This is an optimization exercise on Yosys and OpenROAD, whose aim is small area, not a production implementation. Some runs may be left out. An edit can pass the tests and still lose a function that they never use. Function was not checked in any run shown here: the RTL went through the layout flow alone.

run_1/drive_strength.png
Bar = 100 µm.
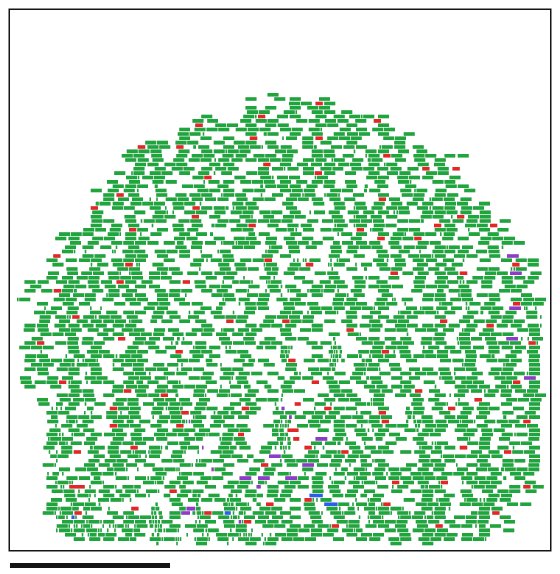
run_1/met1.png
Bar = 100 µm. Supply wires on this layer in gray.
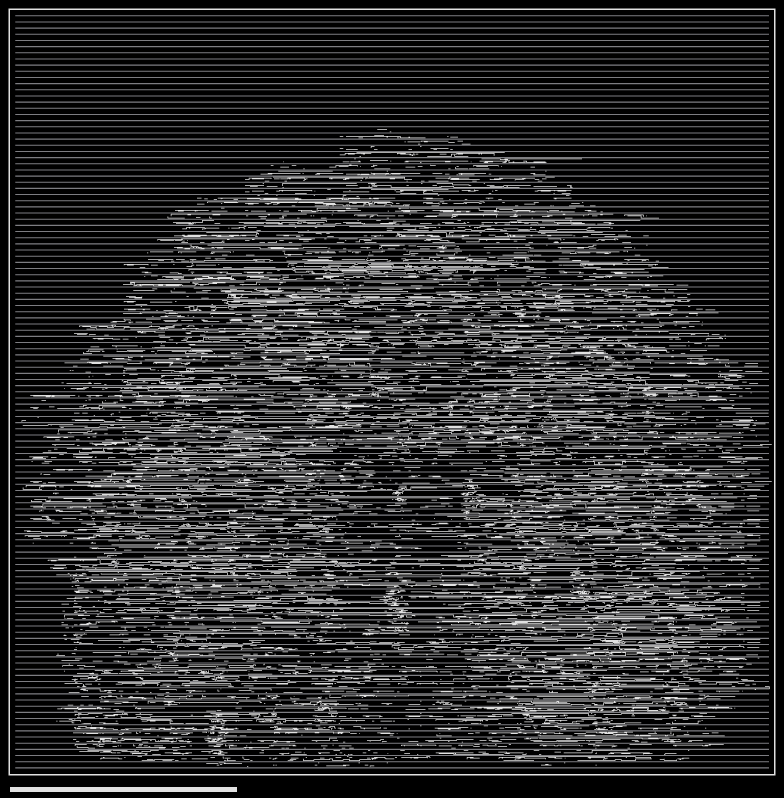
run_1/wire_density.png
The die is cut into 34 by 34 equal tiles; white is low, dark blue is high, scaled to the fullest tile. Values are wire area over tile area, all layers added.
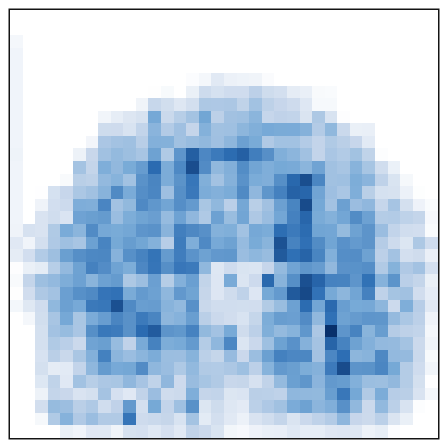
==> design/flow/config.mk <==
export PLATFORM = sky130hd
export DESIGN_NAME = filter_fir
export DESIGN_NICKNAME = filter_fir
export VERILOG_FILES = /design/flow/design.v
export SDC_FILE = /design/flow/constraint.sdc
export NUM_CORES = 8
export LEC_CHECK = 0
export CAP_MARGIN = 0
export CORE_MARGIN = 2
export CORE_UTILIZATION = 40
export GPL_ROUTABILITY_DRIVEN = 0
export GPL_TIMING_DRIVEN = 0
export SLEW_MARGIN = 0
export SYNTH_HIERARCHICAL = 1
==> design/flow/constraint.sdc <==
create_clock -name core_clock -period 6.5 [get_ports {clk}]
set_input_delay 1.3000 -clock core_clock [delete_from_list [all_inputs] [get_ports {clk}]]
set_output_delay 1.3000 -clock core_clock [all_outputs]
set_load 0.01 [all_outputs]
==> design/flow/design.v <==
module filter_fir(input clk, input rst, input signed [15:0] din, output signed [15:0] dout);
  reg [15:0] d0;
  reg [15:0] d1;
  reg [15:0] d2;
  reg [15:0] d3;
  reg [15:0] d4;
  reg [15:0] d5;
  reg [15:0] d6;
  reg [3:0] cnt;
  reg [15:0] w0;   
  reg [15:0] w1;   
  reg [15:0] w2;   
  reg [15:0] w3;   
  reg [15:0] w4;   
  reg [15:0] w5;   
  reg [15:0] w6;   
  reg [15:0] w7;   
  reg [15:0] w8;   
  reg [15:0] w9;   
  reg [15:0] w10;   
  reg [15:0] w11;   
  reg [15:0] w12;   
  reg [15:0] w13;   
  reg [15:0] w14;   
  reg [15:0] w15;   
  reg [15:0] w16;   
  reg [15:0] w17;   
  reg [15:0] w18;   
  reg [15:0] w19;   
  reg [15:0] w20;   
  reg [15:0] w21;   
  reg [15:0] w22;   
  reg [15:0] w23;   
  reg [15:0] w24;   
  reg [15:0] w25;   
  reg [15:0] w26;   
  reg [15:0] w27;   
  reg [15:0] w28;   
  reg [15:0] w29;   
  reg [15:0] w30;   
  reg [15:0] w31;   
  reg [15:0] w32;   
  reg [15:0] w33;   
  reg [15:0] w34;   
  reg [15:0] w35;   
  reg [15:0] w36;   
  reg [15:0] w37;   
  reg [15:0] w38;   
  reg [15:0] w39;   
  reg [15:0] w40;   
  reg [15:0] w41;   
  reg [15:0] w42;   
  reg [15:0] w43;   
  reg [15:0] w44;   
  reg [15:0] w45;   
  reg [15:0] w46;   
  reg [15:0] w47;   
  reg [15:0] w48;   
  reg [15:0] w49;   
  reg [15:0] w50;   
  reg [15:0] w51;   
  reg [15:0] w52;   
  reg [15:0] w53;   
  reg [15:0] w54;   
  reg [15:0] w55;   
  reg [15:0] w56;   
  reg [15:0] w57;   
  reg [15:0] w58;   
  reg [15:0] w59;   
  reg [15:0] w60;   
  reg [15:0] w61;   
  reg [15:0] w62;   
  reg [30:0] s1;   
  reg s1_c12;
  reg s1_c19;
  reg s1_c27;
  reg [27:0] s2;   
  reg s2_c10;
  reg s2_c16;
  reg s2_c22;
  reg [24:0] s3;   
  reg s3_c9;
  reg s3_c15;
  reg s3_c21;
  reg [30:15] ya;
  reg ya_c11;
  reg ya_c15;
  reg ya_c17;
  reg ya_c24;
  reg ya_p;    
  reg [15:0] yo;
  wire ONE = 1'b1;
  wire rstn = ~rst;
  wire i25291;
  wire i25292;
  wire i25293;
  wire s28358;
  wire c28359;
  wire s28360;
  wire c28361;
  wire s28362;
  wire c28363;
  wire s28364;
  wire c28365;
  wire s28366;
  wire c28367;
  wire s28368;
  wire c28369;
  wire s28370;
  wire c28371;
  wire s28372;
  wire c28373;
  wire s28374;
  wire c28375;
  wire s28376;
  wire c28377;
  wire s28378;
  wire c28379;
  wire s28380;
  wire c28381;
  wire s28382;
  wire c28383;
  wire s28384;
  wire c28385;
  wire s28386;
  wire c28387;
  wire s28388;
  wire c28389;
  wire s28390;
  wire c28391;
  wire s28392;
  wire c28393;
  wire s28394;
  wire c28395;
  wire s28396;
  wire c28397;
  wire s28398;
  wire c28399;
  wire s28400;
  wire c28401;
  wire s28402;
  wire c28403;
  wire s28404;
  wire c28405;
  wire s28406;
  wire c28407;
  wire s28408;
  wire c28409;
  wire s28410;
  wire c28411;
  wire s28412;
  wire c28413;
  wire s28414;
  wire c28415;
  wire s28416;
  wire c28417;
  wire s28418;
  wire c28419;
  wire s28420;
  wire c28421;
  wire s28422;
  wire c28423;
  wire s28424;
  wire c28425;
  wire s28426;
  wire c28427;
  wire s28428;
  wire c28429;
  wire s28430;
  wire c28431;
  wire s28432;
  wire c28433;
  wire s28434;
  wire c28435;
  wire s28436;
  wire c28437;
  wire s28438;
  wire c28439;
  wire s28440;
  wire c28441;
  wire s28442;
  wire c28443;
  wire s28444;
  wire c28445;
  wire s28446;
  wire c28447;
  wire s28448;
  wire c28449;
  wire s28450;
  wire c28451;
  wire s28452;
  wire c28453;
  wire s28454;
  wire c28455;
  wire s28456;
  wire c28457;
  wire s28458;
  wire c28459;
  wire s28460;
  wire c28461;
  wire s28462;
  wire c28463;
  wire s28464;
  wire c28465;
  wire s28466;
  wire c28467;
  wire s28468;
  wire c28469;
  wire s28470;
  wire c28471;
  wire s28472;
  wire c28473;
  wire s28474;
  wire c28475;
  wire s28476;
  wire c28477;
  wire s28478;
  wire c28479;
  wire s28480;
  wire c28481;
  wire s28482;
  wire c28483;
  wire s28484;
  wire c28485;
  wire s28486;
  wire c28487;
  wire s28488;
  wire c28489;
  wire s28490;
  wire c28491;
  wire s28492;
  wire c28493;
  wire s28494;
  wire c28495;
  wire s28496;
  wire c28497;
  wire s28498;
  wire c28499;
  wire s28500;
  wire c28501;
  wire s28502;
  wire c28503;
  wire s28504;
  wire c28505;
  wire s28506;
  wire c28507;
  wire s28508;
  wire c28509;
  wire s28510;
  wire c28511;
  wire s28512;
  wire c28513;
  wire s28514;
  wire c28515;
  wire s28516;
  wire c28517;
  wire s28518;
  wire c28519;
  wire s28520;
  wire c28521;
  wire s28522;
  wire c28523;
  wire s28524;
  wire c28525;
  wire s28526;
  wire c28527;
  wire s28528;
  wire c28529;
  wire s28530;
  wire c28531;
  wire s28532;
  wire c28533;
  wire s28534;
  wire c28535;
  wire s28536;
  wire c28537;
  wire s28538;
  wire c28539;
  wire s28540;
  wire c28541;
  wire s28542;
  wire c28543;
  wire s28544;
  wire c28545;
  wire s28546;
  wire c28547;
  wire s28548;
  wire c28549;
  wire s28550;
  wire c28551;
  wire s28552;
  wire c28553;
  wire s28554;
  wire c28555;
  wire s28556;
  wire c28557;
  wire s28558;
  wire c28559;
  wire s28560;
  wire c28561;
  wire s28562;
  wire c28563;
  wire s28564;
  wire c28565;
  wire s28566;
  wire c28567;
  wire s28568;
  wire c28569;
  wire s28570;
  wire c28571;
  wire s28572;
  wire c28573;
  wire s28574;
  wire c28575;
  wire s28576;
  wire c28577;
  wire s28578;
  wire c28579;
  wire s28580;
  wire c28581;
  wire s28582;
  wire c28583;
  wire s28584;
  wire c28585;
  wire s28586;
  wire c28587;
  wire s28588;
  wire c28589;
  wire s28590;
  wire c28591;
  wire s28592;
  wire c28593;
  wire s28594;
  wire c28595;
  wire s28596;
  wire c28597;
  wire s28598;
  wire c28599;
  wire s28600;
  wire c28601;
  wire s28602;
  wire c28603;
  wire s28604;
  wire c28605;
  wire s28606;
  wire c28607;
  wire s28608;
  wire c28609;
  wire s28610;
  wire c28611;
  wire s28612;
  wire c28613;
  wire s28614;
  wire c28615;
  wire s28616;
  wire c28617;
  wire s28618;
  wire c28619;
  wire s28620;
  wire c28621;
  wire s28622;
  wire c28623;
  wire s28624;
  wire c28625;
  wire s28626;
  wire c28627;
  wire s28628;
  wire c28629;
  wire s28630;
  wire c28631;
  wire s28632;
  wire c28633;
  wire s28634;
  wire c28635;
  wire s28636;
  wire c28637;
  wire s28638;
  wire c28639;
  wire s28640;
  wire c28641;
  wire s28642;
  wire c28643;
  wire s28644;
  wire c28645;
  wire i28646;
  wire i28647;
  wire i28648;
  wire i28649;
  wire i28650;
  wire i28651;
  wire i28652;
  wire i28653;
  wire i28654;
  wire i28655;
  wire i28656;
  wire i28657;
  wire i28658;
  wire i28659;
  wire i28660;
  wire i28661;
  wire i28662;
  wire i28663;
  wire i28664;
  wire i28665;
  wire i28666;
  wire i28667;
  wire i28668;
  wire i28669;
  wire i28670;
  wire i28671;
  wire i28672;
  wire i28673;
  wire i28674;
  wire i28675;
  wire i28676;
  wire i28677;
  wire i28678;
  wire i28679;
  wire i28680;
  wire i28681;
  wire i28682;
  wire i28683;
  wire i28684;
  wire i28685;
  wire i28686;
  wire i28687;
  wire i28688;
  wire i28689;
  wire s28690;
  wire c28691;
  wire s28692;
  wire c28693;
  wire s28694;
  wire c28695;
  wire s28696;
  wire c28697;
  wire s28698;
  wire c28699;
  wire s28700;
  wire c28701;
  wire s28702;
  wire c28703;
  wire s28704;
  wire c28705;
  wire s28706;
  wire c28707;
  wire s28708;
  wire c28709;
  wire s28710;
  wire c28711;
  wire s28712;
  wire c28713;
  wire s28714;
  wire c28715;
  wire s28716;
  wire c28717;
  wire s28718;
  wire c28719;
  wire s28720;
  wire c28721;
  wire s28722;
  wire c28723;
  wire s28724;
  wire c28725;
  wire s28726;
  wire c28727;
  wire s28728;
  wire c28729;
  wire s28730;
  wire c28731;
  wire s28732;
  wire c28733;
  wire s28734;
  wire c28735;
  wire s28736;
  wire c28737;
  wire s28738;
  wire c28739;
  wire s28740;
  wire c28741;
  wire s28742;
  wire c28743;
  wire s28744;
  wire c28745;
  wire s28746;
  wire c28747;
  wire s28748;
  wire c28749;
  wire s28750;
  wire c28751;
  wire s28752;
  wire c28753;
  wire s28754;
  wire c28755;
  wire s28756;
  wire c28757;
  wire s28758;
  wire c28759;
  wire s28760;
  wire c28761;
  wire s28762;
  wire c28763;
  wire s28764;
  wire c28765;
  wire s28766;
  wire c28767;
  wire s28768;
  wire c28769;
  wire s28770;
  wire c28771;
  wire s28772;
  wire c28773;
  wire s28774;
  wire c28775;
  wire s28776;
  wire c28777;
  wire s28778;
  wire c28779;
  wire s28780;
  wire c28781;
  wire s28782;
  wire c28783;
  wire s28784;
  wire c28785;
  wire s28786;
  wire c28787;
  wire s28788;
  wire c28789;
  wire s28790;
  wire c28791;
  wire s28792;
  wire c28793;
  wire s28794;
  wire c28795;
  wire s28796;
  wire c28797;
  wire s28798;
  wire c28799;
  wire s28800;
  wire c28801;
  wire s28802;
  wire c28803;
  wire s28804;
  wire c28805;
  wire s28806;
  wire c28807;
  wire s28808;
  wire c28809;
  wire s28810;
  wire c28811;
  wire s28812;
  wire c28813;
  wire s28814;
  wire c28815;
  wire s28816;
  wire c28817;
  wire s28818;
  wire c28819;
  wire s28820;
  wire c28821;
  wire s28822;
  wire c28823;
  wire s28824;
  wire c28825;
  wire s28826;
  wire c28827;
  wire i28828;
  wire i28829;
  wire i28830;
  wire i32610;
  wire i32611;
  wire i32612;
  wire i32613;
  wire i32614;
  wire i32615;
  wire i32616;
  wire i32617;
  wire i32618;
  wire i32619;
  wire i32620;
  wire i32621;
  wire i32622;
  wire i32623;
  wire i32624;
  wire i32625;
  wire i32626;
  wire i32627;
  wire i32628;
  wire i32629;
  wire i32630;
  wire i32631;
  wire i32632;
  wire i32633;
  wire i32634;
  wire i32635;
  wire i32636;
  wire i32637;
  wire i32638;
  wire s32639;
  wire c32640;
  wire s32641;
  wire c32642;
  wire s32643;
  wire c32644;
  wire s32645;
  wire c32646;
  wire s32647;
  wire c32648;
  wire s32649;
  wire c32650;
  wire s32651;
  wire c32652;
  wire s32653;
  wire c32654;
  wire s32655;
  wire c32656;
  wire s32657;
  wire c32658;
  wire s32659;
  wire c32660;
  wire s32661;
  wire c32662;
  wire s32663;
  wire c32664;
  wire s32665;
  wire c32666;
  wire s32667;
  wire c32668;
  wire s32669;
  wire c32670;
  wire s32671;
  wire c32672;
  wire s32673;
  wire c32674;
  wire s32675;
  wire c32676;
  wire s32677;
  wire c32678;
  wire s32679;
  wire c32680;
  wire s32681;
  wire c32682;
  wire s32683;
  wire c32684;
  wire s32685;
  wire c32686;
  wire s32687;
  wire c32688;
  wire s32689;
  wire c32690;
  wire s32691;
  wire c32692;
  wire s32693;
  wire c32694;
  wire s32695;
  wire c32696;
  wire s32697;
  wire c32698;
  wire s32699;
  wire c32700;
  wire s32701;
  wire c32702;
  wire s32703;
  wire c32704;
  wire s32705;
  wire c32706;
  wire s32707;
  wire c32708;
  wire s32709;
  wire c32710;
  wire s32711;
  wire c32712;
  wire s32713;
  wire c32714;
  wire s32715;
  wire c32716;
  wire s32717;
  wire c32718;
  wire s32719;
  wire c32720;
  wire s32721;
  wire c32722;
  wire s32723;
  wire c32724;
  wire s32725;
  wire c32726;
  wire s32727;
  wire c32728;
  wire s32729;
  wire c32730;
  wire s32731;
  wire c32732;
  wire s32733;
  wire c32734;
  wire s32735;
  wire c32736;
  wire s32737;
  wire c32738;
  wire s32739;
  wire c32740;
  wire s32741;
  wire c32742;
  wire s32743;
  wire c32744;
  wire s32745;
  wire c32746;
  wire s32747;
  wire c32748;
  wire s32749;
  wire c32750;
  wire s32751;
  wire c32752;
  wire s32753;
  wire c32754;
  wire s32755;
  wire c32756;
  wire s32757;
  wire c32758;
  wire s32759;
  wire c32760;
  wire s32761;
  wire c32762;
  wire s32763;
  wire c32764;
  wire s32765;
  wire c32766;
  wire s32767;
  wire c32768;
  wire s32769;
  wire c32770;
  wire s32771;
  wire c32772;
  wire s32773;
  wire c32774;
  wire s32775;
  wire c32776;
  wire s32777;
  wire c32778;
  wire s32779;
  wire c32780;
  wire s32781;
  wire c32782;
  wire s32783;
  wire c32784;
  wire s32785;
  wire c32786;
  wire s32787;
  wire c32788;
  wire s32789;
  wire c32790;
  wire s32791;
  wire c32792;
  wire s32793;
  wire c32794;
  wire s32795;
  wire c32796;
  wire s32797;
  wire c32798;
  wire s32799;
  wire c32800;
  wire s32801;
  wire c32802;
  wire s32803;
  wire c32804;
  wire s32805;
  wire c32806;
  wire s32807;
  wire c32808;
  wire s32809;
  wire c32810;
  wire s32811;
  wire c32812;
  wire s32813;
  wire c32814;
  wire s32815;
  wire c32816;
  wire s32817;
  wire c32818;
  wire s32819;
  wire c32820;
  wire s32821;
  wire c32822;
  wire s32823;
  wire c32824;
  wire s32825;
  wire c32826;
  wire s32827;
  wire c32828;
  wire s32829;
  wire c32830;
  wire s32831;
  wire c32832;
  wire s32833;
  wire c32834;
  wire s32835;
  wire c32836;
  wire s32837;
  wire c32838;
  wire s32839;
  wire c32840;
  wire s32841;
  wire c32842;
  wire s32843;
  wire c32844;
  wire s32845;
  wire c32846;
  wire s32847;
  wire c32848;
  wire s32849;
  wire c32850;
  wire s32851;
  wire c32852;
  wire s32853;
  wire c32854;
  wire s32855;
  wire c32856;
  wire s32857;
  wire c32858;
  wire s32859;
  wire c32860;
  wire s32861;
  wire c32862;
  wire s32863;
  wire c32864;
  wire s32865;
  wire c32866;
  wire s32867;
  wire c32868;
  wire s32869;
  wire c32870;
  wire s32871;
  wire c32872;
  wire s32873;
  wire c32874;
  wire s32875;
  wire c32876;
  wire s32877;
  wire c32878;
  wire s32879;
  wire c32880;
  wire s32881;
  wire c32882;
  wire s32883;
  wire c32884;
  wire s32885;
  wire c32886;
  wire s32887;
  wire c32888;
  wire s32889;
  wire c32890;
  wire s32891;
  wire c32892;
  wire s32893;
  wire c32894;
  wire s32895;
  wire c32896;
  wire s32897;
  wire c32898;
  wire s32899;
  wire c32900;
  wire s32901;
  wire c32902;
  wire s32903;
  wire c32904;
  wire s32905;
  wire c32906;
  wire s32907;
  wire c32908;
  wire s32909;
  wire c32910;
  wire s32911;
  wire c32912;
  wire s32913;
  wire c32914;
  wire s32915;
  wire c32916;
  wire s32917;
  wire c32918;
  wire s32919;
  wire c32920;
  wire s32921;
  wire c32922;
  wire s32923;
  wire c32924;
  wire s32925;
  wire c32926;
  wire s32927;
  wire c32928;
  wire s32929;
  wire c32930;
  wire s32931;
  wire c32932;
  wire s32933;
  wire c32934;
  wire s32935;
  wire c32936;
  wire s32937;
  wire c32938;
  wire s32939;
  wire c32940;
  wire s32941;
  wire c32942;
  wire s32943;
  wire c32944;
  wire s32945;
  wire c32946;
  wire s32947;
  wire c32948;
  wire s32949;
  wire c32950;
  wire s32951;
  wire c32952;
  wire s32953;
  wire c32954;
  wire s32955;
  wire c32956;
  wire s32957;
  wire c32958;
  wire s32959;
  wire c32960;
  wire s32961;
  wire c32962;
  wire s32963;
  wire c32964;
  wire s32965;
  wire c32966;
  wire s32967;
  wire c32968;
  wire s32969;
  wire c32970;
  wire s32971;
  wire c32972;
  wire s32973;
  wire c32974;
  wire s32975;
  wire c32976;
  wire s32977;
  wire c32978;
  wire s32979;
  wire c32980;
  wire s32981;
  wire c32982;
  wire s32983;
  wire c32984;
  wire s32985;
  wire c32986;
  wire s32987;
  wire c32988;
  wire s32989;
  wire c32990;
  wire s32991;
  wire c32992;
  wire s32993;
  wire c32994;
  wire s32995;
  wire c32996;
  wire s32997;
  wire c32998;
  wire s32999;
  wire c33000;
  wire s33001;
  wire c33002;
  wire s33003;
  wire c33004;
  wire s33005;
  wire c33006;
  wire s33007;
  wire c33008;
  wire s33009;
  wire c33010;
  wire s33011;
  wire c33012;
  wire s33013;
  wire c33014;
  wire s33015;
  wire c33016;
  wire s33017;
  wire c33018;
  wire s33019;
  wire c33020;
  wire s33021;
  wire c33022;
  wire s33023;
  wire c33024;
  wire s33025;
  wire c33026;
  wire s33027;
  wire c33028;
  wire s33029;
  wire c33030;
  wire s33031;
  wire c33032;
  wire s33033;
  wire c33034;
  wire s33035;
  wire c33036;
  wire s33037;
  wire c33038;
  wire s33039;
  wire c33040;
  wire s33041;
  wire c33042;
  wire s33043;
  wire c33044;
  wire s33045;
  wire c33046;
  wire s33047;
  wire c33048;
  wire s33049;
  wire c33050;
  wire s33051;
  wire c33052;
  wire s33053;
  wire c33054;
  wire s33055;
  wire c33056;
  wire s33057;
  wire c33058;
  wire s33059;
  wire c33060;
  wire s33061;
  wire c33062;
  wire s33063;
  wire c33064;
  wire s33065;
  wire c33066;
  wire s33067;
  wire c33068;
  wire s33069;
  wire c33070;
  wire s33071;
  wire c33072;
  wire s33073;
  wire c33074;
  wire s33075;
  wire c33076;
  wire s33077;
  wire c33078;
  wire s33079;
  wire c33080;
  wire s33081;
  wire c33082;
  wire s33083;
  wire c33084;
  wire s33085;
  wire c33086;
  wire s33087;
  wire c33088;
  wire s33089;
  wire c33090;
  wire s33091;
  wire c33092;
  wire s33093;
  wire c33094;
  wire s33095;
  wire c33096;
  wire s33097;
  wire c33098;
  wire s33099;
  wire c33100;
  wire s33101;
  wire c33102;
  wire s33103;
  wire c33104;
  wire s33105;
  wire c33106;
  wire s33107;
  wire c33108;
  wire s33109;
  wire c33110;
  wire s33111;
  wire c33112;
  wire s33113;
  wire c33114;
  wire s33115;
  wire c33116;
  wire s33117;
  wire c33118;
  wire s33119;
  wire c33120;
  wire s33121;
  wire c33122;
  wire s33123;
  wire c33124;
  wire s33125;
  wire c33126;
  wire s33127;
  wire c33128;
  wire s33129;
  wire c33130;
  wire s33131;
  wire c33132;
  wire s33133;
  wire c33134;
  wire s33135;
  wire c33136;
  wire s33137;
  wire c33138;
  wire s33139;
  wire c33140;
  wire s33141;
  wire c33142;
  wire s33143;
  wire c33144;
  wire s33145;
  wire c33146;
  wire s33147;
  wire c33148;
  wire s33149;
  wire c33150;
  wire s33151;
  wire c33152;
  wire s33153;
  wire c33154;
  wire s33155;
  wire c33156;
  wire s33157;
  wire c33158;
  wire s33159;
  wire c33160;
  wire s33161;
  wire c33162;
  wire s33163;
  wire c33164;
  wire s33165;
  wire c33166;
  wire s33167;
  wire c33168;
  wire s33169;
  wire c33170;
  wire s33171;
  wire c33172;
  wire s33173;
  wire c33174;
  wire s33175;
  wire c33176;
  wire s33177;
  wire c33178;
  wire s33179;
  wire c33180;
  wire i33181;
  wire i33182;
  wire i33183;
  wire i35681;
  wire i35682;
  wire i35683;
  wire i35684;
  wire i35685;
  wire i35686;
  wire i35687;
  wire i35688;
  wire i35689;
  wire i35690;
  wire i35691;
  wire i35692;
  wire i35693;
  wire i35694;
  wire i35695;
  wire i35696;
  wire i35697;
  wire i35698;
  wire i35699;
  wire i35700;
  wire i35701;
  wire i35702;
  wire i35703;
  wire i35704;
  wire i35705;
  wire i35706;
  wire i35707;
  wire i35708;
  wire i35709;
  wire i35710;
  wire i35711;
  wire i35712;
  wire i35713;
  wire i35714;
  wire i35715;
  wire i35716;
  wire i35717;
  wire i35718;
  wire i35719;
  wire i35720;
  wire i35721;
  wire i35722;
  wire i35723;
  wire i35724;
  wire i35725;
  wire i35726;
  wire i35727;
  wire i35728;
  wire i35729;
  wire i35730;
  wire i35731;
  wire i35732;
  wire i35733;
  wire i35734;
  wire i35735;
  wire i35736;
  wire i35737;
  wire i35738;
  wire i35739;
  wire i35740;
  wire i35741;
  wire i35742;
  wire i35743;
  wire i35744;
  wire i35745;
  wire i35746;
  wire i35747;
  wire i35748;
  wire i35749;
  wire i35750;
  wire i35751;
  wire i35752;
  wire i35753;
  wire i35754;
  wire i35755;
  wire i35756;
  wire i35757;
  wire s35758;
  wire c35759;
  wire s35760;
  wire c35761;
  wire s35762;
  wire c35763;
  wire s35764;
  wire c35765;
  wire s35766;
  wire c35767;
  wire s35768;
  wire c35769;
  wire s35770;
  wire c35771;
  wire s35772;
  wire c35773;
  wire s35774;
  wire c35775;
  wire s35776;
  wire c35777;
  wire s35778;
  wire c35779;
  wire s35780;
  wire c35781;
  wire s35782;
  wire c35783;
  wire s35784;
  wire c35785;
  wire s35786;
  wire c35787;
  wire s35788;
  wire c35789;
  wire s35790;
  wire c35791;
  wire s35792;
  wire c35793;
  wire s35794;
  wire c35795;
  wire s35796;
  wire c35797;
  wire s35798;
  wire c35799;
  wire s35800;
  wire c35801;
  wire s35802;
  wire c35803;
  wire s35804;
  wire c35805;
  wire s35806;
  wire c35807;
  wire s35808;
  wire c35809;
  wire s35810;
  wire c35811;
  wire s35812;
  wire c35813;
  wire s35814;
  wire c35815;
  wire s35816;
  wire c35817;
  wire s35818;
  wire c35819;
  wire s35820;
  wire c35821;
  wire s35822;
  wire c35823;
  wire s35824;
  wire c35825;
  wire s35826;
  wire c35827;
  wire s35828;
  wire c35829;
  wire s35830;
  wire c35831;
  wire s35832;
  wire c35833;
  wire s35834;
  wire c35835;
  wire s35836;
  wire c35837;
  wire s35838;
  wire c35839;
  wire s35840;
  wire c35841;
  wire s35842;
  wire c35843;
  wire s35844;
  wire c35845;
  wire s35846;
  wire c35847;
  wire s35848;
  wire c35849;
  wire s35850;
  wire c35851;
  wire s35852;
  wire c35853;
  wire s35854;
  wire c35855;
  wire s35856;
  wire c35857;
  wire s35858;
  wire c35859;
  wire s35860;
  wire c35861;
  wire s35862;
  wire c35863;
  wire s35864;
  wire c35865;
  wire s35866;
  wire c35867;
  wire s35868;
  wire c35869;
  wire s35870;
  wire c35871;
  wire s35872;
  wire c35873;
  wire s35874;
  wire c35875;
  wire s35876;
  wire c35877;
  wire s35878;
  wire c35879;
  wire s35880;
  wire c35881;
  wire s35882;
  wire c35883;
  wire s35884;
  wire c35885;
  wire s35886;
  wire c35887;
  wire s35888;
  wire c35889;
  wire s35890;
  wire c35891;
  wire s35892;
  wire c35893;
  wire s35894;
  wire c35895;
  wire s35896;
  wire c35897;
  wire s35898;
  wire c35899;
  wire s35900;
  wire c35901;
  wire s35902;
  wire c35903;
  wire s35904;
  wire c35905;
  wire s35906;
  wire c35907;
  wire s35908;
  wire c35909;
  wire s35910;
  wire c35911;
  wire s35912;
  wire c35913;
  wire s35914;
  wire c35915;
  wire s35916;
  wire c35917;
  wire s35918;
  wire c35919;
  wire s35920;
  wire c35921;
  wire s35922;
  wire c35923;
  wire s35924;
  wire c35925;
  wire s35926;
  wire c35927;
  wire s35928;
  wire c35929;
  wire s35930;
  wire c35931;
  wire s35932;
  wire c35933;
  wire s35934;
  wire c35935;
  wire s35936;
  wire c35937;
  wire s35938;
  wire c35939;
  wire s35940;
  wire c35941;
  wire s35942;
  wire c35943;
  wire s35944;
  wire c35945;
  wire s35946;
  wire c35947;
  wire s35948;
  wire c35949;
  wire s35950;
  wire c35951;
  wire s35952;
  wire c35953;
  wire s35954;
  wire c35955;
  wire s35956;
  wire c35957;
  wire s35958;
  wire c35959;
  wire s35960;
  wire c35961;
  wire s35962;
  wire c35963;
  wire s35964;
  wire c35965;
  wire s35966;
  wire c35967;
  wire s35968;
  wire c35969;
  wire s35970;
  wire c35971;
  wire s35972;
  wire c35973;
  wire s35974;
  wire c35975;
  wire s35976;
  wire c35977;
  wire s35978;
  wire c35979;
  wire s35980;
  wire c35981;
  wire s35982;
  wire c35983;
  wire s35984;
  wire c35985;
  wire s35986;
  wire c35987;
  wire s35988;
  wire c35989;
  wire s35990;
  wire c35991;
  wire s35992;
  wire c35993;
  wire s35994;
  wire c35995;
  wire s35996;
  wire c35997;
  wire s35998;
  wire c35999;
  wire s36000;
  wire c36001;
  wire s36002;
  wire c36003;
  wire s36004;
  wire c36005;
  wire s36006;
  wire c36007;
  wire s36008;
  wire c36009;
  wire s36010;
  wire c36011;
  wire s36012;
  wire c36013;
  wire s36014;
  wire c36015;
  wire s36016;
  wire c36017;
  wire s36018;
  wire c36019;
  wire s36020;
  wire c36021;
  wire s36022;
  wire c36023;
  wire s36024;
  wire c36025;
  wire s36026;
  wire c36027;
  wire s36028;
  wire c36029;
  wire s36030;
  wire c36031;
  wire s36032;
  wire c36033;
  wire s36034;
  wire c36035;
  wire s36036;
  wire c36037;
  wire s36038;
  wire c36039;
  wire s36040;
  wire c36041;
  wire s36042;
  wire c36043;
  wire s36044;
  wire c36045;
  wire s36046;
  wire c36047;
  wire s36048;
  wire c36049;
  wire s36050;
  wire c36051;
  wire s36052;
  wire c36053;
  wire s36054;
  wire c36055;
  wire s36056;
  wire c36057;
  wire s36058;
  wire c36059;
  wire s36060;
  wire c36061;
  wire s36062;
  wire c36063;
  wire s36064;
  wire c36065;
  wire s36066;
  wire c36067;
  wire s36068;
  wire c36069;
  wire s36070;
  wire c36071;
  wire s36072;
  wire c36073;
  wire s36074;
  wire c36075;
  wire s36076;
  wire c36077;
  wire s36078;
  wire c36079;
  wire s36080;
  wire c36081;
  wire s36082;
  wire c36083;
  wire s36084;
  wire c36085;
  wire s36086;
  wire c36087;
  wire i37540;
  wire i37541;
  wire i37542;
  wire i37543;
  wire i37544;
  wire i37545;
  wire i37546;
  wire i37547;
  wire i37548;
  wire i37549;
  wire i37550;
  wire i37551;
  wire i37552;
  wire i37553;
  wire i37554;
  wire i37555;
  wire i37556;
  wire i37557;
  wire i37558;
  wire i37559;
  wire i37560;
  wire i37561;
  wire i37562;
  wire i37563;
  wire i37564;
  wire i37565;
  wire i37566;
  wire i37567;
  wire i37568;
  wire i37569;
  wire i37570;
  wire i37571;
  wire i37572;
  wire i37573;
  wire i37574;
  wire i37575;
  wire i37576;
  wire i37577;
  wire i37578;
  wire i37579;
  wire i37580;
  wire i37581;
  wire i37582;
  wire i37583;
  wire i37584;
  wire i37585;
  wire i37586;
  wire i37587;
  wire i37588;
  wire i37589;
  wire s37590;
  wire c37591;
  wire s37592;
  wire c37593;
  wire s37594;
  wire c37595;
  wire s37596;
  wire c37597;
  wire s37598;
  wire c37599;
  wire s37600;
  wire c37601;
  wire s37602;
  wire c37603;
  wire s37604;
  wire c37605;
  wire s37606;
  wire c37607;
  wire s37608;
  wire c37609;
  wire s37610;
  wire c37611;
  wire s37612;
  wire c37613;
  wire s37614;
  wire c37615;
  wire s37616;
  wire c37617;
  wire s37618;
  wire c37619;
  wire s37620;
  wire c37621;
  wire s37622;
  wire c37623;
  wire s37624;
  wire c37625;
  wire s37626;
  wire c37627;
  wire s37628;
  wire c37629;
  wire s37630;
  wire c37631;
  wire s37632;
  wire c37633;
  wire s37634;
  wire c37635;
  wire s37636;
  wire c37637;
  wire s37638;
  wire c37639;
  wire s37640;
  wire c37641;
  wire s37642;
  wire c37643;
  wire s37644;
  wire c37645;
  wire s37646;
  wire c37647;
  wire s37648;
  wire c37649;
  wire s37650;
  wire c37651;
  wire s37652;
  wire c37653;
  wire s37654;
  wire c37655;
  wire s37656;
  wire c37657;
  wire s37658;
  wire c37659;
  wire s37660;
  wire c37661;
  wire s37662;
  wire c37663;
  wire s37664;
  wire c37665;
  wire s37666;
  wire c37667;
  wire s37668;
  wire c37669;
  wire s37670;
  wire c37671;
  wire s37672;
  wire c37673;
  wire s37674;
  wire c37675;
  wire s37676;
  wire c37677;
  wire s37678;
  wire c37679;
  wire s37680;
  wire c37681;
  wire s37682;
  wire c37683;
  wire s37684;
  wire c37685;
  wire s37686;
  wire c37687;
  wire s37688;
  wire c37689;
  wire s37690;
  wire c37691;
  wire s37692;
  wire c37693;
  wire s37694;
  wire c37695;
  wire s37696;
  wire c37697;
  wire s37698;
  wire c37699;
  wire s37700;
  wire c37701;
  wire s37702;
  wire c37703;
  wire s37704;
  wire c37705;
  wire s37706;
  wire c37707;
  wire s37708;
  wire c37709;
  wire s37710;
  wire c37711;
  wire s37712;
  wire c37713;
  wire s37714;
  wire c37715;
  wire s37716;
  wire c37717;
  wire s37718;
  wire c37719;
  wire s37720;
  wire c37721;
  wire s37722;
  wire c37723;
  wire s37724;
  wire c37725;
  wire s37726;
  wire c37727;
  wire s37728;
  wire c37729;
  wire s37730;
  wire c37731;
  wire s37732;
  wire c37733;
  wire s37734;
  wire c37735;
  wire s37736;
  wire c37737;
  wire s37738;
  wire c37739;
  wire s37740;
  wire c37741;
  wire s37742;
  wire c37743;
  wire s37744;
  wire c37745;
  wire s37746;
  wire c37747;
  wire s37748;
  wire c37749;
  wire s37750;
  wire c37751;
  wire s37752;
  wire c37753;
  wire s37754;
  wire c37755;
  wire s37756;
  wire c37757;
  wire s37758;
  wire c37759;
  wire s37760;
  wire c37761;
  wire s37762;
  wire c37763;
  wire s37764;
  wire c37765;
  wire s37766;
  wire c37767;
  wire s37768;
  wire c37769;
  wire s37770;
  wire c37771;
  wire s37772;
  wire c37773;
  wire s37774;
  wire c37775;
  wire s37776;
  wire c37777;
  wire s37778;
  wire c37779;
  wire s37780;
  wire c37781;
  wire s37782;
  wire c37783;
  wire s37784;
  wire c37785;
  wire s37786;
  wire c37787;
  wire s37788;
  wire c37789;
  wire s37790;
  wire c37791;
  wire s37792;
  wire c37793;
  wire s37794;
  wire c37795;
  wire s37796;
  wire c37797;
  wire s37798;
  wire c37799;
  wire s37800;
  wire c37801;
  wire s37802;
  wire c37803;
  wire s37804;
  wire c37805;
  wire s37806;
  wire c37807;
  wire s37808;
  wire c37809;
  wire s37810;
  wire c37811;
  wire s37812;
  wire c37813;
  wire s37814;
  wire c37815;
  wire s37816;
  wire c37817;
  wire s37818;
  wire c37819;
  wire s37820;
  wire c37821;
  wire s37822;
  wire c37823;
  wire s37824;
  wire c37825;
  wire s37826;
  wire c37827;
  wire s37828;
  wire c37829;
  wire s37830;
  wire c37831;
  wire s37832;
  wire c37833;
  wire s37834;
  wire c37835;
  wire s37836;
  wire c37837;
  wire s37838;
  wire c37839;
  wire s37840;
  wire c37841;
  wire s37842;
  wire c37843;
  wire s37844;
  wire c37845;
  wire s37846;
  wire c37847;
  wire s37848;
  wire c37849;
  wire s37850;
  wire c37851;
  wire s37852;
  wire c37853;
  wire s37854;
  wire c37855;
  wire s37856;
  wire c37857;
  wire s37858;
  wire c37859;
  wire s37860;
  wire c37861;
  wire s37862;
  wire c37863;
  wire s37864;
  wire c37865;
  wire s37866;
  wire c37867;
  wire s37868;
  wire c37869;
  wire s37870;
  wire c37871;
  wire s37872;
  wire c37873;
  wire s37874;
  wire c37875;
  wire s37876;
  wire c37877;
  wire s37878;
  wire c37879;
  wire s37880;
  wire c37881;
  wire s37882;
  wire c37883;
  wire s37884;
  wire c37885;
  wire s37886;
  wire c37887;
  wire s37888;
  wire c37889;
  wire s37890;
  wire c37891;
  wire s37892;
  wire c37893;
  wire s37894;
  wire c37895;
  wire s37896;
  wire c37897;
  wire s37898;
  wire c37899;
  wire s37900;
  wire c37901;
  wire s37902;
  wire c37903;
  wire s37904;
  wire c37905;
  wire s37906;
  wire c37907;
  wire s37908;
  wire c37909;
  wire s37910;
  wire c37911;
  wire s37912;
  wire c37913;
  wire s37914;
  wire c37915;
  wire s37916;
  wire c37917;
  wire s37918;
  wire c37919;
  wire s37920;
  wire c37921;
  wire s37922;
  wire c37923;
  wire s37924;
  wire c37925;
  wire s37926;
  wire c37927;
  wire s37928;
  wire c37929;
  wire s37930;
  wire c37931;
  wire s37932;
  wire c37933;
  wire s37934;
  wire c37935;
  wire s37936;
  wire c37937;
  wire s37938;
  wire c37939;
  wire s37940;
  wire c37941;
  wire s37942;
  wire c37943;
  wire s37944;
  wire c37945;
  wire s37946;
  wire c37947;
  wire s37948;
  wire c37949;
  wire s37950;
  wire c37951;
  wire s37952;
  wire c37953;
  wire s37954;
  wire c37955;
  wire s37956;
  wire c37957;
  wire s37958;
  wire c37959;
  wire s37960;
  wire c37961;
  wire s37962;
  wire c37963;
  wire s37964;
  wire c37965;
  wire s37966;
  wire c37967;
  wire s37968;
  wire c37969;
  wire s37970;
  wire c37971;
  wire s37972;
  wire c37973;
  wire s37974;
  wire c37975;
  wire s37976;
  wire c37977;
  wire s37978;
  wire c37979;
  wire s37980;
  wire c37981;
  wire s37982;
  wire c37983;
  wire s37984;
  wire c37985;
  wire s37986;
  wire c37987;
  wire s37988;
  wire c37989;
  wire s37990;
  wire c37991;
  wire s37992;
  wire c37993;
  wire s37994;
  wire c37995;
  wire s37996;
  wire c37997;
  wire s37998;
  wire c37999;
  wire s38000;
  wire c38001;
  wire s38002;
  wire c38003;
  wire s38004;
  wire c38005;
  wire s38006;
  wire c38007;
  wire s38008;
  wire c38009;
  wire s38010;
  wire c38011;
  wire s38012;
  wire c38013;
  wire gg38014;
  wire gp38015;
  wire gg38016;
  wire gp38017;
  wire gG38018;
  wire gP38019;
  wire gg38020;
  wire gp38021;
  wire gG38022;
  wire gP38023;
  wire gg38024;
  wire gp38025;
  wire gG38026;
  wire gP38027;
  wire k38028;
  wire k38029;
  wire k38030;
  wire k38031;
  wire k38032;
  wire k38033;
  wire k38034;
  wire k38035;
  wire k38036;
  wire k38037;
  wire k38038;
  wire s38039;
  wire c38040;
  wire s38041;
  wire c38042;
  wire s38043;
  wire c38044;
  wire s38045;
  wire c38046;
  wire s38047;
  wire c38048;
  wire s38049;
  wire c38050;
  wire s38051;
  wire c38052;
  wire s38053;
  wire c38054;
  wire s38055;
  wire c38056;
  wire s38057;
  wire c38058;
  wire s38059;
  wire c38060;
  wire s38061;
  wire c38062;
  wire s38063;
  wire c38064;
  assign i25291 = ~s3_c9;
  assign i25292 = ~s3_c15;
  assign i25293 = ~s3_c21;
  assign s28358 = ~(w4[1] ^ w12[0]);
  assign c28359 = w4[1] | w12[0];
  fir_fa u_s28360 (.a(w17[0]), .b(w38[0]), .ci(w47[0]), .s(s28360), .co(c28361));
  assign s28362 = ~(w4[2] ^ w12[1]);
  assign c28363 = w4[2] | w12[1];
  fir_fa u_s28364 (.a(w17[1]), .b(w38[1]), .ci(w47[1]), .s(s28364), .co(c28365));
  fir_fa u_s28366 (.a(w4[3]), .b(w12[2]), .ci(w17[2]), .s(s28366), .co(c28367));
  fir_fa u_s28368 (.a(w38[2]), .b(w47[2]), .ci(w59[0]), .s(s28368), .co(c28369));
  fir_fa u_s28370 (.a(w4[4]), .b(w12[3]), .ci(w17[3]), .s(s28370), .co(c28371));
  fir_fa u_s28372 (.a(w38[3]), .b(w47[3]), .ci(w59[1]), .s(s28372), .co(c28373));
  fir_fa u_s28374 (.a(w4[5]), .b(w12[4]), .ci(w17[4]), .s(s28374), .co(c28375));
  fir_fa u_s28376 (.a(w38[4]), .b(w47[4]), .ci(w59[2]), .s(s28376), .co(c28377));
  fir_fa u_s28378 (.a(w4[6]), .b(w12[5]), .ci(w17[5]), .s(s28378), .co(c28379));
  fir_fa u_s28380 (.a(w38[5]), .b(w47[5]), .ci(w59[3]), .s(s28380), .co(c28381));
  fir_fa u_s28382 (.a(w4[7]), .b(w12[6]), .ci(w17[6]), .s(s28382), .co(c28383));
  fir_fa u_s28384 (.a(w38[6]), .b(w47[6]), .ci(w59[4]), .s(s28384), .co(c28385));
  fir_fa u_s28386 (.a(w4[8]), .b(w12[7]), .ci(w17[7]), .s(s28386), .co(c28387));
  fir_fa u_s28388 (.a(w38[7]), .b(w47[7]), .ci(w59[5]), .s(s28388), .co(c28389));
  fir_fa u_s28390 (.a(w4[9]), .b(w12[8]), .ci(w17[8]), .s(s28390), .co(c28391));
  fir_fa u_s28392 (.a(w38[8]), .b(w47[8]), .ci(w59[6]), .s(s28392), .co(c28393));
  fir_fa u_s28394 (.a(w4[10]), .b(w12[9]), .ci(w17[9]), .s(s28394), .co(c28395));
  fir_fa u_s28396 (.a(w38[9]), .b(w47[9]), .ci(w59[7]), .s(s28396), .co(c28397));
  fir_fa u_s28398 (.a(w4[11]), .b(w12[10]), .ci(w17[10]), .s(s28398), .co(c28399));
  fir_fa u_s28400 (.a(w38[10]), .b(w47[10]), .ci(w59[8]), .s(s28400), .co(c28401));
  fir_fa u_s28402 (.a(w4[12]), .b(w12[11]), .ci(w17[11]), .s(s28402), .co(c28403));
  fir_fa u_s28404 (.a(w38[11]), .b(w47[11]), .ci(w59[9]), .s(s28404), .co(c28405));
  fir_fa u_s28406 (.a(w4[13]), .b(w12[12]), .ci(w17[12]), .s(s28406), .co(c28407));
  fir_fa u_s28408 (.a(w38[12]), .b(w47[12]), .ci(w59[10]), .s(s28408), .co(c28409));
  fir_fa u_s28410 (.a(w4[14]), .b(w12[13]), .ci(w17[13]), .s(s28410), .co(c28411));
  fir_fa u_s28412 (.a(w38[13]), .b(w47[13]), .ci(w59[11]), .s(s28412), .co(c28413));
  fir_fa u_s28414 (.a(w4[15]), .b(w12[14]), .ci(w17[14]), .s(s28414), .co(c28415));
  fir_fa u_s28416 (.a(w38[14]), .b(w47[14]), .ci(w59[12]), .s(s28416), .co(c28417));
  fir_fa u_s28418 (.a(w12[15]), .b(w17[15]), .ci(w38[15]), .s(s28418), .co(c28419));
  fir_ha u_s28420 (.a(w47[15]), .b(w59[13]), .s(s28420), .co(c28421));
  fir_fa u_s28422 (.a(c28359), .b(s28362), .ci(c28361), .s(s28422), .co(c28423));
  fir_fa u_s28424 (.a(c28363), .b(c28365), .ci(s28366), .s(s28424), .co(c28425));
  fir_fa u_s28426 (.a(c28367), .b(c28369), .ci(s28370), .s(s28426), .co(c28427));
  fir_fa u_s28428 (.a(c28371), .b(c28373), .ci(s28374), .s(s28428), .co(c28429));
  fir_fa u_s28430 (.a(c28375), .b(c28377), .ci(s28378), .s(s28430), .co(c28431));
  fir_fa u_s28432 (.a(c28379), .b(c28381), .ci(s28382), .s(s28432), .co(c28433));
  fir_fa u_s28434 (.a(c28383), .b(c28385), .ci(s28386), .s(s28434), .co(c28435));
  fir_fa u_s28436 (.a(c28387), .b(c28389), .ci(s28390), .s(s28436), .co(c28437));
  fir_fa u_s28438 (.a(c28391), .b(c28393), .ci(s28394), .s(s28438), .co(c28439));
  fir_fa u_s28440 (.a(c28395), .b(c28397), .ci(s28398), .s(s28440), .co(c28441));
  fir_fa u_s28442 (.a(c28399), .b(c28401), .ci(s28402), .s(s28442), .co(c28443));
  fir_fa u_s28444 (.a(c28403), .b(c28405), .ci(s28406), .s(s28444), .co(c28445));
  fir_fa u_s28446 (.a(c28407), .b(c28409), .ci(s28410), .s(s28446), .co(c28447));
  fir_fa u_s28448 (.a(c28411), .b(c28413), .ci(s28414), .s(s28448), .co(c28449));
  fir_fa u_s28450 (.a(s28420), .b(c28415), .ci(c28417), .s(s28450), .co(c28451));
  assign s28452 = ~(w59[14] ^ c28421);
  assign c28453 = w59[14] | c28421;
  fir_fa u_s28454 (.a(s28368), .b(c28423), .ci(s28424), .s(s28454), .co(c28455));
  fir_fa u_s28456 (.a(s28372), .b(c28425), .ci(s28426), .s(s28456), .co(c28457));
  fir_fa u_s28458 (.a(s28376), .b(c28427), .ci(s28428), .s(s28458), .co(c28459));
  fir_fa u_s28460 (.a(s28380), .b(c28429), .ci(s28430), .s(s28460), .co(c28461));
  fir_fa u_s28462 (.a(s28384), .b(c28431), .ci(s28432), .s(s28462), .co(c28463));
  fir_fa u_s28464 (.a(s28388), .b(c28433), .ci(s28434), .s(s28464), .co(c28465));
  fir_fa u_s28466 (.a(s28392), .b(c28435), .ci(s28436), .s(s28466), .co(c28467));
  fir_fa u_s28468 (.a(s28396), .b(c28437), .ci(s28438), .s(s28468), .co(c28469));
  fir_fa u_s28470 (.a(s28400), .b(c28439), .ci(s28440), .s(s28470), .co(c28471));
  fir_fa u_s28472 (.a(s28404), .b(c28441), .ci(s28442), .s(s28472), .co(c28473));
  fir_fa u_s28474 (.a(s28408), .b(c28443), .ci(s28444), .s(s28474), .co(c28475));
  fir_fa u_s28476 (.a(s28412), .b(c28445), .ci(s28446), .s(s28476), .co(c28477));
  fir_fa u_s28478 (.a(s28416), .b(c28447), .ci(s28448), .s(s28478), .co(c28479));
  fir_fa u_s28480 (.a(s28418), .b(c28449), .ci(s28450), .s(s28480), .co(c28481));
  fir_fa u_s28482 (.a(c28419), .b(s28452), .ci(c28451), .s(s28482), .co(c28483));
  assign s28484 = ~(w59[15] ^ c28453);
  assign c28485 = w59[15] | c28453;
  fir_fa u_s28486 (.a(w0[1]), .b(w8[2]), .ci(w21[1]), .s(s28486), .co(c28487));
  fir_fa u_s28488 (.a(w43[1]), .b(w61[1]), .ci(w62[0]), .s(s28488), .co(c28489));
  fir_fa u_s28490 (.a(w0[2]), .b(w8[3]), .ci(w21[2]), .s(s28490), .co(c28491));
  fir_fa u_s28492 (.a(w43[2]), .b(w61[2]), .ci(w62[1]), .s(s28492), .co(c28493));
  fir_fa u_s28494 (.a(w0[3]), .b(w8[4]), .ci(w21[3]), .s(s28494), .co(c28495));
  fir_fa u_s28496 (.a(w43[3]), .b(w61[3]), .ci(w62[2]), .s(s28496), .co(c28497));
  fir_fa u_s28498 (.a(w0[4]), .b(w8[5]), .ci(w21[4]), .s(s28498), .co(c28499));
  fir_fa u_s28500 (.a(w43[4]), .b(w61[4]), .ci(w62[3]), .s(s28500), .co(c28501));
  fir_fa u_s28502 (.a(w0[5]), .b(w8[6]), .ci(w21[5]), .s(s28502), .co(c28503));
  fir_fa u_s28504 (.a(w43[5]), .b(w61[5]), .ci(w62[4]), .s(s28504), .co(c28505));
  fir_fa u_s28506 (.a(w0[6]), .b(w8[7]), .ci(w21[6]), .s(s28506), .co(c28507));
  fir_fa u_s28508 (.a(w43[6]), .b(w61[6]), .ci(w62[5]), .s(s28508), .co(c28509));
  fir_fa u_s28510 (.a(w0[7]), .b(w8[8]), .ci(w21[7]), .s(s28510), .co(c28511));
  fir_fa u_s28512 (.a(w43[7]), .b(w61[7]), .ci(w62[6]), .s(s28512), .co(c28513));
  fir_fa u_s28514 (.a(w0[8]), .b(w8[9]), .ci(w21[8]), .s(s28514), .co(c28515));
  fir_fa u_s28516 (.a(w43[8]), .b(w61[8]), .ci(w62[7]), .s(s28516), .co(c28517));
  fir_fa u_s28518 (.a(w0[9]), .b(w8[10]), .ci(w21[9]), .s(s28518), .co(c28519));
  fir_fa u_s28520 (.a(w43[9]), .b(w61[9]), .ci(w62[8]), .s(s28520), .co(c28521));
  fir_fa u_s28522 (.a(w0[10]), .b(w8[11]), .ci(w21[10]), .s(s28522), .co(c28523));
  fir_fa u_s28524 (.a(w43[10]), .b(w61[10]), .ci(w62[9]), .s(s28524), .co(c28525));
  fir_fa u_s28526 (.a(w0[11]), .b(w8[12]), .ci(w21[11]), .s(s28526), .co(c28527));
  fir_fa u_s28528 (.a(w43[11]), .b(w61[11]), .ci(w62[10]), .s(s28528), .co(c28529));
  fir_fa u_s28530 (.a(w0[12]), .b(w8[13]), .ci(w21[12]), .s(s28530), .co(c28531));
  fir_fa u_s28532 (.a(w43[12]), .b(w61[12]), .ci(w62[11]), .s(s28532), .co(c28533));
  fir_fa u_s28534 (.a(w0[13]), .b(w8[14]), .ci(w21[13]), .s(s28534), .co(c28535));
  fir_fa u_s28536 (.a(w43[13]), .b(w61[13]), .ci(w62[12]), .s(s28536), .co(c28537));
  fir_fa u_s28538 (.a(w0[14]), .b(w8[15]), .ci(w21[14]), .s(s28538), .co(c28539));
  fir_fa u_s28540 (.a(w43[14]), .b(w61[14]), .ci(w62[13]), .s(s28540), .co(c28541));
  fir_fa u_s28542 (.a(w0[15]), .b(w21[15]), .ci(w43[15]), .s(s28542), .co(c28543));
  fir_fa u_s28544 (.a(w61[15]), .b(w62[14]), .ci(s3[16]), .s(s28544), .co(c28545));
  fir_fa u_s28546 (.a(w0[0]), .b(w8[1]), .ci(w21[0]), .s(s28546), .co(c28547));
  fir_fa u_s28548 (.a(w43[0]), .b(w61[0]), .ci(s3[1]), .s(s28548), .co(c28549));
  fir_fa u_s28550 (.a(s3[2]), .b(s28486), .ci(s28488), .s(s28550), .co(c28551));
  fir_fa u_s28552 (.a(s3[3]), .b(c28487), .ci(c28489), .s(s28552), .co(c28553));
  fir_fa u_s28554 (.a(s3[4]), .b(c28491), .ci(c28493), .s(s28554), .co(c28555));
  fir_fa u_s28556 (.a(s3[5]), .b(c28495), .ci(c28497), .s(s28556), .co(c28557));
  fir_fa u_s28558 (.a(s3[6]), .b(c28499), .ci(c28501), .s(s28558), .co(c28559));
  fir_fa u_s28560 (.a(s3[7]), .b(c28503), .ci(c28505), .s(s28560), .co(c28561));
  fir_fa u_s28562 (.a(s3[8]), .b(c28507), .ci(c28509), .s(s28562), .co(c28563));
  fir_fa u_s28564 (.a(s3[9]), .b(c28511), .ci(c28513), .s(s28564), .co(c28565));
  fir_fa u_s28566 (.a(s3[10]), .b(c28515), .ci(c28517), .s(s28566), .co(c28567));
  fir_fa u_s28568 (.a(s3[11]), .b(c28519), .ci(c28521), .s(s28568), .co(c28569));
  fir_fa u_s28570 (.a(s3[12]), .b(c28523), .ci(c28525), .s(s28570), .co(c28571));
  fir_fa u_s28572 (.a(s3[13]), .b(c28527), .ci(c28529), .s(s28572), .co(c28573));
  fir_fa u_s28574 (.a(s3[14]), .b(c28531), .ci(c28533), .s(s28574), .co(c28575));
  fir_fa u_s28576 (.a(s3[15]), .b(c28535), .ci(c28537), .s(s28576), .co(c28577));
  fir_fa u_s28578 (.a(c28539), .b(c28541), .ci(s28542), .s(s28578), .co(c28579));
  fir_fa u_s28580 (.a(w62[15]), .b(s3[17]), .ci(c28543), .s(s28580), .co(c28581));
  fir_fa u_s28582 (.a(s28490), .b(s28492), .ci(c28551), .s(s28582), .co(c28583));
  fir_fa u_s28584 (.a(s28494), .b(s28496), .ci(c28553), .s(s28584), .co(c28585));
  fir_fa u_s28586 (.a(s28498), .b(s28500), .ci(c28555), .s(s28586), .co(c28587));
  fir_fa u_s28588 (.a(s28502), .b(s28504), .ci(c28557), .s(s28588), .co(c28589));
  fir_fa u_s28590 (.a(s28506), .b(s28508), .ci(c28559), .s(s28590), .co(c28591));
  fir_fa u_s28592 (.a(s28510), .b(s28512), .ci(c28561), .s(s28592), .co(c28593));
  fir_fa u_s28594 (.a(s28514), .b(s28516), .ci(c28563), .s(s28594), .co(c28595));
  fir_fa u_s28596 (.a(s28518), .b(s28520), .ci(c28565), .s(s28596), .co(c28597));
  fir_fa u_s28598 (.a(s28522), .b(s28524), .ci(c28567), .s(s28598), .co(c28599));
  fir_fa u_s28600 (.a(s28526), .b(s28528), .ci(c28569), .s(s28600), .co(c28601));
  fir_fa u_s28602 (.a(s28530), .b(s28532), .ci(c28571), .s(s28602), .co(c28603));
  fir_fa u_s28604 (.a(s28534), .b(s28536), .ci(c28573), .s(s28604), .co(c28605));
  fir_fa u_s28606 (.a(s28538), .b(s28540), .ci(c28575), .s(s28606), .co(c28607));
  fir_fa u_s28608 (.a(s28544), .b(c28577), .ci(s28578), .s(s28608), .co(c28609));
  fir_fa u_s28610 (.a(c28545), .b(c28579), .ci(s28580), .s(s28610), .co(c28611));
  fir_fa u_s28612 (.a(c28547), .b(c28549), .ci(s28550), .s(s28612), .co(c28613));
  fir_ha u_s28614 (.a(s28552), .b(s28582), .s(s28614), .co(c28615));
  fir_fa u_s28616 (.a(s28554), .b(c28583), .ci(s28584), .s(s28616), .co(c28617));
  fir_fa u_s28618 (.a(s28556), .b(c28585), .ci(s28586), .s(s28618), .co(c28619));
  fir_fa u_s28620 (.a(s28558), .b(c28587), .ci(s28588), .s(s28620), .co(c28621));
  fir_fa u_s28622 (.a(s28560), .b(c28589), .ci(s28590), .s(s28622), .co(c28623));
  fir_fa u_s28624 (.a(s28562), .b(c28591), .ci(s28592), .s(s28624), .co(c28625));
  fir_fa u_s28626 (.a(s28564), .b(c28593), .ci(s28594), .s(s28626), .co(c28627));
  fir_fa u_s28628 (.a(s28566), .b(c28595), .ci(s28596), .s(s28628), .co(c28629));
  fir_fa u_s28630 (.a(s28568), .b(c28597), .ci(s28598), .s(s28630), .co(c28631));
  fir_fa u_s28632 (.a(s28570), .b(c28599), .ci(s28600), .s(s28632), .co(c28633));
  fir_fa u_s28634 (.a(s28572), .b(c28601), .ci(s28602), .s(s28634), .co(c28635));
  fir_fa u_s28636 (.a(s28574), .b(c28603), .ci(s28604), .s(s28636), .co(c28637));
  fir_fa u_s28638 (.a(s28576), .b(c28605), .ci(s28606), .s(s28638), .co(c28639));
  fir_ha u_s28640 (.a(c28607), .b(s28608), .s(s28640), .co(c28641));
  fir_ha u_s28642 (.a(c28609), .b(s28610), .s(s28642), .co(c28643));
  fir_fa u_s28644 (.a(s3[18]), .b(c28581), .ci(c28611), .s(s28644), .co(c28645));
  assign i28646 = ~w8[0];
  assign i28647 = ~s3[0];
  assign i28648 = ~s28546;
  assign i28649 = ~s28548;
  assign i28650 = ~s28612;
  assign i28651 = ~c28613;
  assign i28652 = ~s28614;
  assign i28653 = ~c28615;
  assign i28654 = ~s28616;
  assign i28655 = ~c28617;
  assign i28656 = ~s28618;
  assign i28657 = ~c28619;
  assign i28658 = ~s28620;
  assign i28659 = ~c28621;
  assign i28660 = ~s28622;
  assign i28661 = ~c28623;
  assign i28662 = ~s28624;
  assign i28663 = ~c28625;
  assign i28664 = ~s28626;
  assign i28665 = ~c28627;
  assign i28666 = ~s28628;
  assign i28667 = ~c28629;
  assign i28668 = ~s28630;
  assign i28669 = ~c28631;
  assign i28670 = ~s28632;
  assign i28671 = ~c28633;
  assign i28672 = ~s28634;
  assign i28673 = ~c28635;
  assign i28674 = ~s28636;
  assign i28675 = ~c28637;
  assign i28676 = ~s28638;
  assign i28677 = ~c28639;
  assign i28678 = ~s28640;
  assign i28679 = ~c28641;
  assign i28680 = ~s28642;
  assign i28681 = ~c28643;
  assign i28682 = ~s28644;
  assign i28683 = ~c28645;
  assign i28684 = ~s3[19];
  assign i28685 = ~s3[20];
  assign i28686 = ~s3[21];
  assign i28687 = ~s3[22];
  assign i28688 = ~s3[23];
  assign i28689 = ~s3[24];
  assign s28690 = ~(w4[0] ^ i28646);
  assign c28691 = w4[0] | i28646;
  fir_fa u_s28692 (.a(s28358), .b(s28360), .ci(i28648), .s(s28692), .co(c28693));
  fir_fa u_s28694 (.a(s28364), .b(s28422), .ci(i28650), .s(s28694), .co(c28695));
  fir_fa u_s28696 (.a(i28651), .b(s28454), .ci(i28652), .s(s28696), .co(c28697));
  fir_fa u_s28698 (.a(c28455), .b(s28456), .ci(i28653), .s(s28698), .co(c28699));
  fir_fa u_s28700 (.a(c28457), .b(s28458), .ci(i28655), .s(s28700), .co(c28701));
  fir_fa u_s28702 (.a(c28459), .b(s28460), .ci(i28657), .s(s28702), .co(c28703));
  fir_fa u_s28704 (.a(c28461), .b(s28462), .ci(i28659), .s(s28704), .co(c28705));
  fir_fa u_s28706 (.a(c28463), .b(s28464), .ci(i28661), .s(s28706), .co(c28707));
  fir_fa u_s28708 (.a(c28465), .b(s28466), .ci(i28663), .s(s28708), .co(c28709));
  fir_fa u_s28710 (.a(c28467), .b(s28468), .ci(i28665), .s(s28710), .co(c28711));
  fir_fa u_s28712 (.a(c28469), .b(s28470), .ci(i28667), .s(s28712), .co(c28713));
  fir_fa u_s28714 (.a(c28471), .b(s28472), .ci(i28669), .s(s28714), .co(c28715));
  fir_fa u_s28716 (.a(c28473), .b(s28474), .ci(i28671), .s(s28716), .co(c28717));
  fir_fa u_s28718 (.a(c28475), .b(s28476), .ci(i28673), .s(s28718), .co(c28719));
  fir_fa u_s28720 (.a(c28477), .b(s28478), .ci(i28675), .s(s28720), .co(c28721));
  fir_fa u_s28722 (.a(c28479), .b(s28480), .ci(i28677), .s(s28722), .co(c28723));
  fir_fa u_s28724 (.a(c28481), .b(s28482), .ci(i28680), .s(s28724), .co(c28725));
  fir_fa u_s28726 (.a(s28484), .b(c28483), .ci(i28681), .s(s28726), .co(c28727));
  assign s28728 = ~(i28684 ^ c28485);
  assign c28729 = i28684 | c28485;
  fir_fa u_s28730 (.a(c28691), .b(i28649), .ci(s28692), .s(s28730), .co(c28731));
  fir_ha u_s28732 (.a(c28693), .b(s28694), .s(s28732), .co(c28733));
  fir_ha u_s28734 (.a(c28695), .b(s28696), .s(s28734), .co(c28735));
  fir_fa u_s28736 (.a(i28654), .b(c28697), .ci(s28698), .s(s28736), .co(c28737));
  fir_fa u_s28738 (.a(i28656), .b(c28699), .ci(s28700), .s(s28738), .co(c28739));
  fir_fa u_s28740 (.a(i28658), .b(c28701), .ci(s28702), .s(s28740), .co(c28741));
  fir_fa u_s28742 (.a(i28660), .b(c28703), .ci(s28704), .s(s28742), .co(c28743));
  fir_fa u_s28744 (.a(i28662), .b(c28705), .ci(s28706), .s(s28744), .co(c28745));
  fir_fa u_s28746 (.a(i28664), .b(c28707), .ci(s28708), .s(s28746), .co(c28747));
  fir_fa u_s28748 (.a(i28666), .b(c28709), .ci(s28710), .s(s28748), .co(c28749));
  fir_fa u_s28750 (.a(i28668), .b(c28711), .ci(s28712), .s(s28750), .co(c28751));
  fir_fa u_s28752 (.a(i28670), .b(c28713), .ci(s28714), .s(s28752), .co(c28753));
  fir_fa u_s28754 (.a(i28672), .b(c28715), .ci(s28716), .s(s28754), .co(c28755));
  fir_fa u_s28756 (.a(i28674), .b(c28717), .ci(s28718), .s(s28756), .co(c28757));
  fir_fa u_s28758 (.a(i28676), .b(c28719), .ci(s28720), .s(s28758), .co(c28759));
  fir_fa u_s28760 (.a(i28678), .b(c28721), .ci(s28722), .s(s28760), .co(c28761));
  fir_fa u_s28762 (.a(i28679), .b(c28723), .ci(s28724), .s(s28762), .co(c28763));
  fir_fa u_s28764 (.a(i28682), .b(c28725), .ci(s28726), .s(s28764), .co(c28765));
  fir_fa u_s28766 (.a(s28728), .b(i28683), .ci(c28727), .s(s28766), .co(c28767));
  fir_ha u_s28768 (.a(i28685), .b(c28729), .s(s28768), .co(c28769));
  assign s28770 = ~i28686;
  assign c28771 = i28686;
  assign s28772 = ~i28687;
  assign c28773 = i28687;
  assign s28774 = ~i28688;
  assign c28775 = i28688;
  assign s28776 = ~i28689;
  assign c28777 = i28689;
  fir_ha u_s28778 (.a(i28647), .b(s28690), .s(s28778), .co(c28779));
  fir_ha u_s28780 (.a(s28730), .b(c28779), .s(s28780), .co(c28781));
  fir_fa u_s28782 (.a(c28731), .b(s28732), .ci(c28781), .s(s28782), .co(c28783));
  fir_fa u_s28784 (.a(c28733), .b(s28734), .ci(c28783), .s(s28784), .co(c28785));
  fir_fa u_s28786 (.a(c28735), .b(s28736), .ci(c28785), .s(s28786), .co(c28787));
  fir_fa u_s28788 (.a(c28737), .b(s28738), .ci(c28787), .s(s28788), .co(c28789));
  fir_fa u_s28790 (.a(c28739), .b(s28740), .ci(c28789), .s(s28790), .co(c28791));
  fir_fa u_s28792 (.a(c28741), .b(s28742), .ci(c28791), .s(s28792), .co(c28793));
  fir_fa u_s28794 (.a(c28743), .b(s28744), .ci(c28793), .s(s28794), .co(c28795));
  fir_fa u_s28796 (.a(c28745), .b(s28746), .ci(i25291), .s(s28796), .co(c28797));
  fir_fa u_s28798 (.a(c28747), .b(s28748), .ci(c28797), .s(s28798), .co(c28799));
  fir_fa u_s28800 (.a(c28749), .b(s28750), .ci(c28799), .s(s28800), .co(c28801));
  fir_fa u_s28802 (.a(c28751), .b(s28752), .ci(c28801), .s(s28802), .co(c28803));
  fir_fa u_s28804 (.a(c28753), .b(s28754), .ci(c28803), .s(s28804), .co(c28805));
  fir_fa u_s28806 (.a(c28755), .b(s28756), .ci(c28805), .s(s28806), .co(c28807));
  fir_fa u_s28808 (.a(c28757), .b(s28758), .ci(i25292), .s(s28808), .co(c28809));
  fir_fa u_s28810 (.a(c28759), .b(s28760), .ci(c28809), .s(s28810), .co(c28811));
  fir_fa u_s28812 (.a(c28761), .b(s28762), .ci(c28811), .s(s28812), .co(c28813));
  fir_fa u_s28814 (.a(c28763), .b(s28764), .ci(c28813), .s(s28814), .co(c28815));
  fir_fa u_s28816 (.a(c28765), .b(s28766), .ci(c28815), .s(s28816), .co(c28817));
  fir_fa u_s28818 (.a(c28767), .b(s28768), .ci(c28817), .s(s28818), .co(c28819));
  fir_fa u_s28820 (.a(c28769), .b(s28770), .ci(i25293), .s(s28820), .co(c28821));
  fir_fa u_s28822 (.a(c28771), .b(s28772), .ci(c28821), .s(s28822), .co(c28823));
  fir_fa u_s28824 (.a(c28773), .b(s28774), .ci(c28823), .s(s28824), .co(c28825));
  fir_fa u_s28826 (.a(c28775), .b(s28776), .ci(c28825), .s(s28826), .co(c28827));
  assign i28828 = ~s2_c10;
  assign i28829 = ~s2_c16;
  assign i28830 = ~s2_c22;
  assign i32610 = ~s2[0];
  assign i32611 = ~s2[1];
  assign i32612 = ~s2[2];
  assign i32613 = ~s2[3];
  assign i32614 = ~s2[4];
  assign i32615 = ~s2[5];
  assign i32616 = ~s2[6];
  assign i32617 = ~s2[7];
  assign i32618 = ~s2[8];
  assign i32619 = ~s2[9];
  assign i32620 = ~s2[10];
  assign i32621 = ~s2[11];
  assign i32622 = ~s2[12];
  assign i32623 = ~s2[13];
  assign i32624 = ~s2[14];
  assign i32625 = ~s2[15];
  assign i32626 = ~s2[16];
  assign i32627 = ~s2[17];
  assign i32628 = ~s2[18];
  assign i32629 = ~s2[19];
  assign i32630 = ~s2[20];
  assign i32631 = ~s2[21];
  assign i32632 = ~s2[22];
  assign i32633 = ~s2[23];
  assign i32634 = ~s2[24];
  assign i32635 = ~s3[24];
  assign i32636 = ~s2[25];
  assign i32637 = ~s2[26];
  assign i32638 = ~s2[27];
  fir_fa u_s32639 (.a(w3[1]), .b(w7[2]), .ci(w19[2]), .s(s32639), .co(c32640));
  fir_fa u_s32641 (.a(w26[2]), .b(w29[0]), .ci(w32[1]), .s(s32641), .co(c32642));
  fir_fa u_s32643 (.a(w34[2]), .b(w41[2]), .ci(w44[1]), .s(s32643), .co(c32644));
  fir_fa u_s32645 (.a(w53[1]), .b(w55[2]), .ci(w57[1]), .s(s32645), .co(c32646));
  fir_fa u_s32647 (.a(w3[2]), .b(w7[3]), .ci(w19[3]), .s(s32647), .co(c32648));
  fir_fa u_s32649 (.a(w26[3]), .b(w29[1]), .ci(w32[2]), .s(s32649), .co(c32650));
  fir_fa u_s32651 (.a(w34[3]), .b(w41[3]), .ci(w44[2]), .s(s32651), .co(c32652));
  fir_fa u_s32653 (.a(w53[2]), .b(w55[3]), .ci(w57[2]), .s(s32653), .co(c32654));
  fir_fa u_s32655 (.a(w1[0]), .b(w3[3]), .ci(w7[4]), .s(s32655), .co(c32656));
  fir_fa u_s32657 (.a(w19[4]), .b(w26[4]), .ci(w29[2]), .s(s32657), .co(c32658));
  fir_fa u_s32659 (.a(w32[3]), .b(w34[4]), .ci(w41[4]), .s(s32659), .co(c32660));
  fir_fa u_s32661 (.a(w44[3]), .b(w53[3]), .ci(w55[4]), .s(s32661), .co(c32662));
  fir_fa u_s32663 (.a(w57[3]), .b(s3[4]), .ci(i32614), .s(s32663), .co(c32664));
  fir_fa u_s32665 (.a(w1[1]), .b(w3[4]), .ci(w7[5]), .s(s32665), .co(c32666));
  fir_fa u_s32667 (.a(w19[5]), .b(w26[5]), .ci(w29[3]), .s(s32667), .co(c32668));
  fir_fa u_s32669 (.a(w32[4]), .b(w34[5]), .ci(w41[5]), .s(s32669), .co(c32670));
  fir_fa u_s32671 (.a(w44[4]), .b(w53[4]), .ci(w55[5]), .s(s32671), .co(c32672));
  fir_fa u_s32673 (.a(w57[4]), .b(w62[0]), .ci(s3[5]), .s(s32673), .co(c32674));
  fir_fa u_s32675 (.a(w1[2]), .b(w3[5]), .ci(w7[6]), .s(s32675), .co(c32676));
  fir_fa u_s32677 (.a(w19[6]), .b(w26[6]), .ci(w29[4]), .s(s32677), .co(c32678));
  fir_fa u_s32679 (.a(w32[5]), .b(w34[6]), .ci(w41[6]), .s(s32679), .co(c32680));
  fir_fa u_s32681 (.a(w44[5]), .b(w53[5]), .ci(w55[6]), .s(s32681), .co(c32682));
  fir_fa u_s32683 (.a(w57[5]), .b(w62[1]), .ci(s3[6]), .s(s32683), .co(c32684));
  fir_fa u_s32685 (.a(w1[3]), .b(w3[6]), .ci(w7[7]), .s(s32685), .co(c32686));
  fir_fa u_s32687 (.a(w19[7]), .b(w26[7]), .ci(w29[5]), .s(s32687), .co(c32688));
  fir_fa u_s32689 (.a(w32[6]), .b(w34[7]), .ci(w41[7]), .s(s32689), .co(c32690));
  fir_fa u_s32691 (.a(w44[6]), .b(w53[6]), .ci(w55[7]), .s(s32691), .co(c32692));
  fir_fa u_s32693 (.a(w57[6]), .b(w62[2]), .ci(s3[7]), .s(s32693), .co(c32694));
  fir_fa u_s32695 (.a(w1[4]), .b(w3[7]), .ci(w7[8]), .s(s32695), .co(c32696));
  fir_fa u_s32697 (.a(w19[8]), .b(w26[8]), .ci(w29[6]), .s(s32697), .co(c32698));
  fir_fa u_s32699 (.a(w32[7]), .b(w34[8]), .ci(w41[8]), .s(s32699), .co(c32700));
  fir_fa u_s32701 (.a(w44[7]), .b(w53[7]), .ci(w55[8]), .s(s32701), .co(c32702));
  fir_fa u_s32703 (.a(w57[7]), .b(w62[3]), .ci(s3[8]), .s(s32703), .co(c32704));
  fir_fa u_s32705 (.a(w1[5]), .b(w3[8]), .ci(w7[9]), .s(s32705), .co(c32706));
  fir_fa u_s32707 (.a(w19[9]), .b(w26[9]), .ci(w29[7]), .s(s32707), .co(c32708));
  fir_fa u_s32709 (.a(w32[8]), .b(w34[9]), .ci(w41[9]), .s(s32709), .co(c32710));
  fir_fa u_s32711 (.a(w44[8]), .b(w53[8]), .ci(w55[9]), .s(s32711), .co(c32712));
  fir_fa u_s32713 (.a(w57[8]), .b(w62[4]), .ci(s3[9]), .s(s32713), .co(c32714));
  fir_fa u_s32715 (.a(w1[6]), .b(w3[9]), .ci(w7[10]), .s(s32715), .co(c32716));
  fir_fa u_s32717 (.a(w19[10]), .b(w26[10]), .ci(w29[8]), .s(s32717), .co(c32718));
  fir_fa u_s32719 (.a(w32[9]), .b(w34[10]), .ci(w41[10]), .s(s32719), .co(c32720));
  fir_fa u_s32721 (.a(w44[9]), .b(w53[9]), .ci(w55[10]), .s(s32721), .co(c32722));
  fir_fa u_s32723 (.a(w57[9]), .b(w62[5]), .ci(s3[10]), .s(s32723), .co(c32724));
  fir_fa u_s32725 (.a(w1[7]), .b(w3[10]), .ci(w7[11]), .s(s32725), .co(c32726));
  fir_fa u_s32727 (.a(w19[11]), .b(w26[11]), .ci(w29[9]), .s(s32727), .co(c32728));
  fir_fa u_s32729 (.a(w32[10]), .b(w34[11]), .ci(w41[11]), .s(s32729), .co(c32730));
  fir_fa u_s32731 (.a(w44[10]), .b(w53[10]), .ci(w55[11]), .s(s32731), .co(c32732));
  fir_fa u_s32733 (.a(w57[10]), .b(w62[6]), .ci(s3[11]), .s(s32733), .co(c32734));
  fir_fa u_s32735 (.a(w1[8]), .b(w3[11]), .ci(w7[12]), .s(s32735), .co(c32736));
  fir_fa u_s32737 (.a(w19[12]), .b(w26[12]), .ci(w29[10]), .s(s32737), .co(c32738));
  fir_fa u_s32739 (.a(w32[11]), .b(w34[12]), .ci(w41[12]), .s(s32739), .co(c32740));
  fir_fa u_s32741 (.a(w44[11]), .b(w53[11]), .ci(w55[12]), .s(s32741), .co(c32742));
  fir_fa u_s32743 (.a(w57[11]), .b(w62[7]), .ci(s3[12]), .s(s32743), .co(c32744));
  fir_fa u_s32745 (.a(w1[9]), .b(w3[12]), .ci(w7[13]), .s(s32745), .co(c32746));
  fir_fa u_s32747 (.a(w19[13]), .b(w26[13]), .ci(w29[11]), .s(s32747), .co(c32748));
  fir_fa u_s32749 (.a(w32[12]), .b(w34[13]), .ci(w41[13]), .s(s32749), .co(c32750));
  fir_fa u_s32751 (.a(w44[12]), .b(w53[12]), .ci(w55[13]), .s(s32751), .co(c32752));
  fir_fa u_s32753 (.a(w57[12]), .b(w62[8]), .ci(s3[13]), .s(s32753), .co(c32754));
  fir_fa u_s32755 (.a(w1[10]), .b(w3[13]), .ci(w7[14]), .s(s32755), .co(c32756));
  fir_fa u_s32757 (.a(w19[14]), .b(w26[14]), .ci(w29[12]), .s(s32757), .co(c32758));
  fir_fa u_s32759 (.a(w32[13]), .b(w34[14]), .ci(w41[14]), .s(s32759), .co(c32760));
  fir_fa u_s32761 (.a(w44[13]), .b(w53[13]), .ci(w55[14]), .s(s32761), .co(c32762));
  fir_fa u_s32763 (.a(w57[13]), .b(w62[9]), .ci(s3[14]), .s(s32763), .co(c32764));
  fir_fa u_s32765 (.a(w1[11]), .b(w3[14]), .ci(w7[15]), .s(s32765), .co(c32766));
  fir_fa u_s32767 (.a(w19[15]), .b(w26[15]), .ci(w29[13]), .s(s32767), .co(c32768));
  fir_fa u_s32769 (.a(w32[14]), .b(w34[15]), .ci(w41[15]), .s(s32769), .co(c32770));
  fir_fa u_s32771 (.a(w44[14]), .b(w53[14]), .ci(w55[15]), .s(s32771), .co(c32772));
  fir_fa u_s32773 (.a(w57[14]), .b(w62[10]), .ci(s3[15]), .s(s32773), .co(c32774));
  fir_fa u_s32775 (.a(w1[12]), .b(w3[15]), .ci(w29[14]), .s(s32775), .co(c32776));
  fir_fa u_s32777 (.a(w32[15]), .b(w44[15]), .ci(w53[15]), .s(s32777), .co(c32778));
  fir_fa u_s32779 (.a(w57[15]), .b(w62[11]), .ci(s3[16]), .s(s32779), .co(c32780));
  fir_fa u_s32781 (.a(w3[0]), .b(w7[1]), .ci(w19[1]), .s(s32781), .co(c32782));
  fir_fa u_s32783 (.a(w26[1]), .b(w32[0]), .ci(w34[1]), .s(s32783), .co(c32784));
  fir_fa u_s32785 (.a(w41[1]), .b(w44[0]), .ci(w53[0]), .s(s32785), .co(c32786));
  fir_fa u_s32787 (.a(w55[1]), .b(w57[0]), .ci(s3[1]), .s(s32787), .co(c32788));
  fir_fa u_s32789 (.a(s3[2]), .b(i32612), .ci(s32639), .s(s32789), .co(c32790));
  fir_fa u_s32791 (.a(s32641), .b(s32643), .ci(s32645), .s(s32791), .co(c32792));
  fir_fa u_s32793 (.a(s3[3]), .b(i32613), .ci(c32640), .s(s32793), .co(c32794));
  fir_fa u_s32795 (.a(c32642), .b(c32644), .ci(c32646), .s(s32795), .co(c32796));
  fir_fa u_s32797 (.a(s32647), .b(s32649), .ci(s32651), .s(s32797), .co(c32798));
  fir_fa u_s32799 (.a(c32648), .b(c32650), .ci(c32652), .s(s32799), .co(c32800));
  fir_fa u_s32801 (.a(c32654), .b(s32655), .ci(s32657), .s(s32801), .co(c32802));
  fir_fa u_s32803 (.a(s32659), .b(s32661), .ci(s32663), .s(s32803), .co(c32804));
  fir_fa u_s32805 (.a(i32615), .b(c32656), .ci(c32658), .s(s32805), .co(c32806));
  fir_fa u_s32807 (.a(c32660), .b(c32662), .ci(c32664), .s(s32807), .co(c32808));
  fir_fa u_s32809 (.a(s32665), .b(s32667), .ci(s32669), .s(s32809), .co(c32810));
  fir_fa u_s32811 (.a(i32616), .b(c32666), .ci(c32668), .s(s32811), .co(c32812));
  fir_fa u_s32813 (.a(c32670), .b(c32672), .ci(c32674), .s(s32813), .co(c32814));
  fir_fa u_s32815 (.a(s32675), .b(s32677), .ci(s32679), .s(s32815), .co(c32816));
  fir_fa u_s32817 (.a(i32617), .b(c32676), .ci(c32678), .s(s32817), .co(c32818));
  fir_fa u_s32819 (.a(c32680), .b(c32682), .ci(c32684), .s(s32819), .co(c32820));
  fir_fa u_s32821 (.a(s32685), .b(s32687), .ci(s32689), .s(s32821), .co(c32822));
  fir_fa u_s32823 (.a(i32618), .b(c32686), .ci(c32688), .s(s32823), .co(c32824));
  fir_fa u_s32825 (.a(c32690), .b(c32692), .ci(c32694), .s(s32825), .co(c32826));
  fir_fa u_s32827 (.a(s32695), .b(s32697), .ci(s32699), .s(s32827), .co(c32828));
  fir_fa u_s32829 (.a(s3_c9), .b(i32619), .ci(c32696), .s(s32829), .co(c32830));
  fir_fa u_s32831 (.a(c32698), .b(c32700), .ci(c32702), .s(s32831), .co(c32832));
  fir_fa u_s32833 (.a(c32704), .b(s32705), .ci(s32707), .s(s32833), .co(c32834));
  fir_fa u_s32835 (.a(s32709), .b(s32711), .ci(s32713), .s(s32835), .co(c32836));
  fir_fa u_s32837 (.a(i32620), .b(c32706), .ci(c32708), .s(s32837), .co(c32838));
  fir_fa u_s32839 (.a(c32710), .b(c32712), .ci(c32714), .s(s32839), .co(c32840));
  fir_fa u_s32841 (.a(s32715), .b(s32717), .ci(s32719), .s(s32841), .co(c32842));
  fir_fa u_s32843 (.a(i32621), .b(c32716), .ci(c32718), .s(s32843), .co(c32844));
  fir_fa u_s32845 (.a(c32720), .b(c32722), .ci(c32724), .s(s32845), .co(c32846));
  fir_fa u_s32847 (.a(s32725), .b(s32727), .ci(s32729), .s(s32847), .co(c32848));
  fir_fa u_s32849 (.a(i32622), .b(c32726), .ci(c32728), .s(s32849), .co(c32850));
  fir_fa u_s32851 (.a(c32730), .b(c32732), .ci(c32734), .s(s32851), .co(c32852));
  fir_fa u_s32853 (.a(s32735), .b(s32737), .ci(s32739), .s(s32853), .co(c32854));
  fir_fa u_s32855 (.a(i32623), .b(c32736), .ci(c32738), .s(s32855), .co(c32856));
  fir_fa u_s32857 (.a(c32740), .b(c32742), .ci(c32744), .s(s32857), .co(c32858));
  fir_fa u_s32859 (.a(s32745), .b(s32747), .ci(s32749), .s(s32859), .co(c32860));
  fir_fa u_s32861 (.a(i32624), .b(c32746), .ci(c32748), .s(s32861), .co(c32862));
  fir_fa u_s32863 (.a(c32750), .b(c32752), .ci(c32754), .s(s32863), .co(c32864));
  fir_fa u_s32865 (.a(s32755), .b(s32757), .ci(s32759), .s(s32865), .co(c32866));
  fir_fa u_s32867 (.a(s3_c15), .b(i32625), .ci(c32756), .s(s32867), .co(c32868));
  fir_fa u_s32869 (.a(c32758), .b(c32760), .ci(c32762), .s(s32869), .co(c32870));
  fir_fa u_s32871 (.a(c32764), .b(s32765), .ci(s32767), .s(s32871), .co(c32872));
  fir_fa u_s32873 (.a(s32769), .b(s32771), .ci(s32773), .s(s32873), .co(c32874));
  fir_fa u_s32875 (.a(i32626), .b(c32766), .ci(c32768), .s(s32875), .co(c32876));
  fir_fa u_s32877 (.a(c32770), .b(c32772), .ci(c32774), .s(s32877), .co(c32878));
  fir_fa u_s32879 (.a(s32775), .b(s32777), .ci(s32779), .s(s32879), .co(c32880));
  fir_fa u_s32881 (.a(w1[13]), .b(w29[15]), .ci(w62[12]), .s(s32881), .co(c32882));
  fir_fa u_s32883 (.a(s3[17]), .b(i32627), .ci(c32776), .s(s32883), .co(c32884));
  fir_fa u_s32885 (.a(w7[0]), .b(w19[0]), .ci(w26[0]), .s(s32885), .co(c32886));
  fir_fa u_s32887 (.a(w34[0]), .b(w41[0]), .ci(w55[0]), .s(s32887), .co(c32888));
  fir_fa u_s32889 (.a(i32611), .b(s32781), .ci(s32783), .s(s32889), .co(c32890));
  fir_fa u_s32891 (.a(c32782), .b(c32784), .ci(c32786), .s(s32891), .co(c32892));
  fir_fa u_s32893 (.a(c32788), .b(s32789), .ci(s32791), .s(s32893), .co(c32894));
  fir_fa u_s32895 (.a(s32653), .b(c32790), .ci(c32792), .s(s32895), .co(c32896));
  fir_fa u_s32897 (.a(s32793), .b(s32795), .ci(s32797), .s(s32897), .co(c32898));
  fir_fa u_s32899 (.a(c32794), .b(c32796), .ci(c32798), .s(s32899), .co(c32900));
  fir_fa u_s32901 (.a(s32799), .b(s32801), .ci(s32803), .s(s32901), .co(c32902));
  fir_fa u_s32903 (.a(s32671), .b(s32673), .ci(c32800), .s(s32903), .co(c32904));
  fir_fa u_s32905 (.a(c32802), .b(s32805), .ci(c32804), .s(s32905), .co(c32906));
  fir_fa u_s32907 (.a(s32681), .b(s32683), .ci(c32806), .s(s32907), .co(c32908));
  fir_fa u_s32909 (.a(c32808), .b(c32810), .ci(s32811), .s(s32909), .co(c32910));
  fir_fa u_s32911 (.a(s32691), .b(s32693), .ci(c32812), .s(s32911), .co(c32912));
  fir_fa u_s32913 (.a(c32814), .b(c32816), .ci(s32817), .s(s32913), .co(c32914));
  fir_fa u_s32915 (.a(s32701), .b(s32703), .ci(c32818), .s(s32915), .co(c32916));
  fir_fa u_s32917 (.a(c32820), .b(c32822), .ci(s32823), .s(s32917), .co(c32918));
  fir_fa u_s32919 (.a(c32824), .b(c32826), .ci(c32828), .s(s32919), .co(c32920));
  fir_fa u_s32921 (.a(s32829), .b(s32831), .ci(s32833), .s(s32921), .co(c32922));
  fir_fa u_s32923 (.a(s32721), .b(s32723), .ci(c32830), .s(s32923), .co(c32924));
  fir_fa u_s32925 (.a(c32832), .b(c32834), .ci(c32836), .s(s32925), .co(c32926));
  fir_fa u_s32927 (.a(s32837), .b(s32839), .ci(s32841), .s(s32927), .co(c32928));
  fir_fa u_s32929 (.a(s32731), .b(s32733), .ci(c32838), .s(s32929), .co(c32930));
  fir_fa u_s32931 (.a(c32840), .b(c32842), .ci(s32843), .s(s32931), .co(c32932));
  fir_ha u_s32933 (.a(s32845), .b(s32847), .s(s32933), .co(c32934));
  fir_fa u_s32935 (.a(s32741), .b(s32743), .ci(c32844), .s(s32935), .co(c32936));
  fir_fa u_s32937 (.a(c32846), .b(c32848), .ci(s32849), .s(s32937), .co(c32938));
  fir_ha u_s32939 (.a(s32851), .b(s32853), .s(s32939), .co(c32940));
  fir_fa u_s32941 (.a(s32751), .b(s32753), .ci(c32850), .s(s32941), .co(c32942));
  fir_fa u_s32943 (.a(c32852), .b(c32854), .ci(s32855), .s(s32943), .co(c32944));
  fir_ha u_s32945 (.a(s32857), .b(s32859), .s(s32945), .co(c32946));
  fir_fa u_s32947 (.a(s32761), .b(s32763), .ci(c32856), .s(s32947), .co(c32948));
  fir_fa u_s32949 (.a(c32858), .b(c32860), .ci(s32861), .s(s32949), .co(c32950));
  fir_ha u_s32951 (.a(s32863), .b(s32865), .s(s32951), .co(c32952));
  fir_fa u_s32953 (.a(c32862), .b(c32864), .ci(c32866), .s(s32953), .co(c32954));
  fir_fa u_s32955 (.a(s32867), .b(s32869), .ci(s32871), .s(s32955), .co(c32956));
  fir_fa u_s32957 (.a(c32868), .b(c32870), .ci(c32872), .s(s32957), .co(c32958));
  fir_fa u_s32959 (.a(c32874), .b(s32875), .ci(s32877), .s(s32959), .co(c32960));
  fir_fa u_s32961 (.a(c32778), .b(c32780), .ci(s32881), .s(s32961), .co(c32962));
  fir_fa u_s32963 (.a(c32876), .b(c32878), .ci(c32880), .s(s32963), .co(c32964));
  fir_fa u_s32965 (.a(w1[14]), .b(w62[13]), .ci(s3[18]), .s(s32965), .co(c32966));
  fir_fa u_s32967 (.a(i32628), .b(c32882), .ci(c32884), .s(s32967), .co(c32968));
  fir_fa u_s32969 (.a(c32886), .b(c32888), .ci(s32785), .s(s32969), .co(c32970));
  fir_fa u_s32971 (.a(s32807), .b(s32809), .ci(c32900), .s(s32971), .co(c32972));
  fir_fa u_s32973 (.a(s32903), .b(c32902), .ci(s32905), .s(s32973), .co(c32974));
  fir_fa u_s32975 (.a(s32813), .b(s32815), .ci(c32904), .s(s32975), .co(c32976));
  fir_fa u_s32977 (.a(s32907), .b(c32906), .ci(s32909), .s(s32977), .co(c32978));
  fir_fa u_s32979 (.a(s32819), .b(s32821), .ci(c32908), .s(s32979), .co(c32980));
  fir_fa u_s32981 (.a(c32910), .b(s32911), .ci(s32913), .s(s32981), .co(c32982));
  fir_fa u_s32983 (.a(s32825), .b(s32827), .ci(c32912), .s(s32983), .co(c32984));
  fir_fa u_s32985 (.a(c32914), .b(s32915), .ci(s32917), .s(s32985), .co(c32986));
  fir_fa u_s32987 (.a(s32835), .b(c32916), .ci(c32918), .s(s32987), .co(c32988));
  fir_ha u_s32989 (.a(s32919), .b(s32921), .s(s32989), .co(c32990));
  fir_fa u_s32991 (.a(c32920), .b(s32923), .ci(c32922), .s(s32991), .co(c32992));
  fir_ha u_s32993 (.a(s32925), .b(s32927), .s(s32993), .co(c32994));
  fir_fa u_s32995 (.a(c32924), .b(c32926), .ci(s32929), .s(s32995), .co(c32996));
  fir_fa u_s32997 (.a(s32933), .b(c32928), .ci(s32931), .s(s32997), .co(c32998));
  fir_fa u_s32999 (.a(c32930), .b(c32934), .ci(c32932), .s(s32999), .co(c33000));
  fir_fa u_s33001 (.a(s32935), .b(s32939), .ci(s32937), .s(s33001), .co(c33002));
  fir_fa u_s33003 (.a(c32936), .b(c32940), .ci(c32938), .s(s33003), .co(c33004));
  fir_fa u_s33005 (.a(s32941), .b(s32945), .ci(s32943), .s(s33005), .co(c33006));
  fir_fa u_s33007 (.a(c32942), .b(c32946), .ci(c32944), .s(s33007), .co(c33008));
  fir_fa u_s33009 (.a(s32947), .b(s32951), .ci(s32949), .s(s33009), .co(c33010));
  fir_fa u_s33011 (.a(s32873), .b(c32948), .ci(c32952), .s(s33011), .co(c33012));
  fir_fa u_s33013 (.a(c32950), .b(s32953), .ci(s32955), .s(s33013), .co(c33014));
  fir_fa u_s33015 (.a(s32879), .b(c32954), .ci(c32956), .s(s33015), .co(c33016));
  fir_ha u_s33017 (.a(s32957), .b(s32959), .s(s33017), .co(c33018));
  fir_fa u_s33019 (.a(s32883), .b(s32961), .ci(c32958), .s(s33019), .co(c33020));
  fir_ha u_s33021 (.a(c32960), .b(s32963), .s(s33021), .co(c33022));
  fir_fa u_s33023 (.a(s32965), .b(c32962), .ci(c32964), .s(s33023), .co(c33024));
  fir_fa u_s33025 (.a(w1[15]), .b(w62[14]), .ci(s3[19]), .s(s33025), .co(c33026));
  fir_fa u_s33027 (.a(i32629), .b(c32966), .ci(c32968), .s(s33027), .co(c33028));
  fir_fa u_s33029 (.a(w62[15]), .b(s3[20]), .ci(i32630), .s(s33029), .co(c33030));
  fir_fa u_s33031 (.a(s3[0]), .b(i32610), .ci(s32885), .s(s33031), .co(c33032));
  fir_fa u_s33033 (.a(s32787), .b(s32969), .ci(s32889), .s(s33033), .co(c33034));
  fir_fa u_s33035 (.a(c32970), .b(c32890), .ci(s32891), .s(s33035), .co(c33036));
  fir_fa u_s33037 (.a(c32892), .b(c32894), .ci(s32895), .s(s33037), .co(c33038));
  fir_fa u_s33039 (.a(c32896), .b(c32898), .ci(s32899), .s(s33039), .co(c33040));
  fir_fa u_s33041 (.a(c32972), .b(s32975), .ci(c32974), .s(s33041), .co(c33042));
  fir_fa u_s33043 (.a(c32976), .b(s32979), .ci(c32978), .s(s33043), .co(c33044));
  fir_fa u_s33045 (.a(c32980), .b(s32983), .ci(c32982), .s(s33045), .co(c33046));
  fir_fa u_s33047 (.a(c32984), .b(c32986), .ci(s32987), .s(s33047), .co(c33048));
  fir_fa u_s33049 (.a(c32988), .b(c32990), .ci(s32993), .s(s33049), .co(c33050));
  fir_fa u_s33051 (.a(c32994), .b(c32992), .ci(s32995), .s(s33051), .co(c33052));
  fir_fa u_s33053 (.a(c32996), .b(c32998), .ci(s32999), .s(s33053), .co(c33054));
  fir_fa u_s33055 (.a(c33000), .b(c33002), .ci(s33003), .s(s33055), .co(c33056));
  fir_fa u_s33057 (.a(c33004), .b(c33006), .ci(s33007), .s(s33057), .co(c33058));
  fir_fa u_s33059 (.a(c33008), .b(s33011), .ci(c33010), .s(s33059), .co(c33060));
  fir_fa u_s33061 (.a(c33012), .b(s33017), .ci(c33014), .s(s33061), .co(c33062));
  fir_fa u_s33063 (.a(c33018), .b(s33021), .ci(c33016), .s(s33063), .co(c33064));
  fir_fa u_s33065 (.a(s32967), .b(c33022), .ci(c33020), .s(s33065), .co(c33066));
  fir_fa u_s33067 (.a(s33025), .b(c33024), .ci(s33027), .s(s33067), .co(c33068));
  fir_fa u_s33069 (.a(c33026), .b(s33029), .ci(c33028), .s(s33069), .co(c33070));
  fir_fa u_s33071 (.a(s3[21]), .b(s3_c21), .ci(i32631), .s(s33071), .co(c33072));
  fir_fa u_s33073 (.a(c33034), .b(s33035), .ci(s32893), .s(s33073), .co(c33074));
  fir_fa u_s33075 (.a(c33036), .b(s32897), .ci(s33037), .s(s33075), .co(c33076));
  fir_fa u_s33077 (.a(s32901), .b(c33038), .ci(s33039), .s(s33077), .co(c33078));
  fir_fa u_s33079 (.a(c33040), .b(s32971), .ci(s32973), .s(s33079), .co(c33080));
  fir_ha u_s33081 (.a(s32977), .b(s33041), .s(s33081), .co(c33082));
  fir_fa u_s33083 (.a(s32981), .b(c33042), .ci(s33043), .s(s33083), .co(c33084));
  fir_fa u_s33085 (.a(s32985), .b(c33044), .ci(s33045), .s(s33085), .co(c33086));
  fir_fa u_s33087 (.a(s32989), .b(c33046), .ci(s33047), .s(s33087), .co(c33088));
  fir_fa u_s33089 (.a(s32991), .b(c33048), .ci(s33049), .s(s33089), .co(c33090));
  fir_fa u_s33091 (.a(s32997), .b(c33050), .ci(s33051), .s(s33091), .co(c33092));
  fir_fa u_s33093 (.a(s33001), .b(c33052), .ci(s33053), .s(s33093), .co(c33094));
  fir_fa u_s33095 (.a(s33005), .b(c33054), .ci(s33055), .s(s33095), .co(c33096));
  fir_fa u_s33097 (.a(s33009), .b(c33056), .ci(s33057), .s(s33097), .co(c33098));
  fir_fa u_s33099 (.a(s33013), .b(c33058), .ci(s33059), .s(s33099), .co(c33100));
  fir_fa u_s33101 (.a(s33015), .b(c33060), .ci(s33061), .s(s33101), .co(c33102));
  fir_fa u_s33103 (.a(s33019), .b(c33062), .ci(s33063), .s(s33103), .co(c33104));
  fir_fa u_s33105 (.a(s33023), .b(c33064), .ci(s33065), .s(s33105), .co(c33106));
  fir_ha u_s33107 (.a(c33066), .b(s33067), .s(s33107), .co(c33108));
  fir_ha u_s33109 (.a(c33068), .b(s33069), .s(s33109), .co(c33110));
  fir_fa u_s33111 (.a(c33030), .b(s33071), .ci(c33070), .s(s33111), .co(c33112));
  fir_fa u_s33113 (.a(s3[22]), .b(i32632), .ci(c33072), .s(s33113), .co(c33114));
  assign s33115 = ~(s3[23] ^ i32633);
  assign c33116 = s3[23] | i32633;
  fir_ha u_s33117 (.a(i32634), .b(i32635), .s(s33117), .co(c33118));
  assign s33119 = ~i32636;
  assign c33120 = i32636;
  assign s33121 = ~i32637;
  assign c33122 = i32637;
  assign s33123 = ~i32638;
  assign c33124 = i32638;
  fir_ha u_s33125 (.a(s32887), .b(s33031), .s(s33125), .co(c33126));
  fir_fa u_s33127 (.a(c33032), .b(s33033), .ci(c33126), .s(s33127), .co(c33128));
  fir_ha u_s33129 (.a(s33073), .b(c33128), .s(s33129), .co(c33130));
  fir_fa u_s33131 (.a(c33074), .b(s33075), .ci(c33130), .s(s33131), .co(c33132));
  fir_fa u_s33133 (.a(c33076), .b(s33077), .ci(c33132), .s(s33133), .co(c33134));
  fir_fa u_s33135 (.a(c33078), .b(s33079), .ci(c33134), .s(s33135), .co(c33136));
  fir_fa u_s33137 (.a(c33080), .b(s33081), .ci(c33136), .s(s33137), .co(c33138));
  fir_fa u_s33139 (.a(c33082), .b(s33083), .ci(c33138), .s(s33139), .co(c33140));
  fir_fa u_s33141 (.a(c33084), .b(s33085), .ci(c33140), .s(s33141), .co(c33142));
  fir_fa u_s33143 (.a(c33086), .b(s33087), .ci(c33142), .s(s33143), .co(c33144));
  fir_fa u_s33145 (.a(c33088), .b(s33089), .ci(i28828), .s(s33145), .co(c33146));
  fir_fa u_s33147 (.a(c33090), .b(s33091), .ci(c33146), .s(s33147), .co(c33148));
  fir_fa u_s33149 (.a(c33092), .b(s33093), .ci(c33148), .s(s33149), .co(c33150));
  fir_fa u_s33151 (.a(c33094), .b(s33095), .ci(c33150), .s(s33151), .co(c33152));
  fir_fa u_s33153 (.a(c33096), .b(s33097), .ci(c33152), .s(s33153), .co(c33154));
  fir_fa u_s33155 (.a(c33098), .b(s33099), .ci(c33154), .s(s33155), .co(c33156));
  fir_fa u_s33157 (.a(c33100), .b(s33101), .ci(i28829), .s(s33157), .co(c33158));
  fir_fa u_s33159 (.a(c33102), .b(s33103), .ci(c33158), .s(s33159), .co(c33160));
  fir_fa u_s33161 (.a(c33104), .b(s33105), .ci(c33160), .s(s33161), .co(c33162));
  fir_fa u_s33163 (.a(c33106), .b(s33107), .ci(c33162), .s(s33163), .co(c33164));
  fir_fa u_s33165 (.a(c33108), .b(s33109), .ci(c33164), .s(s33165), .co(c33166));
  fir_fa u_s33167 (.a(c33110), .b(s33111), .ci(c33166), .s(s33167), .co(c33168));
  fir_fa u_s33169 (.a(c33112), .b(s33113), .ci(i28830), .s(s33169), .co(c33170));
  fir_fa u_s33171 (.a(c33114), .b(s33115), .ci(c33170), .s(s33171), .co(c33172));
  fir_fa u_s33173 (.a(c33116), .b(s33117), .ci(c33172), .s(s33173), .co(c33174));
  fir_fa u_s33175 (.a(c33118), .b(s33119), .ci(c33174), .s(s33175), .co(c33176));
  fir_fa u_s33177 (.a(c33120), .b(s33121), .ci(c33176), .s(s33177), .co(c33178));
  fir_fa u_s33179 (.a(c33122), .b(s33123), .ci(c33178), .s(s33179), .co(c33180));
  assign i33181 = ~s1_c12;
  assign i33182 = ~s1_c19;
  assign i33183 = ~s1_c27;
  assign i35681 = ~w12[0];
  assign i35682 = ~s1[0];
  assign i35683 = ~s2[0];
  assign i35684 = ~w12[1];
  assign i35685 = ~s1[1];
  assign i35686 = ~s2[1];
  assign i35687 = ~w12[2];
  assign i35688 = ~s1[2];
  assign i35689 = ~s2[2];
  assign i35690 = ~w12[3];
  assign i35691 = ~s1[3];
  assign i35692 = ~s2[3];
  assign i35693 = ~w12[4];
  assign i35694 = ~s1[4];
  assign i35695 = ~s2[4];
  assign i35696 = ~w12[5];
  assign i35697 = ~s1[5];
  assign i35698 = ~s2[5];
  assign i35699 = ~w12[6];
  assign i35700 = ~s1[6];
  assign i35701 = ~s2[6];
  assign i35702 = ~w12[7];
  assign i35703 = ~s1[7];
  assign i35704 = ~s2[7];
  assign i35705 = ~w12[8];
  assign i35706 = ~s1[8];
  assign i35707 = ~s2[8];
  assign i35708 = ~w12[9];
  assign i35709 = ~s1[9];
  assign i35710 = ~s2[9];
  assign i35711 = ~w12[10];
  assign i35712 = ~s1[10];
  assign i35713 = ~s2[10];
  assign i35714 = ~s2_c10;
  assign i35715 = ~w12[11];
  assign i35716 = ~s1[11];
  assign i35717 = ~s2[11];
  assign i35718 = ~w12[12];
  assign i35719 = ~s1[12];
  assign i35720 = ~s2[12];
  assign i35721 = ~w12[13];
  assign i35722 = ~s1[13];
  assign i35723 = ~s2[13];
  assign i35724 = ~w12[14];
  assign i35725 = ~s1[14];
  assign i35726 = ~s2[14];
  assign i35727 = ~w12[15];
  assign i35728 = ~s1[15];
  assign i35729 = ~s2[15];
  assign i35730 = ~s1[16];
  assign i35731 = ~s2[16];
  assign i35732 = ~s2_c16;
  assign i35733 = ~s1[17];
  assign i35734 = ~s2[17];
  assign i35735 = ~s1[18];
  assign i35736 = ~s2[18];
  assign i35737 = ~s1[19];
  assign i35738 = ~s2[19];
  assign i35739 = ~s1[20];
  assign i35740 = ~s2[20];
  assign i35741 = ~s1[21];
  assign i35742 = ~s2[21];
  assign i35743 = ~s1[22];
  assign i35744 = ~s2[22];
  assign i35745 = ~s2_c22;
  assign i35746 = ~s1[23];
  assign i35747 = ~s2[23];
  assign i35748 = ~s1[24];
  assign i35749 = ~s2[24];
  assign i35750 = ~s1[25];
  assign i35751 = ~s2[25];
  assign i35752 = ~s1[26];
  assign i35753 = ~s2[26];
  assign i35754 = ~s1[27];
  assign i35755 = ~s1[28];
  assign i35756 = ~s1[29];
  assign i35757 = ~s1[30];
  fir_fa u_s35758 (.a(w0[9]), .b(w0[4]), .ci(w17[9]), .s(s35758), .co(c35759));
  fir_fa u_s35760 (.a(w22[10]), .b(w39[10]), .ci(w49[10]), .s(s35760), .co(c35761));
  fir_fa u_s35762 (.a(i35711), .b(i35712), .ci(i35713), .s(s35762), .co(c35763));
  fir_fa u_s35764 (.a(w0[10]), .b(w0[5]), .ci(w17[10]), .s(s35764), .co(c35765));
  fir_fa u_s35766 (.a(w22[11]), .b(w39[11]), .ci(w49[11]), .s(s35766), .co(c35767));
  fir_fa u_s35768 (.a(i35715), .b(i35716), .ci(i35717), .s(s35768), .co(c35769));
  fir_fa u_s35770 (.a(w0[11]), .b(w0[6]), .ci(w17[11]), .s(s35770), .co(c35771));
  fir_fa u_s35772 (.a(w22[12]), .b(w39[12]), .ci(w49[12]), .s(s35772), .co(c35773));
  fir_fa u_s35774 (.a(i35718), .b(i35719), .ci(i35720), .s(s35774), .co(c35775));
  fir_fa u_s35776 (.a(w0[12]), .b(w0[7]), .ci(w17[12]), .s(s35776), .co(c35777));
  fir_fa u_s35778 (.a(w22[13]), .b(w39[13]), .ci(w49[13]), .s(s35778), .co(c35779));
  fir_fa u_s35780 (.a(i35721), .b(i35722), .ci(i35723), .s(s35780), .co(c35781));
  fir_fa u_s35782 (.a(w0[13]), .b(w0[8]), .ci(w17[13]), .s(s35782), .co(c35783));
  fir_fa u_s35784 (.a(w22[14]), .b(w39[14]), .ci(w49[14]), .s(s35784), .co(c35785));
  fir_fa u_s35786 (.a(i35724), .b(i35725), .ci(i35726), .s(s35786), .co(c35787));
  fir_fa u_s35788 (.a(w0[14]), .b(w0[9]), .ci(w17[14]), .s(s35788), .co(c35789));
  fir_fa u_s35790 (.a(w22[15]), .b(w39[15]), .ci(w49[15]), .s(s35790), .co(c35791));
  fir_fa u_s35792 (.a(i35727), .b(i35728), .ci(i35729), .s(s35792), .co(c35793));
  fir_fa u_s35794 (.a(w0[0]), .b(w17[0]), .ci(w22[1]), .s(s35794), .co(c35795));
  fir_fa u_s35796 (.a(w39[1]), .b(w49[1]), .ci(i35684), .s(s35796), .co(c35797));
  fir_fa u_s35798 (.a(w0[1]), .b(w17[1]), .ci(w22[2]), .s(s35798), .co(c35799));
  fir_fa u_s35800 (.a(w39[2]), .b(w49[2]), .ci(i35687), .s(s35800), .co(c35801));
  fir_fa u_s35802 (.a(w0[2]), .b(w17[2]), .ci(w22[3]), .s(s35802), .co(c35803));
  fir_fa u_s35804 (.a(w39[3]), .b(w49[3]), .ci(i35690), .s(s35804), .co(c35805));
  fir_fa u_s35806 (.a(w0[3]), .b(w17[3]), .ci(w22[4]), .s(s35806), .co(c35807));
  fir_fa u_s35808 (.a(w39[4]), .b(w49[4]), .ci(i35693), .s(s35808), .co(c35809));
  fir_fa u_s35810 (.a(w0[4]), .b(w17[4]), .ci(w22[5]), .s(s35810), .co(c35811));
  fir_fa u_s35812 (.a(w39[5]), .b(w49[5]), .ci(i35696), .s(s35812), .co(c35813));
  fir_fa u_s35814 (.a(w0[5]), .b(w0[0]), .ci(w17[5]), .s(s35814), .co(c35815));
  fir_fa u_s35816 (.a(w22[6]), .b(w39[6]), .ci(w49[6]), .s(s35816), .co(c35817));
  fir_fa u_s35818 (.a(i35699), .b(i35700), .ci(i35701), .s(s35818), .co(c35819));
  fir_fa u_s35820 (.a(w0[6]), .b(w0[1]), .ci(w17[6]), .s(s35820), .co(c35821));
  fir_fa u_s35822 (.a(w22[7]), .b(w39[7]), .ci(w49[7]), .s(s35822), .co(c35823));
  fir_fa u_s35824 (.a(i35702), .b(i35703), .ci(i35704), .s(s35824), .co(c35825));
  fir_fa u_s35826 (.a(w0[7]), .b(w0[2]), .ci(w17[7]), .s(s35826), .co(c35827));
  fir_fa u_s35828 (.a(w22[8]), .b(w39[8]), .ci(w49[8]), .s(s35828), .co(c35829));
  fir_fa u_s35830 (.a(i35705), .b(i35706), .ci(i35707), .s(s35830), .co(c35831));
  fir_fa u_s35832 (.a(w0[8]), .b(w0[3]), .ci(w17[8]), .s(s35832), .co(c35833));
  fir_fa u_s35834 (.a(w22[9]), .b(w39[9]), .ci(w49[9]), .s(s35834), .co(c35835));
  fir_fa u_s35836 (.a(i35708), .b(i35709), .ci(i35710), .s(s35836), .co(c35837));
  fir_fa u_s35838 (.a(i35714), .b(s35758), .ci(s35760), .s(s35838), .co(c35839));
  fir_fa u_s35840 (.a(c35759), .b(c35761), .ci(c35763), .s(s35840), .co(c35841));
  fir_fa u_s35842 (.a(s35764), .b(s35766), .ci(s35768), .s(s35842), .co(c35843));
  fir_fa u_s35844 (.a(c35765), .b(c35767), .ci(c35769), .s(s35844), .co(c35845));
  fir_fa u_s35846 (.a(s35770), .b(s35772), .ci(s35774), .s(s35846), .co(c35847));
  fir_fa u_s35848 (.a(c35771), .b(c35773), .ci(c35775), .s(s35848), .co(c35849));
  fir_fa u_s35850 (.a(s35776), .b(s35778), .ci(s35780), .s(s35850), .co(c35851));
  fir_fa u_s35852 (.a(c35777), .b(c35779), .ci(c35781), .s(s35852), .co(c35853));
  fir_fa u_s35854 (.a(s35782), .b(s35784), .ci(s35786), .s(s35854), .co(c35855));
  fir_fa u_s35856 (.a(c35783), .b(c35785), .ci(c35787), .s(s35856), .co(c35857));
  fir_fa u_s35858 (.a(s35788), .b(s35790), .ci(s35792), .s(s35858), .co(c35859));
  fir_fa u_s35860 (.a(w0[15]), .b(w0[10]), .ci(w17[15]), .s(s35860), .co(c35861));
  fir_fa u_s35862 (.a(i35730), .b(i35731), .ci(i35732), .s(s35862), .co(c35863));
  fir_fa u_s35864 (.a(c35789), .b(c35791), .ci(c35793), .s(s35864), .co(c35865));
  fir_fa u_s35866 (.a(w22[0]), .b(w39[0]), .ci(w49[0]), .s(s35866), .co(c35867));
  fir_fa u_s35868 (.a(i35681), .b(i35682), .ci(i35683), .s(s35868), .co(c35869));
  fir_fa u_s35870 (.a(i35685), .b(i35686), .ci(s35794), .s(s35870), .co(c35871));
  fir_fa u_s35872 (.a(i35688), .b(i35689), .ci(c35795), .s(s35872), .co(c35873));
  fir_fa u_s35874 (.a(c35797), .b(s35798), .ci(s35800), .s(s35874), .co(c35875));
  fir_fa u_s35876 (.a(i35691), .b(i35692), .ci(c35799), .s(s35876), .co(c35877));
  fir_fa u_s35878 (.a(c35801), .b(s35802), .ci(s35804), .s(s35878), .co(c35879));
  fir_fa u_s35880 (.a(i35694), .b(i35695), .ci(c35803), .s(s35880), .co(c35881));
  fir_fa u_s35882 (.a(c35805), .b(s35806), .ci(s35808), .s(s35882), .co(c35883));
  fir_fa u_s35884 (.a(i35697), .b(i35698), .ci(c35807), .s(s35884), .co(c35885));
  fir_fa u_s35886 (.a(c35809), .b(s35810), .ci(s35812), .s(s35886), .co(c35887));
  fir_fa u_s35888 (.a(c35811), .b(c35813), .ci(s35814), .s(s35888), .co(c35889));
  fir_ha u_s35890 (.a(s35816), .b(s35818), .s(s35890), .co(c35891));
  fir_fa u_s35892 (.a(c35815), .b(c35817), .ci(c35819), .s(s35892), .co(c35893));
  fir_fa u_s35894 (.a(s35820), .b(s35822), .ci(s35824), .s(s35894), .co(c35895));
  fir_fa u_s35896 (.a(c35821), .b(c35823), .ci(c35825), .s(s35896), .co(c35897));
  fir_fa u_s35898 (.a(s35826), .b(s35828), .ci(s35830), .s(s35898), .co(c35899));
  fir_fa u_s35900 (.a(c35827), .b(c35829), .ci(c35831), .s(s35900), .co(c35901));
  fir_fa u_s35902 (.a(s35832), .b(s35834), .ci(s35836), .s(s35902), .co(c35903));
  fir_fa u_s35904 (.a(c35833), .b(c35835), .ci(c35837), .s(s35904), .co(c35905));
  fir_ha u_s35906 (.a(s35762), .b(s35838), .s(s35906), .co(c35907));
  fir_fa u_s35908 (.a(c35839), .b(s35840), .ci(s35842), .s(s35908), .co(c35909));
  fir_fa u_s35910 (.a(c35841), .b(c35843), .ci(s35844), .s(s35910), .co(c35911));
  fir_fa u_s35912 (.a(c35845), .b(c35847), .ci(s35848), .s(s35912), .co(c35913));
  fir_fa u_s35914 (.a(c35849), .b(c35851), .ci(s35852), .s(s35914), .co(c35915));
  fir_fa u_s35916 (.a(c35853), .b(c35855), .ci(s35856), .s(s35916), .co(c35917));
  fir_fa u_s35918 (.a(s35860), .b(s35862), .ci(c35857), .s(s35918), .co(c35919));
  fir_fa u_s35920 (.a(w0[11]), .b(i35733), .ci(i35734), .s(s35920), .co(c35921));
  fir_fa u_s35922 (.a(c35861), .b(c35863), .ci(c35865), .s(s35922), .co(c35923));
  fir_fa u_s35924 (.a(w0[12]), .b(i35735), .ci(i35736), .s(s35924), .co(c35925));
  fir_fa u_s35926 (.a(c35867), .b(c35869), .ci(s35796), .s(s35926), .co(c35927));
  fir_fa u_s35928 (.a(c35871), .b(s35872), .ci(s35874), .s(s35928), .co(c35929));
  fir_fa u_s35930 (.a(c35873), .b(s35876), .ci(c35875), .s(s35930), .co(c35931));
  fir_fa u_s35932 (.a(c35877), .b(s35880), .ci(c35879), .s(s35932), .co(c35933));
  fir_fa u_s35934 (.a(c35881), .b(s35884), .ci(c35883), .s(s35934), .co(c35935));
  fir_fa u_s35936 (.a(c35885), .b(s35890), .ci(c35887), .s(s35936), .co(c35937));
  fir_fa u_s35938 (.a(c35891), .b(c35889), .ci(s35892), .s(s35938), .co(c35939));
  fir_fa u_s35940 (.a(c35893), .b(c35895), .ci(s35896), .s(s35940), .co(c35941));
  fir_fa u_s35942 (.a(c35897), .b(c35899), .ci(s35900), .s(s35942), .co(c35943));
  fir_fa u_s35944 (.a(c35901), .b(c35903), .ci(s35904), .s(s35944), .co(c35945));
  fir_fa u_s35946 (.a(c35905), .b(c35907), .ci(s35908), .s(s35946), .co(c35947));
  fir_fa u_s35948 (.a(s35846), .b(c35909), .ci(s35910), .s(s35948), .co(c35949));
  fir_fa u_s35950 (.a(s35850), .b(c35911), .ci(s35912), .s(s35950), .co(c35951));
  fir_fa u_s35952 (.a(s35854), .b(c35913), .ci(s35914), .s(s35952), .co(c35953));
  fir_fa u_s35954 (.a(s35858), .b(c35915), .ci(s35916), .s(s35954), .co(c35955));
  fir_fa u_s35956 (.a(c35859), .b(s35864), .ci(c35917), .s(s35956), .co(c35957));
  fir_fa u_s35958 (.a(s35920), .b(c35919), .ci(s35922), .s(s35958), .co(c35959));
  fir_fa u_s35960 (.a(c35921), .b(s35924), .ci(c35923), .s(s35960), .co(c35961));
  fir_fa u_s35962 (.a(w0[13]), .b(i35737), .ci(i35738), .s(s35962), .co(c35963));
  fir_fa u_s35964 (.a(w0[14]), .b(i35739), .ci(i35740), .s(s35964), .co(c35965));
  fir_fa u_s35966 (.a(w0[15]), .b(i35741), .ci(i35742), .s(s35966), .co(c35967));
  fir_fa u_s35968 (.a(i35743), .b(i35744), .ci(i35745), .s(s35968), .co(c35969));
  fir_fa u_s35970 (.a(s35878), .b(c35929), .ci(s35930), .s(s35970), .co(c35971));
  fir_fa u_s35972 (.a(s35882), .b(c35931), .ci(s35932), .s(s35972), .co(c35973));
  fir_fa u_s35974 (.a(s35886), .b(c35933), .ci(s35934), .s(s35974), .co(c35975));
  fir_fa u_s35976 (.a(s35888), .b(c35935), .ci(s35936), .s(s35976), .co(c35977));
  fir_fa u_s35978 (.a(s35894), .b(c35937), .ci(s35938), .s(s35978), .co(c35979));
  fir_fa u_s35980 (.a(s35898), .b(c35939), .ci(s35940), .s(s35980), .co(c35981));
  fir_fa u_s35982 (.a(s35902), .b(c35941), .ci(s35942), .s(s35982), .co(c35983));
  fir_fa u_s35984 (.a(s35906), .b(c35943), .ci(s35944), .s(s35984), .co(c35985));
  fir_ha u_s35986 (.a(c35945), .b(s35946), .s(s35986), .co(c35987));
  fir_ha u_s35988 (.a(c35947), .b(s35948), .s(s35988), .co(c35989));
  fir_ha u_s35990 (.a(c35949), .b(s35950), .s(s35990), .co(c35991));
  fir_ha u_s35992 (.a(c35951), .b(s35952), .s(s35992), .co(c35993));
  fir_ha u_s35994 (.a(c35953), .b(s35954), .s(s35994), .co(c35995));
  fir_fa u_s35996 (.a(s35918), .b(c35955), .ci(s35956), .s(s35996), .co(c35997));
  fir_ha u_s35998 (.a(c35957), .b(s35958), .s(s35998), .co(c35999));
  fir_ha u_s36000 (.a(c35959), .b(s35960), .s(s36000), .co(c36001));
  fir_fa u_s36002 (.a(c35925), .b(s35962), .ci(c35961), .s(s36002), .co(c36003));
  fir_ha u_s36004 (.a(c35963), .b(s35964), .s(s36004), .co(c36005));
  fir_ha u_s36006 (.a(c35965), .b(s35966), .s(s36006), .co(c36007));
  fir_ha u_s36008 (.a(c35967), .b(s35968), .s(s36008), .co(c36009));
  fir_fa u_s36010 (.a(i35746), .b(i35747), .ci(c35969), .s(s36010), .co(c36011));
  fir_ha u_s36012 (.a(i35748), .b(i35749), .s(s36012), .co(c36013));
  fir_ha u_s36014 (.a(i35750), .b(i35751), .s(s36014), .co(c36015));
  fir_ha u_s36016 (.a(i35752), .b(i35753), .s(s36016), .co(c36017));
  assign s36018 = ~(s2[27] ^ i35754);
  assign c36019 = s2[27] | i35754;
  assign s36020 = ~i35755;
  assign c36021 = i35755;
  assign s36022 = ~i35756;
  assign c36023 = i35756;
  assign s36024 = ~i35757;
  assign c36025 = i35757;
  fir_ha u_s36026 (.a(s35866), .b(s35868), .s(s36026), .co(c36027));
  fir_fa u_s36028 (.a(s35870), .b(s35926), .ci(c36027), .s(s36028), .co(c36029));
  fir_fa u_s36030 (.a(c35927), .b(s35928), .ci(c36029), .s(s36030), .co(c36031));
  fir_ha u_s36032 (.a(s35970), .b(c36031), .s(s36032), .co(c36033));
  fir_fa u_s36034 (.a(c35971), .b(s35972), .ci(c36033), .s(s36034), .co(c36035));
  fir_fa u_s36036 (.a(c35973), .b(s35974), .ci(c36035), .s(s36036), .co(c36037));
  fir_fa u_s36038 (.a(c35975), .b(s35976), .ci(c36037), .s(s36038), .co(c36039));
  fir_fa u_s36040 (.a(c35977), .b(s35978), .ci(c36039), .s(s36040), .co(c36041));
  fir_fa u_s36042 (.a(c35979), .b(s35980), .ci(c36041), .s(s36042), .co(c36043));
  fir_fa u_s36044 (.a(c35981), .b(s35982), .ci(c36043), .s(s36044), .co(c36045));
  fir_fa u_s36046 (.a(c35983), .b(s35984), .ci(c36045), .s(s36046), .co(c36047));
  fir_fa u_s36048 (.a(c35985), .b(s35986), .ci(c36047), .s(s36048), .co(c36049));
  fir_fa u_s36050 (.a(c35987), .b(s35988), .ci(i33181), .s(s36050), .co(c36051));
  fir_fa u_s36052 (.a(c35989), .b(s35990), .ci(c36051), .s(s36052), .co(c36053));
  fir_fa u_s36054 (.a(c35991), .b(s35992), .ci(c36053), .s(s36054), .co(c36055));
  fir_fa u_s36056 (.a(c35993), .b(s35994), .ci(c36055), .s(s36056), .co(c36057));
  fir_fa u_s36058 (.a(c35995), .b(s35996), .ci(c36057), .s(s36058), .co(c36059));
  fir_fa u_s36060 (.a(c35997), .b(s35998), .ci(c36059), .s(s36060), .co(c36061));
  fir_fa u_s36062 (.a(c35999), .b(s36000), .ci(c36061), .s(s36062), .co(c36063));
  fir_fa u_s36064 (.a(c36001), .b(s36002), .ci(i33182), .s(s36064), .co(c36065));
  fir_fa u_s36066 (.a(c36003), .b(s36004), .ci(c36065), .s(s36066), .co(c36067));
  fir_fa u_s36068 (.a(c36005), .b(s36006), .ci(c36067), .s(s36068), .co(c36069));
  fir_fa u_s36070 (.a(c36007), .b(s36008), .ci(c36069), .s(s36070), .co(c36071));
  fir_fa u_s36072 (.a(c36009), .b(s36010), .ci(c36071), .s(s36072), .co(c36073));
  fir_fa u_s36074 (.a(c36011), .b(s36012), .ci(c36073), .s(s36074), .co(c36075));
  fir_fa u_s36076 (.a(c36013), .b(s36014), .ci(c36075), .s(s36076), .co(c36077));
  fir_fa u_s36078 (.a(c36015), .b(s36016), .ci(c36077), .s(s36078), .co(c36079));
  fir_fa u_s36080 (.a(c36017), .b(s36018), .ci(i33183), .s(s36080), .co(c36081));
  fir_fa u_s36082 (.a(c36019), .b(s36020), .ci(c36081), .s(s36082), .co(c36083));
  fir_fa u_s36084 (.a(c36021), .b(s36022), .ci(c36083), .s(s36084), .co(c36085));
  fir_fa u_s36086 (.a(c36023), .b(s36024), .ci(c36085), .s(s36086), .co(c36087));
  assign i37540 = ~s1[0];
  assign i37541 = ~s1[1];
  assign i37542 = ~s1[2];
  assign i37543 = ~s1[3];
  assign i37544 = ~w1[0];
  assign i37545 = ~s1[4];
  assign i37546 = ~w1[1];
  assign i37547 = ~s1[5];
  assign i37548 = ~w1[2];
  assign i37549 = ~s1[6];
  assign i37550 = ~w1[3];
  assign i37551 = ~s1[7];
  assign i37552 = ~w1[4];
  assign i37553 = ~s1[8];
  assign i37554 = ~w1[5];
  assign i37555 = ~s1[9];
  assign i37556 = ~w1[6];
  assign i37557 = ~s1[10];
  assign i37558 = ~w1[7];
  assign i37559 = ~s1[11];
  assign i37560 = ~w1[8];
  assign i37561 = ~s1[12];
  assign i37562 = ~s1_c12;
  assign i37563 = ~w1[9];
  assign i37564 = ~s1[13];
  assign i37565 = ~w1[10];
  assign i37566 = ~s1[14];
  assign i37567 = ~w1[11];
  assign i37568 = ~s1[15];
  assign i37569 = ~w1[12];
  assign i37570 = ~s1[16];
  assign i37571 = ~w1[13];
  assign i37572 = ~s1[17];
  assign i37573 = ~w1[14];
  assign i37574 = ~s1[18];
  assign i37575 = ~w1[15];
  assign i37576 = ~s1[19];
  assign i37577 = ~s1_c19;
  assign i37578 = ~s1[20];
  assign i37579 = ~s1[21];
  assign i37580 = ~s1[22];
  assign i37581 = ~s1[23];
  assign i37582 = ~s1[24];
  assign i37583 = ~s1[25];
  assign i37584 = ~s1[26];
  assign i37585 = ~s1[27];
  assign i37586 = ~s1_c27;
  assign i37587 = ~s1[28];
  assign i37588 = ~s1[29];
  assign i37589 = ~s1[30];
  fir_fa u_s37590 (.a(w0[5]), .b(w0[3]), .ci(w0[2]), .s(s37590), .co(c37591));
  fir_fa u_s37592 (.a(w17[5]), .b(w24[5]), .ci(w30[4]), .s(s37592), .co(c37593));
  fir_fa u_s37594 (.a(w38[5]), .b(w45[5]), .ci(w54[5]), .s(s37594), .co(c37595));
  fir_fa u_s37596 (.a(w62[5]), .b(w62[1]), .ci(w62[0]), .s(s37596), .co(c37597));
  fir_fa u_s37598 (.a(w0[6]), .b(w0[4]), .ci(w0[3]), .s(s37598), .co(c37599));
  fir_fa u_s37600 (.a(w0[0]), .b(w17[6]), .ci(w24[6]), .s(s37600), .co(c37601));
  fir_fa u_s37602 (.a(w30[5]), .b(w38[6]), .ci(w45[6]), .s(s37602), .co(c37603));
  fir_fa u_s37604 (.a(w54[6]), .b(w62[6]), .ci(w62[2]), .s(s37604), .co(c37605));
  fir_fa u_s37606 (.a(w62[1]), .b(i37548), .ci(i37549), .s(s37606), .co(c37607));
  fir_fa u_s37608 (.a(w0[7]), .b(w0[5]), .ci(w0[4]), .s(s37608), .co(c37609));
  fir_fa u_s37610 (.a(w0[1]), .b(w17[7]), .ci(w24[7]), .s(s37610), .co(c37611));
  fir_fa u_s37612 (.a(w30[6]), .b(w38[7]), .ci(w45[7]), .s(s37612), .co(c37613));
  fir_fa u_s37614 (.a(w54[7]), .b(w62[7]), .ci(w62[3]), .s(s37614), .co(c37615));
  fir_fa u_s37616 (.a(w62[2]), .b(i37550), .ci(i37551), .s(s37616), .co(c37617));
  fir_fa u_s37618 (.a(w0[8]), .b(w0[6]), .ci(w0[5]), .s(s37618), .co(c37619));
  fir_fa u_s37620 (.a(w0[2]), .b(w17[8]), .ci(w24[8]), .s(s37620), .co(c37621));
  fir_fa u_s37622 (.a(w30[7]), .b(w38[8]), .ci(w45[8]), .s(s37622), .co(c37623));
  fir_fa u_s37624 (.a(w54[8]), .b(w62[8]), .ci(w62[4]), .s(s37624), .co(c37625));
  fir_fa u_s37626 (.a(w62[3]), .b(i37552), .ci(i37553), .s(s37626), .co(c37627));
  fir_fa u_s37628 (.a(w0[9]), .b(w0[7]), .ci(w0[6]), .s(s37628), .co(c37629));
  fir_fa u_s37630 (.a(w0[3]), .b(w17[9]), .ci(w24[9]), .s(s37630), .co(c37631));
  fir_fa u_s37632 (.a(w30[8]), .b(w38[9]), .ci(w45[9]), .s(s37632), .co(c37633));
  fir_fa u_s37634 (.a(w54[9]), .b(w62[9]), .ci(w62[5]), .s(s37634), .co(c37635));
  fir_fa u_s37636 (.a(w62[4]), .b(i37554), .ci(i37555), .s(s37636), .co(c37637));
  fir_fa u_s37638 (.a(w0[10]), .b(w0[8]), .ci(w0[7]), .s(s37638), .co(c37639));
  fir_fa u_s37640 (.a(w0[4]), .b(w17[10]), .ci(w24[10]), .s(s37640), .co(c37641));
  fir_fa u_s37642 (.a(w30[9]), .b(w38[10]), .ci(w45[10]), .s(s37642), .co(c37643));
  fir_fa u_s37644 (.a(w54[10]), .b(w62[10]), .ci(w62[6]), .s(s37644), .co(c37645));
  fir_fa u_s37646 (.a(w62[5]), .b(i37556), .ci(i37557), .s(s37646), .co(c37647));
  fir_fa u_s37648 (.a(w0[11]), .b(w0[9]), .ci(w0[8]), .s(s37648), .co(c37649));
  fir_fa u_s37650 (.a(w0[5]), .b(w17[11]), .ci(w24[11]), .s(s37650), .co(c37651));
  fir_fa u_s37652 (.a(w30[10]), .b(w38[11]), .ci(w45[11]), .s(s37652), .co(c37653));
  fir_fa u_s37654 (.a(w54[11]), .b(w62[11]), .ci(w62[7]), .s(s37654), .co(c37655));
  fir_fa u_s37656 (.a(w62[6]), .b(i37558), .ci(i37559), .s(s37656), .co(c37657));
  fir_fa u_s37658 (.a(w0[12]), .b(w0[10]), .ci(w0[9]), .s(s37658), .co(c37659));
  fir_fa u_s37660 (.a(w0[6]), .b(w17[12]), .ci(w24[12]), .s(s37660), .co(c37661));
  fir_fa u_s37662 (.a(w30[11]), .b(w38[12]), .ci(w45[12]), .s(s37662), .co(c37663));
  fir_fa u_s37664 (.a(w54[12]), .b(w62[12]), .ci(w62[8]), .s(s37664), .co(c37665));
  fir_fa u_s37666 (.a(w62[7]), .b(i37560), .ci(i37561), .s(s37666), .co(c37667));
  fir_fa u_s37668 (.a(w0[13]), .b(w0[11]), .ci(w0[10]), .s(s37668), .co(c37669));
  fir_fa u_s37670 (.a(w0[7]), .b(w17[13]), .ci(w24[13]), .s(s37670), .co(c37671));
  fir_fa u_s37672 (.a(w30[12]), .b(w38[13]), .ci(w45[13]), .s(s37672), .co(c37673));
  fir_fa u_s37674 (.a(w54[13]), .b(w62[13]), .ci(w62[9]), .s(s37674), .co(c37675));
  fir_fa u_s37676 (.a(w62[8]), .b(i37563), .ci(i37564), .s(s37676), .co(c37677));
  fir_fa u_s37678 (.a(w0[14]), .b(w0[12]), .ci(w0[11]), .s(s37678), .co(c37679));
  fir_fa u_s37680 (.a(w0[8]), .b(w17[14]), .ci(w24[14]), .s(s37680), .co(c37681));
  fir_fa u_s37682 (.a(w30[13]), .b(w38[14]), .ci(w45[14]), .s(s37682), .co(c37683));
  fir_fa u_s37684 (.a(w54[14]), .b(w62[14]), .ci(w62[10]), .s(s37684), .co(c37685));
  fir_fa u_s37686 (.a(w62[9]), .b(i37565), .ci(i37566), .s(s37686), .co(c37687));
  fir_fa u_s37688 (.a(w0[15]), .b(w0[13]), .ci(w0[12]), .s(s37688), .co(c37689));
  fir_fa u_s37690 (.a(w0[9]), .b(w17[15]), .ci(w24[15]), .s(s37690), .co(c37691));
  fir_fa u_s37692 (.a(w30[14]), .b(w38[15]), .ci(w45[15]), .s(s37692), .co(c37693));
  fir_fa u_s37694 (.a(w54[15]), .b(w62[15]), .ci(w62[11]), .s(s37694), .co(c37695));
  fir_fa u_s37696 (.a(w62[10]), .b(i37567), .ci(i37568), .s(s37696), .co(c37697));
  fir_fa u_s37698 (.a(w0[2]), .b(w0[0]), .ci(w17[2]), .s(s37698), .co(c37699));
  fir_fa u_s37700 (.a(w24[2]), .b(w30[1]), .ci(w38[2]), .s(s37700), .co(c37701));
  fir_fa u_s37702 (.a(w45[2]), .b(w54[2]), .ci(w62[2]), .s(s37702), .co(c37703));
  fir_fa u_s37704 (.a(w0[3]), .b(w0[1]), .ci(w0[0]), .s(s37704), .co(c37705));
  fir_fa u_s37706 (.a(w17[3]), .b(w24[3]), .ci(w30[2]), .s(s37706), .co(c37707));
  fir_fa u_s37708 (.a(w38[3]), .b(w45[3]), .ci(w54[3]), .s(s37708), .co(c37709));
  fir_fa u_s37710 (.a(w0[4]), .b(w0[2]), .ci(w0[1]), .s(s37710), .co(c37711));
  fir_fa u_s37712 (.a(w17[4]), .b(w24[4]), .ci(w30[3]), .s(s37712), .co(c37713));
  fir_fa u_s37714 (.a(w38[4]), .b(w45[4]), .ci(w54[4]), .s(s37714), .co(c37715));
  fir_fa u_s37716 (.a(w62[4]), .b(w62[0]), .ci(i37544), .s(s37716), .co(c37717));
  fir_fa u_s37718 (.a(i37546), .b(i37547), .ci(s37590), .s(s37718), .co(c37719));
  fir_fa u_s37720 (.a(s37592), .b(s37594), .ci(s37596), .s(s37720), .co(c37721));
  fir_fa u_s37722 (.a(c37591), .b(c37593), .ci(c37595), .s(s37722), .co(c37723));
  fir_fa u_s37724 (.a(c37597), .b(s37598), .ci(s37600), .s(s37724), .co(c37725));
  fir_fa u_s37726 (.a(s37602), .b(s37604), .ci(s37606), .s(s37726), .co(c37727));
  fir_fa u_s37728 (.a(c37599), .b(c37601), .ci(c37603), .s(s37728), .co(c37729));
  fir_fa u_s37730 (.a(c37605), .b(c37607), .ci(s37608), .s(s37730), .co(c37731));
  fir_fa u_s37732 (.a(s37610), .b(s37612), .ci(s37614), .s(s37732), .co(c37733));
  fir_fa u_s37734 (.a(c37609), .b(c37611), .ci(c37613), .s(s37734), .co(c37735));
  fir_fa u_s37736 (.a(c37615), .b(c37617), .ci(s37618), .s(s37736), .co(c37737));
  fir_fa u_s37738 (.a(s37620), .b(s37622), .ci(s37624), .s(s37738), .co(c37739));
  fir_fa u_s37740 (.a(c37619), .b(c37621), .ci(c37623), .s(s37740), .co(c37741));
  fir_fa u_s37742 (.a(c37625), .b(c37627), .ci(s37628), .s(s37742), .co(c37743));
  fir_fa u_s37744 (.a(s37630), .b(s37632), .ci(s37634), .s(s37744), .co(c37745));
  fir_fa u_s37746 (.a(c37629), .b(c37631), .ci(c37633), .s(s37746), .co(c37747));
  fir_fa u_s37748 (.a(c37635), .b(c37637), .ci(s37638), .s(s37748), .co(c37749));
  fir_fa u_s37750 (.a(s37640), .b(s37642), .ci(s37644), .s(s37750), .co(c37751));
  fir_fa u_s37752 (.a(c37639), .b(c37641), .ci(c37643), .s(s37752), .co(c37753));
  fir_fa u_s37754 (.a(c37645), .b(c37647), .ci(s37648), .s(s37754), .co(c37755));
  fir_fa u_s37756 (.a(s37650), .b(s37652), .ci(s37654), .s(s37756), .co(c37757));
  fir_fa u_s37758 (.a(i37562), .b(c37649), .ci(c37651), .s(s37758), .co(c37759));
  fir_fa u_s37760 (.a(c37653), .b(c37655), .ci(c37657), .s(s37760), .co(c37761));
  fir_fa u_s37762 (.a(s37658), .b(s37660), .ci(s37662), .s(s37762), .co(c37763));
  fir_fa u_s37764 (.a(c37659), .b(c37661), .ci(c37663), .s(s37764), .co(c37765));
  fir_fa u_s37766 (.a(c37665), .b(c37667), .ci(s37668), .s(s37766), .co(c37767));
  fir_fa u_s37768 (.a(s37670), .b(s37672), .ci(s37674), .s(s37768), .co(c37769));
  fir_fa u_s37770 (.a(c37669), .b(c37671), .ci(c37673), .s(s37770), .co(c37771));
  fir_fa u_s37772 (.a(c37675), .b(c37677), .ci(s37678), .s(s37772), .co(c37773));
  fir_fa u_s37774 (.a(s37680), .b(s37682), .ci(s37684), .s(s37774), .co(c37775));
  fir_fa u_s37776 (.a(c37679), .b(c37681), .ci(c37683), .s(s37776), .co(c37777));
  fir_fa u_s37778 (.a(c37685), .b(c37687), .ci(s37688), .s(s37778), .co(c37779));
  fir_fa u_s37780 (.a(s37690), .b(s37692), .ci(s37694), .s(s37780), .co(c37781));
  fir_fa u_s37782 (.a(w0[14]), .b(w0[13]), .ci(w0[10]), .s(s37782), .co(c37783));
  fir_fa u_s37784 (.a(w30[15]), .b(w62[12]), .ci(w62[11]), .s(s37784), .co(c37785));
  fir_fa u_s37786 (.a(i37569), .b(i37570), .ci(c37689), .s(s37786), .co(c37787));
  fir_fa u_s37788 (.a(c37691), .b(c37693), .ci(c37695), .s(s37788), .co(c37789));
  fir_fa u_s37790 (.a(w0[15]), .b(w0[14]), .ci(w0[11]), .s(s37790), .co(c37791));
  fir_fa u_s37792 (.a(w62[13]), .b(w62[12]), .ci(i37571), .s(s37792), .co(c37793));
  fir_fa u_s37794 (.a(w0[0]), .b(w17[0]), .ci(w24[0]), .s(s37794), .co(c37795));
  fir_fa u_s37796 (.a(w38[0]), .b(w45[0]), .ci(w54[0]), .s(s37796), .co(c37797));
  fir_fa u_s37798 (.a(w0[1]), .b(w17[1]), .ci(w24[1]), .s(s37798), .co(c37799));
  fir_fa u_s37800 (.a(w30[0]), .b(w38[1]), .ci(w45[1]), .s(s37800), .co(c37801));
  fir_fa u_s37802 (.a(w54[1]), .b(w62[1]), .ci(i37541), .s(s37802), .co(c37803));
  fir_fa u_s37804 (.a(i37542), .b(s37698), .ci(s37700), .s(s37804), .co(c37805));
  fir_fa u_s37806 (.a(w62[3]), .b(i37543), .ci(c37699), .s(s37806), .co(c37807));
  fir_fa u_s37808 (.a(c37701), .b(c37703), .ci(s37704), .s(s37808), .co(c37809));
  fir_fa u_s37810 (.a(i37545), .b(c37705), .ci(c37707), .s(s37810), .co(c37811));
  fir_fa u_s37812 (.a(c37709), .b(s37710), .ci(s37712), .s(s37812), .co(c37813));
  fir_fa u_s37814 (.a(c37711), .b(c37713), .ci(c37715), .s(s37814), .co(c37815));
  fir_fa u_s37816 (.a(c37717), .b(s37718), .ci(s37720), .s(s37816), .co(c37817));
  fir_fa u_s37818 (.a(c37719), .b(c37721), .ci(s37722), .s(s37818), .co(c37819));
  fir_fa u_s37820 (.a(s37616), .b(c37723), .ci(c37725), .s(s37820), .co(c37821));
  fir_fa u_s37822 (.a(s37728), .b(c37727), .ci(s37730), .s(s37822), .co(c37823));
  fir_fa u_s37824 (.a(s37626), .b(c37729), .ci(c37731), .s(s37824), .co(c37825));
  fir_fa u_s37826 (.a(c37733), .b(s37734), .ci(s37736), .s(s37826), .co(c37827));
  fir_fa u_s37828 (.a(s37636), .b(c37735), .ci(c37737), .s(s37828), .co(c37829));
  fir_fa u_s37830 (.a(c37739), .b(s37740), .ci(s37742), .s(s37830), .co(c37831));
  fir_fa u_s37832 (.a(s37646), .b(c37741), .ci(c37743), .s(s37832), .co(c37833));
  fir_fa u_s37834 (.a(c37745), .b(s37746), .ci(s37748), .s(s37834), .co(c37835));
  fir_fa u_s37836 (.a(s37656), .b(c37747), .ci(c37749), .s(s37836), .co(c37837));
  fir_fa u_s37838 (.a(c37751), .b(s37752), .ci(s37754), .s(s37838), .co(c37839));
  fir_fa u_s37840 (.a(s37664), .b(s37666), .ci(c37753), .s(s37840), .co(c37841));
  fir_fa u_s37842 (.a(c37755), .b(c37757), .ci(s37758), .s(s37842), .co(c37843));
  fir_fa u_s37844 (.a(s37676), .b(c37759), .ci(c37761), .s(s37844), .co(c37845));
  fir_fa u_s37846 (.a(c37763), .b(s37764), .ci(s37766), .s(s37846), .co(c37847));
  fir_fa u_s37848 (.a(s37686), .b(c37765), .ci(c37767), .s(s37848), .co(c37849));
  fir_fa u_s37850 (.a(c37769), .b(s37770), .ci(s37772), .s(s37850), .co(c37851));
  fir_fa u_s37852 (.a(s37696), .b(c37771), .ci(c37773), .s(s37852), .co(c37853));
  fir_fa u_s37854 (.a(c37775), .b(s37776), .ci(s37778), .s(s37854), .co(c37855));
  fir_fa u_s37856 (.a(c37697), .b(s37782), .ci(s37784), .s(s37856), .co(c37857));
  fir_fa u_s37858 (.a(c37777), .b(c37779), .ci(c37781), .s(s37858), .co(c37859));
  fir_fa u_s37860 (.a(i37572), .b(c37783), .ci(c37785), .s(s37860), .co(c37861));
  fir_fa u_s37862 (.a(s37790), .b(s37792), .ci(c37787), .s(s37862), .co(c37863));
  fir_fa u_s37864 (.a(w0[15]), .b(w0[12]), .ci(w62[14]), .s(s37864), .co(c37865));
  fir_fa u_s37866 (.a(w62[13]), .b(i37573), .ci(i37574), .s(s37866), .co(c37867));
  fir_fa u_s37868 (.a(w0[13]), .b(w62[15]), .ci(w62[14]), .s(s37868), .co(c37869));
  fir_fa u_s37870 (.a(i37575), .b(i37576), .ci(i37577), .s(s37870), .co(c37871));
  fir_fa u_s37872 (.a(c37795), .b(c37797), .ci(s37798), .s(s37872), .co(c37873));
  fir_fa u_s37874 (.a(c37799), .b(c37801), .ci(c37803), .s(s37874), .co(c37875));
  fir_fa u_s37876 (.a(s37706), .b(s37708), .ci(c37805), .s(s37876), .co(c37877));
  fir_fa u_s37878 (.a(s37714), .b(s37716), .ci(c37807), .s(s37878), .co(c37879));
  fir_fa u_s37880 (.a(c37809), .b(s37810), .ci(s37812), .s(s37880), .co(c37881));
  fir_fa u_s37882 (.a(c37811), .b(c37813), .ci(s37814), .s(s37882), .co(c37883));
  fir_fa u_s37884 (.a(c37815), .b(s37724), .ci(s37726), .s(s37884), .co(c37885));
  fir_fa u_s37886 (.a(s37732), .b(c37819), .ci(s37820), .s(s37886), .co(c37887));
  fir_fa u_s37888 (.a(s37738), .b(c37821), .ci(c37823), .s(s37888), .co(c37889));
  fir_fa u_s37890 (.a(s37744), .b(c37825), .ci(c37827), .s(s37890), .co(c37891));
  fir_fa u_s37892 (.a(s37750), .b(c37829), .ci(c37831), .s(s37892), .co(c37893));
  fir_fa u_s37894 (.a(s37756), .b(c37833), .ci(c37835), .s(s37894), .co(c37895));
  fir_fa u_s37896 (.a(s37760), .b(s37762), .ci(c37837), .s(s37896), .co(c37897));
  fir_fa u_s37898 (.a(s37840), .b(c37839), .ci(s37842), .s(s37898), .co(c37899));
  fir_fa u_s37900 (.a(s37768), .b(c37841), .ci(c37843), .s(s37900), .co(c37901));
  fir_ha u_s37902 (.a(s37844), .b(s37846), .s(s37902), .co(c37903));
  fir_fa u_s37904 (.a(s37774), .b(c37845), .ci(c37847), .s(s37904), .co(c37905));
  fir_ha u_s37906 (.a(s37848), .b(s37850), .s(s37906), .co(c37907));
  fir_fa u_s37908 (.a(s37780), .b(c37849), .ci(c37851), .s(s37908), .co(c37909));
  fir_ha u_s37910 (.a(s37852), .b(s37854), .s(s37910), .co(c37911));
  fir_fa u_s37912 (.a(s37786), .b(s37788), .ci(s37856), .s(s37912), .co(c37913));
  fir_fa u_s37914 (.a(c37853), .b(c37855), .ci(s37858), .s(s37914), .co(c37915));
  fir_fa u_s37916 (.a(c37789), .b(c37857), .ci(s37860), .s(s37916), .co(c37917));
  fir_ha u_s37918 (.a(c37859), .b(s37862), .s(s37918), .co(c37919));
  fir_fa u_s37920 (.a(c37791), .b(c37793), .ci(s37864), .s(s37920), .co(c37921));
  fir_fa u_s37922 (.a(s37866), .b(c37861), .ci(c37863), .s(s37922), .co(c37923));
  fir_fa u_s37924 (.a(c37865), .b(c37867), .ci(s37868), .s(s37924), .co(c37925));
  fir_fa u_s37926 (.a(w0[14]), .b(w62[15]), .ci(i37578), .s(s37926), .co(c37927));
  fir_fa u_s37928 (.a(w62[0]), .b(i37540), .ci(s37794), .s(s37928), .co(c37929));
  fir_fa u_s37930 (.a(s37800), .b(s37802), .ci(s37872), .s(s37930), .co(c37931));
  fir_fa u_s37932 (.a(s37702), .b(c37873), .ci(s37874), .s(s37932), .co(c37933));
  fir_fa u_s37934 (.a(c37875), .b(s37806), .ci(s37808), .s(s37934), .co(c37935));
  fir_fa u_s37936 (.a(c37877), .b(s37878), .ci(s37880), .s(s37936), .co(c37937));
  fir_fa u_s37938 (.a(c37879), .b(c37881), .ci(s37882), .s(s37938), .co(c37939));
  fir_fa u_s37940 (.a(c37883), .b(c37817), .ci(s37818), .s(s37940), .co(c37941));
  fir_fa u_s37942 (.a(c37885), .b(s37822), .ci(s37886), .s(s37942), .co(c37943));
  fir_fa u_s37944 (.a(s37824), .b(s37826), .ci(c37887), .s(s37944), .co(c37945));
  fir_fa u_s37946 (.a(s37828), .b(s37830), .ci(c37889), .s(s37946), .co(c37947));
  fir_fa u_s37948 (.a(s37832), .b(s37834), .ci(c37891), .s(s37948), .co(c37949));
  fir_fa u_s37950 (.a(s37836), .b(s37838), .ci(c37893), .s(s37950), .co(c37951));
  fir_fa u_s37952 (.a(c37895), .b(s37896), .ci(s37898), .s(s37952), .co(c37953));
  fir_fa u_s37954 (.a(c37897), .b(c37899), .ci(s37900), .s(s37954), .co(c37955));
  fir_fa u_s37956 (.a(c37901), .b(c37903), .ci(s37906), .s(s37956), .co(c37957));
  fir_fa u_s37958 (.a(c37907), .b(c37905), .ci(s37910), .s(s37958), .co(c37959));
  fir_fa u_s37960 (.a(s37912), .b(c37911), .ci(c37909), .s(s37960), .co(c37961));
  fir_fa u_s37962 (.a(c37913), .b(s37916), .ci(s37918), .s(s37962), .co(c37963));
  fir_fa u_s37964 (.a(s37920), .b(c37917), .ci(c37919), .s(s37964), .co(c37965));
  fir_fa u_s37966 (.a(s37870), .b(c37921), .ci(s37924), .s(s37966), .co(c37967));
  fir_fa u_s37968 (.a(c37869), .b(c37871), .ci(s37926), .s(s37968), .co(c37969));
  fir_fa u_s37970 (.a(w0[15]), .b(i37579), .ci(c37927), .s(s37970), .co(c37971));
  fir_fa u_s37972 (.a(s37804), .b(c37931), .ci(s37932), .s(s37972), .co(c37973));
  fir_fa u_s37974 (.a(c37933), .b(s37876), .ci(s37934), .s(s37974), .co(c37975));
  fir_ha u_s37976 (.a(c37935), .b(s37936), .s(s37976), .co(c37977));
  fir_fa u_s37978 (.a(s37816), .b(c37937), .ci(s37938), .s(s37978), .co(c37979));
  fir_fa u_s37980 (.a(s37884), .b(c37939), .ci(s37940), .s(s37980), .co(c37981));
  fir_ha u_s37982 (.a(c37941), .b(s37942), .s(s37982), .co(c37983));
  fir_fa u_s37984 (.a(s37888), .b(c37943), .ci(s37944), .s(s37984), .co(c37985));
  fir_fa u_s37986 (.a(s37890), .b(c37945), .ci(s37946), .s(s37986), .co(c37987));
  fir_fa u_s37988 (.a(s37892), .b(c37947), .ci(s37948), .s(s37988), .co(c37989));
  fir_fa u_s37990 (.a(s37894), .b(c37949), .ci(s37950), .s(s37990), .co(c37991));
  fir_ha u_s37992 (.a(c37951), .b(s37952), .s(s37992), .co(c37993));
  fir_fa u_s37994 (.a(s37902), .b(c37953), .ci(s37954), .s(s37994), .co(c37995));
  fir_fa u_s37996 (.a(s37904), .b(c37955), .ci(s37956), .s(s37996), .co(c37997));
  fir_fa u_s37998 (.a(s37908), .b(c37957), .ci(s37958), .s(s37998), .co(c37999));
  fir_fa u_s38000 (.a(s37914), .b(c37959), .ci(s37960), .s(s38000), .co(c38001));
  fir_fa u_s38002 (.a(c37915), .b(s37962), .ci(c37961), .s(s38002), .co(c38003));
  fir_fa u_s38004 (.a(s37922), .b(c37963), .ci(s37964), .s(s38004), .co(c38005));
  fir_fa u_s38006 (.a(s37966), .b(c37923), .ci(c37965), .s(s38006), .co(c38007));
  fir_fa u_s38008 (.a(c37925), .b(s37968), .ci(c37967), .s(s38008), .co(c38009));
  fir_ha u_s38010 (.a(c37969), .b(s37970), .s(s38010), .co(c38011));
  fir_ha u_s38012 (.a(i37580), .b(c37971), .s(s38012), .co(c38013));
  assign gg38014 = c37989 & s37990;
  assign gp38015 = c37989 | s37990;
  assign gg38016 = c37991 & s37992;
  assign gp38017 = c37991 | s37992;
  assign gG38018 = gg38016 | (gp38017 & gg38014);
  assign gP38019 = gp38017 & gp38015;
  assign gg38020 = c37993 & s37994;
  assign gp38021 = c37993 | s37994;
  assign gG38022 = gg38020 | (gp38021 & gG38018);
  assign gP38023 = gp38021 & gP38019;
  assign gg38024 = c37995 & s37996;
  assign gp38025 = c37995 | s37996;
  assign gG38026 = gg38024 | (gp38025 & gG38022);
  assign gP38027 = gp38025 & gP38023;
  assign k38028 = s37796 & s37928;
  assign k38029 = (c37929 & s37930) | (k38028 & (c37929 | s37930));
  assign k38030 = s37972 & k38029;
  assign k38031 = (c37973 & s37974) | (k38030 & (c37973 | s37974));
  assign k38032 = (c37975 & s37976) | (k38031 & (c37975 | s37976));
  assign k38033 = (c37977 & s37978) | (k38032 & (c37977 | s37978));
  assign k38034 = (c37979 & s37980) | (k38033 & (c37979 | s37980));
  assign k38035 = (c37981 & s37982) | (k38034 & (c37981 | s37982));
  assign k38036 = (c37983 & s37984) | (k38035 & (c37983 | s37984));
  assign k38037 = (c37985 & s37986) | (k38036 & (c37985 | s37986));
  assign k38038 = (c37987 & s37988) | (k38037 & (c37987 | s37988));
  fir_ha u_s38039 (.a(c37997), .b(s37998), .s(s38039), .co(c38040));
  fir_fa u_s38041 (.a(c37999), .b(s38000), .ci(c38040), .s(s38041), .co(c38042));
  fir_ha u_s38043 (.a(c38001), .b(s38002), .s(s38043), .co(c38044));
  fir_fa u_s38045 (.a(c38003), .b(s38004), .ci(c38044), .s(s38045), .co(c38046));
  fir_fa u_s38047 (.a(c38005), .b(s38006), .ci(c38046), .s(s38047), .co(c38048));
  fir_fa u_s38049 (.a(c38007), .b(s38008), .ci(c38048), .s(s38049), .co(c38050));
  fir_fa u_s38051 (.a(c38009), .b(s38010), .ci(c38050), .s(s38051), .co(c38052));
  fir_fa u_s38053 (.a(c38011), .b(s38012), .ci(c38052), .s(s38053), .co(c38054));
  fir_fa u_s38055 (.a(c38013), .b(i37581), .ci(c38054), .s(s38055), .co(c38056));
  fir_ha u_s38057 (.a(i37585), .b(i37586), .s(s38057), .co(c38058));
  fir_ha u_s38059 (.a(i37587), .b(c38058), .s(s38059), .co(c38060));
  fir_ha u_s38061 (.a(i37588), .b(c38060), .s(s38061), .co(c38062));
  fir_ha u_s38063 (.a(i37589), .b(c38062), .s(s38063), .co(c38064));
  wire g7 = rst | (cnt >= 4'd6);    
  wire gn7 = ~g7;
  wire g8 = rst | (cnt >= 4'd5);    
  wire gn8 = ~g8;
  wire g9 = rst | (cnt >= 4'd4);    
  wire gn9 = ~g9;
  wire g10 = rst | (cnt >= 4'd3);    
  wire gn10 = ~g10;
  wire g12 = rst | (cnt >= 4'd1);    
  wire gn12 = ~g12;
  wire [15:0] wn0;
  fir_nand2 #(15) u_g0 (.a({15{gn7}}), .b(d6[14:0]), .y(wn0[14:0]));
  fir_nor2 #(1) u_h0 (.a(g7), .b(d6[15]), .y(wn0[15]));
  wire [15:0] wn1 = w0;
  wire [15:0] wn2 = w1;
  wire [15:0] wn3 = w2;
  wire [15:0] wn4 = ~w3;
  wire [15:0] wn5 = w4;
  wire [15:0] wn6 = w5;
  wire [15:0] wn7 = w6;
  wire [15:0] wn8 = w7;
  wire [15:0] wn9 = w8;
  wire [15:0] wn10 = w9;
  wire [15:0] wn11 = w10;
  wire [15:0] wn12;
  fir_nand2 #(15) u_g12 (.a({15{gn12}}), .b(w11[14:0]), .y(wn12[14:0]));
  fir_nor2 #(1) u_h12 (.a(g12), .b(w11[15]), .y(wn12[15]));
  wire [15:0] wn13 = w12;
  wire [15:0] wn14 = w13;
  wire [15:0] wn15 = w14;
  wire [15:0] wn16 = w15;
  wire [15:0] wn17 = w16;
  wire [15:0] wn18 = w17;
  wire [15:0] wn19 = w18;
  wire [15:0] wn20 = w19;
  wire [15:0] wn21;
  fir_nor2 #(15) u_g21 (.a({15{g9}}), .b(w20[14:0]), .y(wn21[14:0]));
  fir_nand2 #(1) u_h21 (.a(gn9), .b(w20[15]), .y(wn21[15]));
  wire [15:0] wn22 = w21;
  wire [15:0] wn23 = w22;
  wire [15:0] wn24 = w23;
  wire [15:0] wn25 = w24;
  wire [15:0] wn26 = w25;
  wire [15:0] wn27 = w26;
  wire [15:0] wn28 = w27;
  wire [15:0] wn29 = w28;
  wire [15:0] wn30;
  assign wn30[14:0] = w29[14:0] & {15{gn9}};
  assign wn30[15:15] = w29[15:15] | {1{g9}};
  wire [15:0] wn31 = w30;
  wire [15:0] wn32 = w31;
  wire [15:0] wn33 = w32;
  wire [15:0] wn34 = w33;
  wire [15:0] wn35 = w34;
  wire [15:0] wn36 = w35;
  wire [15:0] wn37 = w36;
  wire [15:0] wn38 = w37;
  wire [15:0] wn39;
  fir_nand2 #(15) u_g39 (.a({15{gn9}}), .b(w38[14:0]), .y(wn39[14:0]));
  fir_nor2 #(1) u_h39 (.a(g9), .b(w38[15]), .y(wn39[15]));
  wire [15:0] wn40 = w39;
  wire [15:0] wn41 = w40;
  wire [15:0] wn42 = w41;
  wire [15:0] wn43 = w42;
  wire [15:0] wn44 = w43;
  wire [15:0] wn45 = w44;
  wire [15:0] wn46 = ~w45;
  wire [15:0] wn47 = w46;
  wire [15:0] wn48 = w47;
  wire [15:0] wn49;
  fir_nand2 #(15) u_g49 (.a({15{gn10}}), .b(w48[14:0]), .y(wn49[14:0]));
  fir_nor2 #(1) u_h49 (.a(g10), .b(w48[15]), .y(wn49[15]));
  wire [15:0] wn50 = w49;
  wire [15:0] wn51 = w50;
  wire [15:0] wn52 = w51;
  wire [15:0] wn53 = w52;
  wire [15:0] wn54 = w53;
  wire [15:0] wn55 = w54;
  wire [15:0] wn56 = w55;
  wire [15:0] wn57 = w56;
  wire [15:0] wn58 = w57;
  wire [15:0] wn59;
  assign wn59[14:0] = w58[14:0] | {15{g10}};
  assign wn59[15:15] = w58[15:15] & {1{gn10}};
  wire [15:0] wn60 = w59;
  wire [15:0] wn61 = w60;
  wire [15:0] wn62 = w61;
  wire [30:0] s1_n;
  wire [30:0] s1_d = {s36086, s36084, s36082, s36080, s36078, s36076, s36074, s36072, s36070, s36068, s36066, s36064, s36062, s36060, s36058, s36056, s36054, s36052, s36050, s36048, s36046, s36044, s36042, s36040, s36038, s36036, s36034, s36032, s36030, s36028, s36026};
  fir_nand2 #(1) u_s1_0 (.a(gn8), .b(s1_d[0]), .y(s1_n[0]));
  fir_nand2 #(1) u_s1_1 (.a(gn8), .b(s1_d[1]), .y(s1_n[1]));
  fir_nand2 #(1) u_s1_2 (.a(gn8), .b(s1_d[2]), .y(s1_n[2]));
  fir_nand2 #(1) u_s1_3 (.a(gn8), .b(s1_d[3]), .y(s1_n[3]));
  fir_nand2 #(1) u_s1_4 (.a(gn8), .b(s1_d[4]), .y(s1_n[4]));
  fir_nand2 #(1) u_s1_5 (.a(gn8), .b(s1_d[5]), .y(s1_n[5]));
  fir_nand2 #(1) u_s1_6 (.a(gn8), .b(s1_d[6]), .y(s1_n[6]));
  fir_nor2 #(1) u_s1_7 (.a(g8), .b(s1_d[7]), .y(s1_n[7]));
  fir_nand2 #(1) u_s1_8 (.a(gn8), .b(s1_d[8]), .y(s1_n[8]));
  fir_nand2 #(1) u_s1_9 (.a(gn8), .b(s1_d[9]), .y(s1_n[9]));
  fir_nand2 #(1) u_s1_10 (.a(gn8), .b(s1_d[10]), .y(s1_n[10]));
  fir_nand2 #(1) u_s1_11 (.a(gn8), .b(s1_d[11]), .y(s1_n[11]));
  fir_nand2 #(1) u_s1_12 (.a(gn8), .b(s1_d[12]), .y(s1_n[12]));
  fir_nand2 #(1) u_s1_13 (.a(gn8), .b(s1_d[13]), .y(s1_n[13]));
  fir_nand2 #(1) u_s1_14 (.a(gn8), .b(s1_d[14]), .y(s1_n[14]));
  fir_nor2 #(1) u_s1_15 (.a(g8), .b(s1_d[15]), .y(s1_n[15]));
  fir_nor2 #(1) u_s1_16 (.a(g8), .b(s1_d[16]), .y(s1_n[16]));
  fir_nand2 #(1) u_s1_17 (.a(gn8), .b(s1_d[17]), .y(s1_n[17]));
  fir_nor2 #(1) u_s1_18 (.a(g8), .b(s1_d[18]), .y(s1_n[18]));
  fir_nand2 #(1) u_s1_19 (.a(gn8), .b(s1_d[19]), .y(s1_n[19]));
  fir_nor2 #(1) u_s1_20 (.a(g8), .b(s1_d[20]), .y(s1_n[20]));
  fir_nor2 #(1) u_s1_21 (.a(g8), .b(s1_d[21]), .y(s1_n[21]));
  fir_nand2 #(1) u_s1_22 (.a(gn8), .b(s1_d[22]), .y(s1_n[22]));
  fir_nor2 #(1) u_s1_23 (.a(g8), .b(s1_d[23]), .y(s1_n[23]));
  fir_nor2 #(1) u_s1_24 (.a(g8), .b(s1_d[24]), .y(s1_n[24]));
  fir_nor2 #(1) u_s1_25 (.a(g8), .b(s1_d[25]), .y(s1_n[25]));
  fir_nor2 #(1) u_s1_26 (.a(g8), .b(s1_d[26]), .y(s1_n[26]));
  fir_nor2 #(1) u_s1_27 (.a(g8), .b(s1_d[27]), .y(s1_n[27]));
  fir_nor2 #(1) u_s1_28 (.a(g8), .b(s1_d[28]), .y(s1_n[28]));
  fir_nor2 #(1) u_s1_29 (.a(g8), .b(s1_d[29]), .y(s1_n[29]));
  fir_nor2 #(1) u_s1_30 (.a(g8), .b(s1_d[30]), .y(s1_n[30]));
  wire [0:0] s1_c12_n;
  fir_nand2 #(1) u_s1_c12 (.a({1{gn8}}), .b(c36049), .y(s1_c12_n));
  wire [0:0] s1_c19_n;
  fir_nand2 #(1) u_s1_c19 (.a({1{gn8}}), .b(c36063), .y(s1_c19_n));
  wire [0:0] s1_c27_n;
  fir_nand2 #(1) u_s1_c27 (.a({1{gn8}}), .b(c36079), .y(s1_c27_n));
  wire [27:0] s2_n;
  wire [27:0] s2_d = {s33179, s33177, s33175, s33173, s33171, s33169, s33167, s33165, s33163, s33161, s33159, s33157, s33155, s33153, s33151, s33149, s33147, s33145, s33143, s33141, s33139, s33137, s33135, s33133, s33131, s33129, s33127, s33125};
  fir_nand2 #(1) u_s2_0 (.a(gn8), .b(s2_d[0]), .y(s2_n[0]));
  fir_nor2 #(1) u_s2_1 (.a(g8), .b(s2_d[1]), .y(s2_n[1]));
  fir_nor2 #(1) u_s2_2 (.a(g8), .b(s2_d[2]), .y(s2_n[2]));
  fir_nand2 #(1) u_s2_3 (.a(gn8), .b(s2_d[3]), .y(s2_n[3]));
  fir_nand2 #(1) u_s2_4 (.a(gn8), .b(s2_d[4]), .y(s2_n[4]));
  fir_nand2 #(1) u_s2_5 (.a(gn8), .b(s2_d[5]), .y(s2_n[5]));
  fir_nor2 #(1) u_s2_6 (.a(g8), .b(s2_d[6]), .y(s2_n[6]));
  fir_nand2 #(1) u_s2_7 (.a(gn8), .b(s2_d[7]), .y(s2_n[7]));
  fir_nand2 #(1) u_s2_8 (.a(gn8), .b(s2_d[8]), .y(s2_n[8]));
  fir_nand2 #(1) u_s2_9 (.a(gn8), .b(s2_d[9]), .y(s2_n[9]));
  fir_nand2 #(1) u_s2_10 (.a(gn8), .b(s2_d[10]), .y(s2_n[10]));
  fir_nand2 #(1) u_s2_11 (.a(gn8), .b(s2_d[11]), .y(s2_n[11]));
  fir_nand2 #(1) u_s2_12 (.a(gn8), .b(s2_d[12]), .y(s2_n[12]));
  fir_nand2 #(1) u_s2_13 (.a(gn8), .b(s2_d[13]), .y(s2_n[13]));
  fir_nand2 #(1) u_s2_14 (.a(gn8), .b(s2_d[14]), .y(s2_n[14]));
  fir_nand2 #(1) u_s2_15 (.a(gn8), .b(s2_d[15]), .y(s2_n[15]));
  fir_nand2 #(1) u_s2_16 (.a(gn8), .b(s2_d[16]), .y(s2_n[16]));
  fir_nand2 #(1) u_s2_17 (.a(gn8), .b(s2_d[17]), .y(s2_n[17]));
  fir_nor2 #(1) u_s2_18 (.a(g8), .b(s2_d[18]), .y(s2_n[18]));
  fir_nor2 #(1) u_s2_19 (.a(g8), .b(s2_d[19]), .y(s2_n[19]));
  fir_nor2 #(1) u_s2_20 (.a(g8), .b(s2_d[20]), .y(s2_n[20]));
  fir_nand2 #(1) u_s2_21 (.a(gn8), .b(s2_d[21]), .y(s2_n[21]));
  fir_nor2 #(1) u_s2_22 (.a(g8), .b(s2_d[22]), .y(s2_n[22]));
  fir_nor2 #(1) u_s2_23 (.a(g8), .b(s2_d[23]), .y(s2_n[23]));
  fir_nor2 #(1) u_s2_24 (.a(g8), .b(s2_d[24]), .y(s2_n[24]));
  fir_nor2 #(1) u_s2_25 (.a(g8), .b(s2_d[25]), .y(s2_n[25]));
  fir_nor2 #(1) u_s2_26 (.a(g8), .b(s2_d[26]), .y(s2_n[26]));
  fir_nor2 #(1) u_s2_27 (.a(g8), .b(s2_d[27]), .y(s2_n[27]));
  wire [0:0] s2_c10_n;
  fir_nand2 #(1) u_s2_c10 (.a({1{gn8}}), .b(c33144), .y(s2_c10_n));
  wire [0:0] s2_c16_n;
  fir_nand2 #(1) u_s2_c16 (.a({1{gn8}}), .b(c33156), .y(s2_c16_n));
  wire [0:0] s2_c22_n;
  fir_nand2 #(1) u_s2_c22 (.a({1{gn8}}), .b(c33168), .y(s2_c22_n));
  wire [24:0] s3_n;
  wire [24:0] s3_d = {s28826, s28824, s28822, s28820, s28818, s28816, s28814, s28812, s28810, s28808, s28806, s28804, s28802, s28800, s28798, s28796, s28794, s28792, s28790, s28788, s28786, s28784, s28782, s28780, s28778};
  fir_nand2 #(1) u_s3_0 (.a(gn8), .b(s3_d[0]), .y(s3_n[0]));
  fir_nand2 #(1) u_s3_1 (.a(gn8), .b(s3_d[1]), .y(s3_n[1]));
  fir_nor2 #(1) u_s3_2 (.a(g8), .b(s3_d[2]), .y(s3_n[2]));
  fir_nand2 #(1) u_s3_3 (.a(gn8), .b(s3_d[3]), .y(s3_n[3]));
  fir_nand2 #(1) u_s3_4 (.a(gn8), .b(s3_d[4]), .y(s3_n[4]));
  fir_nand2 #(1) u_s3_5 (.a(gn8), .b(s3_d[5]), .y(s3_n[5]));
  fir_nor2 #(1) u_s3_6 (.a(g8), .b(s3_d[6]), .y(s3_n[6]));
  fir_nor2 #(1) u_s3_7 (.a(g8), .b(s3_d[7]), .y(s3_n[7]));
  fir_nor2 #(1) u_s3_8 (.a(g8), .b(s3_d[8]), .y(s3_n[8]));
  fir_nand2 #(1) u_s3_9 (.a(gn8), .b(s3_d[9]), .y(s3_n[9]));
  fir_nand2 #(1) u_s3_10 (.a(gn8), .b(s3_d[10]), .y(s3_n[10]));
  fir_nand2 #(1) u_s3_11 (.a(gn8), .b(s3_d[11]), .y(s3_n[11]));
  fir_nand2 #(1) u_s3_12 (.a(gn8), .b(s3_d[12]), .y(s3_n[12]));
  fir_nand2 #(1) u_s3_13 (.a(gn8), .b(s3_d[13]), .y(s3_n[13]));
  fir_nand2 #(1) u_s3_14 (.a(gn8), .b(s3_d[14]), .y(s3_n[14]));
  fir_nor2 #(1) u_s3_15 (.a(g8), .b(s3_d[15]), .y(s3_n[15]));
  fir_nand2 #(1) u_s3_16 (.a(gn8), .b(s3_d[16]), .y(s3_n[16]));
  fir_nor2 #(1) u_s3_17 (.a(g8), .b(s3_d[17]), .y(s3_n[17]));
  fir_nand2 #(1) u_s3_18 (.a(gn8), .b(s3_d[18]), .y(s3_n[18]));
  fir_nand2 #(1) u_s3_19 (.a(gn8), .b(s3_d[19]), .y(s3_n[19]));
  fir_nand2 #(1) u_s3_20 (.a(gn8), .b(s3_d[20]), .y(s3_n[20]));
  fir_nand2 #(1) u_s3_21 (.a(gn8), .b(s3_d[21]), .y(s3_n[21]));
  fir_nor2 #(1) u_s3_22 (.a(g8), .b(s3_d[22]), .y(s3_n[22]));
  fir_nor2 #(1) u_s3_23 (.a(g8), .b(s3_d[23]), .y(s3_n[23]));
  fir_nor2 #(1) u_s3_24 (.a(g8), .b(s3_d[24]), .y(s3_n[24]));
  wire [0:0] s3_c9_n;
  fir_nand2 #(1) u_s3_c9 (.a({1{gn8}}), .b(c28795), .y(s3_c9_n));
  wire [0:0] s3_c15_n;
  fir_nand2 #(1) u_s3_c15 (.a({1{gn8}}), .b(c28807), .y(s3_c15_n));
  wire [0:0] s3_c21_n;
  fir_nand2 #(1) u_s3_c21 (.a({1{gn8}}), .b(c28819), .y(s3_c21_n));
  wire [30:15] yan = {s38063, s38061, s38059, s38057, i37584, i37583, i37582, s38055, s38053, s38051, s38049, s38047, s38045, s38043, s38041, s38039};
  wire yc15 = ya_c15 | (ya_p & ya_c11);
  wire [30:0] yfull = {ya, 15'd0} + ({30'd0, yc15} << 15) + ({30'd0, ya_c17} << 17) + ({30'd0, ya_c24} << 24);
  always @(posedge clk) begin
    d0 <= {~din[15], din[14:0]};    
    d1 <= d0;
    d2 <= d1;
    d3 <= d2;
    d4 <= d3;
    d5 <= d4;
    d6 <= d5;
    if (rst) cnt <= 4'd12; else if (cnt != 4'd0) cnt <= cnt - 4'd1;
    w0 <= wn0;
    w1 <= wn1;
    w2 <= wn2;
    w3 <= wn3;
    w4 <= wn4;
    w5 <= wn5;
    w6 <= wn6;
    w7 <= wn7;
    w8 <= wn8;
    w9 <= wn9;
    w10 <= wn10;
    w11 <= wn11;
    w12 <= wn12;
    w13 <= wn13;
    w14 <= wn14;
    w15 <= wn15;
    w16 <= wn16;
    w17 <= wn17;
    w18 <= wn18;
    w19 <= wn19;
    w20 <= wn20;
    w21 <= wn21;
    w22 <= wn22;
    w23 <= wn23;
    w24 <= wn24;
    w25 <= wn25;
    w26 <= wn26;
    w27 <= wn27;
    w28 <= wn28;
    w29 <= wn29;
    w30 <= wn30;
    w31 <= wn31;
    w32 <= wn32;
    w33 <= wn33;
    w34 <= wn34;
    w35 <= wn35;
    w36 <= wn36;
    w37 <= wn37;
    w38 <= wn38;
    w39 <= wn39;
    w40 <= wn40;
    w41 <= wn41;
    w42 <= wn42;
    w43 <= wn43;
    w44 <= wn44;
    w45 <= wn45;
    w46 <= wn46;
    w47 <= wn47;
    w48 <= wn48;
    w49 <= wn49;
    w50 <= wn50;
    w51 <= wn51;
    w52 <= wn52;
    w53 <= wn53;
    w54 <= wn54;
    w55 <= wn55;
    w56 <= wn56;
    w57 <= wn57;
    w58 <= wn58;
    w59 <= wn59;
    w60 <= wn60;
    w61 <= wn61;
    w62 <= wn62;
    s1 <= s1_n;
    s1_c12 <= s1_c12_n;
    s1_c19 <= s1_c19_n;
    s1_c27 <= s1_c27_n;
    s2 <= s2_n;
    s2_c10 <= s2_c10_n;
    s2_c16 <= s2_c16_n;
    s2_c22 <= s2_c22_n;
    s3 <= s3_n;
    s3_c9 <= s3_c9_n;
    s3_c15 <= s3_c15_n;
    s3_c21 <= s3_c21_n;
    ya <= yan;
    ya_c11 <= k38038;
    ya_c15 <= gG38026;
    ya_c17 <= c38042;
    ya_c24 <= c38056;
    ya_p <= gP38027;
    if (g9) yo <= 16'd0; else yo <= ~yfull[30:15];
  end
  assign dout = yo;
endmodule
module fir_fa(input a, input b, input ci, output s, output co);
  assign s = a ^ b ^ ci;
  assign co = (a & b) | (ci & (a ^ b));
endmodule
module fir_ha(input a, input b, output s, output co);
  assign s = a ^ b;
  assign co = a & b;
endmodule
module fir_nand2 #(parameter N = 1) (input [N-1:0] a, input [N-1:0] b, output [N-1:0] y);
  assign y = ~(a & b);
endmodule
module fir_nor2 #(parameter N = 1) (input [N-1:0] a, input [N-1:0] b, output [N-1:0] y);
  assign y = ~(a | b);
endmodule
==> design/flow/flow/run.sh <==
#!/bin/bash
# The standard layout (standard.sh) with the clock tree built without dummy load cells
# and the port buffers made of the smallest buffer cell.
set -euo pipefail
CTS="-sink_clustering_enable -repair_clock_nets -dont_use_dummy_load -sink_clustering_size 19 -sink_clustering_max_diameter 58 -buf_list {sky130_fd_sc_hd__clkbuf_2 sky130_fd_sc_hd__clkbuf_4 sky130_fd_sc_hd__clkbuf_8}"
bash standard.sh "CTS_ARGS=$CTS" "BUFFER_PORTS_ARGS=-buffer_cell sky130_fd_sc_hd__buf_1" finish > standard_flow.log 2>&1
==> design/flow/standard.sh <==
#!/bin/bash
# synth_recipe.tcl (not shown) runs the flow's synth.tcl, then flattens the netlist and writes it again
# the make line also repeats each setting of config.mk as NAME=value (left out here)
make -C /OpenROAD-flow-scripts/flow DESIGN_CONFIG=/design/flow/config.mk WORK_HOME=/design/flow/orfs CLKGATE_MAP_FILE= SYNTH_SCRIPT=/design/flow/synth_recipe.tcl "${@:-finish}"
==> flow_summary.toml, run 1 <==
[status]
status = "no timing/DRC/antenna violations"

[worst_setup_path]
path_class = "reg2reg"
crit_start = "w0[14]$_DFF_P_"
r2r_slack_ns = 0.20
cp.depth = 14
cp.buffers_inverters = 0
arrival_ns = 6.93
worst_path_max_delay_cell = "dfxtp_1"
cp_data_required_time_ns = 7.13
critical-path-top-delay-family = "adder cells"
path_max_fanout = 8

[drt]
wl_met3_um = 4037
drt-initial-drc-count = 1143
dr_wl_met2_um = 44490
antenna_left = 0
routedWlPerCell_um = 21.71
wirelength_um = 92690
drc = 0

[yosys]
yosysUniqueCellTypes = 40
synth_area_mm2 = 0.04439
async_flop_share_pct = 0
synth_adder_area_share_pct = 38.20
synth_mux_area_share_pct = 0
yosys-top-cells-area = "dfxtp_1 (57%), fa_1 (36%), ha_1 (2.0%), inv_1 (1.7%), nand2_1 (1.1%)"
postSynthAreaPerCell_um2 = 16.72
yosys.area.top_type = "dfxtp_1"
synth.top_cell.area_share_pct = 56.55
yosys.area_share.simple_pct = 2.540
synth-main-ff-cell = "dfxtp_1"
synth_compound_area_share_pct = 0.6539
ys_warn_count = 7
netlist_instances = 2655

[timing]
setup_viol = 0
setup_ws_ns = 0.2000
fin_hold_ws_ns = 0.2479
slew_viol_final = 0
min_period_over_period_pct = 96.92
max_freq_mhz = 158.7
fin_skew_ns = 0.1070
fin_setup_tns_ns = 0
fin_crit_ns = 6.300
slew_headroom_pct = 7.992
grt_setup_unrepaired = "no"

[placement]
portBuffers = 33
place_area_mm2 = 0.04643
placed_cells = 4178

[floorplan]
ios = 34
coreArea_mm2 = 0.1104
dieWidth_um = 337.1
num_rows = 122
nWellTaps = 1488

[clock_network]
clockRootBuffer = "clkbuf_8"
clock_path_buffers = 3
clk_latency_ns = 0.78
h-tree-depth = 3

[job]
cap_viol_max_count = 0

[layout]
n_all_inverters = 207
nClkBuffers = 88
multi_input_area_mm2 = 0.01846
seq_cell_count = 1254
register_area_mm2 = 0.02513
seq_area_share_pct = 52.71
multi_input_cells = 1188
non_clock_buffer_count = 41
final_layout_size_suffix_gt1_share_pct = 4.212
reg.largest.list = "s1 (31), s2 (28), s3 (25)"
area_delta_synth_final_pct = 7.390
num_antenna_cells = 4
final_cell_mix = "dfxtp_1 (1241), fa_1 (801), inv_1 (204)"
largest_reg_flops = 31
fin_nets = 3671

[grt]
antenna_found_initial = 4
grtUsageMet1_pct = 24.19
grt_use_total_pct = 17.27
busiest_layer = "met2"
use_met2_pct = 28.20

[hold_path]
holdCritPathClass = "reg2reg"
-- drive_strength.png (at the start) --
- drive 1 or less: green (cells 2661; most used dfxtp_1)
- drive 6 and up: red (cells 93; most used clkbuf_8)
- drive 3 to 4: blue (cells 4; most used dfxtp_4)
- drive 2: purple (cells 20; most used dfxtp_2)

-- met1.png (at the start) --
- main direction: horizontal
- longest straight run: 94.8 µm
- wire length on this layer: 42.1 mm
- share of all routed wire: 45%
- nets with wire on the layer: 3459

-- wire_density.png (at the start) --
- emptiest ninth of the die: top left
- tiles over half the peak: 22%
- densest ninth of the die: middle
- nearly empty tiles: 28%
- mean over tiles: 0.13
- fullest tile: 0.45

## Run 2: large edit since run 1, in outline
design/flow/design.v: 3507 -> 3456 lines; modules unchanged: 4
  filter_fir: edited, 3493 -> 3442 lines
run_2/final_congestion.png
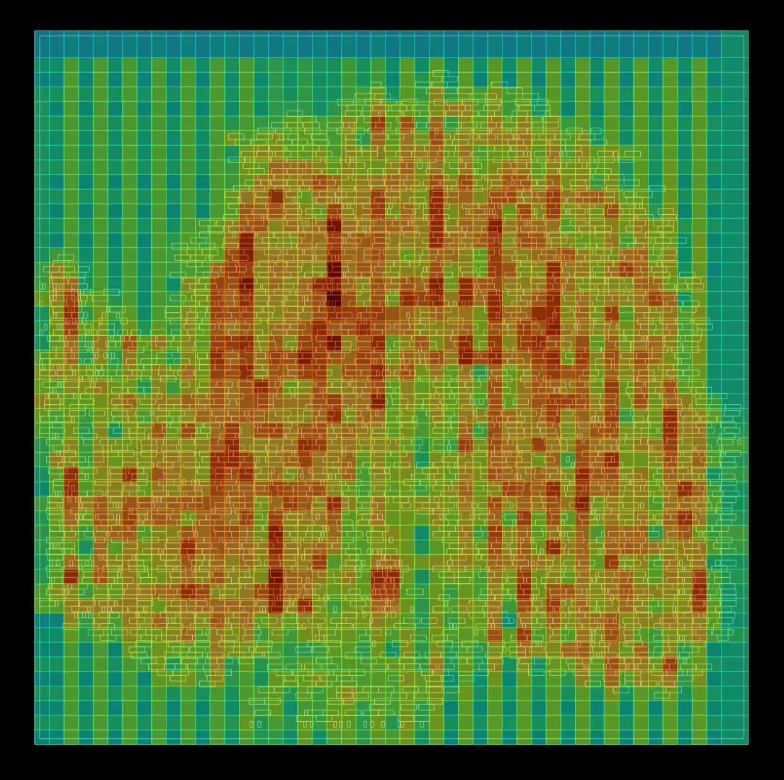
gr busiest metal: met2
M2 GR Usage: 32.05%
Total GRT Usage: 18.57%
global-route met3 utilization: 2.789%

run_2/cell_classes.png
Bar = 100 µm. Fill, decap, tap and diode cells in gray.
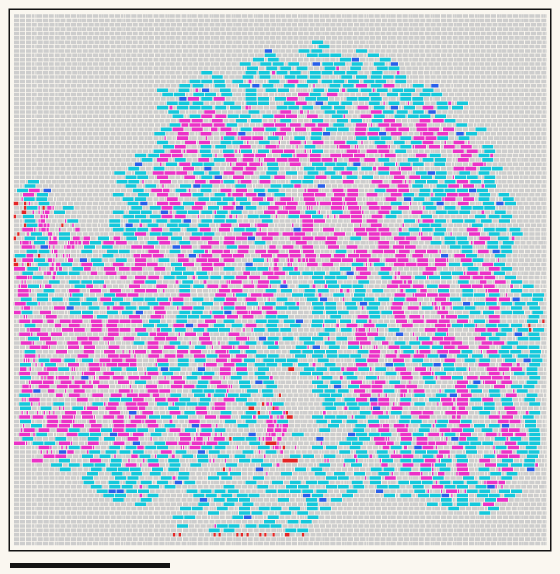
- all other logic: magenta (cells 1370; share of their area 42%)
- cells driving clock nets: blue (cells 95; share of their area 2.9%)
- other buffers and delay cells: red (cells 46; share of their area 0.52%)
- flip-flops: cyan (cells 1253; share of their area 55%)

==> run 2 against run 1 <==
Against the previous run: non-clock buffer count rose by 5; via count fell by 0.45%; first-iteration DRC count fell by 13%; still clean; clock skew fell by 0.0031 ns; area after synthesis barely moved; critical path depth fell by 1; global-route usage rose by 1.3 points; sequential share of layout area fell by 0.11 points; register-to-register slack got worse by 0.096 ns; hold slack improved by 0.023 ns; routed wire length rose by 6.1%.
==> flow_summary.toml, run 2 <==
[placement]
place_area_mm2 = 0.04639
pre_cts_slack_ns = -0.1744
placed_cells = 4157

[layout]
n_all_inverters = 196
non_clock_buffer_count = 46
multi_input_cells = 1174
num_antenna_cells = 4
final_cell_mix = "dfxtp_1 (1238), fa_1 (803), inv_1 (194)"
seq_cell_count = 1253
seq_area_share_pct = 52.60
final_layout_size_suffix_gt1_share_pct = 4.559
register_area_mm2 = 0.02510
dominant_cells = "registers"
multi_input_area_mm2 = 0.01847
fin_nets = 3657
area_delta_synth_final_pct = 7.614
largest_reg_flops = 31

[timing]
slew_viol_final = 0
fin_skew_ns = 0.1039
fin_setup_tns_ns = 0
setup_ws_ns = 0.1042
fin_crit_ns = 6.396
slew_headroom_pct = 21.57
max_freq_mhz = 156.4
grt_setup_unrepaired = "no"
fin_hold_ws_ns = 0.2708
setup_viol = 0

[drt]
antenna_left = 0
drc = 0
routedWlPerCell_um = 23.11
dr_wl_met2_um = 49980
wl_met3_um = 3606
drt-initial-drc-count = 1000

[worst_setup_path]
cp_data_required_time_ns = 7.08
cp.depth = 13
critical-path-top-delay-family = "adder cells"
cp.buffers_inverters = 0
arrival_ns = 6.98
path_class = "reg2reg"
path_max_fanout = 5
r2r_slack_ns = 0.10
worst_path_max_delay_cell = "fa_1"
crit_start = "w62[3]$_DFF_P_"

[yosys]
synth_area_mm2 = 0.04435
synth-main-ff-cell = "dfxtp_1"
async_flop_share_pct = 0
synth_mux_area_share_pct = 0
yosys-top-cells-area = "dfxtp_1 (57%), fa_1 (36%), ha_1 (2.0%), inv_1 (1.7%), nand2_1 (0.85%)"
netlist_instances = 2634
synth.top_cell.area_share_pct = 56.56
postSynthAreaPerCell_um2 = 16.84
yosysUniqueCellTypes = 37
yosys.area_share.simple_pct = 2.669
ys_warn_count = 7
synth_adder_area_share_pct = 38.27
synth_compound_area_share_pct = 0.4175
yosys.area.top_type = "dfxtp_1"

[clock_network]
h-tree-depth = 3
clockRootBuffer = "clkbuf_8"
clock_path_buffers = 3
clk_latency_ns = 0.78
numClockSinks = 1253

[floorplan]
num_rows = 122
coreArea_mm2 = 0.1104
nWellTaps = 1488
dieWidth_um = 337.0
ios = 34

[hold_path]
holdCritPathClass = "reg2reg"

[status]
status = "no timing/DRC/antenna violations"

[job]
cap_viol_max_count = 0

[grt]
grtUsageMet1_pct = 24.29
grt_start_max_net_pins = 49
antenna_found_initial = 12
run_2/met1.png
Bar = 100 µm. Supply wires on this layer in gray.
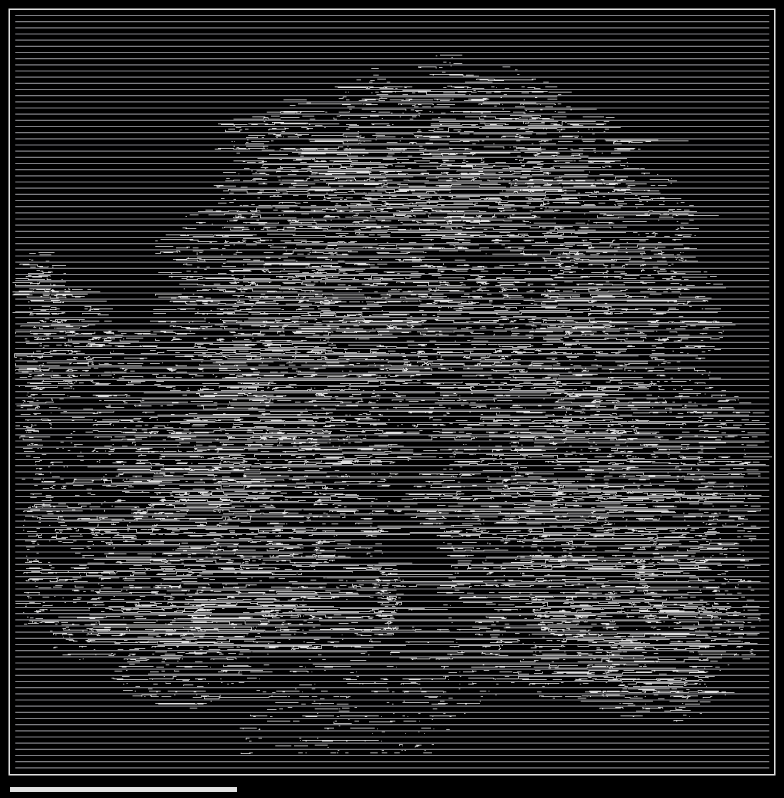
- nets with wire on the layer: 3469
- main direction: horizontal
- share of all routed wire: 42%

## port drivers added, routing unchanged
Ports are ideal in the flow. The routed layouts listed here were re-timed in OpenROAD.
Step 1 assumes that a clkbuf_16 drives the clock port and a buf_2 every other input.
Step 2 moves the port delays by t, midway between the first and last clock arrival at a register: inputs arrive t later, outputs are due t later. That takes back most of the time a late clock gives input paths.
a / b / c = ideal / step 1 / step 2; a / b = the first two.
| run | t (ns) | setup WS [ns] | worst setup path after step 2 | slew at the worst register clock pin (ns) | cell pins on the clock port's net |
|---|---|---|---|---|---|
| run 1 | 0.794 | 0.200 / 0.200 / 0.200 | register to register | 0.12 / 0.12 | 1 |
| run 2 | 0.794 | 0.104 / 0.104 / 0.104 | register to register | 0.12 / 0.12 | 1 |
After both steps setup and hold are still met in every run listed.
